This design comes from an exercise in tuning for small area, a short achievable clock period and few clock cycles per item on the open sky130 flow, not from production work.
At most, simulation tests tie the RTL to the original design; equivalence was not proved.
Not every run is shown, and edits may drop behaviour that the tests do not exercise.
The RTL of runs 1 to 6 was laid out without a check of its function.
Power and IR drop assume default switching activity.

**Run 1: routed clock nets over the placement**

Bar = 50 um.
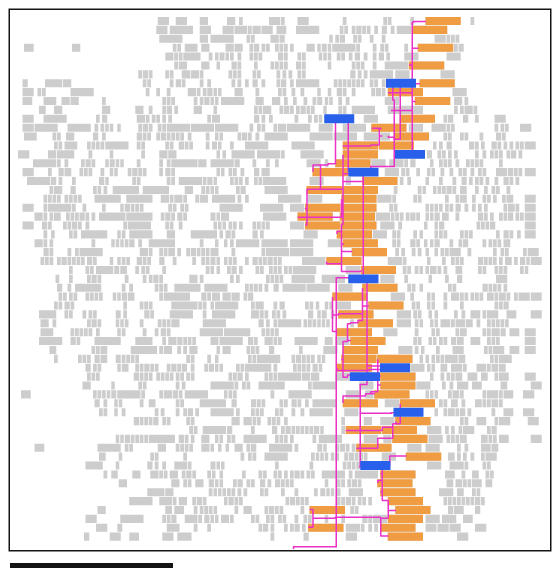
**Run 1: close-up of the layout**

Window x 73 to 93, y 106 to 126 um. Cells in grey, sequential cells in the stronger grey; small squares are vias.
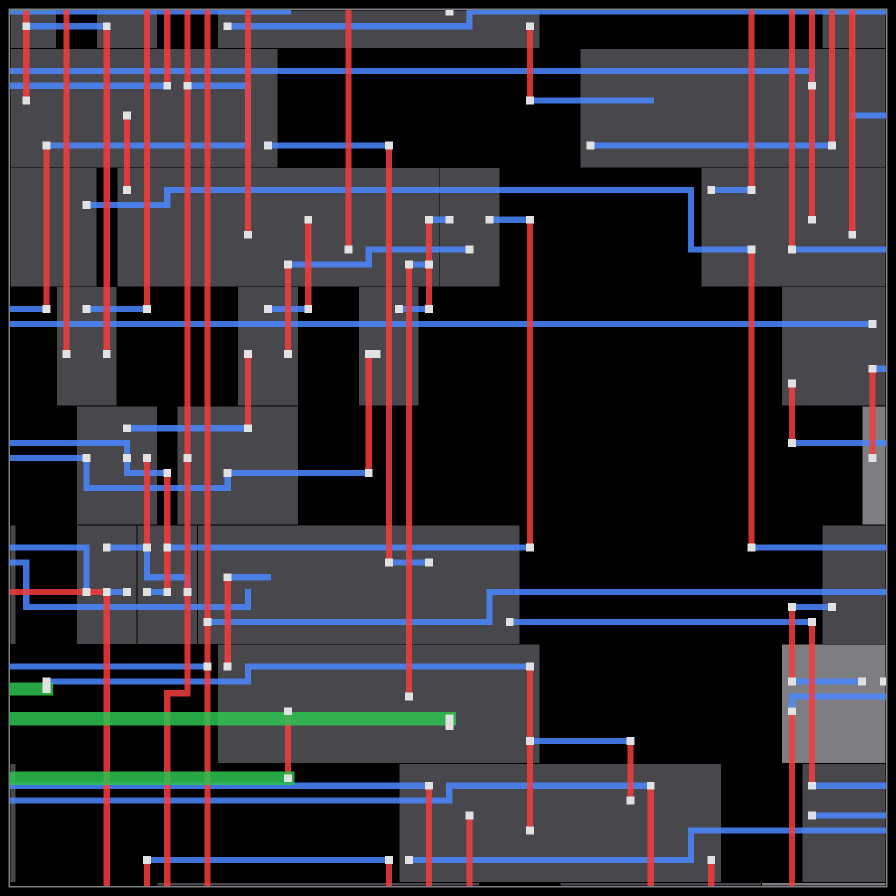
**Run 1: sequential cells grouped by signal name**

Bar = 50 um. Other cells in grey.
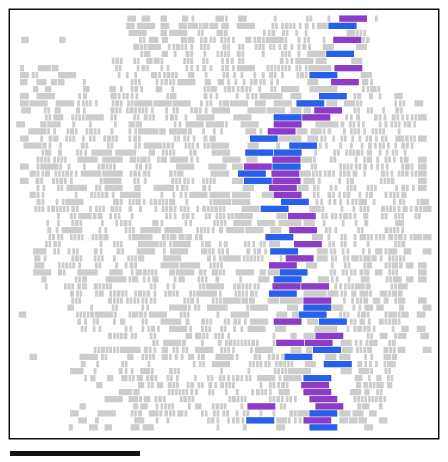
$ cat design/flow/run.sh
#!/bin/bash
# synth_recipe.tcl (not shown) runs the flow's synth.tcl, then flattens the netlist and writes it again
# the make line also repeats each setting of config.mk as NAME=value (left out here)
make -C /OpenROAD-flow-scripts/flow DESIGN_CONFIG=/design/flow/config.mk WORK_HOME=/design/flow/orfs CLKGATE_MAP_FILE= SYNTH_SCRIPT=/design/flow/synth_recipe.tcl finish
$ cat design/flow/config.mk
export PLATFORM = sky130hd
export DESIGN_NAME = booth
export DESIGN_NICKNAME = booth
export VERILOG_FILES = /design/flow/design.v
export SDC_FILE = /design/flow/constraint.sdc
export NUM_CORES = 4
export LEC_CHECK = 0
export ABC_AREA = 1
export CAP_MARGIN = 20
export CORE_MARGIN = 2
export CORE_UTILIZATION = 40
export SLEW_MARGIN = 20
export SYNTH_HIERARCHICAL = 1
export SYNTH_MINIMUM_KEEP_SIZE = 0
$ cat design/flow/constraint.sdc
create_clock -name core_clock -period 4.0 [get_ports {clk}]
set_input_delay 0.8000 -clock core_clock [delete_from_list [all_inputs] [get_ports {clk}]]
set_output_delay 0.8000 -clock core_clock [all_outputs]
set_load 0.01 [all_outputs]
$ cat design/flow/design.v
module booth (
    input  wire        clk  ,
    input  wire        rst_n,
    input  wire [15:0] x    ,
    input  wire [15:0] y    ,
    input  wire        start,
    output wire [31:0] z    ,
    output wire        busy
);
assign busy = 1'b0;
wire neg0 = y[1];
wire one0 = y[0] ^ 1'b0;
wire two0 = (y[1] & ~y[0] & ~1'b0) | (~y[1] & y[0] & 1'b0);
wire neg1 = y[3];
wire one1 = y[2] ^ y[1];
wire two1 = (y[3] & ~y[2] & ~y[1]) | (~y[3] & y[2] & y[1]);
wire neg2 = y[5];
wire one2 = y[4] ^ y[3];
wire two2 = (y[5] & ~y[4] & ~y[3]) | (~y[5] & y[4] & y[3]);
wire neg3 = y[7];
wire one3 = y[6] ^ y[5];
wire two3 = (y[7] & ~y[6] & ~y[5]) | (~y[7] & y[6] & y[5]);
wire neg4 = y[9];
wire one4 = y[8] ^ y[7];
wire two4 = (y[9] & ~y[8] & ~y[7]) | (~y[9] & y[8] & y[7]);
wire neg5 = y[11];
wire one5 = y[10] ^ y[9];
wire two5 = (y[11] & ~y[10] & ~y[9]) | (~y[11] & y[10] & y[9]);
wire neg6 = y[13];
wire one6 = y[12] ^ y[11];
wire two6 = (y[13] & ~y[12] & ~y[11]) | (~y[13] & y[12] & y[11]);
wire neg7 = y[15];
wire one7 = y[14] ^ y[13];
wire two7 = (y[15] & ~y[14] & ~y[13]) | (~y[15] & y[14] & y[13]);
wire pp0_0;
mbs upp0_0 (.xj(x[0]), .xm(1'b0), .one(one0), .two(two0), .neg(neg0), .pp(pp0_0));
wire pp0_1;
mbs upp0_1 (.xj(x[1]), .xm(x[0]), .one(one0), .two(two0), .neg(neg0), .pp(pp0_1));
wire pp0_2;
mbs upp0_2 (.xj(x[2]), .xm(x[1]), .one(one0), .two(two0), .neg(neg0), .pp(pp0_2));
wire pp0_3;
mbs upp0_3 (.xj(x[3]), .xm(x[2]), .one(one0), .two(two0), .neg(neg0), .pp(pp0_3));
wire pp0_4;
mbs upp0_4 (.xj(x[4]), .xm(x[3]), .one(one0), .two(two0), .neg(neg0), .pp(pp0_4));
wire pp0_5;
mbs upp0_5 (.xj(x[5]), .xm(x[4]), .one(one0), .two(two0), .neg(neg0), .pp(pp0_5));
wire pp0_6;
mbs upp0_6 (.xj(x[6]), .xm(x[5]), .one(one0), .two(two0), .neg(neg0), .pp(pp0_6));
wire pp0_7;
mbs upp0_7 (.xj(x[7]), .xm(x[6]), .one(one0), .two(two0), .neg(neg0), .pp(pp0_7));
wire pp0_8;
mbs upp0_8 (.xj(x[8]), .xm(x[7]), .one(one0), .two(two0), .neg(neg0), .pp(pp0_8));
wire pp0_9;
mbs upp0_9 (.xj(x[9]), .xm(x[8]), .one(one0), .two(two0), .neg(neg0), .pp(pp0_9));
wire pp0_10;
mbs upp0_10 (.xj(x[10]), .xm(x[9]), .one(one0), .two(two0), .neg(neg0), .pp(pp0_10));
wire pp0_11;
mbs upp0_11 (.xj(x[11]), .xm(x[10]), .one(one0), .two(two0), .neg(neg0), .pp(pp0_11));
wire pp0_12;
mbs upp0_12 (.xj(x[12]), .xm(x[11]), .one(one0), .two(two0), .neg(neg0), .pp(pp0_12));
wire pp0_13;
mbs upp0_13 (.xj(x[13]), .xm(x[12]), .one(one0), .two(two0), .neg(neg0), .pp(pp0_13));
wire pp0_14;
mbs upp0_14 (.xj(x[14]), .xm(x[13]), .one(one0), .two(two0), .neg(neg0), .pp(pp0_14));
wire pp0_15;
mbs upp0_15 (.xj(x[15]), .xm(x[14]), .one(one0), .two(two0), .neg(neg0), .pp(pp0_15));
wire pp0_16;
mbsn upp0_16 (.xj(x[15]), .xm(x[15]), .one(one0), .two(two0), .neg(neg0), .pp(pp0_16));
wire s0n = ~pp0_16;
wire pp1_0;
mbs upp1_0 (.xj(x[0]), .xm(1'b0), .one(one1), .two(two1), .neg(neg1), .pp(pp1_0));
wire pp1_1;
mbs upp1_1 (.xj(x[1]), .xm(x[0]), .one(one1), .two(two1), .neg(neg1), .pp(pp1_1));
wire pp1_2;
mbs upp1_2 (.xj(x[2]), .xm(x[1]), .one(one1), .two(two1), .neg(neg1), .pp(pp1_2));
wire pp1_3;
mbs upp1_3 (.xj(x[3]), .xm(x[2]), .one(one1), .two(two1), .neg(neg1), .pp(pp1_3));
wire pp1_4;
mbs upp1_4 (.xj(x[4]), .xm(x[3]), .one(one1), .two(two1), .neg(neg1), .pp(pp1_4));
wire pp1_5;
mbs upp1_5 (.xj(x[5]), .xm(x[4]), .one(one1), .two(two1), .neg(neg1), .pp(pp1_5));
wire pp1_6;
mbs upp1_6 (.xj(x[6]), .xm(x[5]), .one(one1), .two(two1), .neg(neg1), .pp(pp1_6));
wire pp1_7;
mbs upp1_7 (.xj(x[7]), .xm(x[6]), .one(one1), .two(two1), .neg(neg1), .pp(pp1_7));
wire pp1_8;
mbs upp1_8 (.xj(x[8]), .xm(x[7]), .one(one1), .two(two1), .neg(neg1), .pp(pp1_8));
wire pp1_9;
mbs upp1_9 (.xj(x[9]), .xm(x[8]), .one(one1), .two(two1), .neg(neg1), .pp(pp1_9));
wire pp1_10;
mbs upp1_10 (.xj(x[10]), .xm(x[9]), .one(one1), .two(two1), .neg(neg1), .pp(pp1_10));
wire pp1_11;
mbs upp1_11 (.xj(x[11]), .xm(x[10]), .one(one1), .two(two1), .neg(neg1), .pp(pp1_11));
wire pp1_12;
mbs upp1_12 (.xj(x[12]), .xm(x[11]), .one(one1), .two(two1), .neg(neg1), .pp(pp1_12));
wire pp1_13;
mbs upp1_13 (.xj(x[13]), .xm(x[12]), .one(one1), .two(two1), .neg(neg1), .pp(pp1_13));
wire pp1_14;
mbs upp1_14 (.xj(x[14]), .xm(x[13]), .one(one1), .two(two1), .neg(neg1), .pp(pp1_14));
wire pp1_15;
mbs upp1_15 (.xj(x[15]), .xm(x[14]), .one(one1), .two(two1), .neg(neg1), .pp(pp1_15));
wire pp1_16;
mbsn upp1_16 (.xj(x[15]), .xm(x[15]), .one(one1), .two(two1), .neg(neg1), .pp(pp1_16));
wire pp2_0;
mbs upp2_0 (.xj(x[0]), .xm(1'b0), .one(one2), .two(two2), .neg(neg2), .pp(pp2_0));
wire pp2_1;
mbs upp2_1 (.xj(x[1]), .xm(x[0]), .one(one2), .two(two2), .neg(neg2), .pp(pp2_1));
wire pp2_2;
mbs upp2_2 (.xj(x[2]), .xm(x[1]), .one(one2), .two(two2), .neg(neg2), .pp(pp2_2));
wire pp2_3;
mbs upp2_3 (.xj(x[3]), .xm(x[2]), .one(one2), .two(two2), .neg(neg2), .pp(pp2_3));
wire pp2_4;
mbs upp2_4 (.xj(x[4]), .xm(x[3]), .one(one2), .two(two2), .neg(neg2), .pp(pp2_4));
wire pp2_5;
mbs upp2_5 (.xj(x[5]), .xm(x[4]), .one(one2), .two(two2), .neg(neg2), .pp(pp2_5));
wire pp2_6;
mbs upp2_6 (.xj(x[6]), .xm(x[5]), .one(one2), .two(two2), .neg(neg2), .pp(pp2_6));
wire pp2_7;
mbs upp2_7 (.xj(x[7]), .xm(x[6]), .one(one2), .two(two2), .neg(neg2), .pp(pp2_7));
wire pp2_8;
mbs upp2_8 (.xj(x[8]), .xm(x[7]), .one(one2), .two(two2), .neg(neg2), .pp(pp2_8));
wire pp2_9;
mbs upp2_9 (.xj(x[9]), .xm(x[8]), .one(one2), .two(two2), .neg(neg2), .pp(pp2_9));
wire pp2_10;
mbs upp2_10 (.xj(x[10]), .xm(x[9]), .one(one2), .two(two2), .neg(neg2), .pp(pp2_10));
wire pp2_11;
mbs upp2_11 (.xj(x[11]), .xm(x[10]), .one(one2), .two(two2), .neg(neg2), .pp(pp2_11));
wire pp2_12;
mbs upp2_12 (.xj(x[12]), .xm(x[11]), .one(one2), .two(two2), .neg(neg2), .pp(pp2_12));
wire pp2_13;
mbs upp2_13 (.xj(x[13]), .xm(x[12]), .one(one2), .two(two2), .neg(neg2), .pp(pp2_13));
wire pp2_14;
mbs upp2_14 (.xj(x[14]), .xm(x[13]), .one(one2), .two(two2), .neg(neg2), .pp(pp2_14));
wire pp2_15;
mbs upp2_15 (.xj(x[15]), .xm(x[14]), .one(one2), .two(two2), .neg(neg2), .pp(pp2_15));
wire pp2_16;
mbsn upp2_16 (.xj(x[15]), .xm(x[15]), .one(one2), .two(two2), .neg(neg2), .pp(pp2_16));
wire pp3_0;
mbs upp3_0 (.xj(x[0]), .xm(1'b0), .one(one3), .two(two3), .neg(neg3), .pp(pp3_0));
wire pp3_1;
mbs upp3_1 (.xj(x[1]), .xm(x[0]), .one(one3), .two(two3), .neg(neg3), .pp(pp3_1));
wire pp3_2;
mbs upp3_2 (.xj(x[2]), .xm(x[1]), .one(one3), .two(two3), .neg(neg3), .pp(pp3_2));
wire pp3_3;
mbs upp3_3 (.xj(x[3]), .xm(x[2]), .one(one3), .two(two3), .neg(neg3), .pp(pp3_3));
wire pp3_4;
mbs upp3_4 (.xj(x[4]), .xm(x[3]), .one(one3), .two(two3), .neg(neg3), .pp(pp3_4));
wire pp3_5;
mbs upp3_5 (.xj(x[5]), .xm(x[4]), .one(one3), .two(two3), .neg(neg3), .pp(pp3_5));
wire pp3_6;
mbs upp3_6 (.xj(x[6]), .xm(x[5]), .one(one3), .two(two3), .neg(neg3), .pp(pp3_6));
wire pp3_7;
mbs upp3_7 (.xj(x[7]), .xm(x[6]), .one(one3), .two(two3), .neg(neg3), .pp(pp3_7));
wire pp3_8;
mbs upp3_8 (.xj(x[8]), .xm(x[7]), .one(one3), .two(two3), .neg(neg3), .pp(pp3_8));
wire pp3_9;
mbs upp3_9 (.xj(x[9]), .xm(x[8]), .one(one3), .two(two3), .neg(neg3), .pp(pp3_9));
wire pp3_10;
mbs upp3_10 (.xj(x[10]), .xm(x[9]), .one(one3), .two(two3), .neg(neg3), .pp(pp3_10));
wire pp3_11;
mbs upp3_11 (.xj(x[11]), .xm(x[10]), .one(one3), .two(two3), .neg(neg3), .pp(pp3_11));
wire pp3_12;
mbs upp3_12 (.xj(x[12]), .xm(x[11]), .one(one3), .two(two3), .neg(neg3), .pp(pp3_12));
wire pp3_13;
mbs upp3_13 (.xj(x[13]), .xm(x[12]), .one(one3), .two(two3), .neg(neg3), .pp(pp3_13));
wire pp3_14;
mbs upp3_14 (.xj(x[14]), .xm(x[13]), .one(one3), .two(two3), .neg(neg3), .pp(pp3_14));
wire pp3_15;
mbs upp3_15 (.xj(x[15]), .xm(x[14]), .one(one3), .two(two3), .neg(neg3), .pp(pp3_15));
wire pp3_16;
mbsn upp3_16 (.xj(x[15]), .xm(x[15]), .one(one3), .two(two3), .neg(neg3), .pp(pp3_16));
wire pp4_0;
mbs upp4_0 (.xj(x[0]), .xm(1'b0), .one(one4), .two(two4), .neg(neg4), .pp(pp4_0));
wire pp4_1;
mbs upp4_1 (.xj(x[1]), .xm(x[0]), .one(one4), .two(two4), .neg(neg4), .pp(pp4_1));
wire pp4_2;
mbs upp4_2 (.xj(x[2]), .xm(x[1]), .one(one4), .two(two4), .neg(neg4), .pp(pp4_2));
wire pp4_3;
mbs upp4_3 (.xj(x[3]), .xm(x[2]), .one(one4), .two(two4), .neg(neg4), .pp(pp4_3));
wire pp4_4;
mbs upp4_4 (.xj(x[4]), .xm(x[3]), .one(one4), .two(two4), .neg(neg4), .pp(pp4_4));
wire pp4_5;
mbs upp4_5 (.xj(x[5]), .xm(x[4]), .one(one4), .two(two4), .neg(neg4), .pp(pp4_5));
wire pp4_6;
mbs upp4_6 (.xj(x[6]), .xm(x[5]), .one(one4), .two(two4), .neg(neg4), .pp(pp4_6));
wire pp4_7;
mbs upp4_7 (.xj(x[7]), .xm(x[6]), .one(one4), .two(two4), .neg(neg4), .pp(pp4_7));
wire pp4_8;
mbs upp4_8 (.xj(x[8]), .xm(x[7]), .one(one4), .two(two4), .neg(neg4), .pp(pp4_8));
wire pp4_9;
mbs upp4_9 (.xj(x[9]), .xm(x[8]), .one(one4), .two(two4), .neg(neg4), .pp(pp4_9));
wire pp4_10;
mbs upp4_10 (.xj(x[10]), .xm(x[9]), .one(one4), .two(two4), .neg(neg4), .pp(pp4_10));
wire pp4_11;
mbs upp4_11 (.xj(x[11]), .xm(x[10]), .one(one4), .two(two4), .neg(neg4), .pp(pp4_11));
wire pp4_12;
mbs upp4_12 (.xj(x[12]), .xm(x[11]), .one(one4), .two(two4), .neg(neg4), .pp(pp4_12));
wire pp4_13;
mbs upp4_13 (.xj(x[13]), .xm(x[12]), .one(one4), .two(two4), .neg(neg4), .pp(pp4_13));
wire pp4_14;
mbs upp4_14 (.xj(x[14]), .xm(x[13]), .one(one4), .two(two4), .neg(neg4), .pp(pp4_14));
wire pp4_15;
mbs upp4_15 (.xj(x[15]), .xm(x[14]), .one(one4), .two(two4), .neg(neg4), .pp(pp4_15));
wire pp4_16;
mbsn upp4_16 (.xj(x[15]), .xm(x[15]), .one(one4), .two(two4), .neg(neg4), .pp(pp4_16));
wire pp5_0;
mbs upp5_0 (.xj(x[0]), .xm(1'b0), .one(one5), .two(two5), .neg(neg5), .pp(pp5_0));
wire pp5_1;
mbs upp5_1 (.xj(x[1]), .xm(x[0]), .one(one5), .two(two5), .neg(neg5), .pp(pp5_1));
wire pp5_2;
mbs upp5_2 (.xj(x[2]), .xm(x[1]), .one(one5), .two(two5), .neg(neg5), .pp(pp5_2));
wire pp5_3;
mbs upp5_3 (.xj(x[3]), .xm(x[2]), .one(one5), .two(two5), .neg(neg5), .pp(pp5_3));
wire pp5_4;
mbs upp5_4 (.xj(x[4]), .xm(x[3]), .one(one5), .two(two5), .neg(neg5), .pp(pp5_4));
wire pp5_5;
mbs upp5_5 (.xj(x[5]), .xm(x[4]), .one(one5), .two(two5), .neg(neg5), .pp(pp5_5));
wire pp5_6;
mbs upp5_6 (.xj(x[6]), .xm(x[5]), .one(one5), .two(two5), .neg(neg5), .pp(pp5_6));
wire pp5_7;
mbs upp5_7 (.xj(x[7]), .xm(x[6]), .one(one5), .two(two5), .neg(neg5), .pp(pp5_7));
wire pp5_8;
mbs upp5_8 (.xj(x[8]), .xm(x[7]), .one(one5), .two(two5), .neg(neg5), .pp(pp5_8));
wire pp5_9;
mbs upp5_9 (.xj(x[9]), .xm(x[8]), .one(one5), .two(two5), .neg(neg5), .pp(pp5_9));
wire pp5_10;
mbs upp5_10 (.xj(x[10]), .xm(x[9]), .one(one5), .two(two5), .neg(neg5), .pp(pp5_10));
wire pp5_11;
mbs upp5_11 (.xj(x[11]), .xm(x[10]), .one(one5), .two(two5), .neg(neg5), .pp(pp5_11));
wire pp5_12;
mbs upp5_12 (.xj(x[12]), .xm(x[11]), .one(one5), .two(two5), .neg(neg5), .pp(pp5_12));
wire pp5_13;
mbs upp5_13 (.xj(x[13]), .xm(x[12]), .one(one5), .two(two5), .neg(neg5), .pp(pp5_13));
wire pp5_14;
mbs upp5_14 (.xj(x[14]), .xm(x[13]), .one(one5), .two(two5), .neg(neg5), .pp(pp5_14));
wire pp5_15;
mbs upp5_15 (.xj(x[15]), .xm(x[14]), .one(one5), .two(two5), .neg(neg5), .pp(pp5_15));
wire pp5_16;
mbsn upp5_16 (.xj(x[15]), .xm(x[15]), .one(one5), .two(two5), .neg(neg5), .pp(pp5_16));
wire pp6_0;
mbs upp6_0 (.xj(x[0]), .xm(1'b0), .one(one6), .two(two6), .neg(neg6), .pp(pp6_0));
wire pp6_1;
mbs upp6_1 (.xj(x[1]), .xm(x[0]), .one(one6), .two(two6), .neg(neg6), .pp(pp6_1));
wire pp6_2;
mbs upp6_2 (.xj(x[2]), .xm(x[1]), .one(one6), .two(two6), .neg(neg6), .pp(pp6_2));
wire pp6_3;
mbs upp6_3 (.xj(x[3]), .xm(x[2]), .one(one6), .two(two6), .neg(neg6), .pp(pp6_3));
wire pp6_4;
mbs upp6_4 (.xj(x[4]), .xm(x[3]), .one(one6), .two(two6), .neg(neg6), .pp(pp6_4));
wire pp6_5;
mbs upp6_5 (.xj(x[5]), .xm(x[4]), .one(one6), .two(two6), .neg(neg6), .pp(pp6_5));
wire pp6_6;
mbs upp6_6 (.xj(x[6]), .xm(x[5]), .one(one6), .two(two6), .neg(neg6), .pp(pp6_6));
wire pp6_7;
mbs upp6_7 (.xj(x[7]), .xm(x[6]), .one(one6), .two(two6), .neg(neg6), .pp(pp6_7));
wire pp6_8;
mbs upp6_8 (.xj(x[8]), .xm(x[7]), .one(one6), .two(two6), .neg(neg6), .pp(pp6_8));
wire pp6_9;
mbs upp6_9 (.xj(x[9]), .xm(x[8]), .one(one6), .two(two6), .neg(neg6), .pp(pp6_9));
wire pp6_10;
mbs upp6_10 (.xj(x[10]), .xm(x[9]), .one(one6), .two(two6), .neg(neg6), .pp(pp6_10));
wire pp6_11;
mbs upp6_11 (.xj(x[11]), .xm(x[10]), .one(one6), .two(two6), .neg(neg6), .pp(pp6_11));
wire pp6_12;
mbs upp6_12 (.xj(x[12]), .xm(x[11]), .one(one6), .two(two6), .neg(neg6), .pp(pp6_12));
wire pp6_13;
mbs upp6_13 (.xj(x[13]), .xm(x[12]), .one(one6), .two(two6), .neg(neg6), .pp(pp6_13));
wire pp6_14;
mbs upp6_14 (.xj(x[14]), .xm(x[13]), .one(one6), .two(two6), .neg(neg6), .pp(pp6_14));
wire pp6_15;
mbs upp6_15 (.xj(x[15]), .xm(x[14]), .one(one6), .two(two6), .neg(neg6), .pp(pp6_15));
wire pp6_16;
mbsn upp6_16 (.xj(x[15]), .xm(x[15]), .one(one6), .two(two6), .neg(neg6), .pp(pp6_16));
wire pp7_0;
mbs upp7_0 (.xj(x[0]), .xm(1'b0), .one(one7), .two(two7), .neg(neg7), .pp(pp7_0));
wire pp7_1;
mbs upp7_1 (.xj(x[1]), .xm(x[0]), .one(one7), .two(two7), .neg(neg7), .pp(pp7_1));
wire pp7_2;
mbs upp7_2 (.xj(x[2]), .xm(x[1]), .one(one7), .two(two7), .neg(neg7), .pp(pp7_2));
wire pp7_3;
mbs upp7_3 (.xj(x[3]), .xm(x[2]), .one(one7), .two(two7), .neg(neg7), .pp(pp7_3));
wire pp7_4;
mbs upp7_4 (.xj(x[4]), .xm(x[3]), .one(one7), .two(two7), .neg(neg7), .pp(pp7_4));
wire pp7_5;
mbs upp7_5 (.xj(x[5]), .xm(x[4]), .one(one7), .two(two7), .neg(neg7), .pp(pp7_5));
wire pp7_6;
mbs upp7_6 (.xj(x[6]), .xm(x[5]), .one(one7), .two(two7), .neg(neg7), .pp(pp7_6));
wire pp7_7;
mbs upp7_7 (.xj(x[7]), .xm(x[6]), .one(one7), .two(two7), .neg(neg7), .pp(pp7_7));
wire pp7_8;
mbs upp7_8 (.xj(x[8]), .xm(x[7]), .one(one7), .two(two7), .neg(neg7), .pp(pp7_8));
wire pp7_9;
mbs upp7_9 (.xj(x[9]), .xm(x[8]), .one(one7), .two(two7), .neg(neg7), .pp(pp7_9));
wire pp7_10;
mbs upp7_10 (.xj(x[10]), .xm(x[9]), .one(one7), .two(two7), .neg(neg7), .pp(pp7_10));
wire pp7_11;
mbs upp7_11 (.xj(x[11]), .xm(x[10]), .one(one7), .two(two7), .neg(neg7), .pp(pp7_11));
wire pp7_12;
mbs upp7_12 (.xj(x[12]), .xm(x[11]), .one(one7), .two(two7), .neg(neg7), .pp(pp7_12));
wire pp7_13;
mbs upp7_13 (.xj(x[13]), .xm(x[12]), .one(one7), .two(two7), .neg(neg7), .pp(pp7_13));
wire pp7_14;
mbs upp7_14 (.xj(x[14]), .xm(x[13]), .one(one7), .two(two7), .neg(neg7), .pp(pp7_14));
wire pp7_15;
mbs upp7_15 (.xj(x[15]), .xm(x[14]), .one(one7), .two(two7), .neg(neg7), .pp(pp7_15));
wire pp7_16;
mbsn upp7_16 (.xj(x[15]), .xm(x[15]), .one(one7), .two(two7), .neg(neg7), .pp(pp7_16));
wire s1, c2;
mha us1 (.a(neg1), .b(pp0_2), .s(s1), .co(c2));
wire s3, c4;
mha us3 (.a(pp0_3), .b(pp1_1), .s(s3), .co(c4));
wire s5, c6;
mfa us5 (.a(neg2), .b(pp0_4), .c(pp1_2), .s(s5), .co(c6));
wire s7, c8;
mha us7 (.a(pp2_0), .b(c4), .s(s7), .co(c8));
wire s9, c10;
mfa us9 (.a(pp0_5), .b(pp1_3), .c(pp2_1), .s(s9), .co(c10));
wire s11, c12;
mha us11 (.a(c6), .b(c8), .s(s11), .co(c12));
wire s13, c14;
mfa us13 (.a(neg3), .b(pp0_6), .c(pp1_4), .s(s13), .co(c14));
wire s15, c16;
mfa us15 (.a(pp2_2), .b(pp3_0), .c(c10), .s(s15), .co(c16));
wire s17, c18;
mha us17 (.a(s13), .b(c12), .s(s17), .co(c18));
wire s19, c20;
mfa us19 (.a(pp0_7), .b(pp1_5), .c(pp2_3), .s(s19), .co(c20));
wire s21, c22;
mfa us21 (.a(pp3_1), .b(c14), .c(s19), .s(s21), .co(c22));
wire s23, c24;
mha us23 (.a(c16), .b(c18), .s(s23), .co(c24));
wire s25, c26;
mfa us25 (.a(neg4), .b(pp0_8), .c(pp1_6), .s(s25), .co(c26));
wire s27, c28;
mfa us27 (.a(pp2_4), .b(pp3_2), .c(pp4_0), .s(s27), .co(c28));
wire s29, c30;
mfa us29 (.a(c20), .b(s25), .c(s27), .s(s29), .co(c30));
wire s31, c32;
mha us31 (.a(c22), .b(s29), .s(s31), .co(c32));
wire s33, c34;
mfa us33 (.a(pp0_9), .b(pp1_7), .c(pp2_5), .s(s33), .co(c34));
wire s35, c36;
mfa us35 (.a(pp3_3), .b(pp4_1), .c(c26), .s(s35), .co(c36));
wire s37, c38;
mfa us37 (.a(c28), .b(s33), .c(s35), .s(s37), .co(c38));
wire s39, c40;
mha us39 (.a(c30), .b(c32), .s(s39), .co(c40));
wire s41, c42;
mfa us41 (.a(neg5), .b(pp0_10), .c(pp1_8), .s(s41), .co(c42));
wire s43, c44;
mfa us43 (.a(pp2_6), .b(pp3_4), .c(pp4_2), .s(s43), .co(c44));
wire s45, c46;
mfa us45 (.a(pp5_0), .b(c34), .c(s41), .s(s45), .co(c46));
wire s47, c48;
mfa us47 (.a(s43), .b(c36), .c(s45), .s(s47), .co(c48));
wire s49, c50;
mha us49 (.a(c38), .b(c40), .s(s49), .co(c50));
wire s51, c52;
mfa us51 (.a(pp0_11), .b(pp1_9), .c(pp2_7), .s(s51), .co(c52));
wire s53, c54;
mfa us53 (.a(pp3_5), .b(pp4_3), .c(pp5_1), .s(s53), .co(c54));
wire s55, c56;
mfa us55 (.a(c42), .b(c44), .c(s51), .s(s55), .co(c56));
wire s57, c58;
mfa us57 (.a(s53), .b(c46), .c(s55), .s(s57), .co(c58));
wire s59, c60;
mha us59 (.a(c48), .b(s57), .s(s59), .co(c60));
wire s61, c62;
mfa us61 (.a(neg6), .b(pp0_12), .c(pp1_10), .s(s61), .co(c62));
wire s63, c64;
mfa us63 (.a(pp2_8), .b(pp3_6), .c(pp4_4), .s(s63), .co(c64));
wire s65, c66;
mfa us65 (.a(pp5_2), .b(pp6_0), .c(c52), .s(s65), .co(c66));
wire s67, c68;
mfa us67 (.a(c54), .b(s61), .c(s63), .s(s67), .co(c68));
wire s69, c70;
mfa us69 (.a(s65), .b(c56), .c(s67), .s(s69), .co(c70));
wire s71, c72;
mha us71 (.a(c58), .b(s69), .s(s71), .co(c72));
wire s73, c74;
mfa us73 (.a(pp0_13), .b(pp1_11), .c(pp2_9), .s(s73), .co(c74));
wire s75, c76;
mfa us75 (.a(pp3_7), .b(pp4_5), .c(pp5_3), .s(s75), .co(c76));
wire s77, c78;
mfa us77 (.a(pp6_1), .b(c62), .c(c64), .s(s77), .co(c78));
wire s79, c80;
mfa us79 (.a(s73), .b(s75), .c(c66), .s(s79), .co(c80));
wire s81, c82;
mfa us81 (.a(s77), .b(c68), .c(s79), .s(s81), .co(c82));
wire s83, c84;
mha us83 (.a(c70), .b(c72), .s(s83), .co(c84));
wire s85, c86;
mfa us85 (.a(neg7), .b(pp0_14), .c(pp1_12), .s(s85), .co(c86));
wire s87, c88;
mfa us87 (.a(pp2_10), .b(pp3_8), .c(pp4_6), .s(s87), .co(c88));
wire s89, c90;
mfa us89 (.a(pp5_4), .b(pp6_2), .c(pp7_0), .s(s89), .co(c90));
wire s91, c92;
mfa us91 (.a(c74), .b(c76), .c(s85), .s(s91), .co(c92));
wire s93, c94;
mfa us93 (.a(s87), .b(s89), .c(c78), .s(s93), .co(c94));
wire s95, c96;
mfa us95 (.a(s91), .b(c80), .c(s93), .s(s95), .co(c96));
wire s97, c98;
mha us97 (.a(c82), .b(s95), .s(s97), .co(c98));
wire s99, c100;
mfa us99 (.a(pp0_15), .b(pp1_13), .c(pp2_11), .s(s99), .co(c100));
wire s101, c102;
mfa us101 (.a(pp3_9), .b(pp4_7), .c(pp5_5), .s(s101), .co(c102));
wire s103, c104;
mfa us103 (.a(pp6_3), .b(pp7_1), .c(c86), .s(s103), .co(c104));
wire s105, c106;
mfa us105 (.a(c88), .b(c90), .c(s99), .s(s105), .co(c106));
wire s107, c108;
mfa us107 (.a(s101), .b(s103), .c(c92), .s(s107), .co(c108));
wire s109, c110;
mfa us109 (.a(s105), .b(c94), .c(s107), .s(s109), .co(c110));
wire s111, c112;
mha us111 (.a(c96), .b(s109), .s(s111), .co(c112));
wire s113, c114;
mfa us113 (.a(s0n), .b(pp1_14), .c(pp2_12), .s(s113), .co(c114));
wire s115, c116;
mfa us115 (.a(pp3_10), .b(pp4_8), .c(pp5_6), .s(s115), .co(c116));
wire s117, c118;
mfa us117 (.a(pp6_4), .b(pp7_2), .c(c100), .s(s117), .co(c118));
wire s119, c120;
mfa us119 (.a(c102), .b(s113), .c(s115), .s(s119), .co(c120));
wire s121, c122;
mfa us121 (.a(c104), .b(s117), .c(c106), .s(s121), .co(c122));
wire s123, c124;
mfa us123 (.a(s119), .b(c108), .c(s121), .s(s123), .co(c124));
wire s125, c126;
mha us125 (.a(c110), .b(s123), .s(s125), .co(c126));
wire s127, c128;
mfa us127 (.a(s0n), .b(pp1_15), .c(pp2_13), .s(s127), .co(c128));
wire s129, c130;
mfa us129 (.a(pp3_11), .b(pp4_9), .c(pp5_7), .s(s129), .co(c130));
wire s131, c132;
mfa us131 (.a(pp6_5), .b(pp7_3), .c(c114), .s(s131), .co(c132));
wire s133, c134;
mfa us133 (.a(c116), .b(s127), .c(s129), .s(s133), .co(c134));
wire s135, c136;
mfa us135 (.a(c118), .b(s131), .c(c120), .s(s135), .co(c136));
wire s137, c138;
mfa us137 (.a(s133), .b(c122), .c(s135), .s(s137), .co(c138));
wire s139, c140;
mha us139 (.a(c124), .b(s137), .s(s139), .co(c140));
wire s141, c142;
mfa us141 (.a(pp0_16), .b(pp1_16), .c(pp2_14), .s(s141), .co(c142));
wire s143, c144;
mfa us143 (.a(pp3_12), .b(pp4_10), .c(pp5_8), .s(s143), .co(c144));
wire s145, c146;
mfa us145 (.a(pp6_6), .b(pp7_4), .c(c128), .s(s145), .co(c146));
wire s147, c148;
mfa us147 (.a(c130), .b(s141), .c(s143), .s(s147), .co(c148));
wire s149, c150;
mfa us149 (.a(c132), .b(s145), .c(c134), .s(s149), .co(c150));
wire s151, c152;
mfa us151 (.a(s147), .b(c136), .c(s149), .s(s151), .co(c152));
wire s153, c154;
mha us153 (.a(c138), .b(s151), .s(s153), .co(c154));
wire s155 = ~pp2_15;
wire s156, c157;
mfa us156 (.a(pp3_13), .b(pp4_11), .c(pp5_9), .s(s156), .co(c157));
wire s158, c159;
mfa us158 (.a(pp6_7), .b(pp7_5), .c(s155), .s(s158), .co(c159));
wire s160, c161;
mfa us160 (.a(c142), .b(c144), .c(s156), .s(s160), .co(c161));
wire s162, c163;
mfa us162 (.a(s158), .b(c146), .c(c148), .s(s162), .co(c163));
wire s164, c165;
mfa us164 (.a(s160), .b(c150), .c(s162), .s(s164), .co(c165));
wire s166, c167;
mha us166 (.a(c152), .b(s164), .s(s166), .co(c167));
wire s168, c169;
mfa us168 (.a(pp2_16), .b(pp3_14), .c(pp4_12), .s(s168), .co(c169));
wire s170, c171;
mfa us170 (.a(pp5_10), .b(pp6_8), .c(pp7_6), .s(s170), .co(c171));
wire s172, c173;
mfa us172 (.a(pp2_15), .b(c157), .c(s168), .s(s172), .co(c173));
wire s174, c175;
mfa us174 (.a(s170), .b(c159), .c(c161), .s(s174), .co(c175));
wire s176, c177;
mfa us176 (.a(s172), .b(c163), .c(s174), .s(s176), .co(c177));
wire s178, c179;
mha us178 (.a(c165), .b(s176), .s(s178), .co(c179));
wire s180 = ~pp3_15;
wire s181, c182;
mfa us181 (.a(pp4_13), .b(pp5_11), .c(pp6_9), .s(s181), .co(c182));
wire s183, c184;
mfa us183 (.a(pp7_7), .b(s180), .c(c169), .s(s183), .co(c184));
wire s185, c186;
mfa us185 (.a(c171), .b(s181), .c(s183), .s(s185), .co(c186));
wire s187, c188;
mfa us187 (.a(c173), .b(c175), .c(s185), .s(s187), .co(c188));
wire s189, c190;
mha us189 (.a(c177), .b(s187), .s(s189), .co(c190));
wire s191, c192;
mfa us191 (.a(pp3_16), .b(pp4_14), .c(pp5_12), .s(s191), .co(c192));
wire s193, c194;
mfa us193 (.a(pp6_10), .b(pp7_8), .c(pp3_15), .s(s193), .co(c194));
wire s195, c196;
mfa us195 (.a(c182), .b(s191), .c(s193), .s(s195), .co(c196));
wire s197, c198;
mfa us197 (.a(c184), .b(s195), .c(c186), .s(s197), .co(c198));
wire s199, c200;
mha us199 (.a(c188), .b(s197), .s(s199), .co(c200));
wire s201 = ~pp4_15;
wire s202, c203;
mfa us202 (.a(pp5_13), .b(pp6_11), .c(pp7_9), .s(s202), .co(c203));
wire s204, c205;
mfa us204 (.a(s201), .b(c192), .c(c194), .s(s204), .co(c205));
wire s206, c207;
mfa us206 (.a(s202), .b(s204), .c(c196), .s(s206), .co(c207));
wire s208, c209;
mha us208 (.a(s206), .b(c198), .s(s208), .co(c209));
wire s210, c211;
mfa us210 (.a(pp4_16), .b(pp5_14), .c(pp6_12), .s(s210), .co(c211));
wire s212, c213;
mfa us212 (.a(pp7_10), .b(pp4_15), .c(c203), .s(s212), .co(c213));
wire s214, c215;
mfa us214 (.a(s210), .b(c205), .c(s212), .s(s214), .co(c215));
wire s216, c217;
mha us216 (.a(c207), .b(s214), .s(s216), .co(c217));
wire s218 = ~pp5_15;
wire s219, c220;
mfa us219 (.a(pp6_13), .b(pp7_11), .c(s218), .s(s219), .co(c220));
wire s221, c222;
mfa us221 (.a(c211), .b(s219), .c(c213), .s(s221), .co(c222));
wire s223, c224;
mha us223 (.a(c215), .b(s221), .s(s223), .co(c224));
wire s225, c226;
mfa us225 (.a(pp5_16), .b(pp6_14), .c(pp7_12), .s(s225), .co(c226));
wire s227, c228;
mfa us227 (.a(pp5_15), .b(s225), .c(c220), .s(s227), .co(c228));
wire s229, c230;
mha us229 (.a(s227), .b(c222), .s(s229), .co(c230));
wire s231 = ~pp6_15;
wire s232, c233;
mfa us232 (.a(pp7_13), .b(s231), .c(c226), .s(s232), .co(c233));
wire s234, c235;
mha us234 (.a(s232), .b(c228), .s(s234), .co(c235));
wire s236, c237;
mfa us236 (.a(pp6_16), .b(pp7_14), .c(pp6_15), .s(s236), .co(c237));
wire s238, c239;
mha us238 (.a(s236), .b(c233), .s(s238), .co(c239));
wire s240 = ~pp7_15;
wire s241, c242;
mha us241 (.a(s240), .b(c237), .s(s241), .co(c242));
wire s243, c244;
mha us243 (.a(pp7_16), .b(pp7_15), .s(s243), .co(c244));
wire s245 = ~c244;
reg [31:0] qa;
reg [29:0] qb;
wire [31:0] qbw = {1'b0, qb[29], qb[28], qb[27], qb[26], qb[25], qb[24], qb[23], qb[22], qb[21], qb[20], qb[19], qb[18], qb[17], qb[16], qb[15], qb[14], qb[13], qb[12], qb[11], qb[10], qb[9], qb[8], qb[7], qb[6], qb[5], qb[4], qb[3], qb[2], qb[1], 1'b0, qb[0]};
assign z = qa + qbw;
always @(posedge clk)
    if (start) begin
        qa <= {s245, c242, c239, c235, c230, c224, c217, c209, c200, c190, c179, c167, c154, c140, c126, c112, c98, c84, s81, c60, c50, s47, s37, c24, s21, s15, s9, s5, c2, pp1_0, pp0_1, pp0_0};
        qb <= {s243, s241, s238, s234, s229, s223, s216, s208, s199, s189, s178, s166, s153, s139, s125, s111, s97, s83, s71, s59, s49, s39, s31, s23, s17, s11, s7, s3, s1, neg0};
    end
endmodule
module mfa (input wire a, input wire b, input wire c, output wire s, output wire co);
assign s  = a ^ b ^ c;
assign co = (a & b) | (a & c) | (b & c);
endmodule
module mbs (input wire xj, input wire xm, input wire one, input wire two, input wire neg, output wire pp);
assign pp = ((one & xj) | (two & xm)) ^ neg;
endmodule
module mbsn (input wire xj, input wire xm, input wire one, input wire two, input wire neg, output wire pp);
assign pp = ~(((one & xj) | (two & xm)) ^ neg);
endmodule
module mha (input wire a, input wire b, output wire s, output wire co);
assign s  = a ^ b;
assign co = a & b;
endmodule
==> out/results.ini, run 1 <==
[power]
power_clock_mw = 0.736
vdd_drop_max_mv = 0.7118
power.density_nw_per_um2 = 601.3
cellLeakagePower_nw = 7.425
p_switching_mw = 3.579

[final_layout]
n_fill_cell = 2620
finish.instance_area_um2 = 12890
final_common_cell = nand2_1
seqCellArea_um2 = 1862
final_nets = 2030
nNonClkBuffers = 167
multi_input_area_share_pct = 60.27
final_cell_mix = 877 x nand2_1, 245 x inv_1, 156 x nand3_1
multi_input_area_um2 = 7771
inv_count = 257
multi_input_cells = 1348
fin_util_pct = 50.05
n_sequential_cell = 62

[yosys]
synth_xor_area_share_pct = 1.264
synth-seq-area-share_pct = 17.91
yosys.area.top_type = nand2_1
synth_top_family_by_area = simple AND/OR/NAND/NOR gates
synth_area_leaders = nand2_1 32%, edfxtp_1 18%, fa_1 17%
yosysWarnings = 7
synthSimpleGateAreaFrac_pct = 44.64
netlist_area_um2 = 10390
synth_compound_area_share_pct = 1.481
synthDistinctLibCells = 25

[floorplanning]
chipWidth_um = 165.2
die_h_um = 165.2
core-area_um2 = 25760
dieArea_um2 = 27290

[worst_setup_path]
crit_family = adder cells
path_buf_inv = 3
crit_cells = 11
worstSetupEndpointType = flop
cpMaxStageDelayCell = fa_1

[global_route]
grt.busiest_layer = met2
met1_usage_pct = 31.44
first_global_vias = 9644
grt_first_pass_wirelength_um = 48110
antenna_found_initial = 0
grt_max_degree = 37

[placement]
dpl_cell_area_um2 = 12400
dp_cells = 2162
pre_cts_slack_ns = -0.6655

[sta]
max_freq_mhz = 253.7
hold_violations = 0
fin_crit_ns = 3.941
final_max_slew_viol_count = 0
fin_ws_ns = 0.05902

[detailed_routing]
totalWireLength_um = 29370
met2RoutedLength_um = 13700
routed_via_density = 4.822

[clocking]
holdBufCountCts = 0
cts-root-buf = clkbuf_16
cts_tree = done
cts_sinks = 62
cts_setup_buffers = 6

[hold_path]
holdCritStartpoint = start

[status]
status = timing/DRC/antenna clean

-- 'routed clock nets over the placement' (at the start) --
magenta -> clock wires  # length 766 um
blue -> cells driving clock nets  # count 9
orange -> flip-flops  # count 62
routed clock nets = 10

-- 'close-up of the layout' (at the start) --
red -> met2
blue -> met1
green -> met3
most frequent = fa_1 (7), nand2_1 (5)
cells with their middle in the window = 16
sequential cells in the window = 0

-- 'sequential cells grouped by signal name' (at the start) --
blue -> qb  # sequential cells 30
purple -> qa  # sequential cells 32

**Run 1: signal metal coverage by tile**

The die is cut into 33 by 33 equal tiles; dark purple is low, yellow is high, scaled to the fullest tile. Values are wire area over tile area, all layers added.
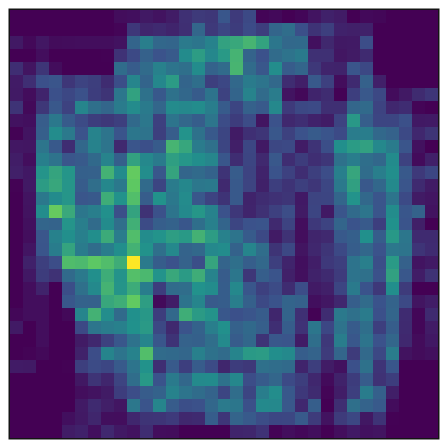

--- run 2 (changed files replaced; the others as in run 1) ---
removed: design/flow/run.sh
==> design/flow/design.v <==
module booth (
    input  wire        clk  ,
    input  wire        rst_n,
    input  wire [15:0] x    ,
    input  wire [15:0] y    ,
    input  wire        start,
    output wire [31:0] z    ,
    output wire        busy
);
assign busy = 1'b0;
wire one0_0, two0_0;
menc ue0_0 (.y2(y[1]), .y1(y[0]), .y0(1'b0), .one(one0_0), .two(two0_0));
wire one1_0, two1_0;
menc ue1_0 (.y2(y[3]), .y1(y[2]), .y0(y[1]), .one(one1_0), .two(two1_0));
wire one2_0, two2_0;
menc ue2_0 (.y2(y[5]), .y1(y[4]), .y0(y[3]), .one(one2_0), .two(two2_0));
wire one3_0, two3_0;
menc ue3_0 (.y2(y[7]), .y1(y[6]), .y0(y[5]), .one(one3_0), .two(two3_0));
wire one4_0, two4_0;
menc ue4_0 (.y2(y[9]), .y1(y[8]), .y0(y[7]), .one(one4_0), .two(two4_0));
wire one5_0, two5_0;
menc ue5_0 (.y2(y[11]), .y1(y[10]), .y0(y[9]), .one(one5_0), .two(two5_0));
wire one6_0, two6_0;
menc ue6_0 (.y2(y[13]), .y1(y[12]), .y0(y[11]), .one(one6_0), .two(two6_0));
wire one7_0, two7_0;
menc ue7_0 (.y2(y[15]), .y1(y[14]), .y0(y[13]), .one(one7_0), .two(two7_0));
wire pp0_0;
mbs upp0_0 (.xj(x[0]), .xm(1'b0), .one(one0_0), .two(two0_0), .neg(y[1]), .pp(pp0_0));
wire pp0_1;
mbs upp0_1 (.xj(x[1]), .xm(x[0]), .one(one0_0), .two(two0_0), .neg(y[1]), .pp(pp0_1));
wire pp0_2;
mbs upp0_2 (.xj(x[2]), .xm(x[1]), .one(one0_0), .two(two0_0), .neg(y[1]), .pp(pp0_2));
wire pp0_3;
mbs upp0_3 (.xj(x[3]), .xm(x[2]), .one(one0_0), .two(two0_0), .neg(y[1]), .pp(pp0_3));
wire pp0_4;
mbs upp0_4 (.xj(x[4]), .xm(x[3]), .one(one0_0), .two(two0_0), .neg(y[1]), .pp(pp0_4));
wire pp0_5;
mbs upp0_5 (.xj(x[5]), .xm(x[4]), .one(one0_0), .two(two0_0), .neg(y[1]), .pp(pp0_5));
wire pp0_6;
mbs upp0_6 (.xj(x[6]), .xm(x[5]), .one(one0_0), .two(two0_0), .neg(y[1]), .pp(pp0_6));
wire pp0_7;
mbs upp0_7 (.xj(x[7]), .xm(x[6]), .one(one0_0), .two(two0_0), .neg(y[1]), .pp(pp0_7));
wire pp0_8;
mbs upp0_8 (.xj(x[8]), .xm(x[7]), .one(one0_0), .two(two0_0), .neg(y[1]), .pp(pp0_8));
wire pp0_9;
mbs upp0_9 (.xj(x[9]), .xm(x[8]), .one(one0_0), .two(two0_0), .neg(y[1]), .pp(pp0_9));
wire pp0_10;
mbs upp0_10 (.xj(x[10]), .xm(x[9]), .one(one0_0), .two(two0_0), .neg(y[1]), .pp(pp0_10));
wire pp0_11;
mbs upp0_11 (.xj(x[11]), .xm(x[10]), .one(one0_0), .two(two0_0), .neg(y[1]), .pp(pp0_11));
wire pp0_12;
mbs upp0_12 (.xj(x[12]), .xm(x[11]), .one(one0_0), .two(two0_0), .neg(y[1]), .pp(pp0_12));
wire pp0_13;
mbs upp0_13 (.xj(x[13]), .xm(x[12]), .one(one0_0), .two(two0_0), .neg(y[1]), .pp(pp0_13));
wire pp0_14;
mbs upp0_14 (.xj(x[14]), .xm(x[13]), .one(one0_0), .two(two0_0), .neg(y[1]), .pp(pp0_14));
wire pp0_15;
mbs upp0_15 (.xj(x[15]), .xm(x[14]), .one(one0_0), .two(two0_0), .neg(y[1]), .pp(pp0_15));
wire pp0_16;
mbsn upp0_16 (.xj(x[15]), .xm(x[15]), .one(one0_0), .two(two0_0), .neg(y[1]), .pp(pp0_16));
wire s0n;
minv us0n (.a(pp0_16), .y(s0n));
wire pp1_0;
mbs upp1_0 (.xj(x[0]), .xm(1'b0), .one(one1_0), .two(two1_0), .neg(y[3]), .pp(pp1_0));
wire pp1_1;
mbs upp1_1 (.xj(x[1]), .xm(x[0]), .one(one1_0), .two(two1_0), .neg(y[3]), .pp(pp1_1));
wire pp1_2;
mbs upp1_2 (.xj(x[2]), .xm(x[1]), .one(one1_0), .two(two1_0), .neg(y[3]), .pp(pp1_2));
wire pp1_3;
mbs upp1_3 (.xj(x[3]), .xm(x[2]), .one(one1_0), .two(two1_0), .neg(y[3]), .pp(pp1_3));
wire pp1_4;
mbs upp1_4 (.xj(x[4]), .xm(x[3]), .one(one1_0), .two(two1_0), .neg(y[3]), .pp(pp1_4));
wire pp1_5;
mbs upp1_5 (.xj(x[5]), .xm(x[4]), .one(one1_0), .two(two1_0), .neg(y[3]), .pp(pp1_5));
wire pp1_6;
mbs upp1_6 (.xj(x[6]), .xm(x[5]), .one(one1_0), .two(two1_0), .neg(y[3]), .pp(pp1_6));
wire pp1_7;
mbs upp1_7 (.xj(x[7]), .xm(x[6]), .one(one1_0), .two(two1_0), .neg(y[3]), .pp(pp1_7));
wire pp1_8;
mbs upp1_8 (.xj(x[8]), .xm(x[7]), .one(one1_0), .two(two1_0), .neg(y[3]), .pp(pp1_8));
wire pp1_9;
mbs upp1_9 (.xj(x[9]), .xm(x[8]), .one(one1_0), .two(two1_0), .neg(y[3]), .pp(pp1_9));
wire pp1_10;
mbs upp1_10 (.xj(x[10]), .xm(x[9]), .one(one1_0), .two(two1_0), .neg(y[3]), .pp(pp1_10));
wire pp1_11;
mbs upp1_11 (.xj(x[11]), .xm(x[10]), .one(one1_0), .two(two1_0), .neg(y[3]), .pp(pp1_11));
wire pp1_12;
mbs upp1_12 (.xj(x[12]), .xm(x[11]), .one(one1_0), .two(two1_0), .neg(y[3]), .pp(pp1_12));
wire pp1_13;
mbs upp1_13 (.xj(x[13]), .xm(x[12]), .one(one1_0), .two(two1_0), .neg(y[3]), .pp(pp1_13));
wire pp1_14;
mbs upp1_14 (.xj(x[14]), .xm(x[13]), .one(one1_0), .two(two1_0), .neg(y[3]), .pp(pp1_14));
wire pp1_15;
mbs upp1_15 (.xj(x[15]), .xm(x[14]), .one(one1_0), .two(two1_0), .neg(y[3]), .pp(pp1_15));
wire pp1_16;
mbsn upp1_16 (.xj(x[15]), .xm(x[15]), .one(one1_0), .two(two1_0), .neg(y[3]), .pp(pp1_16));
wire pp2_0;
mbs upp2_0 (.xj(x[0]), .xm(1'b0), .one(one2_0), .two(two2_0), .neg(y[5]), .pp(pp2_0));
wire pp2_1;
mbs upp2_1 (.xj(x[1]), .xm(x[0]), .one(one2_0), .two(two2_0), .neg(y[5]), .pp(pp2_1));
wire pp2_2;
mbs upp2_2 (.xj(x[2]), .xm(x[1]), .one(one2_0), .two(two2_0), .neg(y[5]), .pp(pp2_2));
wire pp2_3;
mbs upp2_3 (.xj(x[3]), .xm(x[2]), .one(one2_0), .two(two2_0), .neg(y[5]), .pp(pp2_3));
wire pp2_4;
mbs upp2_4 (.xj(x[4]), .xm(x[3]), .one(one2_0), .two(two2_0), .neg(y[5]), .pp(pp2_4));
wire pp2_5;
mbs upp2_5 (.xj(x[5]), .xm(x[4]), .one(one2_0), .two(two2_0), .neg(y[5]), .pp(pp2_5));
wire pp2_6;
mbs upp2_6 (.xj(x[6]), .xm(x[5]), .one(one2_0), .two(two2_0), .neg(y[5]), .pp(pp2_6));
wire pp2_7;
mbs upp2_7 (.xj(x[7]), .xm(x[6]), .one(one2_0), .two(two2_0), .neg(y[5]), .pp(pp2_7));
wire pp2_8;
mbs upp2_8 (.xj(x[8]), .xm(x[7]), .one(one2_0), .two(two2_0), .neg(y[5]), .pp(pp2_8));
wire pp2_9;
mbs upp2_9 (.xj(x[9]), .xm(x[8]), .one(one2_0), .two(two2_0), .neg(y[5]), .pp(pp2_9));
wire pp2_10;
mbs upp2_10 (.xj(x[10]), .xm(x[9]), .one(one2_0), .two(two2_0), .neg(y[5]), .pp(pp2_10));
wire pp2_11;
mbs upp2_11 (.xj(x[11]), .xm(x[10]), .one(one2_0), .two(two2_0), .neg(y[5]), .pp(pp2_11));
wire pp2_12;
mbs upp2_12 (.xj(x[12]), .xm(x[11]), .one(one2_0), .two(two2_0), .neg(y[5]), .pp(pp2_12));
wire pp2_13;
mbs upp2_13 (.xj(x[13]), .xm(x[12]), .one(one2_0), .two(two2_0), .neg(y[5]), .pp(pp2_13));
wire pp2_14;
mbs upp2_14 (.xj(x[14]), .xm(x[13]), .one(one2_0), .two(two2_0), .neg(y[5]), .pp(pp2_14));
wire pp2_15;
mbs upp2_15 (.xj(x[15]), .xm(x[14]), .one(one2_0), .two(two2_0), .neg(y[5]), .pp(pp2_15));
wire pp2_16;
mbsn upp2_16 (.xj(x[15]), .xm(x[15]), .one(one2_0), .two(two2_0), .neg(y[5]), .pp(pp2_16));
wire pp3_0;
mbs upp3_0 (.xj(x[0]), .xm(1'b0), .one(one3_0), .two(two3_0), .neg(y[7]), .pp(pp3_0));
wire pp3_1;
mbs upp3_1 (.xj(x[1]), .xm(x[0]), .one(one3_0), .two(two3_0), .neg(y[7]), .pp(pp3_1));
wire pp3_2;
mbs upp3_2 (.xj(x[2]), .xm(x[1]), .one(one3_0), .two(two3_0), .neg(y[7]), .pp(pp3_2));
wire pp3_3;
mbs upp3_3 (.xj(x[3]), .xm(x[2]), .one(one3_0), .two(two3_0), .neg(y[7]), .pp(pp3_3));
wire pp3_4;
mbs upp3_4 (.xj(x[4]), .xm(x[3]), .one(one3_0), .two(two3_0), .neg(y[7]), .pp(pp3_4));
wire pp3_5;
mbs upp3_5 (.xj(x[5]), .xm(x[4]), .one(one3_0), .two(two3_0), .neg(y[7]), .pp(pp3_5));
wire pp3_6;
mbs upp3_6 (.xj(x[6]), .xm(x[5]), .one(one3_0), .two(two3_0), .neg(y[7]), .pp(pp3_6));
wire pp3_7;
mbs upp3_7 (.xj(x[7]), .xm(x[6]), .one(one3_0), .two(two3_0), .neg(y[7]), .pp(pp3_7));
wire pp3_8;
mbs upp3_8 (.xj(x[8]), .xm(x[7]), .one(one3_0), .two(two3_0), .neg(y[7]), .pp(pp3_8));
wire pp3_9;
mbs upp3_9 (.xj(x[9]), .xm(x[8]), .one(one3_0), .two(two3_0), .neg(y[7]), .pp(pp3_9));
wire pp3_10;
mbs upp3_10 (.xj(x[10]), .xm(x[9]), .one(one3_0), .two(two3_0), .neg(y[7]), .pp(pp3_10));
wire pp3_11;
mbs upp3_11 (.xj(x[11]), .xm(x[10]), .one(one3_0), .two(two3_0), .neg(y[7]), .pp(pp3_11));
wire pp3_12;
mbs upp3_12 (.xj(x[12]), .xm(x[11]), .one(one3_0), .two(two3_0), .neg(y[7]), .pp(pp3_12));
wire pp3_13;
mbs upp3_13 (.xj(x[13]), .xm(x[12]), .one(one3_0), .two(two3_0), .neg(y[7]), .pp(pp3_13));
wire pp3_14;
mbs upp3_14 (.xj(x[14]), .xm(x[13]), .one(one3_0), .two(two3_0), .neg(y[7]), .pp(pp3_14));
wire pp3_15;
mbs upp3_15 (.xj(x[15]), .xm(x[14]), .one(one3_0), .two(two3_0), .neg(y[7]), .pp(pp3_15));
wire pp3_16;
mbsn upp3_16 (.xj(x[15]), .xm(x[15]), .one(one3_0), .two(two3_0), .neg(y[7]), .pp(pp3_16));
wire pp4_0;
mbs upp4_0 (.xj(x[0]), .xm(1'b0), .one(one4_0), .two(two4_0), .neg(y[9]), .pp(pp4_0));
wire pp4_1;
mbs upp4_1 (.xj(x[1]), .xm(x[0]), .one(one4_0), .two(two4_0), .neg(y[9]), .pp(pp4_1));
wire pp4_2;
mbs upp4_2 (.xj(x[2]), .xm(x[1]), .one(one4_0), .two(two4_0), .neg(y[9]), .pp(pp4_2));
wire pp4_3;
mbs upp4_3 (.xj(x[3]), .xm(x[2]), .one(one4_0), .two(two4_0), .neg(y[9]), .pp(pp4_3));
wire pp4_4;
mbs upp4_4 (.xj(x[4]), .xm(x[3]), .one(one4_0), .two(two4_0), .neg(y[9]), .pp(pp4_4));
wire pp4_5;
mbs upp4_5 (.xj(x[5]), .xm(x[4]), .one(one4_0), .two(two4_0), .neg(y[9]), .pp(pp4_5));
wire pp4_6;
mbs upp4_6 (.xj(x[6]), .xm(x[5]), .one(one4_0), .two(two4_0), .neg(y[9]), .pp(pp4_6));
wire pp4_7;
mbs upp4_7 (.xj(x[7]), .xm(x[6]), .one(one4_0), .two(two4_0), .neg(y[9]), .pp(pp4_7));
wire pp4_8;
mbs upp4_8 (.xj(x[8]), .xm(x[7]), .one(one4_0), .two(two4_0), .neg(y[9]), .pp(pp4_8));
wire pp4_9;
mbs upp4_9 (.xj(x[9]), .xm(x[8]), .one(one4_0), .two(two4_0), .neg(y[9]), .pp(pp4_9));
wire pp4_10;
mbs upp4_10 (.xj(x[10]), .xm(x[9]), .one(one4_0), .two(two4_0), .neg(y[9]), .pp(pp4_10));
wire pp4_11;
mbs upp4_11 (.xj(x[11]), .xm(x[10]), .one(one4_0), .two(two4_0), .neg(y[9]), .pp(pp4_11));
wire pp4_12;
mbs upp4_12 (.xj(x[12]), .xm(x[11]), .one(one4_0), .two(two4_0), .neg(y[9]), .pp(pp4_12));
wire pp4_13;
mbs upp4_13 (.xj(x[13]), .xm(x[12]), .one(one4_0), .two(two4_0), .neg(y[9]), .pp(pp4_13));
wire pp4_14;
mbs upp4_14 (.xj(x[14]), .xm(x[13]), .one(one4_0), .two(two4_0), .neg(y[9]), .pp(pp4_14));
wire pp4_15;
mbs upp4_15 (.xj(x[15]), .xm(x[14]), .one(one4_0), .two(two4_0), .neg(y[9]), .pp(pp4_15));
wire pp4_16;
mbsn upp4_16 (.xj(x[15]), .xm(x[15]), .one(one4_0), .two(two4_0), .neg(y[9]), .pp(pp4_16));
wire pp5_0;
mbs upp5_0 (.xj(x[0]), .xm(1'b0), .one(one5_0), .two(two5_0), .neg(y[11]), .pp(pp5_0));
wire pp5_1;
mbs upp5_1 (.xj(x[1]), .xm(x[0]), .one(one5_0), .two(two5_0), .neg(y[11]), .pp(pp5_1));
wire pp5_2;
mbs upp5_2 (.xj(x[2]), .xm(x[1]), .one(one5_0), .two(two5_0), .neg(y[11]), .pp(pp5_2));
wire pp5_3;
mbs upp5_3 (.xj(x[3]), .xm(x[2]), .one(one5_0), .two(two5_0), .neg(y[11]), .pp(pp5_3));
wire pp5_4;
mbs upp5_4 (.xj(x[4]), .xm(x[3]), .one(one5_0), .two(two5_0), .neg(y[11]), .pp(pp5_4));
wire pp5_5;
mbs upp5_5 (.xj(x[5]), .xm(x[4]), .one(one5_0), .two(two5_0), .neg(y[11]), .pp(pp5_5));
wire pp5_6;
mbs upp5_6 (.xj(x[6]), .xm(x[5]), .one(one5_0), .two(two5_0), .neg(y[11]), .pp(pp5_6));
wire pp5_7;
mbs upp5_7 (.xj(x[7]), .xm(x[6]), .one(one5_0), .two(two5_0), .neg(y[11]), .pp(pp5_7));
wire pp5_8;
mbs upp5_8 (.xj(x[8]), .xm(x[7]), .one(one5_0), .two(two5_0), .neg(y[11]), .pp(pp5_8));
wire pp5_9;
mbs upp5_9 (.xj(x[9]), .xm(x[8]), .one(one5_0), .two(two5_0), .neg(y[11]), .pp(pp5_9));
wire pp5_10;
mbs upp5_10 (.xj(x[10]), .xm(x[9]), .one(one5_0), .two(two5_0), .neg(y[11]), .pp(pp5_10));
wire pp5_11;
mbs upp5_11 (.xj(x[11]), .xm(x[10]), .one(one5_0), .two(two5_0), .neg(y[11]), .pp(pp5_11));
wire pp5_12;
mbs upp5_12 (.xj(x[12]), .xm(x[11]), .one(one5_0), .two(two5_0), .neg(y[11]), .pp(pp5_12));
wire pp5_13;
mbs upp5_13 (.xj(x[13]), .xm(x[12]), .one(one5_0), .two(two5_0), .neg(y[11]), .pp(pp5_13));
wire pp5_14;
mbs upp5_14 (.xj(x[14]), .xm(x[13]), .one(one5_0), .two(two5_0), .neg(y[11]), .pp(pp5_14));
wire pp5_15;
mbs upp5_15 (.xj(x[15]), .xm(x[14]), .one(one5_0), .two(two5_0), .neg(y[11]), .pp(pp5_15));
wire pp5_16;
mbsn upp5_16 (.xj(x[15]), .xm(x[15]), .one(one5_0), .two(two5_0), .neg(y[11]), .pp(pp5_16));
wire pp6_0;
mbs upp6_0 (.xj(x[0]), .xm(1'b0), .one(one6_0), .two(two6_0), .neg(y[13]), .pp(pp6_0));
wire pp6_1;
mbs upp6_1 (.xj(x[1]), .xm(x[0]), .one(one6_0), .two(two6_0), .neg(y[13]), .pp(pp6_1));
wire pp6_2;
mbs upp6_2 (.xj(x[2]), .xm(x[1]), .one(one6_0), .two(two6_0), .neg(y[13]), .pp(pp6_2));
wire pp6_3;
mbs upp6_3 (.xj(x[3]), .xm(x[2]), .one(one6_0), .two(two6_0), .neg(y[13]), .pp(pp6_3));
wire pp6_4;
mbs upp6_4 (.xj(x[4]), .xm(x[3]), .one(one6_0), .two(two6_0), .neg(y[13]), .pp(pp6_4));
wire pp6_5;
mbs upp6_5 (.xj(x[5]), .xm(x[4]), .one(one6_0), .two(two6_0), .neg(y[13]), .pp(pp6_5));
wire pp6_6;
mbs upp6_6 (.xj(x[6]), .xm(x[5]), .one(one6_0), .two(two6_0), .neg(y[13]), .pp(pp6_6));
wire pp6_7;
mbs upp6_7 (.xj(x[7]), .xm(x[6]), .one(one6_0), .two(two6_0), .neg(y[13]), .pp(pp6_7));
wire pp6_8;
mbs upp6_8 (.xj(x[8]), .xm(x[7]), .one(one6_0), .two(two6_0), .neg(y[13]), .pp(pp6_8));
wire pp6_9;
mbs upp6_9 (.xj(x[9]), .xm(x[8]), .one(one6_0), .two(two6_0), .neg(y[13]), .pp(pp6_9));
wire pp6_10;
mbs upp6_10 (.xj(x[10]), .xm(x[9]), .one(one6_0), .two(two6_0), .neg(y[13]), .pp(pp6_10));
wire pp6_11;
mbs upp6_11 (.xj(x[11]), .xm(x[10]), .one(one6_0), .two(two6_0), .neg(y[13]), .pp(pp6_11));
wire pp6_12;
mbs upp6_12 (.xj(x[12]), .xm(x[11]), .one(one6_0), .two(two6_0), .neg(y[13]), .pp(pp6_12));
wire pp6_13;
mbs upp6_13 (.xj(x[13]), .xm(x[12]), .one(one6_0), .two(two6_0), .neg(y[13]), .pp(pp6_13));
wire pp6_14;
mbs upp6_14 (.xj(x[14]), .xm(x[13]), .one(one6_0), .two(two6_0), .neg(y[13]), .pp(pp6_14));
wire pp6_15;
mbs upp6_15 (.xj(x[15]), .xm(x[14]), .one(one6_0), .two(two6_0), .neg(y[13]), .pp(pp6_15));
wire pp6_16;
mbsn upp6_16 (.xj(x[15]), .xm(x[15]), .one(one6_0), .two(two6_0), .neg(y[13]), .pp(pp6_16));
wire pp7_0;
mbs upp7_0 (.xj(x[0]), .xm(1'b0), .one(one7_0), .two(two7_0), .neg(y[15]), .pp(pp7_0));
wire pp7_1;
mbs upp7_1 (.xj(x[1]), .xm(x[0]), .one(one7_0), .two(two7_0), .neg(y[15]), .pp(pp7_1));
wire pp7_2;
mbs upp7_2 (.xj(x[2]), .xm(x[1]), .one(one7_0), .two(two7_0), .neg(y[15]), .pp(pp7_2));
wire pp7_3;
mbs upp7_3 (.xj(x[3]), .xm(x[2]), .one(one7_0), .two(two7_0), .neg(y[15]), .pp(pp7_3));
wire pp7_4;
mbs upp7_4 (.xj(x[4]), .xm(x[3]), .one(one7_0), .two(two7_0), .neg(y[15]), .pp(pp7_4));
wire pp7_5;
mbs upp7_5 (.xj(x[5]), .xm(x[4]), .one(one7_0), .two(two7_0), .neg(y[15]), .pp(pp7_5));
wire pp7_6;
mbs upp7_6 (.xj(x[6]), .xm(x[5]), .one(one7_0), .two(two7_0), .neg(y[15]), .pp(pp7_6));
wire pp7_7;
mbs upp7_7 (.xj(x[7]), .xm(x[6]), .one(one7_0), .two(two7_0), .neg(y[15]), .pp(pp7_7));
wire pp7_8;
mbs upp7_8 (.xj(x[8]), .xm(x[7]), .one(one7_0), .two(two7_0), .neg(y[15]), .pp(pp7_8));
wire pp7_9;
mbs upp7_9 (.xj(x[9]), .xm(x[8]), .one(one7_0), .two(two7_0), .neg(y[15]), .pp(pp7_9));
wire pp7_10;
mbs upp7_10 (.xj(x[10]), .xm(x[9]), .one(one7_0), .two(two7_0), .neg(y[15]), .pp(pp7_10));
wire pp7_11;
mbs upp7_11 (.xj(x[11]), .xm(x[10]), .one(one7_0), .two(two7_0), .neg(y[15]), .pp(pp7_11));
wire pp7_12;
mbs upp7_12 (.xj(x[12]), .xm(x[11]), .one(one7_0), .two(two7_0), .neg(y[15]), .pp(pp7_12));
wire pp7_13;
mbs upp7_13 (.xj(x[13]), .xm(x[12]), .one(one7_0), .two(two7_0), .neg(y[15]), .pp(pp7_13));
wire pp7_14;
mbs upp7_14 (.xj(x[14]), .xm(x[13]), .one(one7_0), .two(two7_0), .neg(y[15]), .pp(pp7_14));
wire pp7_15;
mbs upp7_15 (.xj(x[15]), .xm(x[14]), .one(one7_0), .two(two7_0), .neg(y[15]), .pp(pp7_15));
wire pp7_16;
mbsn upp7_16 (.xj(x[15]), .xm(x[15]), .one(one7_0), .two(two7_0), .neg(y[15]), .pp(pp7_16));
wire s1, c2;
mha us1 (.a(y[3]), .b(pp0_2), .s(s1), .co(c2));
wire s3, c4;
mha us3 (.a(pp0_3), .b(pp1_1), .s(s3), .co(c4));
wire s5, c6;
mfa us5 (.a(y[5]), .b(pp0_4), .c(pp1_2), .s(s5), .co(c6));
wire s7, c8;
mha us7 (.a(pp2_0), .b(c4), .s(s7), .co(c8));
wire s9, c10;
mfa us9 (.a(pp0_5), .b(pp1_3), .c(pp2_1), .s(s9), .co(c10));
wire s11, c12;
mha us11 (.a(c6), .b(c8), .s(s11), .co(c12));
wire s13, c14;
mfa us13 (.a(y[7]), .b(pp0_6), .c(pp1_4), .s(s13), .co(c14));
wire s15, c16;
mfa us15 (.a(pp2_2), .b(pp3_0), .c(c10), .s(s15), .co(c16));
wire s17, c18;
mha us17 (.a(s13), .b(c12), .s(s17), .co(c18));
wire s19, c20;
mfa us19 (.a(pp0_7), .b(pp1_5), .c(pp2_3), .s(s19), .co(c20));
wire s21, c22;
mfa us21 (.a(pp3_1), .b(c14), .c(s19), .s(s21), .co(c22));
wire s23, c24;
mha us23 (.a(c16), .b(c18), .s(s23), .co(c24));
wire s25, c26;
mfa us25 (.a(y[9]), .b(pp0_8), .c(pp1_6), .s(s25), .co(c26));
wire s27, c28;
mfa us27 (.a(pp2_4), .b(pp3_2), .c(pp4_0), .s(s27), .co(c28));
wire s29, c30;
mfa us29 (.a(c20), .b(s25), .c(s27), .s(s29), .co(c30));
wire s31, c32;
mha us31 (.a(c22), .b(s29), .s(s31), .co(c32));
wire s33, c34;
mfa us33 (.a(pp0_9), .b(pp1_7), .c(pp2_5), .s(s33), .co(c34));
wire s35, c36;
mfa us35 (.a(pp3_3), .b(pp4_1), .c(c26), .s(s35), .co(c36));
wire s37, c38;
mfa us37 (.a(c28), .b(s33), .c(c30), .s(s37), .co(c38));
wire s39, c40;
mha us39 (.a(s35), .b(c32), .s(s39), .co(c40));
wire s41, c42;
mfa us41 (.a(y[11]), .b(pp0_10), .c(pp1_8), .s(s41), .co(c42));
wire s43, c44;
mfa us43 (.a(pp2_6), .b(pp3_4), .c(pp4_2), .s(s43), .co(c44));
wire s45, c46;
mfa us45 (.a(pp5_0), .b(c34), .c(s41), .s(s45), .co(c46));
wire s47, c48;
mfa us47 (.a(s43), .b(c36), .c(s45), .s(s47), .co(c48));
wire s49, c50;
mha us49 (.a(c38), .b(c40), .s(s49), .co(c50));
wire s51, c52;
mfa us51 (.a(pp0_11), .b(pp1_9), .c(pp2_7), .s(s51), .co(c52));
wire s53, c54;
mfa us53 (.a(pp3_5), .b(pp4_3), .c(pp5_1), .s(s53), .co(c54));
wire s55, c56;
mfa us55 (.a(c42), .b(c44), .c(s51), .s(s55), .co(c56));
wire s57, c58;
mfa us57 (.a(s53), .b(c46), .c(s55), .s(s57), .co(c58));
wire s59, c60;
mha us59 (.a(c48), .b(s57), .s(s59), .co(c60));
wire s61, c62;
mfa us61 (.a(y[13]), .b(pp0_12), .c(pp1_10), .s(s61), .co(c62));
wire s63, c64;
mfa us63 (.a(pp2_8), .b(pp3_6), .c(pp4_4), .s(s63), .co(c64));
wire s65, c66;
mfa us65 (.a(pp5_2), .b(pp6_0), .c(c52), .s(s65), .co(c66));
wire s67, c68;
mfa us67 (.a(c54), .b(s61), .c(s63), .s(s67), .co(c68));
wire s69, c70;
mfa us69 (.a(c56), .b(s65), .c(s67), .s(s69), .co(c70));
wire s71, c72;
mha us71 (.a(c58), .b(s69), .s(s71), .co(c72));
wire s73, c74;
mfa us73 (.a(pp0_13), .b(pp1_11), .c(pp2_9), .s(s73), .co(c74));
wire s75, c76;
mfa us75 (.a(pp3_7), .b(pp4_5), .c(pp5_3), .s(s75), .co(c76));
wire s77, c78;
mfa us77 (.a(pp6_1), .b(c62), .c(c64), .s(s77), .co(c78));
wire s79, c80;
mfa us79 (.a(s73), .b(s75), .c(c66), .s(s79), .co(c80));
wire s81, c82;
mfa us81 (.a(c68), .b(s77), .c(s79), .s(s81), .co(c82));
wire s83, c84;
mha us83 (.a(c70), .b(c72), .s(s83), .co(c84));
wire s85, c86;
mfa us85 (.a(y[15]), .b(pp0_14), .c(pp1_12), .s(s85), .co(c86));
wire s87, c88;
mfa us87 (.a(pp2_10), .b(pp3_8), .c(pp4_6), .s(s87), .co(c88));
wire s89, c90;
mfa us89 (.a(pp5_4), .b(pp6_2), .c(pp7_0), .s(s89), .co(c90));
wire s91, c92;
mfa us91 (.a(c74), .b(c76), .c(s85), .s(s91), .co(c92));
wire s93, c94;
mfa us93 (.a(s87), .b(s89), .c(c78), .s(s93), .co(c94));
wire s95, c96;
mfa us95 (.a(s91), .b(c80), .c(s93), .s(s95), .co(c96));
wire s97, c98;
mha us97 (.a(c82), .b(s95), .s(s97), .co(c98));
wire s99, c100;
mfa us99 (.a(pp0_15), .b(pp1_13), .c(pp2_11), .s(s99), .co(c100));
wire s101, c102;
mfa us101 (.a(pp3_9), .b(pp4_7), .c(pp5_5), .s(s101), .co(c102));
wire s103, c104;
mfa us103 (.a(pp6_3), .b(pp7_1), .c(c86), .s(s103), .co(c104));
wire s105, c106;
mfa us105 (.a(c88), .b(c90), .c(s99), .s(s105), .co(c106));
wire s107, c108;
mfa us107 (.a(s101), .b(c92), .c(s103), .s(s107), .co(c108));
wire s109, c110;
mfa us109 (.a(s105), .b(c94), .c(s107), .s(s109), .co(c110));
wire s111, c112;
mha us111 (.a(c96), .b(s109), .s(s111), .co(c112));
wire s113, c114;
mfa us113 (.a(s0n), .b(pp1_14), .c(pp2_12), .s(s113), .co(c114));
wire s115, c116;
mfa us115 (.a(pp3_10), .b(pp4_8), .c(pp5_6), .s(s115), .co(c116));
wire s117, c118;
mfa us117 (.a(pp6_4), .b(pp7_2), .c(c100), .s(s117), .co(c118));
wire s119, c120;
mfa us119 (.a(c102), .b(s113), .c(s115), .s(s119), .co(c120));
wire s121, c122;
mfa us121 (.a(c104), .b(c106), .c(s117), .s(s121), .co(c122));
wire s123, c124;
mfa us123 (.a(s119), .b(c108), .c(s121), .s(s123), .co(c124));
wire s125, c126;
mha us125 (.a(c110), .b(s123), .s(s125), .co(c126));
wire s127, c128;
mfa us127 (.a(s0n), .b(pp1_15), .c(pp2_13), .s(s127), .co(c128));
wire s129, c130;
mfa us129 (.a(pp3_11), .b(pp4_9), .c(pp5_7), .s(s129), .co(c130));
wire s131, c132;
mfa us131 (.a(pp6_5), .b(pp7_3), .c(c114), .s(s131), .co(c132));
wire s133, c134;
mfa us133 (.a(c116), .b(s127), .c(s129), .s(s133), .co(c134));
wire s135, c136;
mfa us135 (.a(c118), .b(c120), .c(s131), .s(s135), .co(c136));
wire s137, c138;
mfa us137 (.a(s133), .b(c122), .c(s135), .s(s137), .co(c138));
wire s139, c140;
mha us139 (.a(c124), .b(s137), .s(s139), .co(c140));
wire s141, c142;
mfa us141 (.a(pp0_16), .b(pp1_16), .c(pp2_14), .s(s141), .co(c142));
wire s143, c144;
mfa us143 (.a(pp3_12), .b(pp4_10), .c(pp5_8), .s(s143), .co(c144));
wire s145, c146;
mfa us145 (.a(pp6_6), .b(pp7_4), .c(c128), .s(s145), .co(c146));
wire s147, c148;
mfa us147 (.a(c130), .b(s141), .c(s143), .s(s147), .co(c148));
wire s149, c150;
mfa us149 (.a(c132), .b(c134), .c(s145), .s(s149), .co(c150));
wire s151, c152;
mfa us151 (.a(s147), .b(c136), .c(s149), .s(s151), .co(c152));
wire s153, c154;
mha us153 (.a(c138), .b(s151), .s(s153), .co(c154));
wire s155;
minv us155 (.a(pp2_15), .y(s155));
wire s156, c157;
mfa us156 (.a(pp3_13), .b(pp4_11), .c(pp5_9), .s(s156), .co(c157));
wire s158, c159;
mfa us158 (.a(pp6_7), .b(pp7_5), .c(s155), .s(s158), .co(c159));
wire s160, c161;
mfa us160 (.a(c142), .b(c144), .c(s156), .s(s160), .co(c161));
wire s162, c163;
mfa us162 (.a(s158), .b(c146), .c(c148), .s(s162), .co(c163));
wire s164, c165;
mfa us164 (.a(s160), .b(c150), .c(s162), .s(s164), .co(c165));
wire s166, c167;
mha us166 (.a(c152), .b(s164), .s(s166), .co(c167));
wire s168, c169;
mfa us168 (.a(pp2_16), .b(pp3_14), .c(pp4_12), .s(s168), .co(c169));
wire s170, c171;
mfa us170 (.a(pp5_10), .b(pp6_8), .c(pp7_6), .s(s170), .co(c171));
wire s172, c173;
mfa us172 (.a(pp2_15), .b(c157), .c(c159), .s(s172), .co(c173));
wire s174, c175;
mfa us174 (.a(s168), .b(s170), .c(c161), .s(s174), .co(c175));
wire s176, c177;
mfa us176 (.a(s172), .b(c163), .c(s174), .s(s176), .co(c177));
wire s178, c179;
mha us178 (.a(c165), .b(s176), .s(s178), .co(c179));
wire s180;
minv us180 (.a(pp3_15), .y(s180));
wire s181, c182;
mfa us181 (.a(pp4_13), .b(pp5_11), .c(pp6_9), .s(s181), .co(c182));
wire s183, c184;
mfa us183 (.a(pp7_7), .b(s180), .c(c169), .s(s183), .co(c184));
wire s185, c186;
mfa us185 (.a(c171), .b(s181), .c(c173), .s(s185), .co(c186));
wire s187, c188;
mfa us187 (.a(s183), .b(c175), .c(s185), .s(s187), .co(c188));
wire s189, c190;
mha us189 (.a(c177), .b(s187), .s(s189), .co(c190));
wire s191, c192;
mfa us191 (.a(pp3_16), .b(pp4_14), .c(pp5_12), .s(s191), .co(c192));
wire s193, c194;
mfa us193 (.a(pp6_10), .b(pp7_8), .c(pp3_15), .s(s193), .co(c194));
wire s195, c196;
mfa us195 (.a(c182), .b(s191), .c(s193), .s(s195), .co(c196));
wire s197, c198;
mfa us197 (.a(c184), .b(s195), .c(c186), .s(s197), .co(c198));
wire s199, c200;
mha us199 (.a(c188), .b(s197), .s(s199), .co(c200));
wire s201;
minv us201 (.a(pp4_15), .y(s201));
wire s202, c203;
mfa us202 (.a(pp5_13), .b(pp6_11), .c(pp7_9), .s(s202), .co(c203));
wire s204, c205;
mfa us204 (.a(s201), .b(c192), .c(c194), .s(s204), .co(c205));
wire s206, c207;
mfa us206 (.a(s202), .b(c196), .c(s204), .s(s206), .co(c207));
wire s208, c209;
mha us208 (.a(s206), .b(c198), .s(s208), .co(c209));
wire s210, c211;
mfa us210 (.a(pp4_16), .b(pp5_14), .c(pp6_12), .s(s210), .co(c211));
wire s212, c213;
mfa us212 (.a(pp7_10), .b(pp4_15), .c(c203), .s(s212), .co(c213));
wire s214, c215;
mfa us214 (.a(s210), .b(c205), .c(s212), .s(s214), .co(c215));
wire s216, c217;
mha us216 (.a(c207), .b(s214), .s(s216), .co(c217));
wire s218;
minv us218 (.a(pp5_15), .y(s218));
wire s219, c220;
mfa us219 (.a(pp6_13), .b(pp7_11), .c(s218), .s(s219), .co(c220));
wire s221, c222;
mfa us221 (.a(c211), .b(s219), .c(c213), .s(s221), .co(c222));
wire s223, c224;
mha us223 (.a(c215), .b(s221), .s(s223), .co(c224));
wire s225, c226;
mfa us225 (.a(pp5_16), .b(pp6_14), .c(pp7_12), .s(s225), .co(c226));
wire s227, c228;
mfa us227 (.a(pp5_15), .b(c220), .c(s225), .s(s227), .co(c228));
wire s229, c230;
mha us229 (.a(s227), .b(c222), .s(s229), .co(c230));
wire s231;
minv us231 (.a(pp6_15), .y(s231));
wire s232, c233;
mfa us232 (.a(pp7_13), .b(s231), .c(c226), .s(s232), .co(c233));
wire s234, c235;
mha us234 (.a(c228), .b(s232), .s(s234), .co(c235));
wire s236, c237;
mfa us236 (.a(pp6_16), .b(pp7_14), .c(pp6_15), .s(s236), .co(c237));
wire s238, c239;
mha us238 (.a(s236), .b(c233), .s(s238), .co(c239));
wire s240;
minv us240 (.a(pp7_15), .y(s240));
wire s241, c242;
mha us241 (.a(s240), .b(c237), .s(s241), .co(c242));
wire s243, c244;
mha us243 (.a(pp7_16), .b(pp7_15), .s(s243), .co(c244));
wire s245;
minv us245 (.a(c244), .y(s245));
wire lp246, lg247;
mha ulp246 (.a(pp0_0), .b(y[1]), .s(lp246), .co(lg247));
wire lp248, lg249;
mha ulp248 (.a(pp1_0), .b(s1), .s(lp248), .co(lg249));
wire lp250, lg251;
mha ulp250 (.a(c2), .b(s3), .s(lp250), .co(lg251));
wire lp252, lg253;
mha ulp252 (.a(s5), .b(s7), .s(lp252), .co(lg253));
wire lp254, lg255;
mha ulp254 (.a(s9), .b(s11), .s(lp254), .co(lg255));
wire lp256, lg257;
mha ulp256 (.a(s15), .b(s17), .s(lp256), .co(lg257));
wire lp258, lg259;
mha ulp258 (.a(s21), .b(s23), .s(lp258), .co(lg259));
wire lp260, lg261;
mha ulp260 (.a(c24), .b(s31), .s(lp260), .co(lg261));
wire lp262, lg263;
mha ulp262 (.a(s37), .b(s39), .s(lp262), .co(lg263));
wire lp264, lg265;
mha ulp264 (.a(s47), .b(s49), .s(lp264), .co(lg265));
wire lp266, lg267;
mha ulp266 (.a(c50), .b(s59), .s(lp266), .co(lg267));
wire lq268;
mand ulq268 (.a(lp248), .b(pp0_1), .y(lq268));
wire lg269;
mao ulg269 (.g1(lg253), .p1(lp252), .g0(lg251), .g(lg269));
wire lq270;
mand ulq270 (.a(lp252), .b(lp250), .y(lq270));
wire lg271;
mao ulg271 (.g1(lg257), .p1(lp256), .g0(lg255), .g(lg271));
wire lq272;
mand ulq272 (.a(lp256), .b(lp254), .y(lq272));
wire lg273;
mao ulg273 (.g1(lg261), .p1(lp260), .g0(lg259), .g(lg273));
wire lq274;
mand ulq274 (.a(lp260), .b(lp258), .y(lq274));
wire lg275;
mao ulg275 (.g1(lg265), .p1(lp264), .g0(lg263), .g(lg275));
wire lq276;
mand ulq276 (.a(lp264), .b(lp262), .y(lq276));
wire la277;
mand ula277 (.a(pp0_1), .b(lg247), .y(la277));
wire lg278;
mao ulg278 (.g1(lg249), .p1(lq268), .g0(lg247), .g(lg278));
wire lg279;
mao ulg279 (.g1(lg255), .p1(lp254), .g0(lg269), .g(lg279));
wire lq280;
mand ulq280 (.a(lp254), .b(lq270), .y(lq280));
wire lg281;
mao ulg281 (.g1(lg271), .p1(lq272), .g0(lg269), .g(lg281));
wire lq282;
mand ulq282 (.a(lq272), .b(lq270), .y(lq282));
wire lg283;
mao ulg283 (.g1(lg263), .p1(lp262), .g0(lg273), .g(lg283));
wire lq284;
mand ulq284 (.a(lp262), .b(lq274), .y(lq284));
wire lg285;
mao ulg285 (.g1(lg275), .p1(lq276), .g0(lg273), .g(lg285));
wire lq286;
mand ulq286 (.a(lq276), .b(lq274), .y(lq286));
wire lg287;
mao ulg287 (.g1(lg251), .p1(lp250), .g0(lg278), .g(lg287));
wire lg288;
mao ulg288 (.g1(lg269), .p1(lq270), .g0(lg278), .g(lg288));
wire lg289;
mao ulg289 (.g1(lg279), .p1(lq280), .g0(lg278), .g(lg289));
wire lg290;
mao ulg290 (.g1(lg281), .p1(lq282), .g0(lg278), .g(lg290));
wire lg291;
mao ulg291 (.g1(lg267), .p1(lp266), .g0(lg285), .g(lg291));
wire lq292;
mand ulq292 (.a(lp266), .b(lq286), .y(lq292));
wire lg293;
mao ulg293 (.g1(lg259), .p1(lp258), .g0(lg290), .g(lg293));
wire lg294;
mao ulg294 (.g1(lg273), .p1(lq274), .g0(lg290), .g(lg294));
wire lg295;
mao ulg295 (.g1(lg283), .p1(lq284), .g0(lg290), .g(lg295));
wire lg296;
mao ulg296 (.g1(lg285), .p1(lq286), .g0(lg290), .g(lg296));
wire lg297;
mao ulg297 (.g1(lg291), .p1(lq292), .g0(lg290), .g(lg297));
wire ls298;
mxor uls298 (.a(pp0_1), .b(lg247), .y(ls298));
wire ls299;
mxor uls299 (.a(lp248), .b(la277), .y(ls299));
wire ls300;
mxor uls300 (.a(lp250), .b(lg278), .y(ls300));
wire ls301;
mxor uls301 (.a(lp252), .b(lg287), .y(ls301));
wire ls302;
mxor uls302 (.a(lp254), .b(lg288), .y(ls302));
wire ls303;
mxor uls303 (.a(lp256), .b(lg289), .y(ls303));
wire ls304;
mxor uls304 (.a(lp258), .b(lg290), .y(ls304));
wire ls305;
mxor uls305 (.a(lp260), .b(lg293), .y(ls305));
wire ls306;
mxor uls306 (.a(lp262), .b(lg294), .y(ls306));
wire ls307;
mxor uls307 (.a(lp264), .b(lg295), .y(ls307));
wire ls308;
mxor uls308 (.a(lp266), .b(lg296), .y(ls308));
reg [12:0] qlo;
reg [19:0] qa;
reg [18:0] qb;
wire hp309, hg310;
mha uhp309 (.a(qa[0]), .b(qb[0]), .s(hp309), .co(hg310));
wire hp311, hg312;
mha uhp311 (.a(qa[1]), .b(qb[1]), .s(hp311), .co(hg312));
wire hp313, hg314;
mha uhp313 (.a(qa[2]), .b(qb[2]), .s(hp313), .co(hg314));
wire hp315, hg316;
mha uhp315 (.a(qa[3]), .b(qb[3]), .s(hp315), .co(hg316));
wire hp317, hg318;
mha uhp317 (.a(qa[4]), .b(qb[4]), .s(hp317), .co(hg318));
wire hp319, hg320;
mha uhp319 (.a(qa[5]), .b(qb[5]), .s(hp319), .co(hg320));
wire hp321, hg322;
mha uhp321 (.a(qa[6]), .b(qb[6]), .s(hp321), .co(hg322));
wire hp323, hg324;
mha uhp323 (.a(qa[7]), .b(qb[7]), .s(hp323), .co(hg324));
wire hp325, hg326;
mha uhp325 (.a(qa[8]), .b(qb[8]), .s(hp325), .co(hg326));
wire hp327, hg328;
mha uhp327 (.a(qa[9]), .b(qb[9]), .s(hp327), .co(hg328));
wire hp329, hg330;
mha uhp329 (.a(qa[10]), .b(qb[10]), .s(hp329), .co(hg330));
wire hp331, hg332;
mha uhp331 (.a(qa[11]), .b(qb[11]), .s(hp331), .co(hg332));
wire hp333, hg334;
mha uhp333 (.a(qa[12]), .b(qb[12]), .s(hp333), .co(hg334));
wire hp335, hg336;
mha uhp335 (.a(qa[13]), .b(qb[13]), .s(hp335), .co(hg336));
wire hp337, hg338;
mha uhp337 (.a(qa[14]), .b(qb[14]), .s(hp337), .co(hg338));
wire hp339, hg340;
mha uhp339 (.a(qa[15]), .b(qb[15]), .s(hp339), .co(hg340));
wire hp341, hg342;
mha uhp341 (.a(qa[16]), .b(qb[16]), .s(hp341), .co(hg342));
wire hp343, hg344;
mha uhp343 (.a(qa[17]), .b(qb[17]), .s(hp343), .co(hg344));
wire hp345, hg346;
mha uhp345 (.a(qa[18]), .b(qb[18]), .s(hp345), .co(hg346));
wire hg347;
mao uhg347 (.g1(hg310), .p1(hp309), .g0(qlo[12]), .g(hg347));
wire hg348;
mao uhg348 (.g1(hg314), .p1(hp313), .g0(hg312), .g(hg348));
wire hq349;
mand uhq349 (.a(hp313), .b(hp311), .y(hq349));
wire hg350;
mao uhg350 (.g1(hg318), .p1(hp317), .g0(hg316), .g(hg350));
wire hq351;
mand uhq351 (.a(hp317), .b(hp315), .y(hq351));
wire hg352;
mao uhg352 (.g1(hg322), .p1(hp321), .g0(hg320), .g(hg352));
wire hq353;
mand uhq353 (.a(hp321), .b(hp319), .y(hq353));
wire hg354;
mao uhg354 (.g1(hg326), .p1(hp325), .g0(hg324), .g(hg354));
wire hq355;
mand uhq355 (.a(hp325), .b(hp323), .y(hq355));
wire hg356;
mao uhg356 (.g1(hg330), .p1(hp329), .g0(hg328), .g(hg356));
wire hq357;
mand uhq357 (.a(hp329), .b(hp327), .y(hq357));
wire hg358;
mao uhg358 (.g1(hg334), .p1(hp333), .g0(hg332), .g(hg358));
wire hq359;
mand uhq359 (.a(hp333), .b(hp331), .y(hq359));
wire hg360;
mao uhg360 (.g1(hg338), .p1(hp337), .g0(hg336), .g(hg360));
wire hq361;
mand uhq361 (.a(hp337), .b(hp335), .y(hq361));
wire hg362;
mao uhg362 (.g1(hg342), .p1(hp341), .g0(hg340), .g(hg362));
wire hq363;
mand uhq363 (.a(hp341), .b(hp339), .y(hq363));
wire hg364;
mao uhg364 (.g1(hg346), .p1(hp345), .g0(hg344), .g(hg364));
wire hq365;
mand uhq365 (.a(hp345), .b(hp343), .y(hq365));
wire hg366;
mao uhg366 (.g1(hg312), .p1(hp311), .g0(hg347), .g(hg366));
wire hg367;
mao uhg367 (.g1(hg348), .p1(hq349), .g0(hg347), .g(hg367));
wire hg368;
mao uhg368 (.g1(hg320), .p1(hp319), .g0(hg350), .g(hg368));
wire hq369;
mand uhq369 (.a(hp319), .b(hq351), .y(hq369));
wire hg370;
mao uhg370 (.g1(hg352), .p1(hq353), .g0(hg350), .g(hg370));
wire hq371;
mand uhq371 (.a(hq353), .b(hq351), .y(hq371));
wire hg372;
mao uhg372 (.g1(hg328), .p1(hp327), .g0(hg354), .g(hg372));
wire hq373;
mand uhq373 (.a(hp327), .b(hq355), .y(hq373));
wire hg374;
mao uhg374 (.g1(hg356), .p1(hq357), .g0(hg354), .g(hg374));
wire hq375;
mand uhq375 (.a(hq357), .b(hq355), .y(hq375));
wire hg376;
mao uhg376 (.g1(hg336), .p1(hp335), .g0(hg358), .g(hg376));
wire hq377;
mand uhq377 (.a(hp335), .b(hq359), .y(hq377));
wire hg378;
mao uhg378 (.g1(hg360), .p1(hq361), .g0(hg358), .g(hg378));
wire hq379;
mand uhq379 (.a(hq361), .b(hq359), .y(hq379));
wire hg380;
mao uhg380 (.g1(hg344), .p1(hp343), .g0(hg362), .g(hg380));
wire hq381;
mand uhq381 (.a(hp343), .b(hq363), .y(hq381));
wire hg382;
mao uhg382 (.g1(hg364), .p1(hq365), .g0(hg362), .g(hg382));
wire hq383;
mand uhq383 (.a(hq365), .b(hq363), .y(hq383));
wire hg384;
mao uhg384 (.g1(hg316), .p1(hp315), .g0(hg367), .g(hg384));
wire hg385;
mao uhg385 (.g1(hg350), .p1(hq351), .g0(hg367), .g(hg385));
wire hg386;
mao uhg386 (.g1(hg368), .p1(hq369), .g0(hg367), .g(hg386));
wire hg387;
mao uhg387 (.g1(hg370), .p1(hq371), .g0(hg367), .g(hg387));
wire hg388;
mao uhg388 (.g1(hg332), .p1(hp331), .g0(hg374), .g(hg388));
wire hq389;
mand uhq389 (.a(hp331), .b(hq375), .y(hq389));
wire hg390;
mao uhg390 (.g1(hg358), .p1(hq359), .g0(hg374), .g(hg390));
wire hq391;
mand uhq391 (.a(hq359), .b(hq375), .y(hq391));
wire hg392;
mao uhg392 (.g1(hg376), .p1(hq377), .g0(hg374), .g(hg392));
wire hq393;
mand uhq393 (.a(hq377), .b(hq375), .y(hq393));
wire hg394;
mao uhg394 (.g1(hg378), .p1(hq379), .g0(hg374), .g(hg394));
wire hq395;
mand uhq395 (.a(hq379), .b(hq375), .y(hq395));
wire ha396;
mand uha396 (.a(qa[19]), .b(hg382), .y(ha396));
wire hq397;
mand uhq397 (.a(qa[19]), .b(hq383), .y(hq397));
wire hg398;
mao uhg398 (.g1(hg324), .p1(hp323), .g0(hg387), .g(hg398));
wire hg399;
mao uhg399 (.g1(hg354), .p1(hq355), .g0(hg387), .g(hg399));
wire hg400;
mao uhg400 (.g1(hg372), .p1(hq373), .g0(hg387), .g(hg400));
wire hg401;
mao uhg401 (.g1(hg374), .p1(hq375), .g0(hg387), .g(hg401));
wire hg402;
mao uhg402 (.g1(hg388), .p1(hq389), .g0(hg387), .g(hg402));
wire hg403;
mao uhg403 (.g1(hg390), .p1(hq391), .g0(hg387), .g(hg403));
wire hg404;
mao uhg404 (.g1(hg392), .p1(hq393), .g0(hg387), .g(hg404));
wire hg405;
mao uhg405 (.g1(hg394), .p1(hq395), .g0(hg387), .g(hg405));
wire hg406;
mao uhg406 (.g1(hg340), .p1(hp339), .g0(hg405), .g(hg406));
wire hg407;
mao uhg407 (.g1(hg362), .p1(hq363), .g0(hg405), .g(hg407));
wire hg408;
mao uhg408 (.g1(hg380), .p1(hq381), .g0(hg405), .g(hg408));
wire hg409;
mao uhg409 (.g1(hg382), .p1(hq383), .g0(hg405), .g(hg409));
wire hg410;
mao uhg410 (.g1(ha396), .p1(hq397), .g0(hg405), .g(hg410));
wire hs411;
mxor uhs411 (.a(hp309), .b(qlo[12]), .y(hs411));
wire hs412;
mxor uhs412 (.a(hp311), .b(hg347), .y(hs412));
wire hs413;
mxor uhs413 (.a(hp313), .b(hg366), .y(hs413));
wire hs414;
mxor uhs414 (.a(hp315), .b(hg367), .y(hs414));
wire hs415;
mxor uhs415 (.a(hp317), .b(hg384), .y(hs415));
wire hs416;
mxor uhs416 (.a(hp319), .b(hg385), .y(hs416));
wire hs417;
mxor uhs417 (.a(hp321), .b(hg386), .y(hs417));
wire hs418;
mxor uhs418 (.a(hp323), .b(hg387), .y(hs418));
wire hs419;
mxor uhs419 (.a(hp325), .b(hg398), .y(hs419));
wire hs420;
mxor uhs420 (.a(hp327), .b(hg399), .y(hs420));
wire hs421;
mxor uhs421 (.a(hp329), .b(hg400), .y(hs421));
wire hs422;
mxor uhs422 (.a(hp331), .b(hg401), .y(hs422));
wire hs423;
mxor uhs423 (.a(hp333), .b(hg402), .y(hs423));
wire hs424;
mxor uhs424 (.a(hp335), .b(hg403), .y(hs424));
wire hs425;
mxor uhs425 (.a(hp337), .b(hg404), .y(hs425));
wire hs426;
mxor uhs426 (.a(hp339), .b(hg405), .y(hs426));
wire hs427;
mxor uhs427 (.a(hp341), .b(hg406), .y(hs427));
wire hs428;
mxor uhs428 (.a(hp343), .b(hg407), .y(hs428));
wire hs429;
mxor uhs429 (.a(hp345), .b(hg408), .y(hs429));
wire hs430;
mxor uhs430 (.a(qa[19]), .b(hg409), .y(hs430));
assign z = {hs430, hs429, hs428, hs427, hs426, hs425, hs424, hs423, hs422, hs421, hs420, hs419, hs418, hs417, hs416, hs415, hs414, hs413, hs412, hs411, qlo[11], qlo[10], qlo[9], qlo[8], qlo[7], qlo[6], qlo[5], qlo[4], qlo[3], qlo[2], qlo[1], qlo[0]};
always @(posedge clk)
    if (start) begin
        qlo <= {lg297, ls308, ls307, ls306, ls305, ls304, ls303, ls302, ls301, ls300, ls299, ls298, lp246};
        qa <= {s245, c242, c239, c235, c230, c224, c217, c209, c200, c190, c179, c167, c154, c140, c126, c112, c98, c84, s81, c60};
        qb <= {s243, s241, s238, s234, s229, s223, s216, s208, s199, s189, s178, s166, s153, s139, s125, s111, s97, s83, s71};
    end
endmodule
module menc (input wire y2, input wire y1, input wire y0, output wire one, output wire two);
assign one = y1 ^ y0;
assign two = (y2 & ~y1 & ~y0) | (~y2 & y1 & y0);
endmodule
module mbs (input wire xj, input wire xm, input wire one, input wire two, input wire neg, output wire pp);
assign pp = ((one & xj) | (two & xm)) ^ neg;
endmodule
module mbsn (input wire xj, input wire xm, input wire one, input wire two, input wire neg, output wire pp);
assign pp = ~(((one & xj) | (two & xm)) ^ neg);
endmodule
module mfa (input wire a, input wire b, input wire c, output wire s, output wire co);
assign s  = a ^ b ^ c;
assign co = (a & b) | (a & c) | (b & c);
endmodule
module mha (input wire a, input wire b, output wire s, output wire co);
assign s  = a ^ b;
assign co = a & b;
endmodule
module mx3 (input wire a, input wire b, input wire c, output wire s);
assign s = a ^ b ^ c;
endmodule
module mmaj (input wire a, input wire b, input wire c, output wire co);
assign co = (a & b) | (a & c) | (b & c);
endmodule
module minv (input wire a, output wire y);
assign y = ~a;
endmodule
module mand (input wire a, input wire b, output wire y);
assign y = a & b;
endmodule
module mxor (input wire a, input wire b, output wire y);
assign y = a ^ b;
endmodule
module mao (input wire g1, input wire p1, input wire g0, output wire g);
assign g = g1 | (p1 & g0);
endmodule
==> design/flow/flow/run.sh <==
#!/bin/bash
set -euo pipefail
export BUFFER_PORTS_ARGS="-buffer_cell sky130_fd_sc_hd__buf_2"
bash standard.sh > standard.log 2>&1
==> design/flow/standard.sh <==
#!/bin/bash
# synth_recipe.tcl (not shown) runs the flow's synth.tcl, then flattens the netlist and writes it again
# the make line also repeats each setting of config.mk as NAME=value (left out here)
make -C /OpenROAD-flow-scripts/flow DESIGN_CONFIG=/design/flow/config.mk WORK_HOME=/design/flow/orfs CLKGATE_MAP_FILE= SYNTH_SCRIPT=/design/flow/synth_recipe.tcl "${@:-finish}"
==> design/flow/config.mk <==
export PLATFORM = sky130hd
export DESIGN_NAME = booth
export DESIGN_NICKNAME = booth
export VERILOG_FILES = /design/flow/design.v
export SDC_FILE = /design/flow/constraint.sdc
export NUM_CORES = 4
export LEC_CHECK = 0
export CAP_MARGIN = 20
export CORE_MARGIN = 2
export CORE_UTILIZATION = 40
export SLEW_MARGIN = 20
export SYNTH_HIERARCHICAL = 1
export SYNTH_MINIMUM_KEEP_SIZE = 0
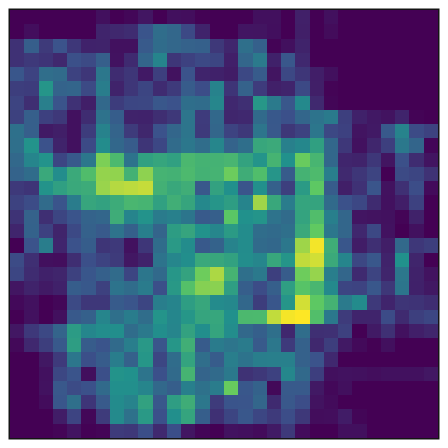
**Above:** run 2 (signal metal coverage by tile).
The die is cut into 30 by 30 equal tiles; dark purple is low, yellow is high, scaled to the fullest tile. Values are wire area over tile area, all layers added.
fullest tile = 0.58
mean over tiles = 0.15
densest ninth of the die = centre
nearly empty tiles = 17%

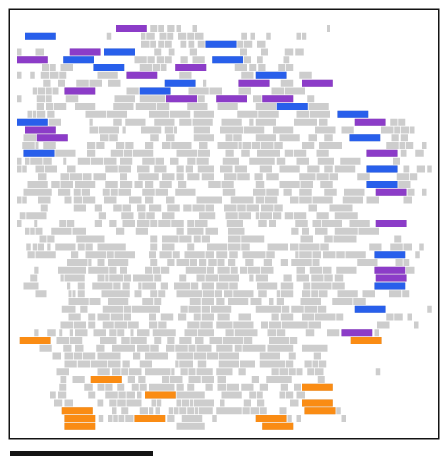
**Above:** run 2 (sequential cells grouped by signal name).
Bar = 50 um. Other cells in grey.
orange -> qlo  # sequential cells 13
purple -> qa  # sequential cells 20
blue -> qb  # sequential cells 19
flip-flop and latch area: 1562 um^2
Util after Layout: 52.08%
Seq group: 1.28 mW

==> out/results.ini, run 2 <==
[final_layout]
nNonClkBuffers = 202  ; was 167
largest_class = multi-input gates  ; unchanged
final_common_cell = a22oi_2  ; was nand2_1
num_antenna_cells = 1  ; was 0
final_cell_mix = 136 x a22oi_2, 118 x buf_4, 110 x xnor2_1  ; was 877 x nand2_1, 245 x inv_1, 156 x nand3_1
finish.instance_area_um2 = 10880  ; was 12890 um^2
regMostFlops = qa  ; unchanged
largest_reg_flops = 20  ; was 32
n_fill_cell = 1818  ; was 2620
multi_input_cells = 587  ; was 1348
clk_share_pct = 1.346  ; was 2.261%
multi_input_area_um2 = 7208  ; was 7771 um^2
seq_area_share_pct = 14.35  ; was 14.44%
n_sequential_cell = 52  ; was 62
instances_no_fill = 1133  ; was 2185
final_nets = 1040  ; was 2030
reg_top3 = qa (20), qb (19), qlo (13)  ; was qa (32), qb (30)
multi_input_area_share_pct = 66.26  ; was 60.27%
drive_gt1_share_pct = 48.89  ; was 12.49%
inv_count = 8  ; was 257
final.clkbuf_count = 5  ; was 10

[global_route]
first_global_vias = 6685  ; was 9644
antenna_found_initial = 1  ; was 0
grt.busiest_layer = met2  ; unchanged
grt_first_pass_wirelength_um = 35320  ; was 48110 um
grt_max_degree = 30  ; was 37
grt_overflow = 0  ; unchanged
met1_usage_pct = 27.99  ; was 31.44%

[clocking]
holdBufCountCts = 0  ; unchanged
cts-root-buf = clkbuf_16  ; unchanged
cts_setup_buffers = 21  ; was 6
htree_num_levels = 2  ; was 3
cts_tree = done  ; unchanged
ctsResizeCount = 27  ; was 51
cts_sinks = 52  ; was 62
clk_pin_slew_ns = 0.09  ; was 0.05 ns

[power]
p_total_mw = 7.598  ; was 7.753 mW
comb_power_share_pct = 77.1  ; was 74.4%
power.density_nw_per_um2 = 698.4  ; was 601.3 nW/um^2
p_sw_share_pct = 41.90  ; was 46.16%
p_switching_mw = 3.183  ; was 3.579 mW
clockPowerShare_pct = 6.1  ; was 9.5%
vdd_drop_max_mv = 0.4406  ; was 0.7118 mV
seqPwrFrac_pct = 16.8  ; was 16.1%
intPower_mw = 4.414  ; was 4.174 mW
cellLeakagePower_nw = 4.388  ; was 7.425 nW
power_clock_mw = 0.463  ; was 0.736 mW
power-top-group = combinational cells  ; unchanged

[worst_setup_path]
crit_cells = 16  ; was 11
cpMaxStageDelayCell = fa_1  ; unchanged
critPathArrivalTime_ns = 4.12  ; was 4.01 ns
crit_family = adder cells  ; unchanged
path_buf_inv = 3  ; unchanged
slowest_delay_ns = 0.45  ; was 0.52 ns
worstSetupEndpointType = flop  ; unchanged
worst-path-max-fanout = 5  ; unchanged

[placement]
dp_cells = 1104  ; was 2162
pre_cts_slack_ns = -0.5526  ; was -0.6655 ns
dpl_cell_area_um2 = 10220  ; was 12400 um^2
port_buffers = 65  ; unchanged
gp_congestion = 0.8575  ; was 0.9084

[yosys]
synth_area_leaders = fa_1 21%, a22oi_2 20%, edfxtp_1 18%  ; was nand2_1 32%, edfxtp_1 18%, fa_1 17%
synth_adder_area_share_pct = 30.09  ; was 24.55%
yosysWarnings = 7  ; unchanged
postSynth.asyncResetShare_pct = 0  ; unchanged
yosysTopAreaCellShare_pct = 21.35  ; was 31.99%
netlist_area_um2 = 8441  ; was 10390 um^2
yosys.area.top_type = fa_1  ; was nand2_1
synthDistinctLibCells = 14  ; was 25
synth_xor_area_share_pct = 18.16  ; was 1.264%
synth.area.mux_share_pct = 0  ; was 0.7583%
synthSimpleGateAreaFrac_pct = 3.320  ; was 44.64%
synth-seq-area-share_pct = 18.50  ; was 17.91%
synth_top_family_by_area = adder cells  ; was simple AND/OR/NAND/NOR gates
synth_compound_area_share_pct = 26.59  ; was 1.481%
ys_ff_latch = 52  ; was 62
ys_top_cells_by_count = 136 x a22oi_2, 128 x xnor2_1, 90 x fa_1, 59 x a21o_1, 59 x ha_1  ; was 886 x nand2_1, 249 x inv_1, 156 x nand3_1, 90 x fa_1, 62 x edfxtp_1
avgSynthCellArea_um2 = 12.62  ; was 6.270 um^2

[status]
so_faults = setup timing
status = complete, but fails checks  ; was timing/DRC/antenna clean

[sta]
rsz0062_at_grt = true
hold_violations = 0  ; unchanged
finalSetupTns_ns = -0.1143  ; was 0 ns
min_period_over_period_pct = 101.5  ; was 98.52%
fin_crit_ns = 4.061  ; was 3.941 ns
max_freq_mhz = 246.3  ; was 253.7 MHz
finalSetupViolations = 2  ; was 0
worst_slew_pin_slew_ns = 0.6990
fin_ws_ns = -0.06054  ; was 0.05902 ns
relSlewSlack_pct = 53.40
final_max_slew_viol_count = 0  ; unchanged

[detailed_routing]
vias = 6024  ; was 10540
antenna_left = 0  ; unchanged
wl_per_cell_um = 19.18  ; was 13.44 um
wl_met3_um = 952  ; was 1274 um
wl_met1_um = 9618  ; was 13780 um
routed_via_density = 5.317  ; was 4.822
met2RoutedLength_um = 10940  ; was 13700 um
drt-pass1-iter-count = 4  ; was 6
highest-signal-layer = met4  ; unchanged
totalWireLength_um = 21730  ; was 29370 um
drc_errors = 0  ; unchanged

[floorplanning]
chipWidth_um = 149.3  ; was 165.2 um
core-area_um2 = 20890  ; was 25760 um^2
die_h_um = 149.3  ; was 165.2 um
row_count = 53  ; was 59
dieArea_um2 = 22280  ; was 27290 um^2
io_pins = 68  ; unchanged

[hold_path]
holdCritStartpoint = y[1]  ; was start
min_path_cells = 3  ; was 1

[run]
cap_violations = 0  ; unchanged

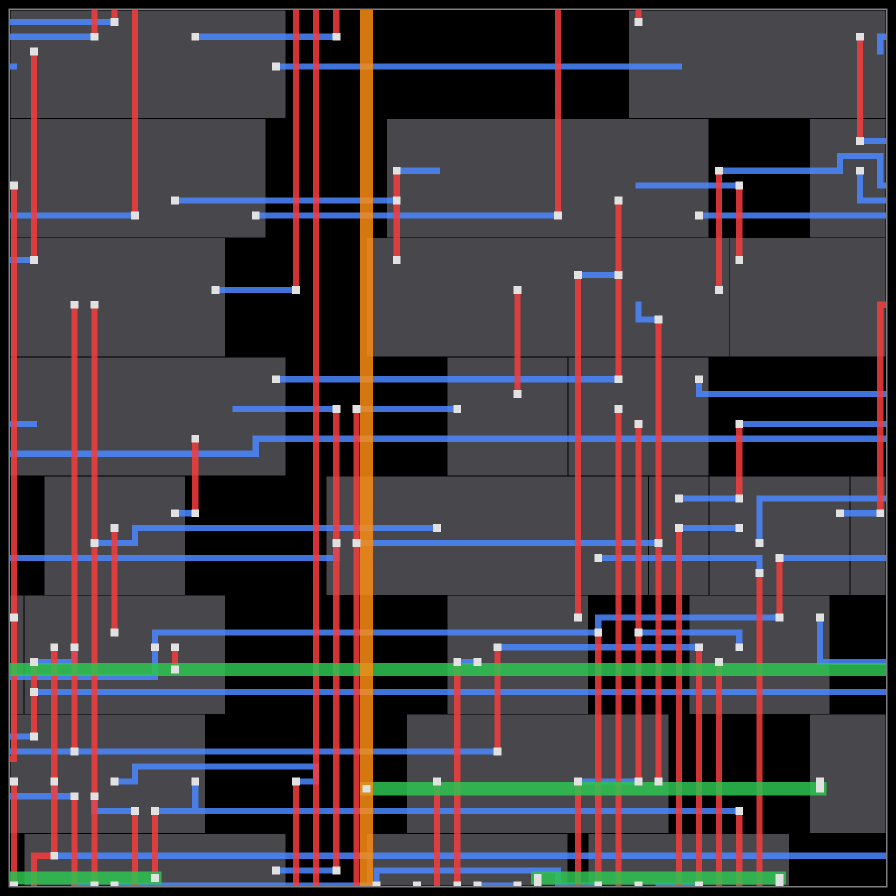
**Above:** run 2 (close-up of the layout).
Window x 65 to 85, y 94 to 114 um. Cells in grey, sequential cells in the stronger grey; small squares are vias.
red -> met2
green -> met3
blue -> met1
orange -> met4
sequential cells in the window = 0
cells with their middle in the window = 19
most frequent = xnor2_1 (5), fa_1 (5), a22oi_2 (2)

**Run 2: routed clock nets over the placement**

Bar = 50 um.
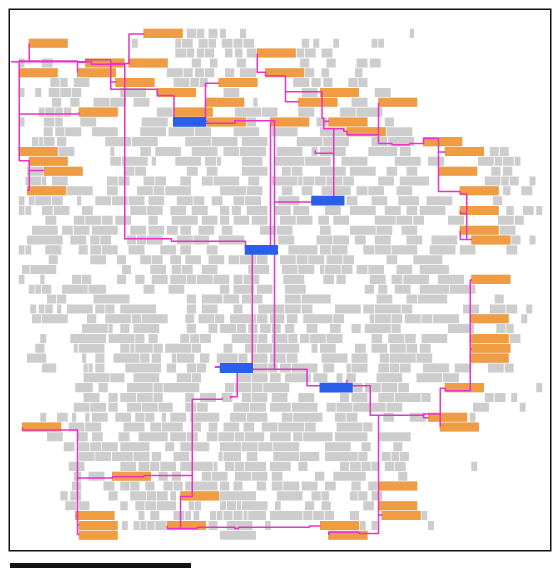

==> inputs of run 3 (changes only) <==
--- a/design/flow/design.v
+++ b/design/flow/design.v
@@ -564,311 +564,323 @@
 mha ulp256 (.a(s15), .b(s17), .s(lp256), .co(lg257));
 wire lp258, lg259;
 mha ulp258 (.a(s21), .b(s23), .s(lp258), .co(lg259));
-wire lp260, lg261;
-mha ulp260 (.a(c24), .b(s31), .s(lp260), .co(lg261));
-wire lp262, lg263;
-mha ulp262 (.a(s37), .b(s39), .s(lp262), .co(lg263));
-wire lp264, lg265;
-mha ulp264 (.a(s47), .b(s49), .s(lp264), .co(lg265));
-wire lp266, lg267;
-mha ulp266 (.a(c50), .b(s59), .s(lp266), .co(lg267));
+wire lq260;
+mand ulq260 (.a(lp248), .b(pp0_1), .y(lq260));
+wire lg261;
+mao ulg261 (.g1(lg253), .p1(lp252), .g0(lg251), .g(lg261));
+wire lq262;
+mand ulq262 (.a(lp252), .b(lp250), .y(lq262));
+wire lg263;
+mao ulg263 (.g1(lg257), .p1(lp256), .g0(lg255), .g(lg263));
+wire lq264;
+mand ulq264 (.a(lp256), .b(lp254), .y(lq264));
+wire la265;
+mand ula265 (.a(pp0_1), .b(lg247), .y(la265));
+wire lg266;
+mao ulg266 (.g1(lg249), .p1(lq260), .g0(lg247), .g(lg266));
+wire lg267;
+mao ulg267 (.g1(lg255), .p1(lp254), .g0(lg261), .g(lg267));
 wire lq268;
-mand ulq268 (.a(lp248), .b(pp0_1), .y(lq268));
+mand ulq268 (.a(lp254), .b(lq262), .y(lq268));
 wire lg269;
-mao ulg269 (.g1(lg253), .p1(lp252), .g0(lg251), .g(lg269));
+mao ulg269 (.g1(lg263), .p1(lq264), .g0(lg261), .g(lg269));
 wire lq270;
-mand ulq270 (.a(lp252), .b(lp250), .y(lq270));
+mand ulq270 (.a(lq264), .b(lq262), .y(lq270));
 wire lg271;
-mao ulg271 (.g1(lg257), .p1(lp256), .g0(lg255), .g(lg271));
-wire lq272;
-mand ulq272 (.a(lp256), .b(lp254), .y(lq272));
+mao ulg271 (.g1(lg251), .p1(lp250), .g0(lg266), .g(lg271));
+wire lg272;
+mao ulg272 (.g1(lg261), .p1(lq262), .g0(lg266), .g(lg272));
 wire lg273;
-mao ulg273 (.g1(lg261), .p1(lp260), .g0(lg259), .g(lg273));
-wire lq274;
-mand ulq274 (.a(lp260), .b(lp258), .y(lq274));
+mao ulg273 (.g1(lg267), .p1(lq268), .g0(lg266), .g(lg273));
+wire lg274;
+mao ulg274 (.g1(lg269), .p1(lq270), .g0(lg266), .g(lg274));
 wire lg275;
-mao ulg275 (.g1(lg265), .p1(lp264), .g0(lg263), .g(lg275));
-wire lq276;
-mand ulq276 (.a(lp264), .b(lp262), .y(lq276));
-wire la277;
-mand ula277 (.a(pp0_1), .b(lg247), .y(la277));
-wire lg278;
-mao ulg278 (.g1(lg249), .p1(lq268), .g0(lg247), .g(lg278));
-wire lg279;
-mao ulg279 (.g1(lg255), .p1(lp254), .g0(lg269), .g(lg279));
-wire lq280;
-mand ulq280 (.a(lp254), .b(lq270), .y(lq280));
-wire lg281;
-mao ulg281 (.g1(lg271), .p1(lq272), .g0(lg269), .g(lg281));
-wire lq282;
-mand ulq282 (.a(lq272), .b(lq270), .y(lq282));
-wire lg283;
-mao ulg283 (.g1(lg263), .p1(lp262), .g0(lg273), .g(lg283));
-wire lq284;
-mand ulq284 (.a(lp262), .b(lq274), .y(lq284));
-wire lg285;
-mao ulg285 (.g1(lg275), .p1(lq276), .g0(lg273), .g(lg285));
-wire lq286;
-mand ulq286 (.a(lq276), .b(lq274), .y(lq286));
-wire lg287;
-mao ulg287 (.g1(lg251), .p1(lp250), .g0(lg278), .g(lg287));
-wire lg288;
-mao ulg288 (.g1(lg269), .p1(lq270), .g0(lg278), .g(lg288));
-wire lg289;
-mao ulg289 (.g1(lg279), .p1(lq280), .g0(lg278), .g(lg289));
-wire lg290;
-mao ulg290 (.g1(lg281), .p1(lq282), .g0(lg278), .g(lg290));
-wire lg291;
-mao ulg291 (.g1(lg267), .p1(lp266), .g0(lg285), .g(lg291));
-wire lq292;
-mand ulq292 (.a(lp266), .b(lq286), .y(lq292));
-wire lg293;
-mao ulg293 (.g1(lg259), .p1(lp258), .g0(lg290), .g(lg293));
-wire lg294;
-mao ulg294 (.g1(lg273), .p1(lq274), .g0(lg290), .g(lg294));
-wire lg295;
-mao ulg295 (.g1(lg283), .p1(lq284), .g0(lg290), .g(lg295));
-wire lg296;
-mao ulg296 (.g1(lg285), .p1(lq286), .g0(lg290), .g(lg296));
-wire lg297;
-mao ulg297 (.g1(lg291), .p1(lq292), .g0(lg290), .g(lg297));
-wire ls298;
-mxor uls298 (.a(pp0_1), .b(lg247), .y(ls298));
-wire ls299;
-mxor uls299 (.a(lp248), .b(la277), .y(ls299));
-wire ls300;
-mxor uls300 (.a(lp250), .b(lg278), .y(ls300));
-wire ls301;
-mxor uls301 (.a(lp252), .b(lg287), .y(ls301));
-wire ls302;
-mxor uls302 (.a(lp254), .b(lg288), .y(ls302));
-wire ls303;
-mxor uls303 (.a(lp256), .b(lg289), .y(ls303));
-wire ls304;
-mxor uls304 (.a(lp258), .b(lg290), .y(ls304));
-wire ls305;
-mxor uls305 (.a(lp260), .b(lg293), .y(ls305));
-wire ls306;
-mxor uls306 (.a(lp262), .b(lg294), .y(ls306));
-wire ls307;
-mxor uls307 (.a(lp264), .b(lg295), .y(ls307));
-wire ls308;
-mxor uls308 (.a(lp266), .b(lg296), .y(ls308));
-reg [12:0] qlo;
-reg [19:0] qa;
-reg [18:0] qb;
+mao ulg275 (.g1(lg259), .p1(lp258), .g0(lg274), .g(lg275));
+wire ls276;
+mxor uls276 (.a(pp0_1), .b(lg247), .y(ls276));
+wire ls277;
+mxor uls277 (.a(lp248), .b(la265), .y(ls277));
+wire ls278;
+mxor uls278 (.a(lp250), .b(lg266), .y(ls278));
+wire ls279;
+mxor uls279 (.a(lp252), .b(lg271), .y(ls279));
+wire ls280;
+mxor uls280 (.a(lp254), .b(lg272), .y(ls280));
+wire ls281;
+mxor uls281 (.a(lp256), .b(lg273), .y(ls281));
+wire ls282;
+mxor uls282 (.a(lp258), .b(lg274), .y(ls282));
+reg [8:0] qlo;
+reg [23:0] qa;
+reg [22:0] qb;
+wire hp283, hg284;
+mha uhp283 (.a(qa[0]), .b(qb[0]), .s(hp283), .co(hg284));
+wire hp285, hg286;
+mha uhp285 (.a(qa[1]), .b(qb[1]), .s(hp285), .co(hg286));
+wire hp287, hg288;
+mha uhp287 (.a(qa[2]), .b(qb[2]), .s(hp287), .co(hg288));
+wire hp289, hg290;
+mha uhp289 (.a(qa[3]), .b(qb[3]), .s(hp289), .co(hg290));
+wire hp291, hg292;
+mha uhp291 (.a(qa[4]), .b(qb[4]), .s(hp291), .co(hg292));
+wire hp293, hg294;
+mha uhp293 (.a(qa[5]), .b(qb[5]), .s(hp293), .co(hg294));
+wire hp295, hg296;
+mha uhp295 (.a(qa[6]), .b(qb[6]), .s(hp295), .co(hg296));
+wire hp297, hg298;
+mha uhp297 (.a(qa[7]), .b(qb[7]), .s(hp297), .co(hg298));
+wire hp299, hg300;
+mha uhp299 (.a(qa[8]), .b(qb[8]), .s(hp299), .co(hg300));
+wire hp301, hg302;
+mha uhp301 (.a(qa[9]), .b(qb[9]), .s(hp301), .co(hg302));
+wire hp303, hg304;
+mha uhp303 (.a(qa[10]), .b(qb[10]), .s(hp303), .co(hg304));
+wire hp305, hg306;
+mha uhp305 (.a(qa[11]), .b(qb[11]), .s(hp305), .co(hg306));
+wire hp307, hg308;
+mha uhp307 (.a(qa[12]), .b(qb[12]), .s(hp307), .co(hg308));
 wire hp309, hg310;
-mha uhp309 (.a(qa[0]), .b(qb[0]), .s(hp309), .co(hg310));
+mha uhp309 (.a(qa[13]), .b(qb[13]), .s(hp309), .co(hg310));
 wire hp311, hg312;
-mha uhp311 (.a(qa[1]), .b(qb[1]), .s(hp311), .co(hg312));
+mha uhp311 (.a(qa[14]), .b(qb[14]), .s(hp311), .co(hg312));
 wire hp313, hg314;
-mha uhp313 (.a(qa[2]), .b(qb[2]), .s(hp313), .co(hg314));
+mha uhp313 (.a(qa[15]), .b(qb[15]), .s(hp313), .co(hg314));
 wire hp315, hg316;
-mha uhp315 (.a(qa[3]), .b(qb[3]), .s(hp315), .co(hg316));
+mha uhp315 (.a(qa[16]), .b(qb[16]), .s(hp315), .co(hg316));
 wire hp317, hg318;
-mha uhp317 (.a(qa[4]), .b(qb[4]), .s(hp317), .co(hg318));
+mha uhp317 (.a(qa[17]), .b(qb[17]), .s(hp317), .co(hg318));
 wire hp319, hg320;
-mha uhp319 (.a(qa[5]), .b(qb[5]), .s(hp319), .co(hg320));
+mha uhp319 (.a(qa[18]), .b(qb[18]), .s(hp319), .co(hg320));
 wire hp321, hg322;
-mha uhp321 (.a(qa[6]), .b(qb[6]), .s(hp321), .co(hg322));
+mha uhp321 (.a(qa[19]), .b(qb[19]), .s(hp321), .co(hg322));
 wire hp323, hg324;
-mha uhp323 (.a(qa[7]), .b(qb[7]), .s(hp323), .co(hg324));
+mha uhp323 (.a(qa[20]), .b(qb[20]), .s(hp323), .co(hg324));
 wire hp325, hg326;
-mha uhp325 (.a(qa[8]), .b(qb[8]), .s(hp325), .co(hg326));
+mha uhp325 (.a(qa[21]), .b(qb[21]), .s(hp325), .co(hg326));
 wire hp327, hg328;
-mha uhp327 (.a(qa[9]), .b(qb[9]), .s(hp327), .co(hg328));
-wire hp329, hg330;
-mha uhp329 (.a(qa[10]), .b(qb[10]), .s(hp329), .co(hg330));
-wire hp331, hg332;
-mha uhp331 (.a(qa[11]), .b(qb[11]), .s(hp331), .co(hg332));
-wire hp333, hg334;
-mha uhp333 (.a(qa[12]), .b(qb[12]), .s(hp333), .co(hg334));
-wire hp335, hg336;
-mha uhp335 (.a(qa[13]), .b(qb[13]), .s(hp335), .co(hg336));
-wire hp337, hg338;
-mha uhp337 (.a(qa[14]), .b(qb[14]), .s(hp337), .co(hg338));
-wire hp339, hg340;
-mha uhp339 (.a(qa[15]), .b(qb[15]), .s(hp339), .co(hg340));
-wire hp341, hg342;
-mha uhp341 (.a(qa[16]), .b(qb[16]), .s(hp341), .co(hg342));
-wire hp343, hg344;
-mha uhp343 (.a(qa[17]), .b(qb[17]), .s(hp343), .co(hg344));
-wire hp345, hg346;
-mha uhp345 (.a(qa[18]), .b(qb[18]), .s(hp345), .co(hg346));
-wire hg347;
-mao uhg347 (.g1(hg310), .p1(hp309), .g0(qlo[12]), .g(hg347));
+mha uhp327 (.a(qa[22]), .b(qb[22]), .s(hp327), .co(hg328));
+wire hg329;
+mao uhg329 (.g1(hg284), .p1(hp283), .g0(qlo[8]), .g(hg329));
+wire hg330;
+mao uhg330 (.g1(hg288), .p1(hp287), .g0(hg286), .g(hg330));
+wire hq331;
+mand uhq331 (.a(hp287), .b(hp285), .y(hq331));
+wire hg332;
+mao uhg332 (.g1(hg292), .p1(hp291), .g0(hg290), .g(hg332));
+wire hq333;
+mand uhq333 (.a(hp291), .b(hp289), .y(hq333));
+wire hg334;
+mao uhg334 (.g1(hg296), .p1(hp295), .g0(hg294), .g(hg334));
+wire hq335;
+mand uhq335 (.a(hp295), .b(hp293), .y(hq335));
+wire hg336;
+mao uhg336 (.g1(hg300), .p1(hp299), .g0(hg298), .g(hg336));
+wire hq337;
+mand uhq337 (.a(hp299), .b(hp297), .y(hq337));
+wire hg338;
+mao uhg338 (.g1(hg304), .p1(hp303), .g0(hg302), .g(hg338));
+wire hq339;
+mand uhq339 (.a(hp303), .b(hp301), .y(hq339));
+wire hg340;
+mao uhg340 (.g1(hg308), .p1(hp307), .g0(hg306), .g(hg340));
+wire hq341;
+mand uhq341 (.a(hp307), .b(hp305), .y(hq341));
+wire hg342;
+mao uhg342 (.g1(hg312), .p1(hp311), .g0(hg310), .g(hg342));
+wire hq343;
+mand uhq343 (.a(hp311), .b(hp309), .y(hq343));
+wire hg344;
+mao uhg344 (.g1(hg316), .p1(hp315), .g0(hg314), .g(hg344));
+wire hq345;
+mand uhq345 (.a(hp315), .b(hp313), .y(hq345));
+wire hg346;
+mao uhg346 (.g1(hg320), .p1(hp319), .g0(hg318), .g(hg346));
+wire hq347;
+mand uhq347 (.a(hp319), .b(hp317), .y(hq347));
 wire hg348;
-mao uhg348 (.g1(hg314), .p1(hp313), .g0(hg312), .g(hg348));
+mao uhg348 (.g1(hg324), .p1(hp323), .g0(hg322), .g(hg348));
 wire hq349;
-mand uhq349 (.a(hp313), .b(hp311), .y(hq349));
+mand uhq349 (.a(hp323), .b(hp321), .y(hq349));
 wire hg350;
-mao uhg350 (.g1(hg318), .p1(hp317), .g0(hg316), .g(hg350));
+mao uhg350 (.g1(hg328), .p1(hp327), .g0(hg326), .g(hg350));
 wire hq351;
-mand uhq351 (.a(hp317), .b(hp315), .y(hq351));
+mand uhq351 (.a(hp327), .b(hp325), .y(hq351));
 wire hg352;
-mao uhg352 (.g1(hg322), .p1(hp321), .g0(hg320), .g(hg352));
-wire hq353;
-mand uhq353 (.a(hp321), .b(hp319), .y(hq353));
+mao uhg352 (.g1(hg286), .p1(hp285), .g0(hg329), .g(hg352));
+wire hg353;
+mao uhg353 (.g1(hg330), .p1(hq331), .g0(hg329), .g(hg353));
 wire hg354;
-mao uhg354 (.g1(hg326), .p1(hp325), .g0(hg324), .g(hg354));
+mao uhg354 (.g1(hg294), .p1(hp293), .g0(hg332), .g(hg354));
 wire hq355;
-mand uhq355 (.a(hp325), .b(hp323), .y(hq355));
+mand uhq355 (.a(hp293), .b(hq333), .y(hq355));
 wire hg356;
-mao uhg356 (.g1(hg330), .p1(hp329), .g0(hg328), .g(hg356));
+mao uhg356 (.g1(hg334), .p1(hq335), .g0(hg332), .g(hg356));
 wire hq357;
-mand uhq357 (.a(hp329), .b(hp327), .y(hq357));
+mand uhq357 (.a(hq335), .b(hq333), .y(hq357));
 wire hg358;
-mao uhg358 (.g1(hg334), .p1(hp333), .g0(hg332), .g(hg358));
+mao uhg358 (.g1(hg302), .p1(hp301), .g0(hg336), .g(hg358));
 wire hq359;
-mand uhq359 (.a(hp333), .b(hp331), .y(hq359));
+mand uhq359 (.a(hp301), .b(hq337), .y(hq359));
 wire hg360;
-mao uhg360 (.g1(hg338), .p1(hp337), .g0(hg336), .g(hg360));
+mao uhg360 (.g1(hg338), .p1(hq339), .g0(hg336), .g(hg360));
 wire hq361;
-mand uhq361 (.a(hp337), .b(hp335), .y(hq361));
+mand uhq361 (.a(hq339), .b(hq337), .y(hq361));
 wire hg362;
-mao uhg362 (.g1(hg342), .p1(hp341), .g0(hg340), .g(hg362));
+mao uhg362 (.g1(hg310), .p1(hp309), .g0(hg340), .g(hg362));
 wire hq363;
-mand uhq363 (.a(hp341), .b(hp339), .y(hq363));
+mand uhq363 (.a(hp309), .b(hq341), .y(hq363));
 wire hg364;
-mao uhg364 (.g1(hg346), .p1(hp345), .g0(hg344), .g(hg364));
+mao uhg364 (.g1(hg342), .p1(hq343), .g0(hg340), .g(hg364));
 wire hq365;
-mand uhq365 (.a(hp345), .b(hp343), .y(hq365));
+mand uhq365 (.a(hq343), .b(hq341), .y(hq365));
 wire hg366;
-mao uhg366 (.g1(hg312), .p1(hp311), .g0(hg347), .g(hg366));
-wire hg367;
-mao uhg367 (.g1(hg348), .p1(hq349), .g0(hg347), .g(hg367));
+mao uhg366 (.g1(hg318), .p1(hp317), .g0(hg344), .g(hg366));
+wire hq367;
+mand uhq367 (.a(hp317), .b(hq345), .y(hq367));
 wire hg368;
-mao uhg368 (.g1(hg320), .p1(hp319), .g0(hg350), .g(hg368));
+mao uhg368 (.g1(hg346), .p1(hq347), .g0(hg344), .g(hg368));
 wire hq369;
-mand uhq369 (.a(hp319), .b(hq351), .y(hq369));
+mand uhq369 (.a(hq347), .b(hq345), .y(hq369));
 wire hg370;
-mao uhg370 (.g1(hg352), .p1(hq353), .g0(hg350), .g(hg370));
+mao uhg370 (.g1(hg326), .p1(hp325), .g0(hg348), .g(hg370));
 wire hq371;
-mand uhq371 (.a(hq353), .b(hq351), .y(hq371));
+mand uhq371 (.a(hp325), .b(hq349), .y(hq371));
 wire hg372;
-mao uhg372 (.g1(hg328), .p1(hp327), .g0(hg354), .g(hg372));
+mao uhg372 (.g1(hg350), .p1(hq351), .g0(hg348), .g(hg372));
 wire hq373;
-mand uhq373 (.a(hp327), .b(hq355), .y(hq373));
+mand uhq373 (.a(hq351), .b(hq349), .y(hq373));
 wire hg374;
-mao uhg374 (.g1(hg356), .p1(hq357), .g0(hg354), .g(hg374));
-wire hq375;
-mand uhq375 (.a(hq357), .b(hq355), .y(hq375));
+mao uhg374 (.g1(hg290), .p1(hp289), .g0(hg353), .g(hg374));
+wire hg375;
+mao uhg375 (.g1(hg332), .p1(hq333), .g0(hg353), .g(hg375));
 wire hg376;
-mao uhg376 (.g1(hg336), .p1(hp335), .g0(hg358), .g(hg376));
-wire hq377;
-mand uhq377 (.a(hp335), .b(hq359), .y(hq377));
+mao uhg376 (.g1(hg354), .p1(hq355), .g0(hg353), .g(hg376));
+wire hg377;
+mao uhg377 (.g1(hg356), .p1(hq357), .g0(hg353), .g(hg377));
 wire hg378;
-mao uhg378 (.g1(hg360), .p1(hq361), .g0(hg358), .g(hg378));
+mao uhg378 (.g1(hg306), .p1(hp305), .g0(hg360), .g(hg378));
 wire hq379;
-mand uhq379 (.a(hq361), .b(hq359), .y(hq379));
+mand uhq379 (.a(hp305), .b(hq361), .y(hq379));
 wire hg380;
-mao uhg380 (.g1(hg344), .p1(hp343), .g0(hg362), .g(hg380));
+mao uhg380 (.g1(hg340), .p1(hq341), .g0(hg360), .g(hg380));
 wire hq381;
-mand uhq381 (.a(hp343), .b(hq363), .y(hq381));
+mand uhq381 (.a(hq341), .b(hq361), .y(hq381));
 wire hg382;
-mao uhg382 (.g1(hg364), .p1(hq365), .g0(hg362), .g(hg382));
+mao uhg382 (.g1(hg362), .p1(hq363), .g0(hg360), .g(hg382));
 wire hq383;
-mand uhq383 (.a(hq365), .b(hq363), .y(hq383));
+mand uhq383 (.a(hq363), .b(hq361), .y(hq383));
 wire hg384;
-mao uhg384 (.g1(hg316), .p1(hp315), .g0(hg367), .g(hg384));
-wire hg385;
-mao uhg385 (.g1(hg350), .p1(hq351), .g0(hg367), .g(hg385));
+mao uhg384 (.g1(hg364), .p1(hq365), .g0(hg360), .g(hg384));
+wire hq385;
+mand uhq385 (.a(hq365), .b(hq361), .y(hq385));
 wire hg386;
-mao uhg386 (.g1(hg368), .p1(hq369), .g0(hg367), .g(hg386));
-wire hg387;
-mao uhg387 (.g1(hg370), .p1(hq371), .g0(hg367), .g(hg387));
+mao uhg386 (.g1(hg322), .p1(hp321), .g0(hg368), .g(hg386));
+wire hq387;
+mand uhq387 (.a(hp321), .b(hq369), .y(hq387));
 wire hg388;
-mao uhg388 (.g1(hg332), .p1(hp331), .g0(hg374), .g(hg388));
+mao uhg388 (.g1(hg348), .p1(hq349), .g0(hg368), .g(hg388));
 wire hq389;
-mand uhq389 (.a(hp331), .b(hq375), .y(hq389));
+mand uhq389 (.a(hq349), .b(hq369), .y(hq389));
 wire hg390;
-mao uhg390 (.g1(hg358), .p1(hq359), .g0(hg374), .g(hg390));
+mao uhg390 (.g1(hg370), .p1(hq371), .g0(hg368), .g(hg390));
 wire hq391;
-mand uhq391 (.a(hq359), .b(hq375), .y(hq391));
+mand uhq391 (.a(hq371), .b(hq369), .y(hq391));
 wire hg392;
-mao uhg392 (.g1(hg376), .p1(hq377), .g0(hg374), .g(hg392));
+mao uhg392 (.g1(hg372), .p1(hq373), .g0(hg368), .g(hg392));
 wire hq393;
-mand uhq393 (.a(hq377), .b(hq375), .y(hq393));
+mand uhq393 (.a(hq373), .b(hq369), .y(hq393));
 wire hg394;
-mao uhg394 (.g1(hg378), .p1(hq379), .g0(hg374), .g(hg394));
-wire hq395;
-mand uhq395 (.a(hq379), .b(hq375), .y(hq395));
-wire ha396;
-mand uha396 (.a(qa[19]), .b(hg382), .y(ha396));
-wire hq397;
-mand uhq397 (.a(qa[19]), .b(hq383), .y(hq397));
+mao uhg394 (.g1(hg298), .p1(hp297), .g0(hg377), .g(hg394));
+wire hg395;
+mao uhg395 (.g1(hg336), .p1(hq337), .g0(hg377), .g(hg395));
+wire hg396;
+mao uhg396 (.g1(hg358), .p1(hq359), .g0(hg377), .g(hg396));
+wire hg397;
+mao uhg397 (.g1(hg360), .p1(hq361), .g0(hg377), .g(hg397));
 wire hg398;
-mao uhg398 (.g1(hg324), .p1(hp323), .g0(hg387), .g(hg398));
+mao uhg398 (.g1(hg378), .p1(hq379), .g0(hg377), .g(hg398));
 wire hg399;
-mao uhg399 (.g1(hg354), .p1(hq355), .g0(hg387), .g(hg399));
+mao uhg399 (.g1(hg380), .p1(hq381), .g0(hg377), .g(hg399));
 wire hg400;
-mao uhg400 (.g1(hg372), .p1(hq373), .g0(hg387), .g(hg400));
+mao uhg400 (.g1(hg382), .p1(hq383), .g0(hg377), .g(hg400));
 wire hg401;
-mao uhg401 (.g1(hg374), .p1(hq375), .g0(hg387), .g(hg401));
-wire hg402;
-mao uhg402 (.g1(hg388), .p1(hq389), .g0(hg387), .g(hg402));
-wire hg403;
-mao uhg403 (.g1(hg390), .p1(hq391), .g0(hg387), .g(hg403));
+mao uhg401 (.g1(hg384), .p1(hq385), .g0(hg377), .g(hg401));
+wire ha402;
+mand uha402 (.a(qa[23]), .b(hg392), .y(ha402));
+wire hq403;
+mand uhq403 (.a(qa[23]), .b(hq393), .y(hq403));
 wire hg404;
-mao uhg404 (.g1(hg392), .p1(hq393), .g0(hg387), .g(hg404));
+mao uhg404 (.g1(hg314), .p1(hp313), .g0(hg401), .g(hg404));
 wire hg405;
-mao uhg405 (.g1(hg394), .p1(hq395), .g0(hg387), .g(hg405));
+mao uhg405 (.g1(hg344), .p1(hq345), .g0(hg401), .g(hg405));
 wire hg406;
-mao uhg406 (.g1(hg340), .p1(hp339), .g0(hg405), .g(hg406));
+mao uhg406 (.g1(hg366), .p1(hq367), .g0(hg401), .g(hg406));
 wire hg407;
-mao uhg407 (.g1(hg362), .p1(hq363), .g0(hg405), .g(hg407));
+mao uhg407 (.g1(hg368), .p1(hq369), .g0(hg401), .g(hg407));
 wire hg408;
-mao uhg408 (.g1(hg380), .p1(hq381), .g0(hg405), .g(hg408));
+mao uhg408 (.g1(hg386), .p1(hq387), .g0(hg401), .g(hg408));
 wire hg409;
-mao uhg409 (.g1(hg382), .p1(hq383), .g0(hg405), .g(hg409));
+mao uhg409 (.g1(hg388), .p1(hq389), .g0(hg401), .g(hg409));
 wire hg410;
-mao uhg410 (.g1(ha396), .p1(hq397), .g0(hg405), .g(hg410));
-wire hs411;
-mxor uhs411 (.a(hp309), .b(qlo[12]), .y(hs411));
-wire hs412;
-mxor uhs412 (.a(hp311), .b(hg347), .y(hs412));
+mao uhg410 (.g1(hg390), .p1(hq391), .g0(hg401), .g(hg410));
+wire hg411;
+mao uhg411 (.g1(hg392), .p1(hq393), .g0(hg401), .g(hg411));
+wire hg412;
+mao uhg412 (.g1(ha402), .p1(hq403), .g0(hg401), .g(hg412));
 wire hs413;
-mxor uhs413 (.a(hp313), .b(hg366), .y(hs413));
+mxor uhs413 (.a(hp283), .b(qlo[8]), .y(hs413));
 wire hs414;
-mxor uhs414 (.a(hp315), .b(hg367), .y(hs414));
+mxor uhs414 (.a(hp285), .b(hg329), .y(hs414));
 wire hs415;
-mxor uhs415 (.a(hp317), .b(hg384), .y(hs415));
+mxor uhs415 (.a(hp287), .b(hg352), .y(hs415));
 wire hs416;
-mxor uhs416 (.a(hp319), .b(hg385), .y(hs416));
+mxor uhs416 (.a(hp289), .b(hg353), .y(hs416));
 wire hs417;
-mxor uhs417 (.a(hp321), .b(hg386), .y(hs417));
+mxor uhs417 (.a(hp291), .b(hg374), .y(hs417));
 wire hs418;
-mxor uhs418 (.a(hp323), .b(hg387), .y(hs418));
+mxor uhs418 (.a(hp293), .b(hg375), .y(hs418));
 wire hs419;
-mxor uhs419 (.a(hp325), .b(hg398), .y(hs419));
+mxor uhs419 (.a(hp295), .b(hg376), .y(hs419));
 wire hs420;
-mxor uhs420 (.a(hp327), .b(hg399), .y(hs420));
+mxor uhs420 (.a(hp297), .b(hg377), .y(hs420));
 wire hs421;
-mxor uhs421 (.a(hp329), .b(hg400), .y(hs421));
+mxor uhs421 (.a(hp299), .b(hg394), .y(hs421));
 wire hs422;
-mxor uhs422 (.a(hp331), .b(hg401), .y(hs422));
+mxor uhs422 (.a(hp301), .b(hg395), .y(hs422));
 wire hs423;
-mxor uhs423 (.a(hp333), .b(hg402), .y(hs423));
+mxor uhs423 (.a(hp303), .b(hg396), .y(hs423));
 wire hs424;
-mxor uhs424 (.a(hp335), .b(hg403), .y(hs424));
+mxor uhs424 (.a(hp305), .b(hg397), .y(hs424));
 wire hs425;
-mxor uhs425 (.a(hp337), .b(hg404), .y(hs425));
+mxor uhs425 (.a(hp307), .b(hg398), .y(hs425));
 wire hs426;
-mxor uhs426 (.a(hp339), .b(hg405), .y(hs426));
+mxor uhs426 (.a(hp309), .b(hg399), .y(hs426));
 wire hs427;
-mxor uhs427 (.a(hp341), .b(hg406), .y(hs427));
+mxor uhs427 (.a(hp311), .b(hg400), .y(hs427));
 wire hs428;
-mxor uhs428 (.a(hp343), .b(hg407), .y(hs428));
+mxor uhs428 (.a(hp313), .b(hg401), .y(hs428));
 wire hs429;
-mxor uhs429 (.a(hp345), .b(hg408), .y(hs429));
+mxor uhs429 (.a(hp315), .b(hg404), .y(hs429));
 wire hs430;
-mxor uhs430 (.a(qa[19]), .b(hg409), .y(hs430));
-assign z = {hs430, hs429, hs428, hs427, hs426, hs425, hs424, hs423, hs422, hs421, hs420, hs419, hs418, hs417, hs416, hs415, hs414, hs413, hs412, hs411, qlo[11], qlo[10], qlo[9], qlo[8], qlo[7], qlo[6], qlo[5], qlo[4], qlo[3], qlo[2], qlo[1], qlo[0]};
+mxor uhs430 (.a(hp317), .b(hg405), .y(hs430));
+wire hs431;
+mxor uhs431 (.a(hp319), .b(hg406), .y(hs431));
+wire hs432;
+mxor uhs432 (.a(hp321), .b(hg407), .y(hs432));
+wire hs433;
+mxor uhs433 (.a(hp323), .b(hg408), .y(hs433));
+wire hs434;
+mxor uhs434 (.a(hp325), .b(hg409), .y(hs434));
+wire hs435;
+mxor uhs435 (.a(hp327), .b(hg410), .y(hs435));
+wire hs436;
+mxor uhs436 (.a(qa[23]), .b(hg411), .y(hs436));
+assign z = {hs436, hs435, hs434, hs433, hs432, hs431, hs430, hs429, hs428, hs427, hs426, hs425, hs424, hs423, hs422, hs421, hs420, hs419, hs418, hs417, hs416, hs415, hs414, hs413, qlo[7], qlo[6], qlo[5], qlo[4], qlo[3], qlo[2], qlo[1], qlo[0]};
 always @(posedge clk)
     if (start) begin
-        qlo <= {lg297, ls308, ls307, ls306, ls305, ls304, ls303, ls302, ls301, ls300, ls299, ls298, lp246};
-        qa <= {s245, c242, c239, c235, c230, c224, c217, c209, c200, c190, c179, c167, c154, c140, c126, c112, c98, c84, s81, c60};
-        qb <= {s243, s241, s238, s234, s229, s223, s216, s208, s199, s189, s178, s166, s153, s139, s125, s111, s97, s83, s71};
+        qlo <= {lg275, ls282, ls281, ls280, ls279, ls278, ls277, ls276, lp246};
+        qa <= {s245, c242, c239, c235, c230, c224, c217, c209, c200, c190, c179, c167, c154, c140, c126, c112, c98, c84, s81, c60, c50, s47, s37, c24};
+        qb <= {s243, s241, s238, s234, s229, s223, s216, s208, s199, s189, s178, s166, s153, s139, s125, s111, s97, s83, s71, s59, s49, s39, s31};
     end
 endmodule
 module menc (input wire y2, input wire y1, input wire y0, output wire one, output wire two);
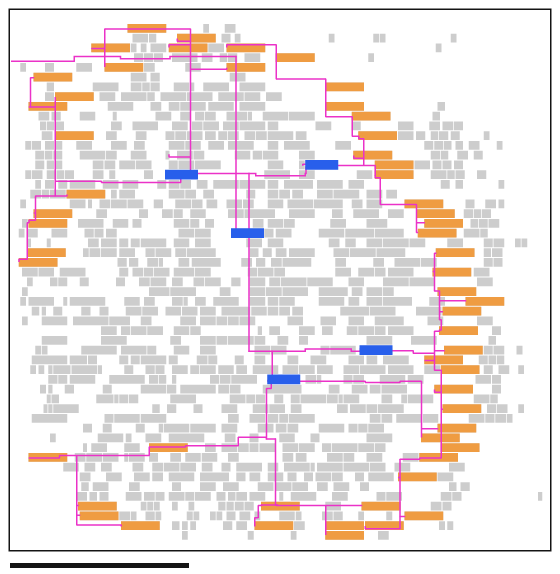
**Above:** run 3 (routed clock nets over the placement).
Bar = 50 um.
blue -> cells driving clock nets  # count 5
magenta -> clock wires  # length 987 um
orange -> flip-flops  # count 56
flops lie = all over the die
Clock Power: 0.521 mW
Clock Power Share: 7.4%

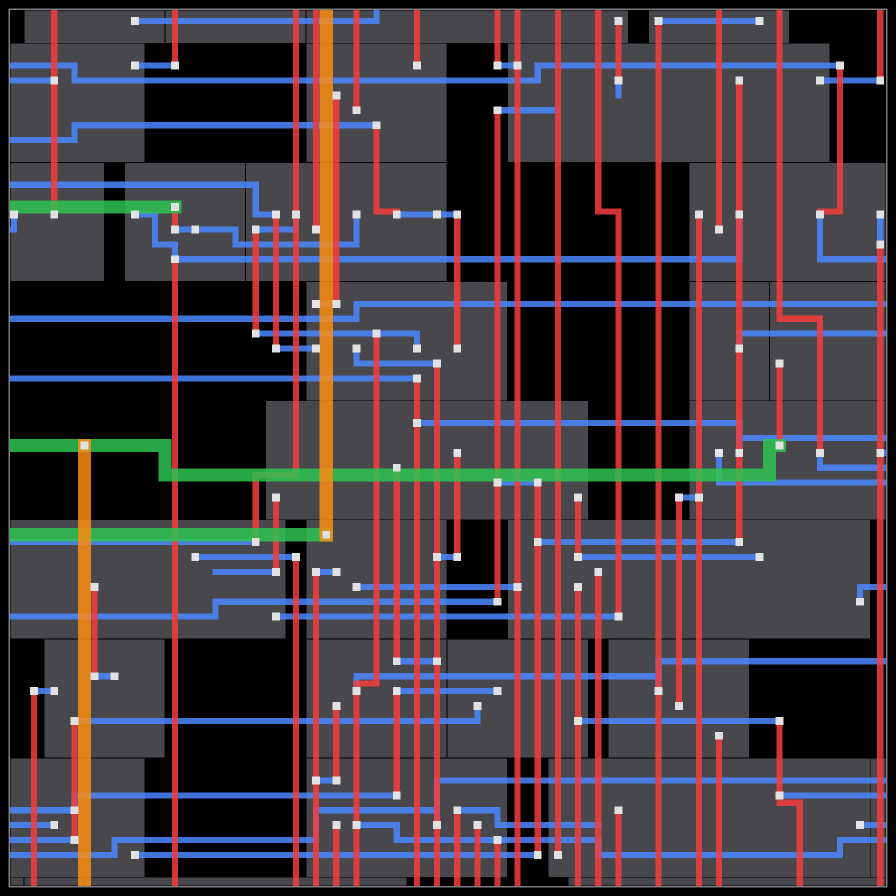
**Above:** run 3 (close-up of the layout).
Window x 65 to 85, y 95 to 115 um. Cells in grey, sequential cells in the stronger grey; small squares are vias.
green -> met3
red -> met2
orange -> met4
blue -> met1
sequential cells in the window = 0
most frequent = xnor2_1 (6), a22oi_2 (5), fa_1 (4)
cells with their middle in the window = 19

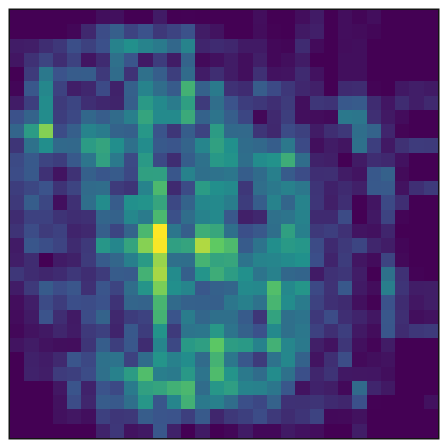
**Above:** run 3 (signal metal coverage by tile).
The die is cut into 30 by 30 equal tiles; dark purple is low, yellow is high, scaled to the fullest tile. Values are wire area over tile area, all layers added.
mean over tiles = 0.15
fullest tile = 0.66
nearly empty tiles = 16%
tiles over half the peak = 9.1%
densest ninth of the die = centre
emptiest ninth of the die = upper right
DR WL/cell: 19.36 um
GRT Overall Usage: 20.02%
DR vias: 5874
Routed Wire Length: 21320 um

==> out/results.ini, run 3 <==
[yosys]
synthCells = 679  ; was 669
synth.most_common_cell = a22oi_2  ; unchanged
synth_top_family_by_area = adder cells  ; unchanged
synth.area.mux_share_pct = 0  ; unchanged
synthFlopType = edfxtp_1  ; unchanged
synthDistinctLibCells = 14  ; unchanged
synth_compound_area_share_pct = 26.36  ; was 26.59%
avgSynthCellArea_um2 = 12.67  ; was 12.62 um^2
ys_ff_latch = 56  ; was 52
yosysTopAreaCellShare_pct = 20.95  ; was 21.35%
postSynth.asyncResetShare_pct = 0  ; unchanged
yosys.area.top_type = fa_1  ; unchanged
ys_top_cells_by_count = 136 x a22oi_2, 128 x xnor2_1, 90 x fa_1, 62 x a21o_1, 59 x ha_1  ; was 136 x a22oi_2, 128 x xnor2_1, 90 x fa_1, 59 x a21o_1, 59 x ha_1
synth_adder_area_share_pct = 29.53  ; was 30.09%
synth_area_leaders = fa_1 21%, a22oi_2 20%, edfxtp_1 20%  ; was fa_1 21%, a22oi_2 20%, edfxtp_1 18%
synthSimpleGateAreaFrac_pct = 3.476  ; was 3.320%
synth-seq-area-share_pct = 19.55  ; was 18.50%
yosysWarnings = 7  ; unchanged
netlist_area_um2 = 8602  ; was 8441 um^2
synth_xor_area_share_pct = 17.82  ; was 18.16%

[worst_setup_path]
critPathArrivalTime_ns = 3.95  ; was 4.12 ns
cpMaxStageDelayCell = fa_1  ; unchanged
startpoint_type = input pin  ; unchanged
slowest_delay_ns = 0.57  ; was 0.45 ns
worst-path-max-fanout = 4  ; was 5
crit_cells = 11  ; was 16
setup.worst_path.class = input pin to flop  ; unchanged
startpoint = y[0]  ; was y[1]
crit_top_cell = fa_1
worstSetupEndpointType = flop  ; unchanged
required_ns = 4.05  ; was 4.06 ns
crit_family = adder cells  ; unchanged
path_buf_inv = 2  ; was 3

[floorplanning]
chipWidth_um = 150.6  ; was 149.3 um
dieArea_um2 = 22690  ; was 22280 um^2
io_pins = 68  ; unchanged
row_count = 53  ; unchanged
initial_core_util_pct = 40.79  ; was 40.41%
core-area_um2 = 21090  ; was 20890 um^2
die_h_um = 150.6  ; was 149.3 um

[placement]
dp_cells = 1093  ; was 1104
pre_cts_slack_ns = -0.2306  ; was -0.5526 ns
port_buffers = 65  ; unchanged
dpl_cell_area_um2 = 10180  ; was 10220 um^2
gp_congestion = 0.8849  ; was 0.8575

[global_route]
first_global_vias = 6409  ; was 6685
use_met3_pct = 3.515  ; was 2.446%
use_met2_pct = 32.91  ; was 34.98%
grt.busiest_layer = met2  ; unchanged
grt_overflow = 0  ; unchanged
antenna_found_initial = 0  ; was 1
met1_usage_pct = 27.42  ; was 27.99%
grt_first_pass_wirelength_um = 34910  ; was 35320 um
grt_max_degree = 30  ; unchanged

[final_layout]
multi_input_cells = 593  ; was 587
final_nets = 1009  ; was 1040
drive_gt1_share_pct = 41.28  ; was 48.89%
fin_util_pct = 49.13  ; was 52.08%
clk_share_pct = 1.582  ; was 1.346%
multi_input_area_share_pct = 67.39  ; was 66.26%
finish.instance_area_um2 = 10360  ; was 10880 um^2
num_antenna_cells = 0  ; was 1
regMostFlops = qa  ; unchanged
nNonClkBuffers = 161  ; was 202
final.clkbuf_count = 6  ; was 5
seq_area_share_pct = 16.23  ; was 14.35%
final_common_cell = a22oi_2  ; unchanged
reg_top3 = qa (24), qb (23), qlo (9)  ; was qa (20), qb (19), qlo (13)
n_sequential_cell = 56  ; was 52
largest_reg_flops = 24  ; was 20
multi_input_area_um2 = 6982  ; was 7208 um^2
n_fill_cell = 1916  ; was 1818
final_cell_mix = 136 x a22oi_2, 125 x xnor2_1, 87 x buf_4  ; was 136 x a22oi_2, 118 x buf_4, 110 x xnor2_1
inv_count = 8  ; unchanged
largest_class = multi-input gates  ; unchanged
layout.buffer.nonclock.area_share_pct = 11.18  ; was 14.58%
instances_no_fill = 1101  ; was 1133
seqCellArea_um2 = 1682  ; was 1562 um^2

[sta]
rsz0062_at_grt = false  ; was true
holdWs_ns = 1.113  ; was 1.079 ns
min_period_over_period_pct = 97.45  ; was 101.5%
fin_ws_ns = 0.1021  ; was -0.06054 ns
fin_crit_ns = 3.898  ; was 4.061 ns
final_max_slew_viol_count = 0  ; unchanged
worst_slew_pin_slew_ns = 0.7764  ; was 0.6990 ns
finalSetupViolations = 0  ; was 2
finalSetupTns_ns = 0  ; was -0.1143 ns
relSlewSlack_pct = 48.24  ; was 53.40%
hold_violations = 0  ; unchanged
max_freq_mhz = 256.5  ; was 246.3 MHz

[power]
p_switching_mw = 3.018  ; was 3.183 mW
power.density_nw_per_um2 = 676.0  ; was 698.4 nW/um^2
comb_power_share_pct = 73.8  ; was 77.1%
vdd_drop_max_mv = 0.3142  ; was 0.4406 mV
p_seq_mw = 1.31  ; was 1.28 mW
cellLeakagePower_nw = 4.112  ; was 4.388 nW
p_total_mw = 7.003  ; was 7.598 mW
intPower_mw = 3.985  ; was 4.414 mW
power-top-group = combinational cells  ; unchanged
seqPwrFrac_pct = 18.8  ; was 16.8%
p_sw_share_pct = 43.10  ; was 41.90%

[detailed_routing]
initialDrtViolationCount = 299  ; was 297
drc_errors = 0  ; unchanged
wl_met1_um = 9696  ; was 9618 um
drt-pass1-iter-count = 4  ; unchanged
antenna_left = 0  ; unchanged
wl_met3_um = 1117  ; was 952 um
highest-signal-layer = met4  ; unchanged
routed_via_density = 5.335  ; was 5.317
met2RoutedLength_um = 10100  ; was 10940 um

[hold_path]
min_path_cells = 1  ; was 3
holdCritStartpoint = start  ; was y[1]
hold_end = qb[19]  ; was qlo[0]

[clocking]
cts_tree = done  ; unchanged
cts_made_buffers = 5  ; unchanged
cts-root-buf = clkbuf_16  ; unchanged
cts_setup_buffers = 0  ; was 21
clockBufferDepth = 2  ; unchanged
cts_sinks = 56  ; was 52
holdBufCountCts = 0  ; unchanged
clk_pin_slew_ns = 0.08  ; was 0.09 ns
ctsResizeCount = 0  ; was 27
htree_num_levels = 2  ; unchanged

[status]
status = timing/DRC/antenna clean  ; was complete, but fails checks

[run]
cap_violations = 0  ; unchanged

**Run 3: sequential cells grouped by signal name**

Bar = 50 um. Other cells in grey.
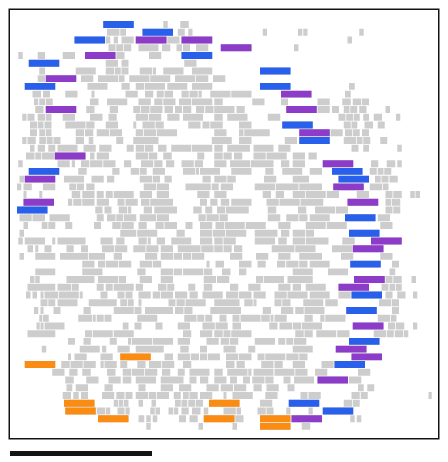

==> inputs of run 4 (changes only) <==
--- a/design/flow/design.v
+++ b/design/flow/design.v
@@ -564,323 +564,315 @@
 mha ulp256 (.a(s15), .b(s17), .s(lp256), .co(lg257));
 wire lp258, lg259;
 mha ulp258 (.a(s21), .b(s23), .s(lp258), .co(lg259));
-wire lq260;
-mand ulq260 (.a(lp248), .b(pp0_1), .y(lq260));
-wire lg261;
-mao ulg261 (.g1(lg253), .p1(lp252), .g0(lg251), .g(lg261));
-wire lq262;
-mand ulq262 (.a(lp252), .b(lp250), .y(lq262));
-wire lg263;
-mao ulg263 (.g1(lg257), .p1(lp256), .g0(lg255), .g(lg263));
+wire lp260, lg261;
+mha ulp260 (.a(c24), .b(s31), .s(lp260), .co(lg261));
+wire lp262, lg263;
+mha ulp262 (.a(s37), .b(s39), .s(lp262), .co(lg263));
 wire lq264;
-mand ulq264 (.a(lp256), .b(lp254), .y(lq264));
-wire la265;
-mand ula265 (.a(pp0_1), .b(lg247), .y(la265));
-wire lg266;
-mao ulg266 (.g1(lg249), .p1(lq260), .g0(lg247), .g(lg266));
+mand ulq264 (.a(lp248), .b(pp0_1), .y(lq264));
+wire lg265;
+mao ulg265 (.g1(lg253), .p1(lp252), .g0(lg251), .g(lg265));
+wire lq266;
+mand ulq266 (.a(lp252), .b(lp250), .y(lq266));
 wire lg267;
-mao ulg267 (.g1(lg255), .p1(lp254), .g0(lg261), .g(lg267));
+mao ulg267 (.g1(lg257), .p1(lp256), .g0(lg255), .g(lg267));
 wire lq268;
-mand ulq268 (.a(lp254), .b(lq262), .y(lq268));
+mand ulq268 (.a(lp256), .b(lp254), .y(lq268));
 wire lg269;
-mao ulg269 (.g1(lg263), .p1(lq264), .g0(lg261), .g(lg269));
+mao ulg269 (.g1(lg261), .p1(lp260), .g0(lg259), .g(lg269));
 wire lq270;
-mand ulq270 (.a(lq264), .b(lq262), .y(lq270));
-wire lg271;
-mao ulg271 (.g1(lg251), .p1(lp250), .g0(lg266), .g(lg271));
+mand ulq270 (.a(lp260), .b(lp258), .y(lq270));
+wire la271;
+mand ula271 (.a(pp0_1), .b(lg247), .y(la271));
 wire lg272;
-mao ulg272 (.g1(lg261), .p1(lq262), .g0(lg266), .g(lg272));
+mao ulg272 (.g1(lg249), .p1(lq264), .g0(lg247), .g(lg272));
 wire lg273;
-mao ulg273 (.g1(lg267), .p1(lq268), .g0(lg266), .g(lg273));
-wire lg274;
-mao ulg274 (.g1(lg269), .p1(lq270), .g0(lg266), .g(lg274));
+mao ulg273 (.g1(lg255), .p1(lp254), .g0(lg265), .g(lg273));
+wire lq274;
+mand ulq274 (.a(lp254), .b(lq266), .y(lq274));
 wire lg275;
-mao ulg275 (.g1(lg259), .p1(lp258), .g0(lg274), .g(lg275));
-wire ls276;
-mxor uls276 (.a(pp0_1), .b(lg247), .y(ls276));
-wire ls277;
-mxor uls277 (.a(lp248), .b(la265), .y(ls277));
-wire ls278;
-mxor uls278 (.a(lp250), .b(lg266), .y(ls278));
-wire ls279;
-mxor uls279 (.a(lp252), .b(lg271), .y(ls279));
-wire ls280;
-mxor uls280 (.a(lp254), .b(lg272), .y(ls280));
-wire ls281;
-mxor uls281 (.a(lp256), .b(lg273), .y(ls281));
-wire ls282;
-mxor uls282 (.a(lp258), .b(lg274), .y(ls282));
-reg [8:0] qlo;
-reg [23:0] qa;
-reg [22:0] qb;
-wire hp283, hg284;
-mha uhp283 (.a(qa[0]), .b(qb[0]), .s(hp283), .co(hg284));
-wire hp285, hg286;
-mha uhp285 (.a(qa[1]), .b(qb[1]), .s(hp285), .co(hg286));
-wire hp287, hg288;
-mha uhp287 (.a(qa[2]), .b(qb[2]), .s(hp287), .co(hg288));
-wire hp289, hg290;
-mha uhp289 (.a(qa[3]), .b(qb[3]), .s(hp289), .co(hg290));
-wire hp291, hg292;
-mha uhp291 (.a(qa[4]), .b(qb[4]), .s(hp291), .co(hg292));
-wire hp293, hg294;
-mha uhp293 (.a(qa[5]), .b(qb[5]), .s(hp293), .co(hg294));
+mao ulg275 (.g1(lg267), .p1(lq268), .g0(lg265), .g(lg275));
+wire lq276;
+mand ulq276 (.a(lq268), .b(lq266), .y(lq276));
+wire lg277;
+mao ulg277 (.g1(lg263), .p1(lp262), .g0(lg269), .g(lg277));
+wire lq278;
+mand ulq278 (.a(lp262), .b(lq270), .y(lq278));
+wire lg279;
+mao ulg279 (.g1(lg251), .p1(lp250), .g0(lg272), .g(lg279));
+wire lg280;
+mao ulg280 (.g1(lg265), .p1(lq266), .g0(lg272), .g(lg280));
+wire lg281;
+mao ulg281 (.g1(lg273), .p1(lq274), .g0(lg272), .g(lg281));
+wire lg282;
+mao ulg282 (.g1(lg275), .p1(lq276), .g0(lg272), .g(lg282));
+wire lg283;
+mao ulg283 (.g1(lg259), .p1(lp258), .g0(lg282), .g(lg283));
+wire lg284;
+mao ulg284 (.g1(lg269), .p1(lq270), .g0(lg282), .g(lg284));
+wire lg285;
+mao ulg285 (.g1(lg277), .p1(lq278), .g0(lg282), .g(lg285));
+wire ls286;
+mxor uls286 (.a(pp0_1), .b(lg247), .y(ls286));
+wire ls287;
+mxor uls287 (.a(lp248), .b(la271), .y(ls287));
+wire ls288;
+mxor uls288 (.a(lp250), .b(lg272), .y(ls288));
+wire ls289;
+mxor uls289 (.a(lp252), .b(lg279), .y(ls289));
+wire ls290;
+mxor uls290 (.a(lp254), .b(lg280), .y(ls290));
+wire ls291;
+mxor uls291 (.a(lp256), .b(lg281), .y(ls291));
+wire ls292;
+mxor uls292 (.a(lp258), .b(lg282), .y(ls292));
+wire ls293;
+mxor uls293 (.a(lp260), .b(lg283), .y(ls293));
+wire ls294;
+mxor uls294 (.a(lp262), .b(lg284), .y(ls294));
+reg [10:0] qlo;
+reg [21:0] qa;
+reg [20:0] qb;
 wire hp295, hg296;
-mha uhp295 (.a(qa[6]), .b(qb[6]), .s(hp295), .co(hg296));
+mha uhp295 (.a(qa[0]), .b(qb[0]), .s(hp295), .co(hg296));
 wire hp297, hg298;
-mha uhp297 (.a(qa[7]), .b(qb[7]), .s(hp297), .co(hg298));
+mha uhp297 (.a(qa[1]), .b(qb[1]), .s(hp297), .co(hg298));
 wire hp299, hg300;
-mha uhp299 (.a(qa[8]), .b(qb[8]), .s(hp299), .co(hg300));
+mha uhp299 (.a(qa[2]), .b(qb[2]), .s(hp299), .co(hg300));
 wire hp301, hg302;
-mha uhp301 (.a(qa[9]), .b(qb[9]), .s(hp301), .co(hg302));
+mha uhp301 (.a(qa[3]), .b(qb[3]), .s(hp301), .co(hg302));
 wire hp303, hg304;
-mha uhp303 (.a(qa[10]), .b(qb[10]), .s(hp303), .co(hg304));
+mha uhp303 (.a(qa[4]), .b(qb[4]), .s(hp303), .co(hg304));
 wire hp305, hg306;
-mha uhp305 (.a(qa[11]), .b(qb[11]), .s(hp305), .co(hg306));
+mha uhp305 (.a(qa[5]), .b(qb[5]), .s(hp305), .co(hg306));
 wire hp307, hg308;
-mha uhp307 (.a(qa[12]), .b(qb[12]), .s(hp307), .co(hg308));
+mha uhp307 (.a(qa[6]), .b(qb[6]), .s(hp307), .co(hg308));
 wire hp309, hg310;
-mha uhp309 (.a(qa[13]), .b(qb[13]), .s(hp309), .co(hg310));
+mha uhp309 (.a(qa[7]), .b(qb[7]), .s(hp309), .co(hg310));
 wire hp311, hg312;
-mha uhp311 (.a(qa[14]), .b(qb[14]), .s(hp311), .co(hg312));
+mha uhp311 (.a(qa[8]), .b(qb[8]), .s(hp311), .co(hg312));
 wire hp313, hg314;
-mha uhp313 (.a(qa[15]), .b(qb[15]), .s(hp313), .co(hg314));
+mha uhp313 (.a(qa[9]), .b(qb[9]), .s(hp313), .co(hg314));
 wire hp315, hg316;
-mha uhp315 (.a(qa[16]), .b(qb[16]), .s(hp315), .co(hg316));
+mha uhp315 (.a(qa[10]), .b(qb[10]), .s(hp315), .co(hg316));
 wire hp317, hg318;
-mha uhp317 (.a(qa[17]), .b(qb[17]), .s(hp317), .co(hg318));
+mha uhp317 (.a(qa[11]), .b(qb[11]), .s(hp317), .co(hg318));
 wire hp319, hg320;
-mha uhp319 (.a(qa[18]), .b(qb[18]), .s(hp319), .co(hg320));
+mha uhp319 (.a(qa[12]), .b(qb[12]), .s(hp319), .co(hg320));
 wire hp321, hg322;
-mha uhp321 (.a(qa[19]), .b(qb[19]), .s(hp321), .co(hg322));
+mha uhp321 (.a(qa[13]), .b(qb[13]), .s(hp321), .co(hg322));
 wire hp323, hg324;
-mha uhp323 (.a(qa[20]), .b(qb[20]), .s(hp323), .co(hg324));
+mha uhp323 (.a(qa[14]), .b(qb[14]), .s(hp323), .co(hg324));
 wire hp325, hg326;
-mha uhp325 (.a(qa[21]), .b(qb[21]), .s(hp325), .co(hg326));
+mha uhp325 (.a(qa[15]), .b(qb[15]), .s(hp325), .co(hg326));
 wire hp327, hg328;
-mha uhp327 (.a(qa[22]), .b(qb[22]), .s(hp327), .co(hg328));
-wire hg329;
-mao uhg329 (.g1(hg284), .p1(hp283), .g0(qlo[8]), .g(hg329));
-wire hg330;
-mao uhg330 (.g1(hg288), .p1(hp287), .g0(hg286), .g(hg330));
-wire hq331;
-mand uhq331 (.a(hp287), .b(hp285), .y(hq331));
-wire hg332;
-mao uhg332 (.g1(hg292), .p1(hp291), .g0(hg290), .g(hg332));
-wire hq333;
-mand uhq333 (.a(hp291), .b(hp289), .y(hq333));
-wire hg334;
-mao uhg334 (.g1(hg296), .p1(hp295), .g0(hg294), .g(hg334));
-wire hq335;
-mand uhq335 (.a(hp295), .b(hp293), .y(hq335));
-wire hg336;
-mao uhg336 (.g1(hg300), .p1(hp299), .g0(hg298), .g(hg336));
-wire hq337;
-mand uhq337 (.a(hp299), .b(hp297), .y(hq337));
+mha uhp327 (.a(qa[16]), .b(qb[16]), .s(hp327), .co(hg328));
+wire hp329, hg330;
+mha uhp329 (.a(qa[17]), .b(qb[17]), .s(hp329), .co(hg330));
+wire hp331, hg332;
+mha uhp331 (.a(qa[18]), .b(qb[18]), .s(hp331), .co(hg332));
+wire hp333, hg334;
+mha uhp333 (.a(qa[19]), .b(qb[19]), .s(hp333), .co(hg334));
+wire hp335, hg336;
+mha uhp335 (.a(qa[20]), .b(qb[20]), .s(hp335), .co(hg336));
+wire hg337;
+mao uhg337 (.g1(hg296), .p1(hp295), .g0(qlo[10]), .g(hg337));
 wire hg338;
-mao uhg338 (.g1(hg304), .p1(hp303), .g0(hg302), .g(hg338));
+mao uhg338 (.g1(hg300), .p1(hp299), .g0(hg298), .g(hg338));
 wire hq339;
-mand uhq339 (.a(hp303), .b(hp301), .y(hq339));
+mand uhq339 (.a(hp299), .b(hp297), .y(hq339));
 wire hg340;
-mao uhg340 (.g1(hg308), .p1(hp307), .g0(hg306), .g(hg340));
+mao uhg340 (.g1(hg304), .p1(hp303), .g0(hg302), .g(hg340));
 wire hq341;
-mand uhq341 (.a(hp307), .b(hp305), .y(hq341));
+mand uhq341 (.a(hp303), .b(hp301), .y(hq341));
 wire hg342;
-mao uhg342 (.g1(hg312), .p1(hp311), .g0(hg310), .g(hg342));
+mao uhg342 (.g1(hg308), .p1(hp307), .g0(hg306), .g(hg342));
 wire hq343;
-mand uhq343 (.a(hp311), .b(hp309), .y(hq343));
+mand uhq343 (.a(hp307), .b(hp305), .y(hq343));
 wire hg344;
-mao uhg344 (.g1(hg316), .p1(hp315), .g0(hg314), .g(hg344));
+mao uhg344 (.g1(hg312), .p1(hp311), .g0(hg310), .g(hg344));
 wire hq345;
-mand uhq345 (.a(hp315), .b(hp313), .y(hq345));
+mand uhq345 (.a(hp311), .b(hp309), .y(hq345));
 wire hg346;
-mao uhg346 (.g1(hg320), .p1(hp319), .g0(hg318), .g(hg346));
+mao uhg346 (.g1(hg316), .p1(hp315), .g0(hg314), .g(hg346));
 wire hq347;
-mand uhq347 (.a(hp319), .b(hp317), .y(hq347));
+mand uhq347 (.a(hp315), .b(hp313), .y(hq347));
 wire hg348;
-mao uhg348 (.g1(hg324), .p1(hp323), .g0(hg322), .g(hg348));
+mao uhg348 (.g1(hg320), .p1(hp319), .g0(hg318), .g(hg348));
 wire hq349;
-mand uhq349 (.a(hp323), .b(hp321), .y(hq349));
+mand uhq349 (.a(hp319), .b(hp317), .y(hq349));
 wire hg350;
-mao uhg350 (.g1(hg328), .p1(hp327), .g0(hg326), .g(hg350));
+mao uhg350 (.g1(hg324), .p1(hp323), .g0(hg322), .g(hg350));
 wire hq351;
-mand uhq351 (.a(hp327), .b(hp325), .y(hq351));
+mand uhq351 (.a(hp323), .b(hp321), .y(hq351));
 wire hg352;
-mao uhg352 (.g1(hg286), .p1(hp285), .g0(hg329), .g(hg352));
-wire hg353;
-mao uhg353 (.g1(hg330), .p1(hq331), .g0(hg329), .g(hg353));
+mao uhg352 (.g1(hg328), .p1(hp327), .g0(hg326), .g(hg352));
+wire hq353;
+mand uhq353 (.a(hp327), .b(hp325), .y(hq353));
 wire hg354;
-mao uhg354 (.g1(hg294), .p1(hp293), .g0(hg332), .g(hg354));
+mao uhg354 (.g1(hg332), .p1(hp331), .g0(hg330), .g(hg354));
 wire hq355;
-mand uhq355 (.a(hp293), .b(hq333), .y(hq355));
+mand uhq355 (.a(hp331), .b(hp329), .y(hq355));
 wire hg356;
-mao uhg356 (.g1(hg334), .p1(hq335), .g0(hg332), .g(hg356));
+mao uhg356 (.g1(hg336), .p1(hp335), .g0(hg334), .g(hg356));
 wire hq357;
-mand uhq357 (.a(hq335), .b(hq333), .y(hq357));
+mand uhq357 (.a(hp335), .b(hp333), .y(hq357));
 wire hg358;
-mao uhg358 (.g1(hg302), .p1(hp301), .g0(hg336), .g(hg358));
-wire hq359;
-mand uhq359 (.a(hp301), .b(hq337), .y(hq359));
+mao uhg358 (.g1(hg298), .p1(hp297), .g0(hg337), .g(hg358));
+wire hg359;
+mao uhg359 (.g1(hg338), .p1(hq339), .g0(hg337), .g(hg359));
 wire hg360;
-mao uhg360 (.g1(hg338), .p1(hq339), .g0(hg336), .g(hg360));
+mao uhg360 (.g1(hg306), .p1(hp305), .g0(hg340), .g(hg360));
 wire hq361;
-mand uhq361 (.a(hq339), .b(hq337), .y(hq361));
+mand uhq361 (.a(hp305), .b(hq341), .y(hq361));
 wire hg362;
-mao uhg362 (.g1(hg310), .p1(hp309), .g0(hg340), .g(hg362));
+mao uhg362 (.g1(hg342), .p1(hq343), .g0(hg340), .g(hg362));
 wire hq363;
-mand uhq363 (.a(hp309), .b(hq341), .y(hq363));
+mand uhq363 (.a(hq343), .b(hq341), .y(hq363));
 wire hg364;
-mao uhg364 (.g1(hg342), .p1(hq343), .g0(hg340), .g(hg364));
+mao uhg364 (.g1(hg314), .p1(hp313), .g0(hg344), .g(hg364));
 wire hq365;
-mand uhq365 (.a(hq343), .b(hq341), .y(hq365));
+mand uhq365 (.a(hp313), .b(hq345), .y(hq365));
 wire hg366;
-mao uhg366 (.g1(hg318), .p1(hp317), .g0(hg344), .g(hg366));
+mao uhg366 (.g1(hg346), .p1(hq347), .g0(hg344), .g(hg366));
 wire hq367;
-mand uhq367 (.a(hp317), .b(hq345), .y(hq367));
+mand uhq367 (.a(hq347), .b(hq345), .y(hq367));
 wire hg368;
-mao uhg368 (.g1(hg346), .p1(hq347), .g0(hg344), .g(hg368));
+mao uhg368 (.g1(hg322), .p1(hp321), .g0(hg348), .g(hg368));
 wire hq369;
-mand uhq369 (.a(hq347), .b(hq345), .y(hq369));
+mand uhq369 (.a(hp321), .b(hq349), .y(hq369));
 wire hg370;
-mao uhg370 (.g1(hg326), .p1(hp325), .g0(hg348), .g(hg370));
+mao uhg370 (.g1(hg350), .p1(hq351), .g0(hg348), .g(hg370));
 wire hq371;
-mand uhq371 (.a(hp325), .b(hq349), .y(hq371));
+mand uhq371 (.a(hq351), .b(hq349), .y(hq371));
 wire hg372;
-mao uhg372 (.g1(hg350), .p1(hq351), .g0(hg348), .g(hg372));
+mao uhg372 (.g1(hg330), .p1(hp329), .g0(hg352), .g(hg372));
 wire hq373;
-mand uhq373 (.a(hq351), .b(hq349), .y(hq373));
+mand uhq373 (.a(hp329), .b(hq353), .y(hq373));
 wire hg374;
-mao uhg374 (.g1(hg290), .p1(hp289), .g0(hg353), .g(hg374));
-wire hg375;
-mao uhg375 (.g1(hg332), .p1(hq333), .g0(hg353), .g(hg375));
-wire hg376;
-mao uhg376 (.g1(hg354), .p1(hq355), .g0(hg353), .g(hg376));
-wire hg377;
-mao uhg377 (.g1(hg356), .p1(hq357), .g0(hg353), .g(hg377));
+mao uhg374 (.g1(hg354), .p1(hq355), .g0(hg352), .g(hg374));
+wire hq375;
+mand uhq375 (.a(hq355), .b(hq353), .y(hq375));
+wire ha376;
+mand uha376 (.a(qa[21]), .b(hg356), .y(ha376));
+wire hq377;
+mand uhq377 (.a(qa[21]), .b(hq357), .y(hq377));
 wire hg378;
-mao uhg378 (.g1(hg306), .p1(hp305), .g0(hg360), .g(hg378));
-wire hq379;
-mand uhq379 (.a(hp305), .b(hq361), .y(hq379));
+mao uhg378 (.g1(hg302), .p1(hp301), .g0(hg359), .g(hg378));
+wire hg379;
+mao uhg379 (.g1(hg340), .p1(hq341), .g0(hg359), .g(hg379));
 wire hg380;
-mao uhg380 (.g1(hg340), .p1(hq341), .g0(hg360), .g(hg380));
-wire hq381;
-mand uhq381 (.a(hq341), .b(hq361), .y(hq381));
+mao uhg380 (.g1(hg360), .p1(hq361), .g0(hg359), .g(hg380));
+wire hg381;
+mao uhg381 (.g1(hg362), .p1(hq363), .g0(hg359), .g(hg381));
 wire hg382;
-mao uhg382 (.g1(hg362), .p1(hq363), .g0(hg360), .g(hg382));
+mao uhg382 (.g1(hg318), .p1(hp317), .g0(hg366), .g(hg382));
 wire hq383;
-mand uhq383 (.a(hq363), .b(hq361), .y(hq383));
+mand uhq383 (.a(hp317), .b(hq367), .y(hq383));
 wire hg384;
-mao uhg384 (.g1(hg364), .p1(hq365), .g0(hg360), .g(hg384));
+mao uhg384 (.g1(hg348), .p1(hq349), .g0(hg366), .g(hg384));
 wire hq385;
-mand uhq385 (.a(hq365), .b(hq361), .y(hq385));
+mand uhq385 (.a(hq349), .b(hq367), .y(hq385));
 wire hg386;
-mao uhg386 (.g1(hg322), .p1(hp321), .g0(hg368), .g(hg386));
+mao uhg386 (.g1(hg368), .p1(hq369), .g0(hg366), .g(hg386));
 wire hq387;
-mand uhq387 (.a(hp321), .b(hq369), .y(hq387));
+mand uhq387 (.a(hq369), .b(hq367), .y(hq387));
 wire hg388;
-mao uhg388 (.g1(hg348), .p1(hq349), .g0(hg368), .g(hg388));
+mao uhg388 (.g1(hg370), .p1(hq371), .g0(hg366), .g(hg388));
 wire hq389;
-mand uhq389 (.a(hq349), .b(hq369), .y(hq389));
+mand uhq389 (.a(hq371), .b(hq367), .y(hq389));
 wire hg390;
-mao uhg390 (.g1(hg370), .p1(hq371), .g0(hg368), .g(hg390));
+mao uhg390 (.g1(hg334), .p1(hp333), .g0(hg374), .g(hg390));
 wire hq391;
-mand uhq391 (.a(hq371), .b(hq369), .y(hq391));
+mand uhq391 (.a(hp333), .b(hq375), .y(hq391));
 wire hg392;
-mao uhg392 (.g1(hg372), .p1(hq373), .g0(hg368), .g(hg392));
+mao uhg392 (.g1(hg356), .p1(hq357), .g0(hg374), .g(hg392));
 wire hq393;
-mand uhq393 (.a(hq373), .b(hq369), .y(hq393));
+mand uhq393 (.a(hq357), .b(hq375), .y(hq393));
 wire hg394;
-mao uhg394 (.g1(hg298), .p1(hp297), .g0(hg377), .g(hg394));
-wire hg395;
-mao uhg395 (.g1(hg336), .p1(hq337), .g0(hg377), .g(hg395));
+mao uhg394 (.g1(ha376), .p1(hq377), .g0(hg374), .g(hg394));
+wire hq395;
+mand uhq395 (.a(hq377), .b(hq375), .y(hq395));
 wire hg396;
-mao uhg396 (.g1(hg358), .p1(hq359), .g0(hg377), .g(hg396));
+mao uhg396 (.g1(hg310), .p1(hp309), .g0(hg381), .g(hg396));
 wire hg397;
-mao uhg397 (.g1(hg360), .p1(hq361), .g0(hg377), .g(hg397));
+mao uhg397 (.g1(hg344), .p1(hq345), .g0(hg381), .g(hg397));
 wire hg398;
-mao uhg398 (.g1(hg378), .p1(hq379), .g0(hg377), .g(hg398));
+mao uhg398 (.g1(hg364), .p1(hq365), .g0(hg381), .g(hg398));
 wire hg399;
-mao uhg399 (.g1(hg380), .p1(hq381), .g0(hg377), .g(hg399));
+mao uhg399 (.g1(hg366), .p1(hq367), .g0(hg381), .g(hg399));
 wire hg400;
-mao uhg400 (.g1(hg382), .p1(hq383), .g0(hg377), .g(hg400));
+mao uhg400 (.g1(hg382), .p1(hq383), .g0(hg381), .g(hg400));
 wire hg401;
-mao uhg401 (.g1(hg384), .p1(hq385), .g0(hg377), .g(hg401));
-wire ha402;
-mand uha402 (.a(qa[23]), .b(hg392), .y(ha402));
-wire hq403;
-mand uhq403 (.a(qa[23]), .b(hq393), .y(hq403));
+mao uhg401 (.g1(hg384), .p1(hq385), .g0(hg381), .g(hg401));
+wire hg402;
+mao uhg402 (.g1(hg386), .p1(hq387), .g0(hg381), .g(hg402));
+wire hg403;
+mao uhg403 (.g1(hg388), .p1(hq389), .g0(hg381), .g(hg403));
 wire hg404;
-mao uhg404 (.g1(hg314), .p1(hp313), .g0(hg401), .g(hg404));
+mao uhg404 (.g1(hg326), .p1(hp325), .g0(hg403), .g(hg404));
 wire hg405;
-mao uhg405 (.g1(hg344), .p1(hq345), .g0(hg401), .g(hg405));
+mao uhg405 (.g1(hg352), .p1(hq353), .g0(hg403), .g(hg405));
 wire hg406;
-mao uhg406 (.g1(hg366), .p1(hq367), .g0(hg401), .g(hg406));
+mao uhg406 (.g1(hg372), .p1(hq373), .g0(hg403), .g(hg406));
 wire hg407;
-mao uhg407 (.g1(hg368), .p1(hq369), .g0(hg401), .g(hg407));
+mao uhg407 (.g1(hg374), .p1(hq375), .g0(hg403), .g(hg407));
 wire hg408;
-mao uhg408 (.g1(hg386), .p1(hq387), .g0(hg401), .g(hg408));
+mao uhg408 (.g1(hg390), .p1(hq391), .g0(hg403), .g(hg408));
 wire hg409;
-mao uhg409 (.g1(hg388), .p1(hq389), .g0(hg401), .g(hg409));
+mao uhg409 (.g1(hg392), .p1(hq393), .g0(hg403), .g(hg409));
 wire hg410;
-mao uhg410 (.g1(hg390), .p1(hq391), .g0(hg401), .g(hg410));
-wire hg411;
-mao uhg411 (.g1(hg392), .p1(hq393), .g0(hg401), .g(hg411));
-wire hg412;
-mao uhg412 (.g1(ha402), .p1(hq403), .g0(hg401), .g(hg412));
+mao uhg410 (.g1(hg394), .p1(hq395), .g0(hg403), .g(hg410));
+wire hs411;
+mxor uhs411 (.a(hp295), .b(qlo[10]), .y(hs411));
+wire hs412;
+mxor uhs412 (.a(hp297), .b(hg337), .y(hs412));
 wire hs413;
-mxor uhs413 (.a(hp283), .b(qlo[8]), .y(hs413));
+mxor uhs413 (.a(hp299), .b(hg358), .y(hs413));
 wire hs414;
-mxor uhs414 (.a(hp285), .b(hg329), .y(hs414));
+mxor uhs414 (.a(hp301), .b(hg359), .y(hs414));
 wire hs415;
-mxor uhs415 (.a(hp287), .b(hg352), .y(hs415));
+mxor uhs415 (.a(hp303), .b(hg378), .y(hs415));
 wire hs416;
-mxor uhs416 (.a(hp289), .b(hg353), .y(hs416));
+mxor uhs416 (.a(hp305), .b(hg379), .y(hs416));
 wire hs417;
-mxor uhs417 (.a(hp291), .b(hg374), .y(hs417));
+mxor uhs417 (.a(hp307), .b(hg380), .y(hs417));
 wire hs418;
-mxor uhs418 (.a(hp293), .b(hg375), .y(hs418));
+mxor uhs418 (.a(hp309), .b(hg381), .y(hs418));
 wire hs419;
-mxor uhs419 (.a(hp295), .b(hg376), .y(hs419));
+mxor uhs419 (.a(hp311), .b(hg396), .y(hs419));
 wire hs420;
-mxor uhs420 (.a(hp297), .b(hg377), .y(hs420));
+mxor uhs420 (.a(hp313), .b(hg397), .y(hs420));
 wire hs421;
-mxor uhs421 (.a(hp299), .b(hg394), .y(hs421));
+mxor uhs421 (.a(hp315), .b(hg398), .y(hs421));
 wire hs422;
-mxor uhs422 (.a(hp301), .b(hg395), .y(hs422));
+mxor uhs422 (.a(hp317), .b(hg399), .y(hs422));
 wire hs423;
-mxor uhs423 (.a(hp303), .b(hg396), .y(hs423));
+mxor uhs423 (.a(hp319), .b(hg400), .y(hs423));
 wire hs424;
-mxor uhs424 (.a(hp305), .b(hg397), .y(hs424));
+mxor uhs424 (.a(hp321), .b(hg401), .y(hs424));
 wire hs425;
-mxor uhs425 (.a(hp307), .b(hg398), .y(hs425));
+mxor uhs425 (.a(hp323), .b(hg402), .y(hs425));
 wire hs426;
-mxor uhs426 (.a(hp309), .b(hg399), .y(hs426));
+mxor uhs426 (.a(hp325), .b(hg403), .y(hs426));
 wire hs427;
-mxor uhs427 (.a(hp311), .b(hg400), .y(hs427));
+mxor uhs427 (.a(hp327), .b(hg404), .y(hs427));
 wire hs428;
-mxor uhs428 (.a(hp313), .b(hg401), .y(hs428));
+mxor uhs428 (.a(hp329), .b(hg405), .y(hs428));
 wire hs429;
-mxor uhs429 (.a(hp315), .b(hg404), .y(hs429));
+mxor uhs429 (.a(hp331), .b(hg406), .y(hs429));
 wire hs430;
-mxor uhs430 (.a(hp317), .b(hg405), .y(hs430));
+mxor uhs430 (.a(hp333), .b(hg407), .y(hs430));
 wire hs431;
-mxor uhs431 (.a(hp319), .b(hg406), .y(hs431));
+mxor uhs431 (.a(hp335), .b(hg408), .y(hs431));
 wire hs432;
-mxor uhs432 (.a(hp321), .b(hg407), .y(hs432));
-wire hs433;
-mxor uhs433 (.a(hp323), .b(hg408), .y(hs433));
-wire hs434;
-mxor uhs434 (.a(hp325), .b(hg409), .y(hs434));
-wire hs435;
-mxor uhs435 (.a(hp327), .b(hg410), .y(hs435));
-wire hs436;
-mxor uhs436 (.a(qa[23]), .b(hg411), .y(hs436));
-assign z = {hs436, hs435, hs434, hs433, hs432, hs431, hs430, hs429, hs428, hs427, hs426, hs425, hs424, hs423, hs422, hs421, hs420, hs419, hs418, hs417, hs416, hs415, hs414, hs413, qlo[7], qlo[6], qlo[5], qlo[4], qlo[3], qlo[2], qlo[1], qlo[0]};
+mxor uhs432 (.a(qa[21]), .b(hg409), .y(hs432));
+assign z = {hs432, hs431, hs430, hs429, hs428, hs427, hs426, hs425, hs424, hs423, hs422, hs421, hs420, hs419, hs418, hs417, hs416, hs415, hs414, hs413, hs412, hs411, qlo[9], qlo[8], qlo[7], qlo[6], qlo[5], qlo[4], qlo[3], qlo[2], qlo[1], qlo[0]};
 always @(posedge clk)
     if (start) begin
-        qlo <= {lg275, ls282, ls281, ls280, ls279, ls278, ls277, ls276, lp246};
-        qa <= {s245, c242, c239, c235, c230, c224, c217, c209, c200, c190, c179, c167, c154, c140, c126, c112, c98, c84, s81, c60, c50, s47, s37, c24};
-        qb <= {s243, s241, s238, s234, s229, s223, s216, s208, s199, s189, s178, s166, s153, s139, s125, s111, s97, s83, s71, s59, s49, s39, s31};
+        qlo <= {lg285, ls294, ls293, ls292, ls291, ls290, ls289, ls288, ls287, ls286, lp246};
+        qa <= {s245, c242, c239, c235, c230, c224, c217, c209, c200, c190, c179, c167, c154, c140, c126, c112, c98, c84, s81, c60, c50, s47};
+        qb <= {s243, s241, s238, s234, s229, s223, s216, s208, s199, s189, s178, s166, s153, s139, s125, s111, s97, s83, s71, s59, s49};
     end
 endmodule
 module menc (input wire y2, input wire y1, input wire y0, output wire one, output wire two);
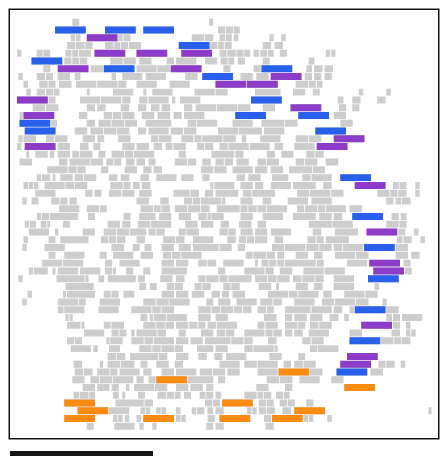
**Above:** run 4 (sequential cells grouped by signal name).
Bar = 50 um. Other cells in grey.
purple -> qa  # sequential cells 22, where all over the die
blue -> qb  # sequential cells 21, where all over the die
orange -> qlo  # sequential cells 11

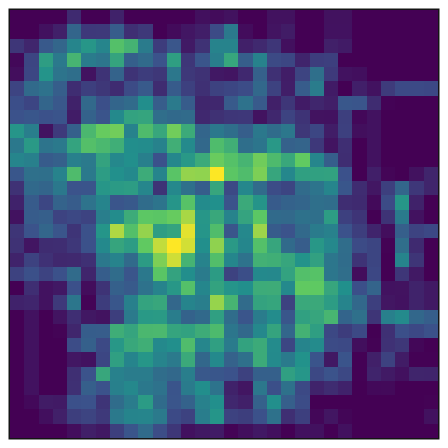
**Above:** run 4 (signal metal coverage by tile).
The die is cut into 30 by 30 equal tiles; dark purple is low, yellow is high, scaled to the fullest tile. Values are wire area over tile area, all layers added.
nearly empty tiles = 17%
mean over tiles = 0.15
densest ninth of the die = centre
emptiest ninth of the die = upper right
fullest tile = 0.53
DR vias: 5919
Routed Wire Length: 21340 um
GRT Overall Usage: 20.27%

==> out/results.ini, run 4 <==
[status]
status = timing/DRC/antenna clean  ; unchanged

[final_layout]
largest_class = multi-input gates  ; unchanged
multi_input_area_um2 = 6958  ; was 6982 um^2
largest_reg_flops = 22  ; was 24
reg_top3 = qa (22), qb (21), qlo (11)  ; was qa (24), qb (23), qlo (9)
finish.instance_area_um2 = 10630  ; was 10360 um^2
num_antenna_cells = 0  ; unchanged
n_fill_cell = 1875  ; was 1916
seqCellArea_um2 = 1622  ; was 1682 um^2
multi_input_cells = 587  ; was 593
n_sequential_cell = 54  ; was 56
final_nets = 1026  ; was 1009
multi_input_area_share_pct = 65.43  ; was 67.39%
syn2layout_area_growth_pct = 25.10  ; was 20.44%
final_common_cell = a22oi_2  ; unchanged
final.clkbuf_count = 5  ; was 6
fin_util_pct = 50.75  ; was 49.13%
inv_count = 8  ; unchanged
instances_no_fill = 1118  ; was 1101
seq_area_share_pct = 15.25  ; was 16.23%
final_cell_mix = 136 x a22oi_2, 125 x xnor2_1, 98 x buf_4  ; was 136 x a22oi_2, 125 x xnor2_1, 87 x buf_4
clk_share_pct = 1.588  ; was 1.582%
drive_gt1_share_pct = 43.65  ; was 41.28%
regMostFlops = qa  ; unchanged
layout.buffer.nonclock.area_share_pct = 14.21  ; was 11.18%
nNonClkBuffers = 186  ; was 161

[sta]
holdWs_ns = 1.105  ; was 1.113 ns
fin_crit_ns = 3.954  ; was 3.898 ns
hold_violations = 0  ; unchanged
final_max_slew_viol_count = 0  ; unchanged
worst_slew_pin_slew_ns = 0.7553  ; was 0.7764 ns
finalSetupViolations = 0  ; unchanged
fin_ws_ns = 0.04616  ; was 0.1021 ns
min_period_over_period_pct = 98.85  ; was 97.45%
relSlewSlack_pct = 49.64  ; was 48.24%
finalSetupTns_ns = 0  ; unchanged
max_freq_mhz = 252.9  ; was 256.5 MHz

[yosys]
synth_adder_area_share_pct = 29.88  ; was 29.53%
yosysWarnings = 7  ; unchanged
synthDistinctLibCells = 14  ; unchanged
synth.most_common_cell = a22oi_2  ; unchanged
netlist_area_um2 = 8501  ; was 8602 um^2
synth.area.mux_share_pct = 0  ; unchanged
synth_xor_area_share_pct = 18.03  ; was 17.82%
ys_ff_latch = 54  ; was 56
synth_edf_count = 54  ; was 56
synth_top_family_by_area = adder cells  ; unchanged
synthSimpleGateAreaFrac_pct = 3.297  ; was 3.476%
ys_top_cells_by_count = 136 x a22oi_2, 128 x xnor2_1, 90 x fa_1, 59 x a21o_1, 59 x ha_1  ; was 136 x a22oi_2, 128 x xnor2_1, 90 x fa_1, 62 x a21o_1, 59 x ha_1
synth-seq-area-share_pct = 19.08  ; was 19.55%
postSynth.asyncResetShare_pct = 0  ; unchanged
synth_area_leaders = fa_1 21%, a22oi_2 20%, edfxtp_1 19%  ; was fa_1 21%, a22oi_2 20%, edfxtp_1 20%
yosys.area.top_type = fa_1  ; unchanged
avgSynthCellArea_um2 = 12.67  ; about the same
yosysTopAreaCellShare_pct = 21.20  ; was 20.95%
synthCells = 671  ; was 679
synthFlopType = edfxtp_1  ; unchanged
synth_compound_area_share_pct = 26.41  ; was 26.36%

[global_route]
grt.busiest_layer = met2  ; unchanged
use_met2_pct = 34.47  ; was 32.91%
antenna_found_initial = 0  ; unchanged
use_met3_pct = 2.439  ; was 3.515%
grt_first_pass_wirelength_um = 35250  ; was 34910 um
first_global_vias = 6601  ; was 6409
grt_overflow = 0  ; unchanged
grt_max_degree = 29  ; was 30
met1_usage_pct = 27.80  ; was 27.42%

[worst_setup_path]
path_cells = clkbuf_4 -> buf_6 -> nand2b_4 -> o22ai_4 -> buf_12 -> a22oi_2 -> xnor2_1 -> fa_1 -> fa_2 -> fa_1 -> fa_1 -> ha_1  ; was buf_2 -> nand2b_1 -> o22ai_4 -> buf_4 -> a22oi_2 -> xnor2_1 -> fa_1 -> fa_1 -> fa_1 -> fa_1 -> ha_1
path_buf_inv = 3  ; was 2
startpoint_type = input pin  ; unchanged
critPathCapture = qb[6]  ; was qb[8]
worstSetupEndpointType = flop  ; unchanged
setup.worst_path.class = input pin to flop  ; unchanged
slowest_delay_ns = 0.53  ; was 0.57 ns
critPathArrivalTime_ns = 4.01  ; was 3.95 ns
cpMaxStageDelayCell = fa_1  ; unchanged
required_ns = 4.06  ; was 4.05 ns
worst-path-max-fanout = 8  ; was 4
crit_family = adder cells  ; unchanged
crit_top_cell = fa_1  ; unchanged
crit_cells = 12  ; was 11
startpoint = y[3]  ; was y[0]

[clocking]
clk_pin_slew_ns = 0.08  ; about the same
clockBufferDepth = 2  ; unchanged
htree_num_levels = 2  ; unchanged
cts-root-buf = clkbuf_16  ; unchanged
ctsResizeCount = 0  ; unchanged
cts_sinks = 54  ; was 56
cts_setup_buffers = 0  ; unchanged
cts_tree = done  ; unchanged
cts_made_buffers = 5  ; unchanged
holdBufCountCts = 0  ; unchanged

[floorplanning]
n_tap_cell = 275  ; unchanged
dieArea_um2 = 22430  ; was 22690 um^2
initial_core_util_pct = 40.57  ; was 40.79%
io_pins = 68  ; unchanged
die_h_um = 149.8  ; was 150.6 um
chipWidth_um = 149.8  ; was 150.6 um
row_count = 53  ; unchanged
core-area_um2 = 20960  ; was 21090 um^2

[detailed_routing]
wl_met3_um = 906  ; was 1117 um
drt-pass1-iter-count = 4  ; unchanged
initialDrtViolationCount = 299  ; unchanged
wl_met1_um = 9574  ; was 9696 um
routed_via_density = 5.294  ; was 5.335
antenna_left = 0  ; unchanged
met2RoutedLength_um = 10600  ; was 10100 um
highest-signal-layer = met4  ; unchanged
wl_per_cell_um = 19.09  ; was 19.36 um
drc_errors = 0  ; unchanged

[power]
p_switching_mw = 3.008  ; was 3.018 mW
cellLeakagePower_nw = 4.254  ; was 4.112 nW
p_seq_mw = 1.29  ; was 1.31 mW
clockPowerShare_pct = 7.4  ; about the same
p_sw_share_pct = 42.45  ; was 43.10%
power-top-group = combinational cells  ; unchanged
comb_power_share_pct = 74.4  ; was 73.8%
power.density_nw_per_um2 = 666.5  ; was 676.0 nW/um^2
pg_comb_mw = 5.27  ; was 5.17 mW
p_total_mw = 7.087  ; was 7.003 mW
intPower_mw = 4.079  ; was 3.985 mW
vdd_drop_max_mv = 0.4129  ; was 0.3142 mV
seqPwrFrac_pct = 18.2  ; was 18.8%

[hold_path]
holdCritStartpoint = start  ; unchanged
min_path_cells = 1  ; unchanged
hold_end = qa[21]  ; was qb[19]
min_path_type = input pin to flop  ; unchanged

[placement]
dpl_cell_area_um2 = 10260  ; was 10180 um^2
place_hpwl_um = 16840  ; was 17160 um
pre_cts_slack_ns = -0.3016  ; was -0.2306 ns
gp_congestion = 0.9349  ; was 0.8849
dp_cells = 1097  ; was 1093
port_buffers = 65  ; unchanged

[run]
cap_violations = 0  ; unchanged

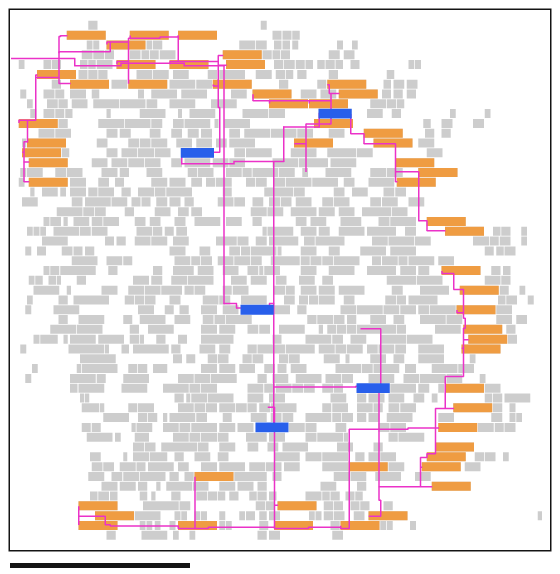
**Above:** run 4 (routed clock nets over the placement).
Bar = 50 um.
magenta -> clock wires  # length 949 um
blue -> cells driving clock nets  # count 5
orange -> flip-flops  # count 54
routed clock nets = 6
flops lie = all over the die
Clock Power: 0.524 mW

**Run 4: close-up of the layout**

Window x 65 to 85, y 95 to 115 um. Cells in grey, sequential cells in the stronger grey; small squares are vias.
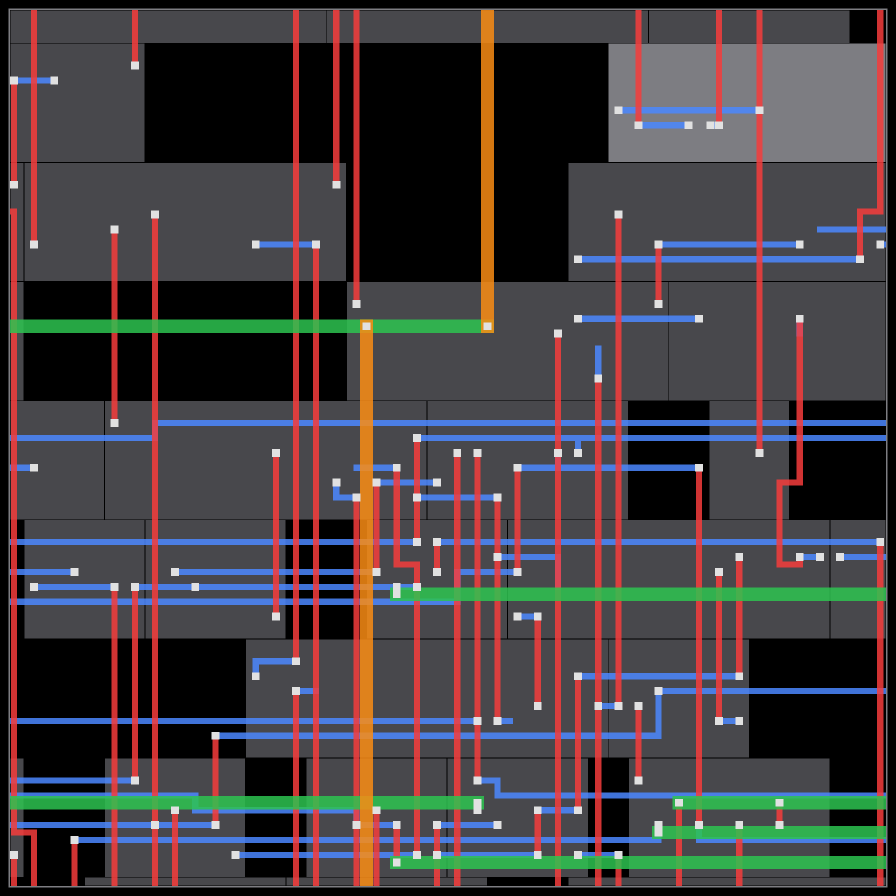

## Run 5: large edit since run 4, in outline
design/flow/design.v: 913 -> 929 lines; modules unchanged: 11
  booth: edited, 877 -> 893 lines
==> design/flow/run.sh (new file) <==
#!/bin/bash
# synth_recipe.tcl (not shown) runs the flow's synth.tcl, then flattens the netlist and writes it again
# the make line also repeats each setting of config.mk as NAME=value (left out here)
make -C /OpenROAD-flow-scripts/flow DESIGN_CONFIG=/design/flow/config.mk WORK_HOME=/design/flow/orfs CLKGATE_MAP_FILE= SYNTH_SCRIPT=/design/flow/synth_recipe.tcl finish
removed: design/flow/flow/run.sh
removed: design/flow/standard.sh
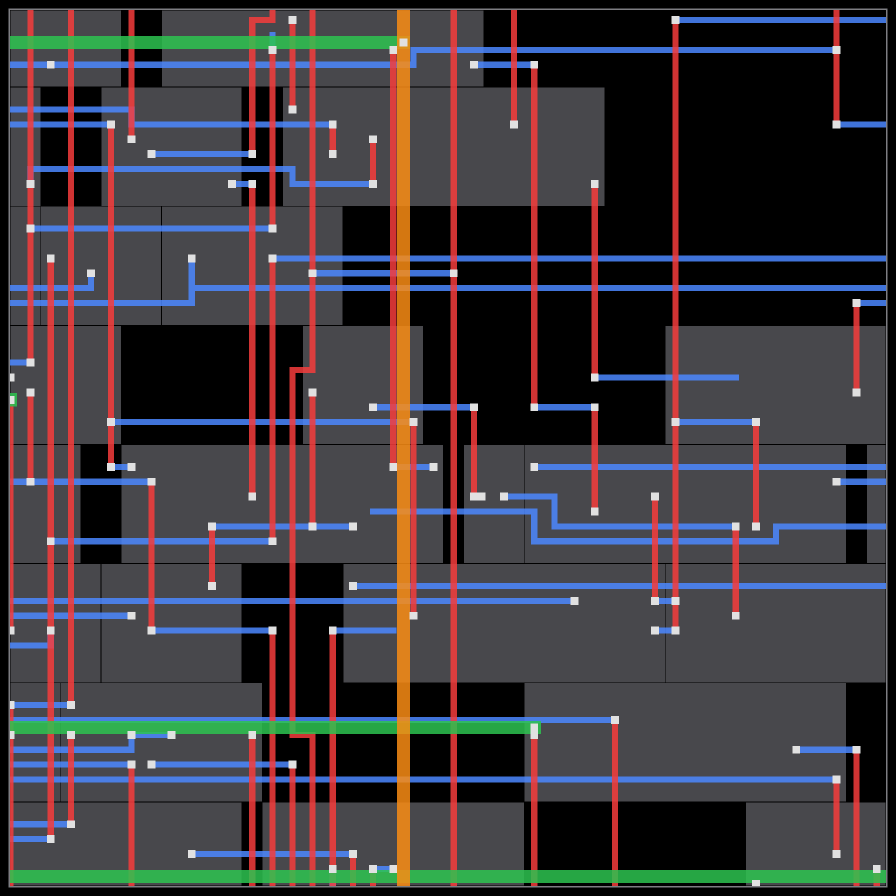
**Above:** run 5 (close-up of the layout).
Window x 66 to 86, y 96 to 116 um. Cells in grey, sequential cells in the stronger grey; small squares are vias.
blue -> met1
red -> met2
green -> met3
orange -> met4
most frequent = fa_1 (7), xnor2_1 (4)
sequential cells in the window = 0
cells with their middle in the window = 19

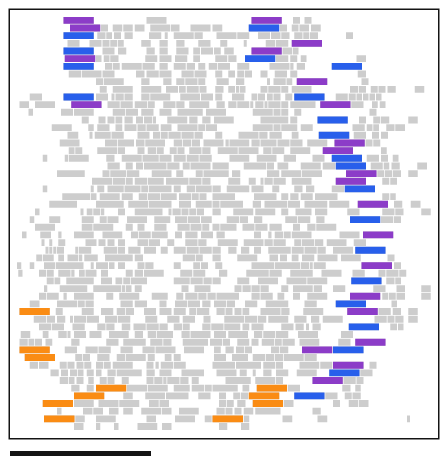
**Above:** run 5 (sequential cells grouped by signal name).
Bar = 50 um. Other cells in grey.
orange -> qlo  # sequential cells 11
blue -> qb  # sequential cells 21, where all over the die
purple -> qa  # sequential cells 22, where all over the die
sequential portion of the cell area: 13.32%
flip-flop and latch area: 1622 um^2
Util after Layout: 56.31%
Seq group: 1.30 mW

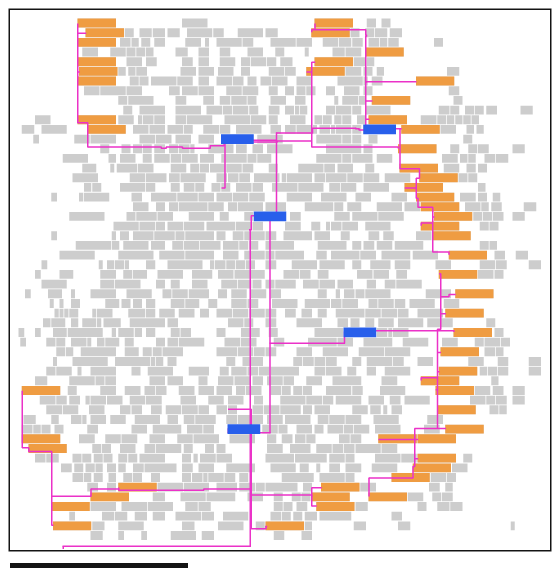
**Above:** run 5 (routed clock nets over the placement).
Bar = 50 um.
magenta -> clock wires  # length 924 um
blue -> cells driving clock nets  # count 5
orange -> flip-flops  # count 54
routed clock nets = 6
flops lie = all over the die

==> out/results.ini, run 5 <==
[status]
status = timing/DRC/antenna clean  ; unchanged

[power]
seqPwrFrac_pct = 16.2  ; was 18.2%
p_switching_mw = 3.221  ; was 3.008 mW
p_total_mw = 8.012  ; was 7.087 mW
power_clock_mw = 0.444  ; was 0.524 mW
intPower_mw = 4.791  ; was 4.079 mW
power-top-group = combinational cells  ; unchanged
p_sw_share_pct = 40.20  ; was 42.45%
clockPowerShare_pct = 5.5  ; was 7.4%
power.density_nw_per_um2 = 658.1  ; was 666.5 nW/um^2
pg_comb_mw = 6.27  ; was 5.27 mW
comb_power_share_pct = 78.3  ; was 74.4%
cellLeakagePower_nw = 4.928  ; was 4.254 nW
vdd_drop_max_mv = 0.3047  ; was 0.4129 mV

[floorplanning]
initial_core_util_pct = 40.47  ; was 40.57%
core-area_um2 = 21620  ; was 20960 um^2
row_count = 54  ; was 53
io_pins = 68  ; unchanged
dieArea_um2 = 23080  ; was 22430 um^2
n_tap_cell = 280  ; was 275
chipWidth_um = 151.9  ; was 149.8 um
die_h_um = 151.9  ; was 149.8 um

[worst_setup_path]
critPathCapture = qb[8]  ; was qb[6]
slowest_delay_ns = 0.52  ; was 0.53 ns
critPathArrivalTime_ns = 4.00  ; was 4.01 ns
startpoint = x[8]  ; was y[3]
cpMaxStageDelayCell = fa_1  ; unchanged
crit_family = adder cells  ; unchanged
setup.worst_path.class = input pin to flop  ; unchanged
crit_cells = 10  ; was 12
path_buf_inv = 3  ; unchanged
startpoint_type = input pin  ; unchanged
required_ns = 4.06  ; about the same
worstSetupEndpointType = flop  ; unchanged
worst-path-max-fanout = 11  ; was 8
path_cells = clkdlybuf4s50_1 -> buf_12 -> buf_4 -> a22oi_2 -> xnor2_2 -> fa_2 -> fa_2 -> fa_1 -> fa_1 -> ha_1  ; was clkbuf_4 -> buf_6 -> nand2b_4 -> o22ai_4 -> buf_12 -> a22oi_2 -> xnor2_1 -> fa_1 -> fa_2 -> fa_1 -> fa_1 -> ha_1

[global_route]
grt_first_pass_wirelength_um = 36010  ; was 35250 um
first_global_vias = 6795  ; was 6601
use_met3_pct = 2.852  ; was 2.439%
antenna_found_initial = 0  ; unchanged
grt_overflow = 0  ; unchanged
grt_use_total_pct = 19.39  ; was 20.27%
met1_usage_pct = 26.87  ; was 27.80%
use_met2_pct = 31.79  ; was 34.47%
grt.busiest_layer = met2  ; unchanged
grt_max_degree = 39  ; was 29

[yosys]
synth_area_leaders = fa_1 21%, a22oi_2 19%, edfxtp_1 19%  ; was fa_1 21%, a22oi_2 20%, edfxtp_1 19%
postSynth.asyncResetShare_pct = 0  ; unchanged
ys_ff_latch = 54  ; unchanged
synth_xor_area_share_pct = 18.32  ; was 18.03%
synthDistinctLibCells = 14  ; unchanged
synth.most_common_cell = a22oi_2  ; unchanged
synth_adder_area_share_pct = 29.02  ; was 29.88%
netlist_area_um2 = 8751  ; was 8501 um^2
synth_compound_area_share_pct = 26.79  ; was 26.41%
synth_top_family_by_area = adder cells  ; unchanged
synth.area.mux_share_pct = 0  ; unchanged
yosysTopAreaCellShare_pct = 20.59  ; was 21.20%
synthCells = 703  ; was 671
synth-seq-area-share_pct = 18.53  ; was 19.08%
yosysWarnings = 7  ; unchanged
synthFlopType = edfxtp_1  ; unchanged
synthSimpleGateAreaFrac_pct = 4.118  ; was 3.297%
avgSynthCellArea_um2 = 12.45  ; was 12.67 um^2
yosys.area.top_type = fa_1  ; unchanged
ys_top_cells_by_count = 136 x a22oi_2, 128 x xnor2_1, 90 x fa_1, 59 x a21o_1, 59 x ha_1  ; unchanged
synth_edf_count = 54  ; unchanged

[final_layout]
multi_input_cells = 622  ; was 587
multi_input_area_share_pct = 61.45  ; was 65.43%
finish.instance_area_um2 = 12170  ; was 10630 um^2
reg_top3 = qa (22), qb (21), qlo (11)  ; unchanged
largest_class = multi-input gates  ; unchanged
syn2layout_area_growth_pct = 39.12  ; was 25.10%
n_sequential_cell = 54  ; unchanged
layout.buffer.nonclock.area_share_pct = 20.96  ; was 14.21%
regMostFlops = qa  ; unchanged
nNonClkBuffers = 264  ; was 186
final.clkbuf_count = 5  ; unchanged
multi_input_area_um2 = 7481  ; was 6958 um^2
final_common_cell = buf_4  ; was a22oi_2
clk_share_pct = 1.151  ; was 1.588%
num_antenna_cells = 0  ; unchanged
n_fill_cell = 1809  ; was 1875
drive_gt1_share_pct = 46.07  ; was 43.65%
final_nets = 1139  ; was 1026
instances_no_fill = 1235  ; was 1118
largest_reg_flops = 22  ; unchanged
inv_count = 8  ; unchanged
final_cell_mix = 149 x buf_4, 136 x a22oi_2, 108 x xnor2_1  ; was 136 x a22oi_2, 125 x xnor2_1, 98 x buf_4

[placement]
dpl_cell_area_um2 = 11130  ; was 10260 um^2
place_hpwl_um = 17710  ; was 16840 um
dp_cells = 1180  ; was 1097
port_buffers = 65  ; unchanged
gp_congestion = 0.8456  ; was 0.9349
pre_cts_slack_ns = -0.7923  ; was -0.3016 ns

[sta]
min_period_over_period_pct = 98.53  ; was 98.85%
relSlewSlack_pct = 36.56  ; was 49.64%
max_freq_mhz = 253.7  ; was 252.9 MHz
finalSetupViolations = 0  ; unchanged
fin_ws_ns = 0.05889  ; was 0.04616 ns
rsz0062_at_grt = true
hold_violations = 0  ; unchanged
final_max_slew_viol_count = 0  ; unchanged
fin_crit_ns = 3.941  ; was 3.954 ns
holdWs_ns = 1.177  ; was 1.105 ns
finalSetupTns_ns = 0  ; unchanged
worst_slew_pin_slew_ns = 0.9516  ; was 0.7553 ns

[detailed_routing]
antenna_left = 0  ; unchanged
initialDrtViolationCount = 298  ; was 299
met2RoutedLength_um = 10860  ; was 10600 um
wl_met3_um = 867  ; was 906 um
routed_via_density = 5.166  ; was 5.294
vias = 6380  ; was 5919
totalWireLength_um = 22280  ; was 21340 um
highest-signal-layer = met4  ; unchanged
wl_met1_um = 10260  ; was 9574 um
drt-pass1-iter-count = 4  ; unchanged
wl_per_cell_um = 18.04  ; was 19.09 um
drc_errors = 0  ; unchanged

[clocking]
clockBufferDepth = 2  ; unchanged
holdBufCountCts = 0  ; unchanged
cts_setup_buffers = 25  ; was 0
cts_made_buffers = 5  ; unchanged
clk_pin_slew_ns = 0.07  ; was 0.08 ns
cts_tree = done  ; unchanged
htree_num_levels = 2  ; unchanged
cts-root-buf = clkbuf_16  ; unchanged
cts_sinks = 54  ; unchanged
ctsResizeCount = 91  ; was 0

[hold_path]
min_path_cells = 1  ; unchanged
holdCritStartpoint = start  ; unchanged
hold_end = qlo[3]  ; was qa[21]
min_path_type = input pin to flop  ; unchanged

[run]
cap_violations = 0  ; unchanged

**Run 5: signal metal coverage by tile**

The die is cut into 30 by 30 equal tiles; dark purple is low, yellow is high, scaled to the fullest tile. Values are wire area over tile area, all layers added.
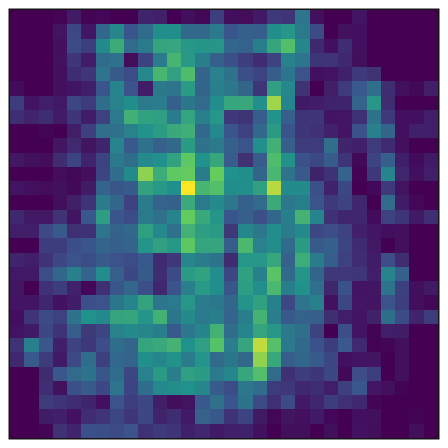

## Run 6: large edit since run 5, in outline
design/flow/design.v: 929 -> 945 lines; modules unchanged: 11
  booth: edited, 893 -> 909 lines
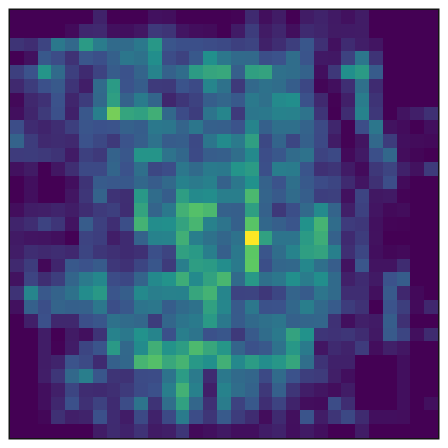
**Above:** run 6 (signal metal coverage by tile).
The die is cut into 31 by 31 equal tiles; dark purple is low, yellow is high, scaled to the fullest tile. Values are wire area over tile area, all layers added.
mean over tiles = 0.15
nearly empty tiles = 15%
tiles over half the peak = 8.3%

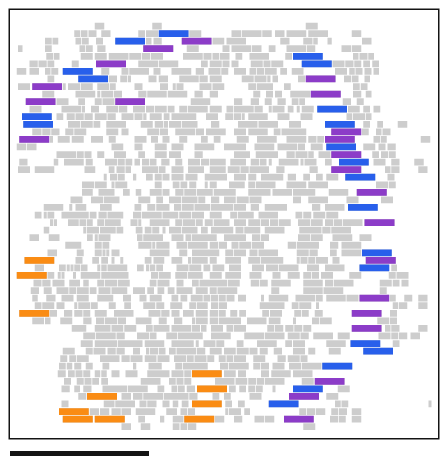
**Above:** run 6 (sequential cells grouped by signal name).
Bar = 50 um. Other cells in grey.
purple -> qa  # sequential cells 22, where all over the die
orange -> qlo  # sequential cells 11
blue -> qb  # sequential cells 21, where all over the die
Util after Layout: 55.90%
sequential portion of the cell area: 13.21%

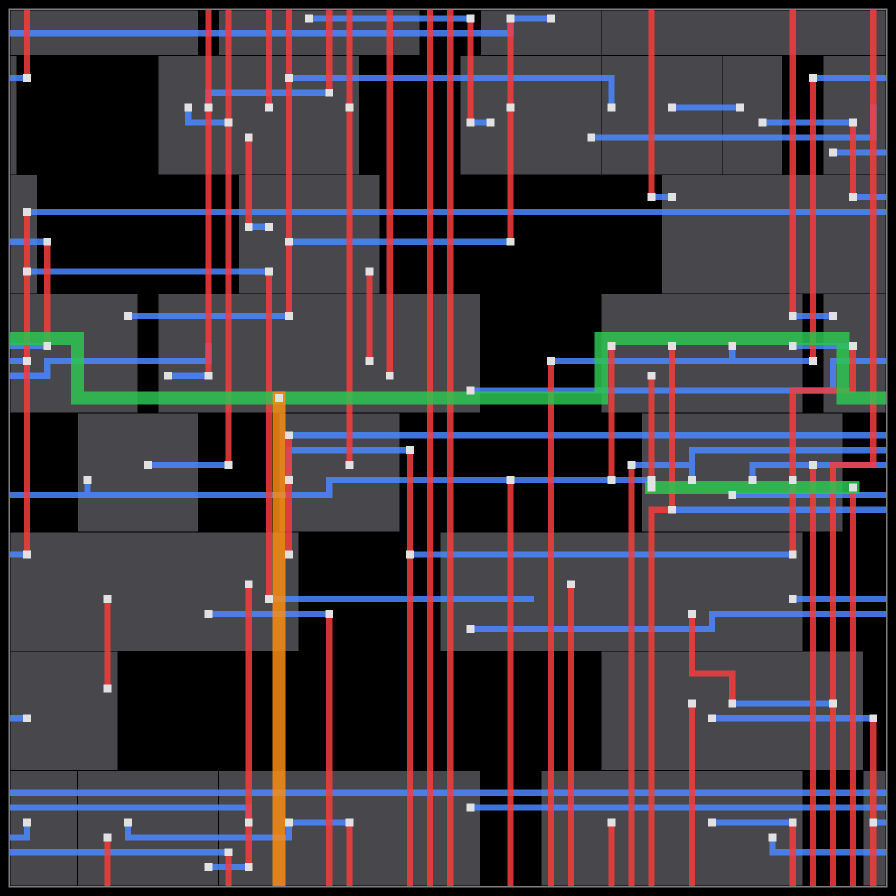
**Above:** run 6 (close-up of the layout).
Window x 67 to 87, y 98 to 118 um. Cells in grey, sequential cells in the stronger grey; small squares are vias.
blue -> met1
red -> met2
orange -> met4
green -> met3
sequential cells in the window = 0
cells with their middle in the window = 19
most frequent = xnor2_1 (4)

==> out/results.ini, run 6 <==
[global_route]
first_global_vias = 7244  ; was 6795
antenna_found_initial = 0  ; unchanged
grt_max_degree = 30  ; was 39
grt.busiest_layer = met2  ; unchanged
grt_use_total_pct = 19.74  ; was 19.39%
grt_first_pass_wirelength_um = 37580  ; was 36010 um
use_met2_pct = 34.08  ; was 31.79%

[sta]
final_max_slew_viol_count = 0  ; unchanged
fin_crit_ns = 3.943  ; was 3.941 ns
holdWs_ns = 1.109  ; was 1.177 ns
max_freq_mhz = 253.6  ; was 253.7 MHz
min_period_over_period_pct = 98.57  ; was 98.53%
finalSetupViolations = 0  ; unchanged
hold_violations = 0  ; unchanged
relSlewSlack_pct = 49.38  ; was 36.56%
finalSetupTns_ns = 0  ; unchanged
worst_slew_pin_slew_ns = 0.7593  ; was 0.9516 ns

[detailed_routing]
drt-pass1-iter-count = 4  ; unchanged
totalWireLength_um = 22610  ; was 22280 um
wl_met1_um = 10520  ; was 10260 um
wl_met3_um = 678  ; was 867 um
drc_errors = 0  ; unchanged
met2RoutedLength_um = 11210  ; was 10860 um
vias = 6652  ; was 6380
wl_per_cell_um = 17.65  ; was 18.04 um

[yosys]
synth_edf_count = 54  ; unchanged
yosysWarnings = 7  ; unchanged
avgSynthCellArea_um2 = 12.25  ; was 12.45 um^2
synth-seq-area-share_pct = 18.02  ; was 18.53%
postSynth.asyncResetShare_pct = 0  ; unchanged
yosys.area.top_type = fa_1  ; unchanged
netlist_area_um2 = 9001  ; was 8751 um^2
ys_top_cells_by_count = 136 x a22oi_2, 128 x xnor2_1, 90 x fa_1, 63 x xor2_1  ; was 136 x a22oi_2, 128 x xnor2_1, 90 x fa_1, 59 x a21o_1, 59 x ha_1
synth_adder_area_share_pct = 28.22  ; was 29.02%
synth_compound_area_share_pct = 27.16  ; was 26.79%
synthCells = 735  ; was 703
yosysTopAreaCellShare_pct = 20.02  ; was 20.59%
synthDistinctLibCells = 14  ; unchanged
synth.area.mux_share_pct = 0  ; unchanged

[final_layout]
final_cell_mix = 182 x buf_4, 136 x a22oi_2, 106 x xnor2_1  ; was 149 x buf_4, 136 x a22oi_2, 108 x xnor2_1
layout.buffer.nonclock.area_share_pct = 20.11  ; was 20.96%
clk_share_pct = 1.152  ; was 1.151%
num_antenna_cells = 0  ; unchanged
seqCellArea_um2 = 1622  ; unchanged
drive_gt1_share_pct = 45.25  ; was 46.07%
reg_top3 = qa (22), qb (21), qlo (11)  ; unchanged
multi_input_area_um2 = 7664  ; was 7481 um^2
syn2layout_area_growth_pct = 36.38  ; was 39.12%
multi_input_cells = 657  ; was 622
final.clkbuf_count = 5  ; unchanged
largest_class = multi-input gates  ; unchanged
nNonClkBuffers = 274  ; was 264
final_nets = 1184  ; was 1139
largest_reg_flops = 22  ; unchanged
n_fill_cell = 1811  ; was 1809
final_common_cell = buf_4  ; unchanged

[clocking]
htree_num_levels = 2  ; unchanged
ctsResizeCount = 77  ; was 91
cts-root-buf = clkbuf_16  ; unchanged
clockBufferDepth = 2  ; unchanged
cts_tree = done  ; unchanged
cts_sinks = 54  ; unchanged
holdBufCountCts = 0  ; unchanged
clk_pin_slew_ns = 0.07  ; about the same
cts_setup_buffers = 9  ; was 25

[worst_setup_path]
path_cells = clkdlybuf4s50_1 -> buf_12 -> buf_4 -> a22oi_2 -> xnor2_2 -> fa_2 -> fa_2 -> fa_1 -> fa_1 -> ha_1  ; unchanged
crit_cells = 10  ; unchanged
worstSetupEndpointType = flop  ; unchanged
crit_family = adder cells  ; unchanged
critPathCapture = qb[7]  ; was qb[8]
startpoint = x[11]  ; was x[8]
setup.worst_path.class = input pin to flop  ; unchanged
critPathArrivalTime_ns = 4.00  ; about the same
startpoint_type = input pin  ; unchanged
path_buf_inv = 3  ; unchanged
worst-path-max-fanout = 10  ; was 11

[floorplanning]
core-area_um2 = 21960  ; was 21620 um^2
io_pins = 68  ; unchanged
initial_core_util_pct = 40.99  ; was 40.47%
row_count = 54  ; unchanged
dieArea_um2 = 23720  ; was 23080 um^2
chipWidth_um = 154.0  ; was 151.9 um
die_h_um = 154.0  ; was 151.9 um
n_tap_cell = 280  ; unchanged

[power]
p_sw_share_pct = 40.20  ; about the same
pg_comb_mw = 6.19  ; was 6.27 mW
power-top-group = combinational cells  ; unchanged
vdd_drop_max_mv = 0.4021  ; was 0.3047 mV
power.density_nw_per_um2 = 646.1  ; was 658.1 nW/um^2
p_total_mw = 7.931  ; was 8.012 mW
intPower_mw = 4.743  ; was 4.791 mW
seqPwrFrac_pct = 16.4  ; was 16.2%
p_seq_mw = 1.30  ; about the same
clockPowerShare_pct = 5.6  ; was 5.5%
comb_power_share_pct = 78.0  ; was 78.3%
cellLeakagePower_nw = 5.029  ; was 4.928 nW

[status]
status = timing/DRC/antenna clean  ; unchanged

[placement]
port_buffers = 65  ; unchanged
place_hpwl_um = 18660  ; was 17710 um
pre_cts_slack_ns = -0.8012  ; was -0.7923 ns
gp_congestion = 0.8699  ; was 0.8456
dp_cells = 1257  ; was 1180
dpl_cell_area_um2 = 11450  ; was 11130 um^2

[hold_path]
min_path_type = input pin to flop  ; unchanged
hold_end = qb[18]  ; was qlo[3]

[run]
cap_violations = 0  ; unchanged

**Run 6: routed clock nets over the placement**

Bar = 50 um.
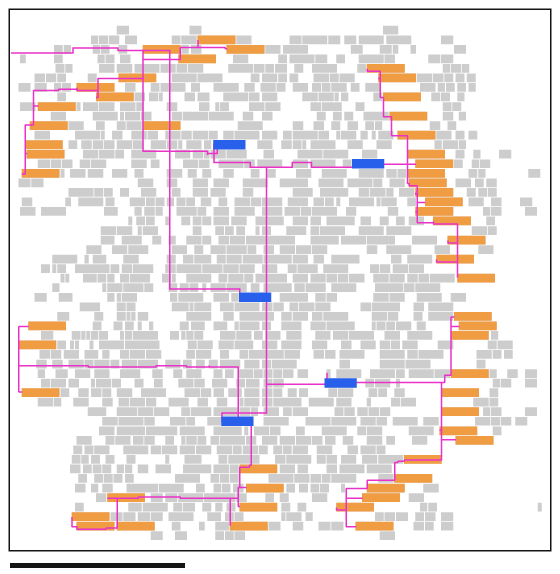

--- run 7: outline of the changes from run 6 ---
design/flow/design.v: 945 -> 907 lines; modules unchanged: 9
  booth: edited, 909 -> 877 lines
  removed: mx3, mmaj
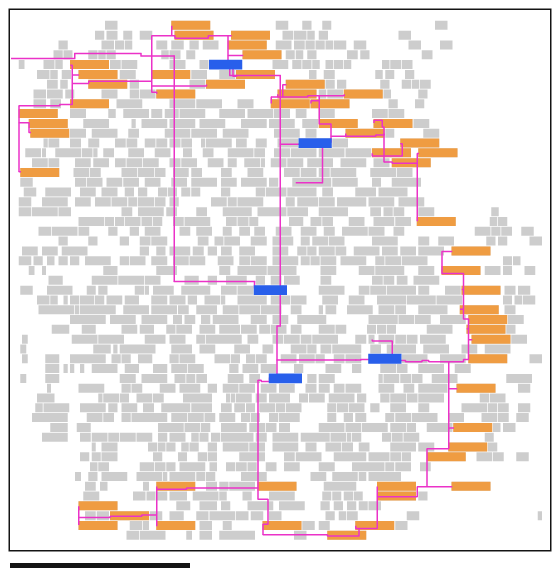
**Above:** run 7 (routed clock nets over the placement).
Bar = 50 um.
magenta -> clock wires  # length 876 um
blue -> cells driving clock nets  # count 5
orange -> flip-flops  # count 54
routed clock nets = 6
flops lie = all over the die

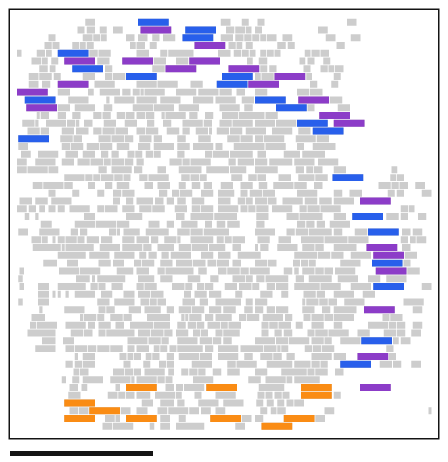
**Above:** run 7 (sequential cells grouped by signal name).
Bar = 50 um. Other cells in grey.
purple -> qa  # sequential cells 22
orange -> qlo  # sequential cells 11
blue -> qb  # sequential cells 21
sequential portion of the cell area: 13.79%
Util after Layout: 56.10%

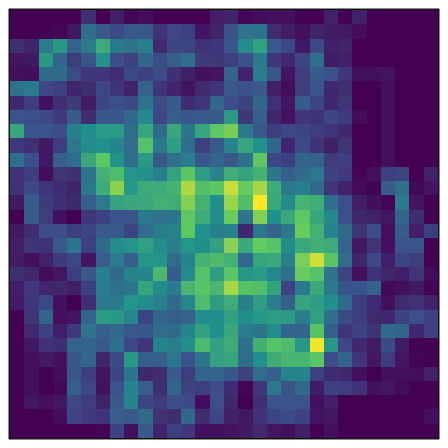
**Above:** run 7 (signal metal coverage by tile).
The die is cut into 30 by 30 equal tiles; dark purple is low, yellow is high, scaled to the fullest tile. Values are wire area over tile area, all layers added.
nearly empty tiles = 15%
densest ninth of the die = centre
mean over tiles = 0.15
fullest tile = 0.59
DR WL/cell: 18.74 um
DR vias: 6178
Routed Wire Length: 21870 um
GRT Overall Usage: 20.40%

==> out/results.ini, run 7 <==
[sta]
worst_slew_pin_slew_ns = 0.7045  ; was 0.7593 ns
fin_crit_ns = 3.921  ; was 3.943 ns
rsz0062_at_grt = false
fin_ws_ns = 0.07925  ; was 0.05704 ns
min_period_over_period_pct = 98.02  ; was 98.57%
relSlewSlack_pct = 53.04  ; was 49.38%
holdWs_ns = 1.087  ; was 1.109 ns
finalSetupTns_ns = 0  ; unchanged
finalSetupViolations = 0  ; unchanged
max_freq_mhz = 255.1  ; was 253.6 MHz
final_max_slew_viol_count = 0  ; unchanged
hold_violations = 0  ; unchanged

[yosys]
synth.area.mux_share_pct = 0  ; unchanged
synthSimpleGateAreaFrac_pct = 3.297  ; was 4.893%
synthCells = 671  ; was 735
synth-seq-area-share_pct = 19.08  ; was 18.02%
synth.most_common_cell = a22oi_2  ; unchanged
postSynth.asyncResetShare_pct = 0  ; unchanged
synth_xor_area_share_pct = 18.03  ; was 18.58%
yosysTopAreaCellShare_pct = 21.20  ; was 20.02%
synthFlopType = edfxtp_1  ; unchanged
synth_adder_area_share_pct = 29.88  ; was 28.22%
synthDistinctLibCells = 14  ; unchanged
netlist_area_um2 = 8501  ; was 9001 um^2
ys_ff_latch = 54  ; unchanged
synth_compound_area_share_pct = 26.41  ; was 27.16%
synth_area_leaders = fa_1 21%, a22oi_2 20%, edfxtp_1 19%  ; was fa_1 20%, a22oi_2 19%, edfxtp_1 18%
avgSynthCellArea_um2 = 12.67  ; was 12.25 um^2
yosys.area.top_type = fa_1  ; unchanged
yosysWarnings = 7  ; unchanged
synth_top_family_by_area = adder cells  ; unchanged
synth_edf_count = 54  ; unchanged
ys_top_cells_by_count = 136 x a22oi_2, 128 x xnor2_1, 90 x fa_1, 59 x a21o_1, 59 x ha_1  ; was 136 x a22oi_2, 128 x xnor2_1, 90 x fa_1, 63 x xor2_1

[global_route]
use_met3_pct = 2.652  ; was 2.255%
antenna_found_initial = 0  ; unchanged
grt_first_pass_wirelength_um = 35600  ; was 37580 um
grt_max_degree = 27  ; was 30
first_global_vias = 6800  ; was 7244
met1_usage_pct = 27.24  ; was 27.07%
grt.busiest_layer = met2  ; unchanged
grt_overflow = 0  ; unchanged
use_met2_pct = 35.14  ; was 34.08%

[worst_setup_path]
slowest_delay_ns = 0.53  ; was 0.55 ns
startpoint = y[7]  ; was x[11]
path_buf_inv = 4  ; was 3
path_cells = clkbuf_2 -> buf_12 -> buf_12 -> xor2_4 -> buf_12 -> a22oi_2 -> xnor2_1 -> fa_1 -> fa_2 -> fa_1 -> fa_1 -> ha_1  ; was clkdlybuf4s50_1 -> buf_12 -> buf_4 -> a22oi_2 -> xnor2_2 -> fa_2 -> fa_2 -> fa_1 -> fa_1 -> ha_1
cpMaxStageDelayCell = fa_1  ; was fa_2
crit_cells = 12  ; was 10
startpoint_type = input pin  ; unchanged
crit_family = adder cells  ; unchanged
critPathArrivalTime_ns = 3.98  ; was 4.00 ns
worst-path-max-fanout = 7  ; was 10
required_ns = 4.06  ; was 4.05 ns
setup.worst_path.class = input pin to flop  ; unchanged
critPathCapture = qb[9]  ; was qb[7]
worstSetupEndpointType = flop  ; unchanged

[detailed_routing]
antenna_left = 0  ; unchanged
initialDrtViolationCount = 291  ; was 229
highest-signal-layer = met4  ; unchanged
drt-pass1-iter-count = 4  ; unchanged
routed_via_density = 5.294  ; was 5.193
wl_met3_um = 1089  ; was 678 um
wl_met1_um = 9530  ; was 10520 um
met2RoutedLength_um = 10950  ; was 11210 um
drc_errors = 0  ; unchanged

[power]
power.density_nw_per_um2 = 669.9  ; was 646.1 nW/um^2
intPower_mw = 4.773  ; was 4.743 mW
pg_comb_mw = 6.07  ; was 6.19 mW
comb_power_share_pct = 77.0  ; was 78.0%
clockPowerShare_pct = 6.5  ; was 5.6%
p_sw_share_pct = 39.39  ; was 40.20%
power_clock_mw = 0.512  ; was 0.444 mW
vdd_drop_max_mv = 0.3429  ; was 0.4021 mV
seqPwrFrac_pct = 16.4  ; about the same
p_seq_mw = 1.30  ; about the same
p_switching_mw = 3.102  ; was 3.188 mW
power-top-group = combinational cells  ; unchanged
cellLeakagePower_nw = 4.714  ; was 5.029 nW
p_total_mw = 7.876  ; was 7.931 mW

[final_layout]
instances_no_fill = 1167  ; was 1281
reg_top3 = qa (22), qb (21), qlo (11)  ; unchanged
multi_input_cells = 587  ; was 657
seqCellArea_um2 = 1622  ; unchanged
drive_gt1_share_pct = 45.18  ; was 45.25%
n_sequential_cell = 54  ; unchanged
inv_count = 8  ; unchanged
multi_input_area_share_pct = 61.10  ; was 62.43%
layout.buffer.nonclock.area_share_pct = 20.49  ; was 20.11%
nNonClkBuffers = 235  ; was 274
final_cell_mix = 136 x a22oi_2, 117 x buf_4, 107 x xnor2_1  ; was 182 x buf_4, 136 x a22oi_2, 106 x xnor2_1
final_common_cell = a22oi_2  ; was buf_4
multi_input_area_um2 = 7183  ; was 7664 um^2
clk_share_pct = 1.437  ; was 1.152%
largest_class = multi-input gates  ; unchanged
regMostFlops = qa  ; unchanged
largest_reg_flops = 22  ; unchanged
finish.instance_area_um2 = 11760  ; was 12280 um^2
final_nets = 1075  ; was 1184
syn2layout_area_growth_pct = 38.30  ; was 36.38%
num_antenna_cells = 0  ; unchanged
n_fill_cell = 1768  ; was 1811
final.clkbuf_count = 5  ; unchanged

[placement]
gp_congestion = 0.8541  ; was 0.8699
place_hpwl_um = 16840  ; was 18660 um
dp_cells = 1127  ; was 1257
port_buffers = 65  ; unchanged
dpl_cell_area_um2 = 10950  ; was 11450 um^2
pre_cts_slack_ns = -0.7370  ; was -0.8012 ns

[floorplanning]
row_count = 53  ; was 54
die_h_um = 149.8  ; was 154.0 um
chipWidth_um = 149.8  ; was 154.0 um
initial_core_util_pct = 40.57  ; was 40.99%
core-area_um2 = 20960  ; was 21960 um^2
io_pins = 68  ; unchanged
dieArea_um2 = 22430  ; was 23720 um^2
n_tap_cell = 275  ; was 280

[clocking]
clk_pin_slew_ns = 0.07  ; about the same
cts_sinks = 54  ; unchanged
htree_num_levels = 2  ; unchanged
cts-root-buf = clkbuf_16  ; unchanged
cts_tree = done  ; unchanged
cts_setup_buffers = 24  ; was 9
cts_made_buffers = 5  ; unchanged
clockBufferDepth = 2  ; unchanged
holdBufCountCts = 0  ; unchanged
ctsResizeCount = 67  ; was 77

[hold_path]
holdCritStartpoint = start  ; unchanged
min_path_cells = 1  ; unchanged
hold_end = qa[21]  ; was qb[18]
min_path_type = input pin to flop  ; unchanged

[status]
status = timing/DRC/antenna clean  ; unchanged

[run]
cap_violations = 0  ; unchanged

Testbench counts for the RTL of run 7, summed over its fixed seeds: cycles 3,200, items 3,200.
**Run 7: close-up of the layout**

Window x 65 to 85, y 95 to 115 um. Cells in grey, sequential cells in the stronger grey; small squares are vias.
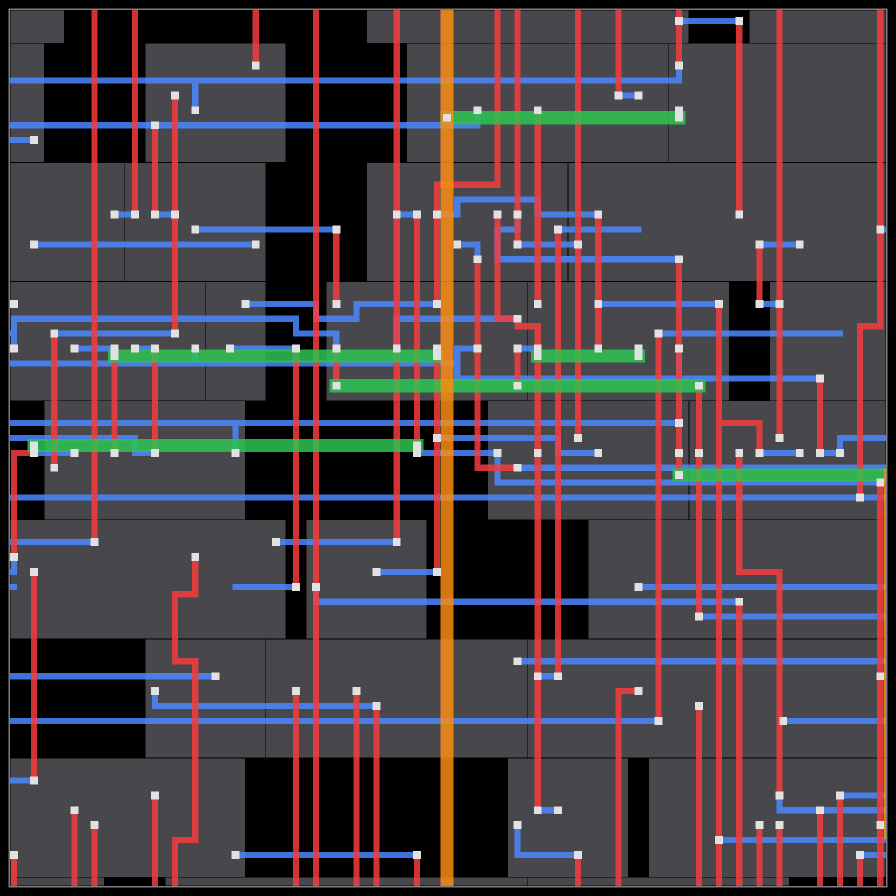

==> inputs of run 8 (changes only) <==
--- a/design/flow/config.mk
+++ b/design/flow/config.mk
@@ -8,6 +8,7 @@
 export CAP_MARGIN = 20
 export CORE_MARGIN = 2
 export CORE_UTILIZATION = 40
+export GPL_TIMING_DRIVEN = 0
 export SLEW_MARGIN = 20
 export SYNTH_HIERARCHICAL = 1
 export SYNTH_MINIMUM_KEEP_SIZE = 0
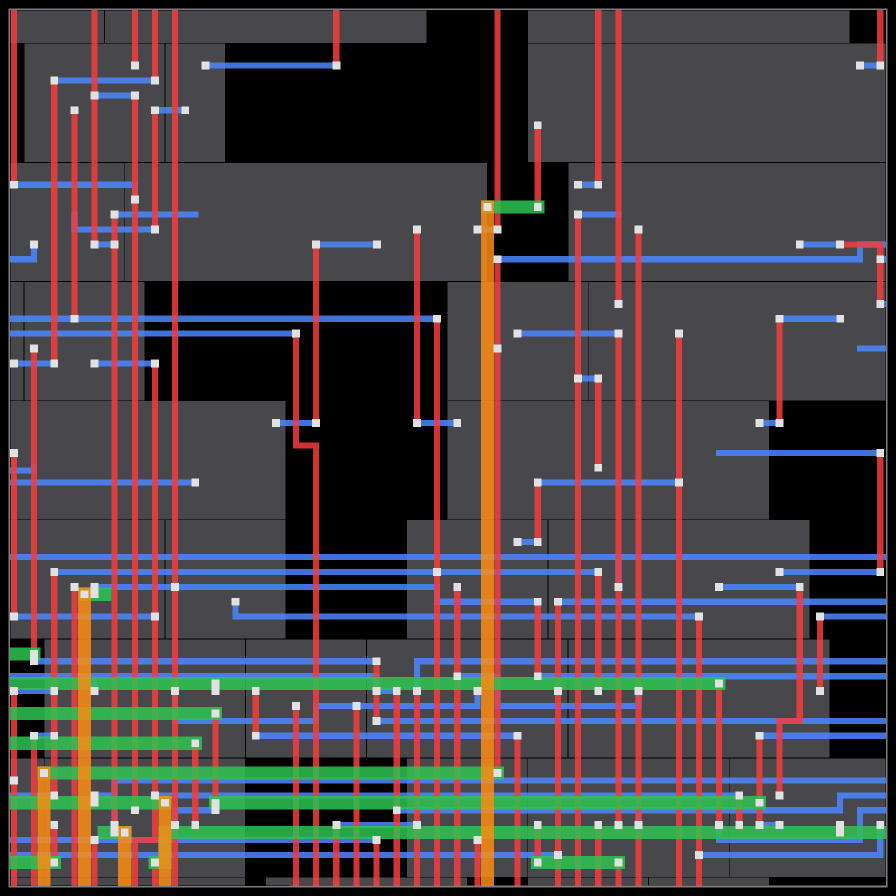
**Above:** run 8 (close-up of the layout).
Window x 65 to 85, y 95 to 115 um. Cells in grey, sequential cells in the stronger grey; small squares are vias.
blue -> met1
green -> met3
red -> met2
orange -> met4
sequential cells in the window = 0
cells with their middle in the window = 22
most frequent = a22oi_2 (5), buf_4 (4)

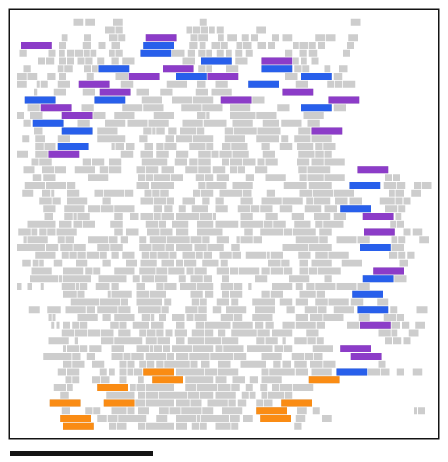
**Above:** run 8 (sequential cells grouped by signal name).
Bar = 50 um. Other cells in grey.
purple -> qa  # sequential cells 22, where all over the die
blue -> qb  # sequential cells 21
orange -> qlo  # sequential cells 11

==> out/results.ini, run 8 <==
[final_layout]
num_antenna_cells = 0  ; unchanged
n_sequential_cell = 54  ; unchanged
final_nets = 1047  ; was 1075
drive_gt1_share_pct = 46.76  ; was 45.18%
final.clkbuf_count = 5  ; unchanged
finish.instance_area_um2 = 11570  ; was 11760 um^2
largest_reg_flops = 22  ; unchanged
layout.buffer.nonclock.area_share_pct = 18.47  ; was 20.49%
inv_count = 8  ; unchanged
reg_top3 = qa (22), qb (21), qlo (11)  ; unchanged
largest_class = multi-input gates  ; unchanged
clk_share_pct = 1.286  ; was 1.437%
fin_util_pct = 55.24  ; was 56.10%
nNonClkBuffers = 207  ; was 235
final_common_cell = a22oi_2  ; unchanged
seq_area_share_pct = 14.01  ; was 13.79%
n_fill_cell = 1766  ; was 1768
multi_input_area_share_pct = 63.00  ; was 61.10%
final_cell_mix = 136 x a22oi_2, 115 x buf_4, 96 x xnor2_1  ; was 136 x a22oi_2, 117 x buf_4, 107 x xnor2_1
regMostFlops = qa  ; unchanged
syn2layout_area_growth_pct = 36.16  ; was 38.30%
seqCellArea_um2 = 1622  ; unchanged
instances_no_fill = 1139  ; was 1167
multi_input_cells = 587  ; unchanged
multi_input_area_um2 = 7292  ; was 7183 um^2

[clocking]
holdBufCountCts = 0  ; unchanged
cts_setup_buffers = 75  ; was 24
clk_pin_slew_ns = 0.08  ; was 0.07 ns
cts-root-buf = clkbuf_16  ; unchanged
cts_sinks = 54  ; unchanged
cts_tree = done  ; unchanged
htree_num_levels = 2  ; unchanged
cts_made_buffers = 5  ; unchanged
clockBufferDepth = 2  ; unchanged

[worst_setup_path]
slowest_delay_ns = 0.50  ; was 0.53 ns
worst-path-max-fanout = 14  ; was 7
startpoint = y[5]  ; was y[7]
critPathCapture = qb[6]  ; was qb[9]
startpoint_type = input pin  ; unchanged
path_cells = buf_12 -> buf_16 -> xor2_4 -> buf_12 -> buf_4 -> a22oi_2 -> xnor2_2 -> fa_2 -> fa_2 -> fa_1 -> fa_1 -> ha_1  ; was clkbuf_2 -> buf_12 -> buf_12 -> xor2_4 -> buf_12 -> a22oi_2 -> xnor2_1 -> fa_1 -> fa_2 -> fa_1 -> fa_1 -> ha_1
cpMaxStageDelayCell = fa_1  ; unchanged
crit_family = adder cells  ; unchanged
crit_cells = 12  ; unchanged
worstSetupEndpointType = flop  ; unchanged
setup.worst_path.class = input pin to flop  ; unchanged
critPathArrivalTime_ns = 3.99  ; was 3.98 ns

[yosys]
postSynth.asyncResetShare_pct = 0  ; unchanged
avgSynthCellArea_um2 = 12.67  ; unchanged
yosysWarnings = 7  ; unchanged
synthFlopType = edfxtp_1  ; unchanged
synthCells = 671  ; unchanged
synth_edf_count = 54  ; unchanged
yosysTopAreaCellShare_pct = 21.20  ; unchanged
synthDistinctLibCells = 14  ; unchanged
ys_ff_latch = 54  ; unchanged
yosys.area.top_type = fa_1  ; unchanged
synthSimpleGateAreaFrac_pct = 3.297  ; unchanged
synth-seq-area-share_pct = 19.08  ; unchanged
synth_compound_area_share_pct = 26.41  ; unchanged
synth_area_leaders = fa_1 21%, a22oi_2 20%, edfxtp_1 19%  ; unchanged
ys_top_cells_by_count = 136 x a22oi_2, 128 x xnor2_1, 90 x fa_1, 59 x a21o_1, 59 x ha_1  ; unchanged
synth_xor_area_share_pct = 18.03  ; unchanged
synth_adder_area_share_pct = 29.88  ; unchanged
netlist_area_um2 = 8501  ; unchanged
synth_top_family_by_area = adder cells  ; unchanged
synth.most_common_cell = a22oi_2  ; unchanged
synth.area.mux_share_pct = 0  ; unchanged

[power]
power_clock_mw = 0.462  ; was 0.512 mW
p_sw_share_pct = 38.37  ; was 39.39%
comb_power_share_pct = 79.0  ; was 77.0%
p_seq_mw = 1.30  ; about the same
p_total_mw = 8.378  ; was 7.876 mW
seqPwrFrac_pct = 15.5  ; was 16.4%
power-top-group = combinational cells  ; unchanged
intPower_mw = 5.164  ; was 4.773 mW
cellLeakagePower_nw = 4.627  ; was 4.714 nW
pg_comb_mw = 6.62  ; was 6.07 mW
p_switching_mw = 3.215  ; was 3.102 mW
clockPowerShare_pct = 5.5  ; was 6.5%
power.density_nw_per_um2 = 723.8  ; was 669.9 nW/um^2
vdd_drop_max_mv = 0.5523  ; was 0.3429 mV

[sta]
max_freq_mhz = 254.2  ; was 255.1 MHz
finalSetupTns_ns = 0  ; unchanged
min_period_over_period_pct = 98.33  ; was 98.02%
fin_ws_ns = 0.06681  ; was 0.07925 ns
hold_violations = 0  ; unchanged
holdWs_ns = 0.8819  ; was 1.087 ns
worst_slew_pin_slew_ns = 0.7389  ; was 0.7045 ns
rsz0062_at_grt = true  ; was false
final_max_slew_viol_count = 0  ; unchanged
finalSetupViolations = 0  ; unchanged
relSlewSlack_pct = 50.74  ; was 53.04%
fin_crit_ns = 3.933  ; was 3.921 ns

[detailed_routing]
initialDrtViolationCount = 339  ; was 291
antenna_left = 0  ; unchanged
wl_met3_um = 806  ; was 1089 um
met2RoutedLength_um = 11530  ; was 10950 um
vias = 6153  ; was 6178
wl_met1_um = 9553  ; was 9530 um
routed_via_density = 5.402  ; was 5.294
highest-signal-layer = met4  ; unchanged
drc_errors = 0  ; unchanged
wl_per_cell_um = 19.74  ; was 18.74 um
drt-pass1-iter-count = 4  ; unchanged
totalWireLength_um = 22480  ; was 21870 um

[floorplanning]
n_tap_cell = 275  ; unchanged
chipWidth_um = 149.8  ; unchanged
core-area_um2 = 20960  ; unchanged
row_count = 53  ; unchanged
dieArea_um2 = 22430  ; unchanged
initial_core_util_pct = 40.57  ; unchanged
io_pins = 68  ; unchanged
die_h_um = 149.8  ; unchanged

[global_route]
first_global_vias = 6756  ; was 6800
grt_first_pass_wirelength_um = 36160  ; was 35600 um
use_met3_pct = 3.018  ; was 2.652%
grt_max_degree = 55  ; was 27
grt_use_total_pct = 20.74  ; was 20.40%
use_met2_pct = 36.67  ; was 35.14%
grt.busiest_layer = met2  ; unchanged
met1_usage_pct = 26.26  ; was 27.24%
antenna_found_initial = 0  ; unchanged
grt_overflow = 0  ; unchanged

[hold_path]
hold_end = qlo[0]  ; was qa[21]
min_path_cells = 2  ; was 1

[placement]
place_hpwl_um = 14960  ; was 16840 um
pre_cts_slack_ns = -1.229  ; was -0.7370 ns
dp_cells = 1028  ; was 1127
dpl_cell_area_um2 = 9932  ; was 10950 um^2
port_buffers = 65  ; unchanged
gp_congestion = 0.8049  ; was 0.8541

[run]
cap_violations = 0  ; unchanged

[status]
status = timing/DRC/antenna clean  ; unchanged

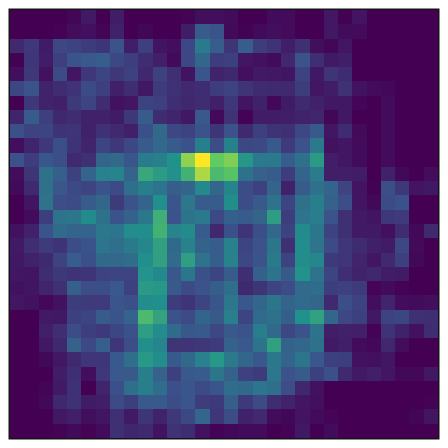
**Above:** run 8 (signal metal coverage by tile).
The die is cut into 30 by 30 equal tiles; dark purple is low, yellow is high, scaled to the fullest tile. Values are wire area over tile area, all layers added.
nearly empty tiles = 19%
fullest tile = 0.88
tiles over half the peak = 3.2%

**Run 8: routed clock nets over the placement**

Bar = 50 um.
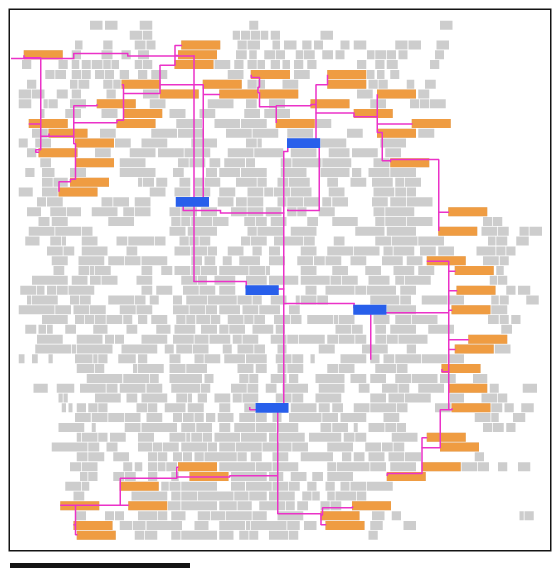

==> inputs of run 9 (changes only) <==
--- a/design/flow/config.mk
+++ b/design/flow/config.mk
@@ -7,8 +7,8 @@
 export LEC_CHECK = 0
 export CAP_MARGIN = 20
 export CORE_MARGIN = 2
-export CORE_UTILIZATION = 40
-export GPL_TIMING_DRIVEN = 0
+export CORE_UTILIZATION = 60
+export PLACE_DENSITY = 0.7
 export SLEW_MARGIN = 20
 export SYNTH_HIERARCHICAL = 1
 export SYNTH_MINIMUM_KEEP_SIZE = 0
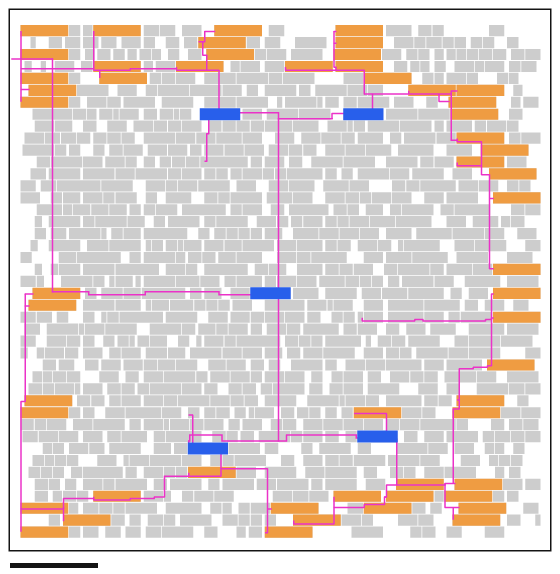
**Above:** run 9 (routed clock nets over the placement).
Bar = 20 um.
orange -> flip-flops  # count 54
magenta -> clock wires  # length 833 um
blue -> cells driving clock nets  # count 5
flops lie = all over the die
Clock Power: 0.511 mW
Clock Power Share: 6.4%

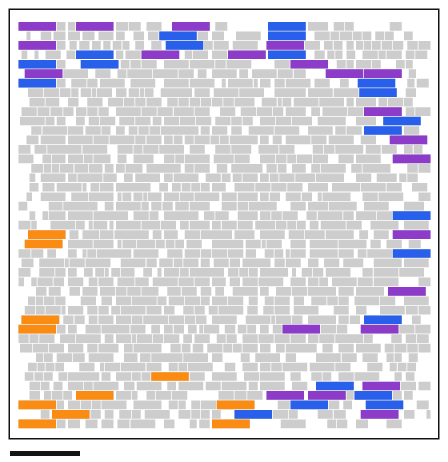
**Above:** run 9 (sequential cells grouped by signal name).
Bar = 20 um. Other cells in grey.
orange -> qlo  # sequential cells 11
blue -> qb  # sequential cells 21, where all over the die
purple -> qa  # sequential cells 22, where all over the die

==> out/results.ini, run 9 <==
[global_route]
use_met3_pct = 6.042  ; was 3.018%
antenna_found_initial = 0  ; unchanged
met1_usage_pct = 40.88  ; was 26.26%
grt_first_pass_wirelength_um = 35910  ; was 36160 um
grt_overflow = 0  ; unchanged
grt.busiest_layer = met2  ; unchanged
grt_use_total_pct = 31.46  ; was 20.74%

[power]
p_sw_share_pct = 40.19  ; was 38.37%
power.density_nw_per_um2 = 678.0  ; was 723.8 nW/um^2
cellLeakagePower_nw = 4.826  ; was 4.627 nW
power-top-group = combinational cells  ; unchanged
vdd_drop_max_mv = 0.5066  ; was 0.5523 mV
p_total_mw = 7.981  ; was 8.378 mW
p_switching_mw = 3.207  ; was 3.215 mW
seqPwrFrac_pct = 16.3  ; was 15.5%

[worst_setup_path]
critPathArrivalTime_ns = 4.07  ; was 3.99 ns
path_buf_inv = 3  ; was 4
crit_cells = 11  ; was 12
worst-path-max-fanout = 3  ; was 14
slowest_delay_ns = 0.50  ; about the same
startpoint_type = input pin  ; unchanged
startpoint = y[0]  ; was y[5]
setup.worst_path.class = input pin to flop  ; unchanged
path_cells = clkbuf_2 -> buf_6 -> xor2_4 -> a22oi_2 -> xor2_2 -> buf_4 -> fa_2 -> fa_2 -> fa_1 -> fa_1 -> ha_1  ; was buf_12 -> buf_16 -> xor2_4 -> buf_12 -> buf_4 -> a22oi_2 -> xnor2_2 -> fa_2 -> fa_2 -> fa_1 -> fa_1 -> ha_1
cpMaxStageDelayCell = fa_1  ; unchanged
required_ns = 4.06  ; about the same
worstSetupEndpointType = flop  ; unchanged
crit_family = adder cells  ; unchanged

[detailed_routing]
vias = 6583  ; was 6153
drt-pass1-iter-count = 5  ; was 4
highest-signal-layer = met4  ; unchanged
initialDrtViolationCount = 426  ; was 339
wl_met3_um = 1634  ; was 806 um
met2RoutedLength_um = 11950  ; was 11530 um
wl_met1_um = 9636  ; was 9553 um

[placement]
pre_cts_slack_ns = -0.6448  ; was -1.229 ns
port_buffers = 65  ; unchanged
dpl_cell_area_um2 = 10840  ; was 9932 um^2
dp_cells = 1036  ; was 1028
gp_congestion = 0.9032  ; was 0.8049

[final_layout]
final_nets = 1089  ; was 1047
instances_no_fill = 1086  ; was 1139
multi_input_area_um2 = 7193  ; was 7292 um^2
nNonClkBuffers = 249  ; was 207
n_fill_cell = 704  ; was 1766
final.clkbuf_count = 6  ; was 5
drive_gt1_share_pct = 46.14  ; was 46.76%
largest_class = multi-input gates  ; unchanged
n_sequential_cell = 54  ; unchanged
regMostFlops = qa  ; unchanged
largest_reg_flops = 22  ; unchanged
inv_count = 8  ; unchanged
syn2layout_area_growth_pct = 38.48  ; was 36.16%
finish.instance_area_um2 = 11770  ; was 11570 um^2
final_common_cell = a22oi_2  ; unchanged
seq_area_share_pct = 13.78  ; was 14.01%
multi_input_cells = 587  ; unchanged
reg_top3 = qa (22), qb (21), qlo (11)  ; unchanged

[sta]
finalSetupViolations = 2  ; was 0
holdWs_ns = 1.179  ; was 0.8819 ns
fin_ws_ns = -0.01457  ; was 0.06681 ns
max_freq_mhz = 249.1  ; was 254.2 MHz
relSlewSlack_pct = 26.11  ; was 50.74%
hold_violations = 0  ; unchanged
min_period_over_period_pct = 100.4  ; was 98.33%
fin_crit_ns = 4.015  ; was 3.933 ns

[status]
status = complete, but fails checks  ; was timing/DRC/antenna clean
so_faults = setup timing

[yosys]
synth.most_common_cell = a22oi_2  ; unchanged
synthFlopType = edfxtp_1  ; unchanged
ys_top_cells_by_count = 136 x a22oi_2, 128 x xnor2_1, 90 x fa_1, 59 x a21o_1, 59 x ha_1  ; unchanged
synth_edf_count = 54  ; unchanged
avgSynthCellArea_um2 = 12.67  ; unchanged
synth_top_family_by_area = adder cells  ; unchanged
synth_xor_area_share_pct = 18.03  ; unchanged
yosys.area.top_type = fa_1  ; unchanged
synth_compound_area_share_pct = 26.41  ; unchanged
ys_ff_latch = 54  ; unchanged
yosysWarnings = 7  ; unchanged
synthDistinctLibCells = 14  ; unchanged
postSynth.asyncResetShare_pct = 0  ; unchanged
synthCells = 671  ; unchanged

[floorplanning]
chipWidth_um = 123.0  ; was 149.8 um
dieArea_um2 = 15140  ; was 22430 um^2
io_pins = 68  ; unchanged
n_tap_cell = 180  ; was 275

[clocking]
cts_made_buffers = 5  ; unchanged
holdBufCountCts = 0  ; unchanged
ctsResizeCount = 75  ; was 101
cts_setup_buffers = 28  ; was 75
clockBufferDepth = 2  ; unchanged
cts_tree = done  ; unchanged
htree_num_levels = 2  ; unchanged
clk_pin_slew_ns = 0.07  ; was 0.08 ns

[hold_path]
holdCritStartpoint = y[1]  ; unchanged
hold_end = qlo[0]  ; unchanged
min_path_type = input pin to flop  ; unchanged
min_path_cells = 3  ; was 2

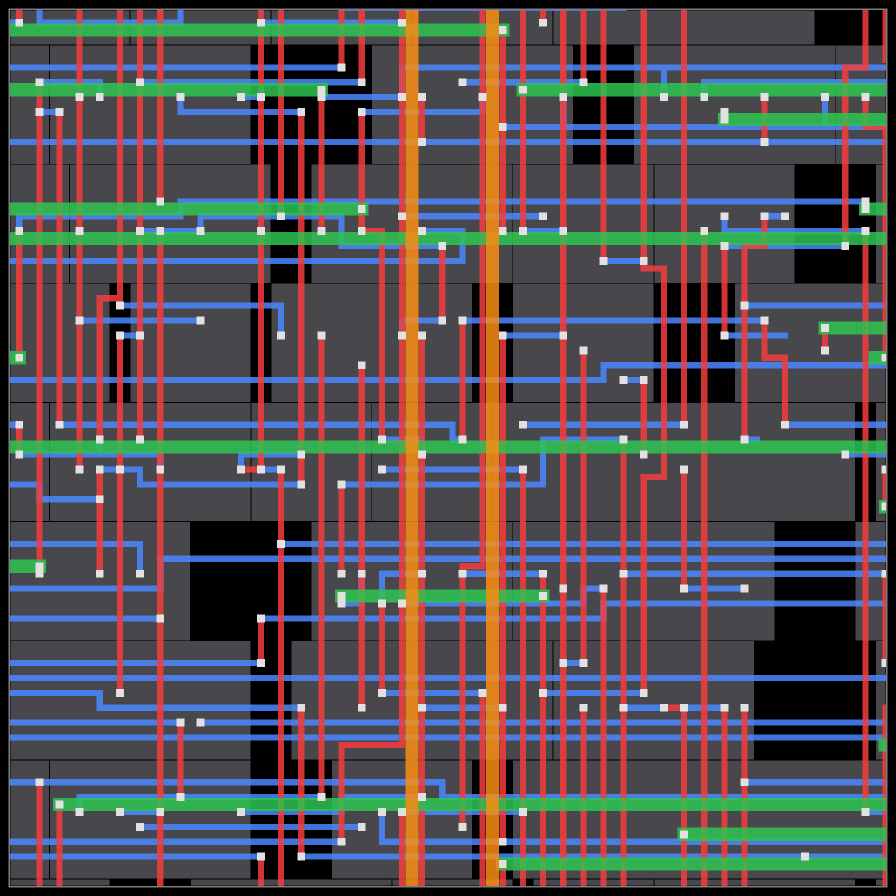
**Above:** run 9 (close-up of the layout).
Window x 52 to 72, y 76 to 96 um. Cells in grey, sequential cells in the stronger grey; small squares are vias.
blue -> met1
orange -> met4
red -> met2
green -> met3
most frequent = a22oi_2 (11), buf_4 (3)
cells with their middle in the window = 23
sequential cells in the window = 0

==> inputs of run 10 (changes only) <==
--- a/design/flow/config.mk
+++ b/design/flow/config.mk
@@ -7,8 +7,8 @@
 export LEC_CHECK = 0
 export CAP_MARGIN = 20
 export CORE_MARGIN = 2
-export CORE_UTILIZATION = 60
-export PLACE_DENSITY = 0.7
+export CORE_UTILIZATION = 80
+export PLACE_DENSITY = 0.9
 export SLEW_MARGIN = 20
 export SYNTH_HIERARCHICAL = 1
 export SYNTH_MINIMUM_KEEP_SIZE = 0
==> out/results.ini, run 10 <==
[status]
status = stopped before the end  ; was complete, but fails checks
stop_stage = detailed placement
error = [ERROR DPL-0038] Utilization greater than 100%, impossible to legalize

[yosys]
ys_top_cells_by_count = 136 x a22oi_2, 128 x xnor2_1, 90 x fa_1, 59 x a21o_1, 59 x ha_1  ; unchanged
synthCells = 671  ; unchanged
synth-seq-area-share_pct = 19.08  ; unchanged
synth_compound_area_share_pct = 26.41  ; unchanged
synthSimpleGateAreaFrac_pct = 3.297  ; unchanged
postSynth.asyncResetShare_pct = 0  ; unchanged
netlist_area_um2 = 8501  ; unchanged
synth_adder_area_share_pct = 29.88  ; unchanged
synth.area.mux_share_pct = 0  ; unchanged
avgSynthCellArea_um2 = 12.67  ; unchanged
synth_area_leaders = fa_1 21%, a22oi_2 20%, edfxtp_1 19%  ; unchanged
yosys.area.top_type = fa_1  ; unchanged
ys_ff_latch = 54  ; unchanged
yosysTopAreaCellShare_pct = 21.20  ; unchanged
synth.most_common_cell = a22oi_2  ; unchanged
synth_xor_area_share_pct = 18.03  ; unchanged
synth_top_family_by_area = adder cells  ; unchanged
synth_edf_count = 54  ; unchanged
synthDistinctLibCells = 14  ; unchanged
yosysWarnings = 7  ; unchanged
synthFlopType = edfxtp_1  ; unchanged

[floorplanning]
die_h_um = 107.1  ; was 123.0 um
chipWidth_um = 107.1  ; was 123.0 um
row_count = 37  ; was 43
io_pins = 68  ; unchanged
initial_core_util_pct = 82.34  ; was 61.24%

[placement]
port_buffers = 65  ; unchanged
gp_congestion = 0.9410  ; was 0.9032

==> inputs of run 11 (changes only) <==
==> design/flow/flow/run.sh (new file) <==
#!/bin/bash
set -euo pipefail
export RECOVER_POWER=50
bash standard.sh > standard.log 2>&1
==> design/flow/standard.sh (new file) <==
#!/bin/bash
# synth_recipe.tcl (not shown) runs the flow's synth.tcl, then flattens the netlist and writes it again
# the make line also repeats each setting of config.mk as NAME=value (left out here)
make -C /OpenROAD-flow-scripts/flow DESIGN_CONFIG=/design/flow/config.mk WORK_HOME=/design/flow/orfs CLKGATE_MAP_FILE= SYNTH_SCRIPT=/design/flow/synth_recipe.tcl "${@:-finish}"
--- a/design/flow/config.mk
+++ b/design/flow/config.mk
@@ -7,8 +7,7 @@
 export LEC_CHECK = 0
 export CAP_MARGIN = 20
 export CORE_MARGIN = 2
-export CORE_UTILIZATION = 80
-export PLACE_DENSITY = 0.9
+export CORE_UTILIZATION = 40
 export SLEW_MARGIN = 20
 export SYNTH_HIERARCHICAL = 1
 export SYNTH_MINIMUM_KEEP_SIZE = 0
removed: design/flow/run.sh
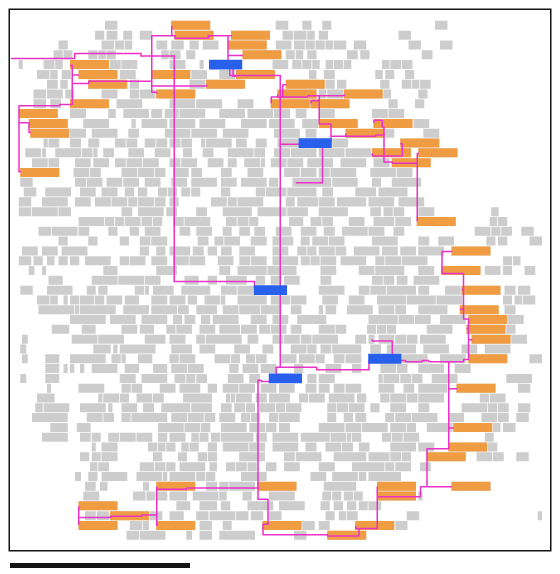
**Above:** run 11 (routed clock nets over the placement).
Bar = 50 um.
magenta -> clock wires  # length 880 um
blue -> cells driving clock nets  # count 5
orange -> flip-flops  # count 54
flops lie = all over the die
routed clock nets = 6
Clock Power: 0.513 mW
Clock Power Share: 6.5%

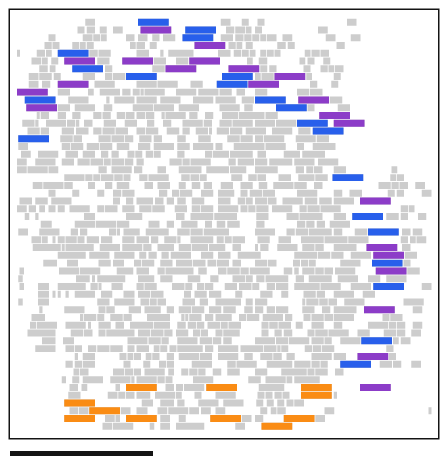
**Above:** run 11 (sequential cells grouped by signal name).
Bar = 50 um. Other cells in grey.
purple -> qa  # sequential cells 22
orange -> qlo  # sequential cells 11
blue -> qb  # sequential cells 21

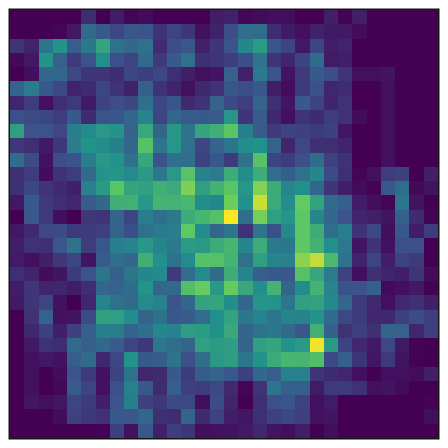
**Above:** run 11 (signal metal coverage by tile).
The die is cut into 30 by 30 equal tiles; dark purple is low, yellow is high, scaled to the fullest tile. Values are wire area over tile area, all layers added.
densest ninth of the die = centre
emptiest ninth of the die = upper right
fullest tile = 0.62
mean over tiles = 0.15
nearly empty tiles = 15%
tiles over half the peak = 14%

==> out/results.ini, run 11 <==
[sta]
final_max_slew_viol_count = 27
finalSetupTns_ns = 0
min_period_over_period_pct = 97.90
fin_ws_ns = 0.08396
worst_slew_pin_slew_ns = 1.670
max_freq_mhz = 255.4

[yosys]
yosysTopAreaCellShare_pct = 21.20  ; unchanged
avgSynthCellArea_um2 = 12.67  ; unchanged
synth_adder_area_share_pct = 29.88  ; unchanged
synthCells = 671  ; unchanged
synthSimpleGateAreaFrac_pct = 3.297  ; unchanged
yosys.area.top_type = fa_1  ; unchanged
synth_compound_area_share_pct = 26.41  ; unchanged
synth_xor_area_share_pct = 18.03  ; unchanged
yosysWarnings = 7  ; unchanged
synth.most_common_cell = a22oi_2  ; unchanged
ys_ff_latch = 54  ; unchanged
postSynth.asyncResetShare_pct = 0  ; unchanged

[detailed_routing]
wl_per_cell_um = 18.80
drt-pass1-iter-count = 4
drc_errors = 0
wl_met1_um = 9920
wl_met3_um = 782
routed_via_density = 5.279
highest-signal-layer = met4
antenna_left = 0

[global_route]
antenna_found_initial = 0
grt_overflow = 0
use_met3_pct = 2.652
grt_use_total_pct = 20.40
met1_usage_pct = 27.24
first_global_vias = 6800
grt_max_degree = 27

[final_layout]
largest_class = multi-input gates
drive_gt1_share_pct = 44.51
final_nets = 1075
num_antenna_cells = 0
clk_share_pct = 1.439
syn2layout_area_growth_pct = 38.05
final.clkbuf_count = 5
multi_input_area_um2 = 7178
inv_count = 8
multi_input_cells = 587
fin_util_pct = 56.00
instances_no_fill = 1167
multi_input_area_share_pct = 61.17
largest_reg_flops = 22

[worst_setup_path]
critPathCapture = qb[9]
crit_family = adder cells
worst-path-max-fanout = 7
worstSetupEndpointType = flop
path_buf_inv = 4
path_cells = clkbuf_2 -> buf_12 -> buf_12 -> xor2_4 -> buf_12 -> a22oi_2 -> xnor2_1 -> fa_1 -> fa_2 -> fa_1 -> fa_1 -> ha_1
required_ns = 4.06

[clocking]
cts_setup_buffers = 24
ctsResizeCount = 67
holdBufCountCts = 0
cts_made_buffers = 5
htree_num_levels = 2

[power]
seqPwrFrac_pct = 16.5
p_sw_share_pct = 39.51
comb_power_share_pct = 77.0
cellLeakagePower_nw = 4.700
p_switching_mw = 3.102
vdd_drop_max_mv = 0.3427
power-top-group = combinational cells

[status]
status = complete, but fails checks  ; was stopped before the end
so_faults = capacitance limit, slew limit

[hold_path]
min_path_type = input pin to flop
min_path_cells = 3
holdCritStartpoint = y[1]

[placement]
pre_cts_slack_ns = -0.7370
place_hpwl_um = 16840
port_buffers = 65  ; unchanged
dp_cells = 1127

[floorplanning]
core-area_um2 = 20960
row_count = 53  ; was 37
initial_core_util_pct = 40.57  ; was 82.34%
chipWidth_um = 149.8  ; was 107.1 um

[run]
cap_violations = 1

**Run 11: close-up of the layout**

Window x 65 to 85, y 95 to 115 um. Cells in grey, sequential cells in the stronger grey; small squares are vias.
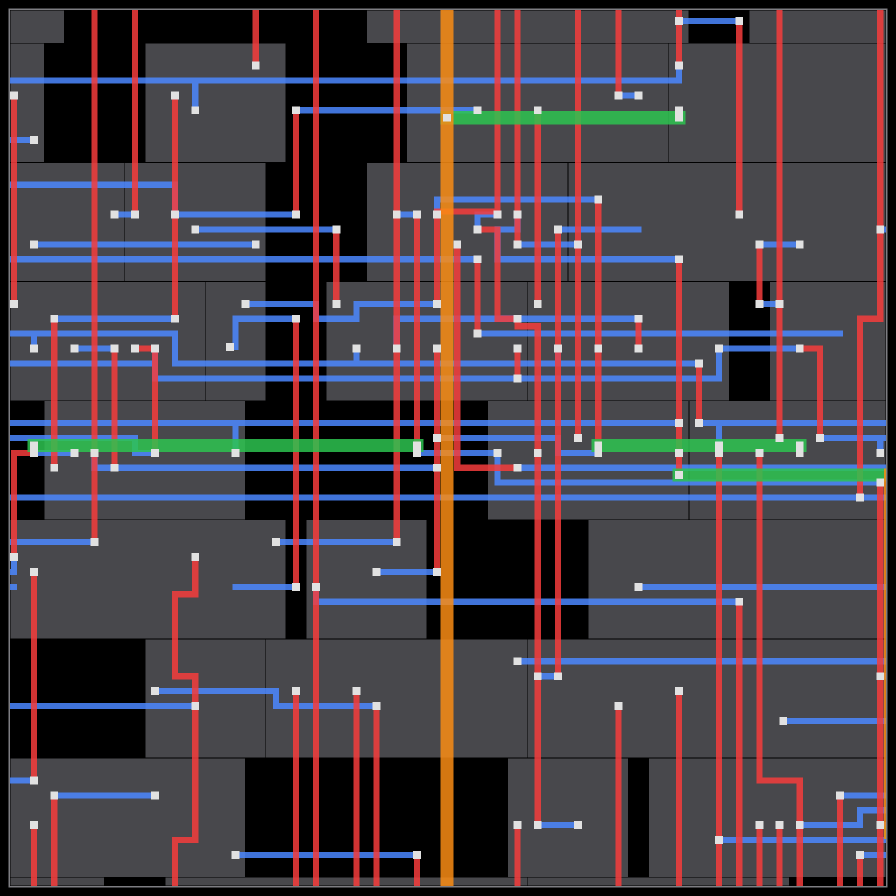

==> inputs of run 12 (changes only) <==
==> design/flow/flow/run.sh (replaced) <==
#!/bin/bash
set -euo pipefail
export RECOVER_POWER=100
bash standard.sh > standard.log 2>&1
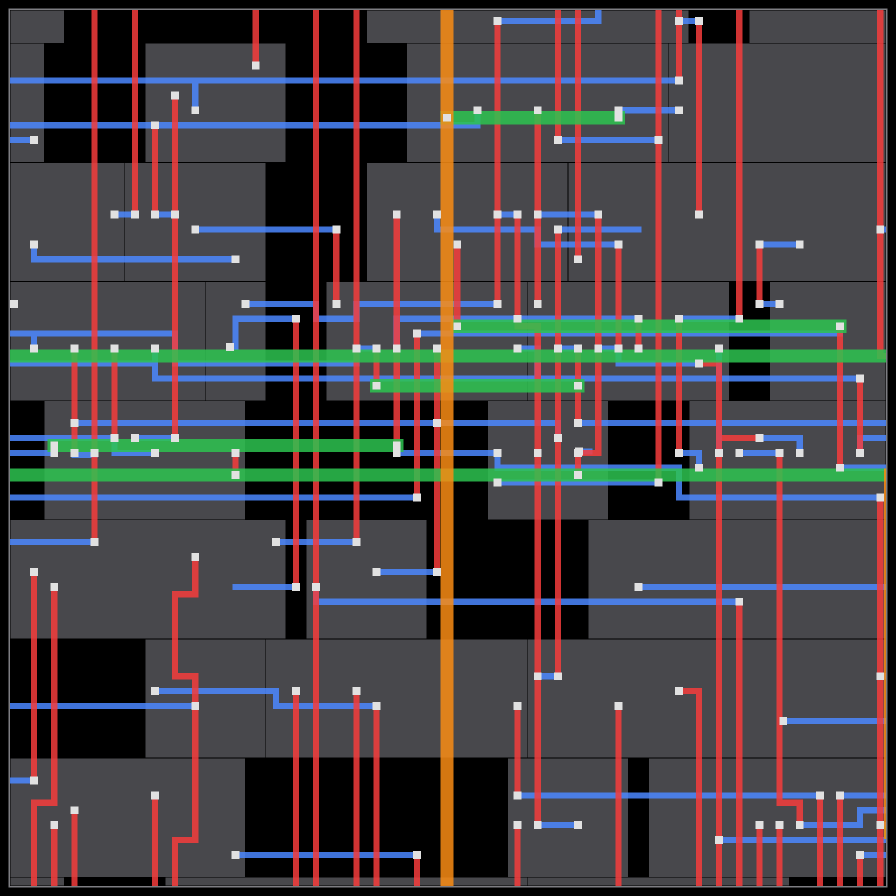
**Above:** run 12 (close-up of the layout).
Window x 65 to 85, y 95 to 115 um. Cells in grey, sequential cells in the stronger grey; small squares are vias.
red -> met2
orange -> met4
blue -> met1
green -> met3
cells with their middle in the window = 22
most frequent = a22oi_2 (6)
sequential cells in the window = 0

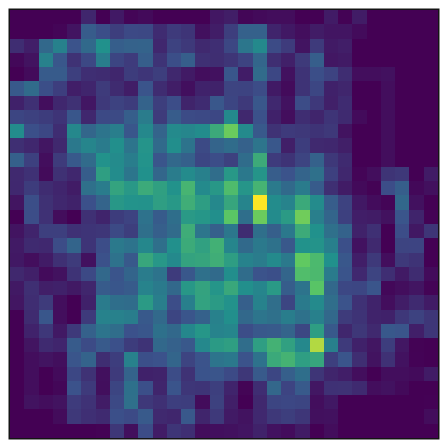
**Above:** run 12 (signal metal coverage by tile).
The die is cut into 30 by 30 equal tiles; dark purple is low, yellow is high, scaled to the fullest tile. Values are wire area over tile area, all layers added.
mean over tiles = 0.15
nearly empty tiles = 15%
densest ninth of the die = centre
tiles over half the peak = 8.4%
fullest tile = 0.72
emptiest ninth of the die = upper right
DR WL/cell: 18.74 um
DR vias: 6183
Routed Wire Length: 21870 um

==> out/results.ini, run 12 <==
[final_layout]
drive_gt1_share_pct = 43.27  ; was 44.51%
multi_input_area_share_pct = 61.08  ; was 61.17%
largest_class = multi-input gates  ; unchanged
layout.buffer.nonclock.area_share_pct = 20.38  ; was 20.39%
n_sequential_cell = 54  ; unchanged
num_antenna_cells = 0  ; unchanged
largest_reg_flops = 22  ; unchanged
regMostFlops = qa  ; unchanged

[status]
so_faults = capacitance limit, slew limit  ; unchanged
status = complete, but fails checks  ; unchanged

[run]
cap_violations = 1  ; unchanged

[hold_path]
hold_end = qlo[0]  ; unchanged

[sta]
final_max_slew_viol_count = 27  ; unchanged
finalSetupViolations = 0  ; unchanged
fin_ws_ns = 0.07629  ; was 0.08396 ns
relSlewSlack_pct = -11.56  ; was -11.31%

[worst_setup_path]
critPathCapture = qb[9]  ; unchanged
critPathArrivalTime_ns = 3.98  ; was 3.97 ns
slowest_delay_ns = 0.53  ; about the same
worst-path-max-fanout = 7  ; unchanged
crit_family = adder cells  ; unchanged

[power]
power-top-group = combinational cells  ; unchanged
cellLeakagePower_nw = 4.692  ; was 4.700 nW
p_sw_share_pct = 40.15  ; was 39.51%
seqPwrFrac_pct = 16.9  ; was 16.5%
power.density_nw_per_um2 = 655.3  ; was 669.2 nW/um^2

[floorplanning]
io_pins = 68  ; unchanged
initial_core_util_pct = 40.57  ; unchanged

[yosys]
synth_xor_area_share_pct = 18.03  ; unchanged
synth_edf_count = 54  ; unchanged
avgSynthCellArea_um2 = 12.67  ; unchanged
netlist_area_um2 = 8501  ; unchanged
synth_compound_area_share_pct = 26.41  ; unchanged
synth_adder_area_share_pct = 29.88  ; unchanged

[detailed_routing]
wl_met1_um = 9547  ; was 9920 um
wl_met3_um = 1141  ; was 782 um

[placement]
dpl_cell_area_um2 = 10950  ; unchanged

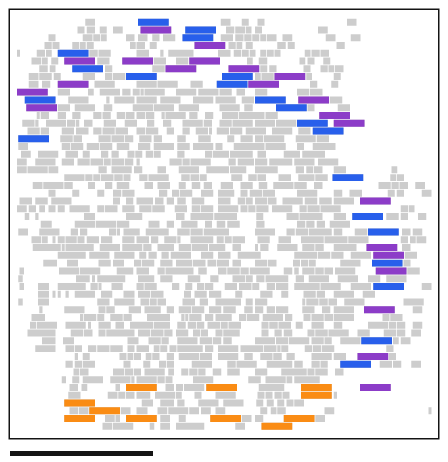
**Above:** run 12 (sequential cells grouped by signal name).
Bar = 50 um. Other cells in grey.
purple -> qa  # sequential cells 22
blue -> qb  # sequential cells 21
orange -> qlo  # sequential cells 11
Util after Layout: 55.73%
sequential portion of the cell area: 13.89%

-- port drivers added, routing unchanged --
No port has a modelled driver above. Below, the same layouts with a new extraction and two added sets of constraints.
Step 1 sets driving cells, clkbuf_16 on the clock port and buf_2 on the other inputs (assumed; they add their load-dependent delay and slew).
Step 2, shift: input delay + t, output delay - t, t = (earliest + latest rising clock arrival at the registers) / 2. This alone moves slack from input paths to output paths.
Three values: ideal ports, drivers, drivers and shift; two values: the first two.
| run | t (ns) | slack for setup (ns) | hold slack, ns | worst setup path at the end | latest minus earliest clock arrival (ns) |
|---|---|---|---|---|---|
| run 1 | 0.359 | 0.059 / 0.046 / -0.313 | 0.934 / 0.913 / 1.272 | input to register | 0.005 / 0.005 |
| run 2 | 0.351 | -0.061 / -0.080 / -0.431 | 1.079 / 1.057 / 1.231 | input to register | 0.016 / 0.016 |
| run 3 | 0.346 | 0.102 / 0.124 / -0.222 | 1.113 / 1.087 / 1.248 | input to register | 0.018 / 0.018 |
| run 4 | 0.354 | 0.046 / 0.061 / -0.294 | 1.105 / 1.076 / 1.238 | input to register | 0.011 / 0.011 |
| run 5 | 0.352 | 0.059 / 0.079 / -0.273 | 1.177 / 1.152 / 1.504 | input to register | 0.008 / 0.008 |
| run 6 | 0.352 | 0.057 / 0.080 / -0.272 | 1.109 / 1.078 / 1.431 | input to register | 0.014 / 0.013 |
| run 7 | 0.350 | 0.079 / 0.095 / -0.255 | 1.087 / 1.057 / 1.407 | input to register | 0.005 / 0.005 |
| run 8 | 0.353 | 0.067 / -0.016 / -0.369 | 0.882 / 1.007 / 1.360 | input to register | 0.008 / 0.008 |
| run 9 | 0.348 | -0.015 / -0.003 / -0.351 | 1.179 / 1.162 / 1.510 | input to register | 0.010 / 0.009 |
| run 11 | 0.351 | 0.084 / 0.099 / -0.252 | 1.341 / 1.332 / 1.683 | input to register | 0.005 / 0.005 |
| run 12 | 0.350 | 0.076 / 0.087 / -0.264 | 1.342 / 1.333 / 1.684 | input to register | 0.005 / 0.005 |
The setup slack of run 8, which loses most, moves by -0.083 ns with the drivers and by -0.436 ns with both steps.
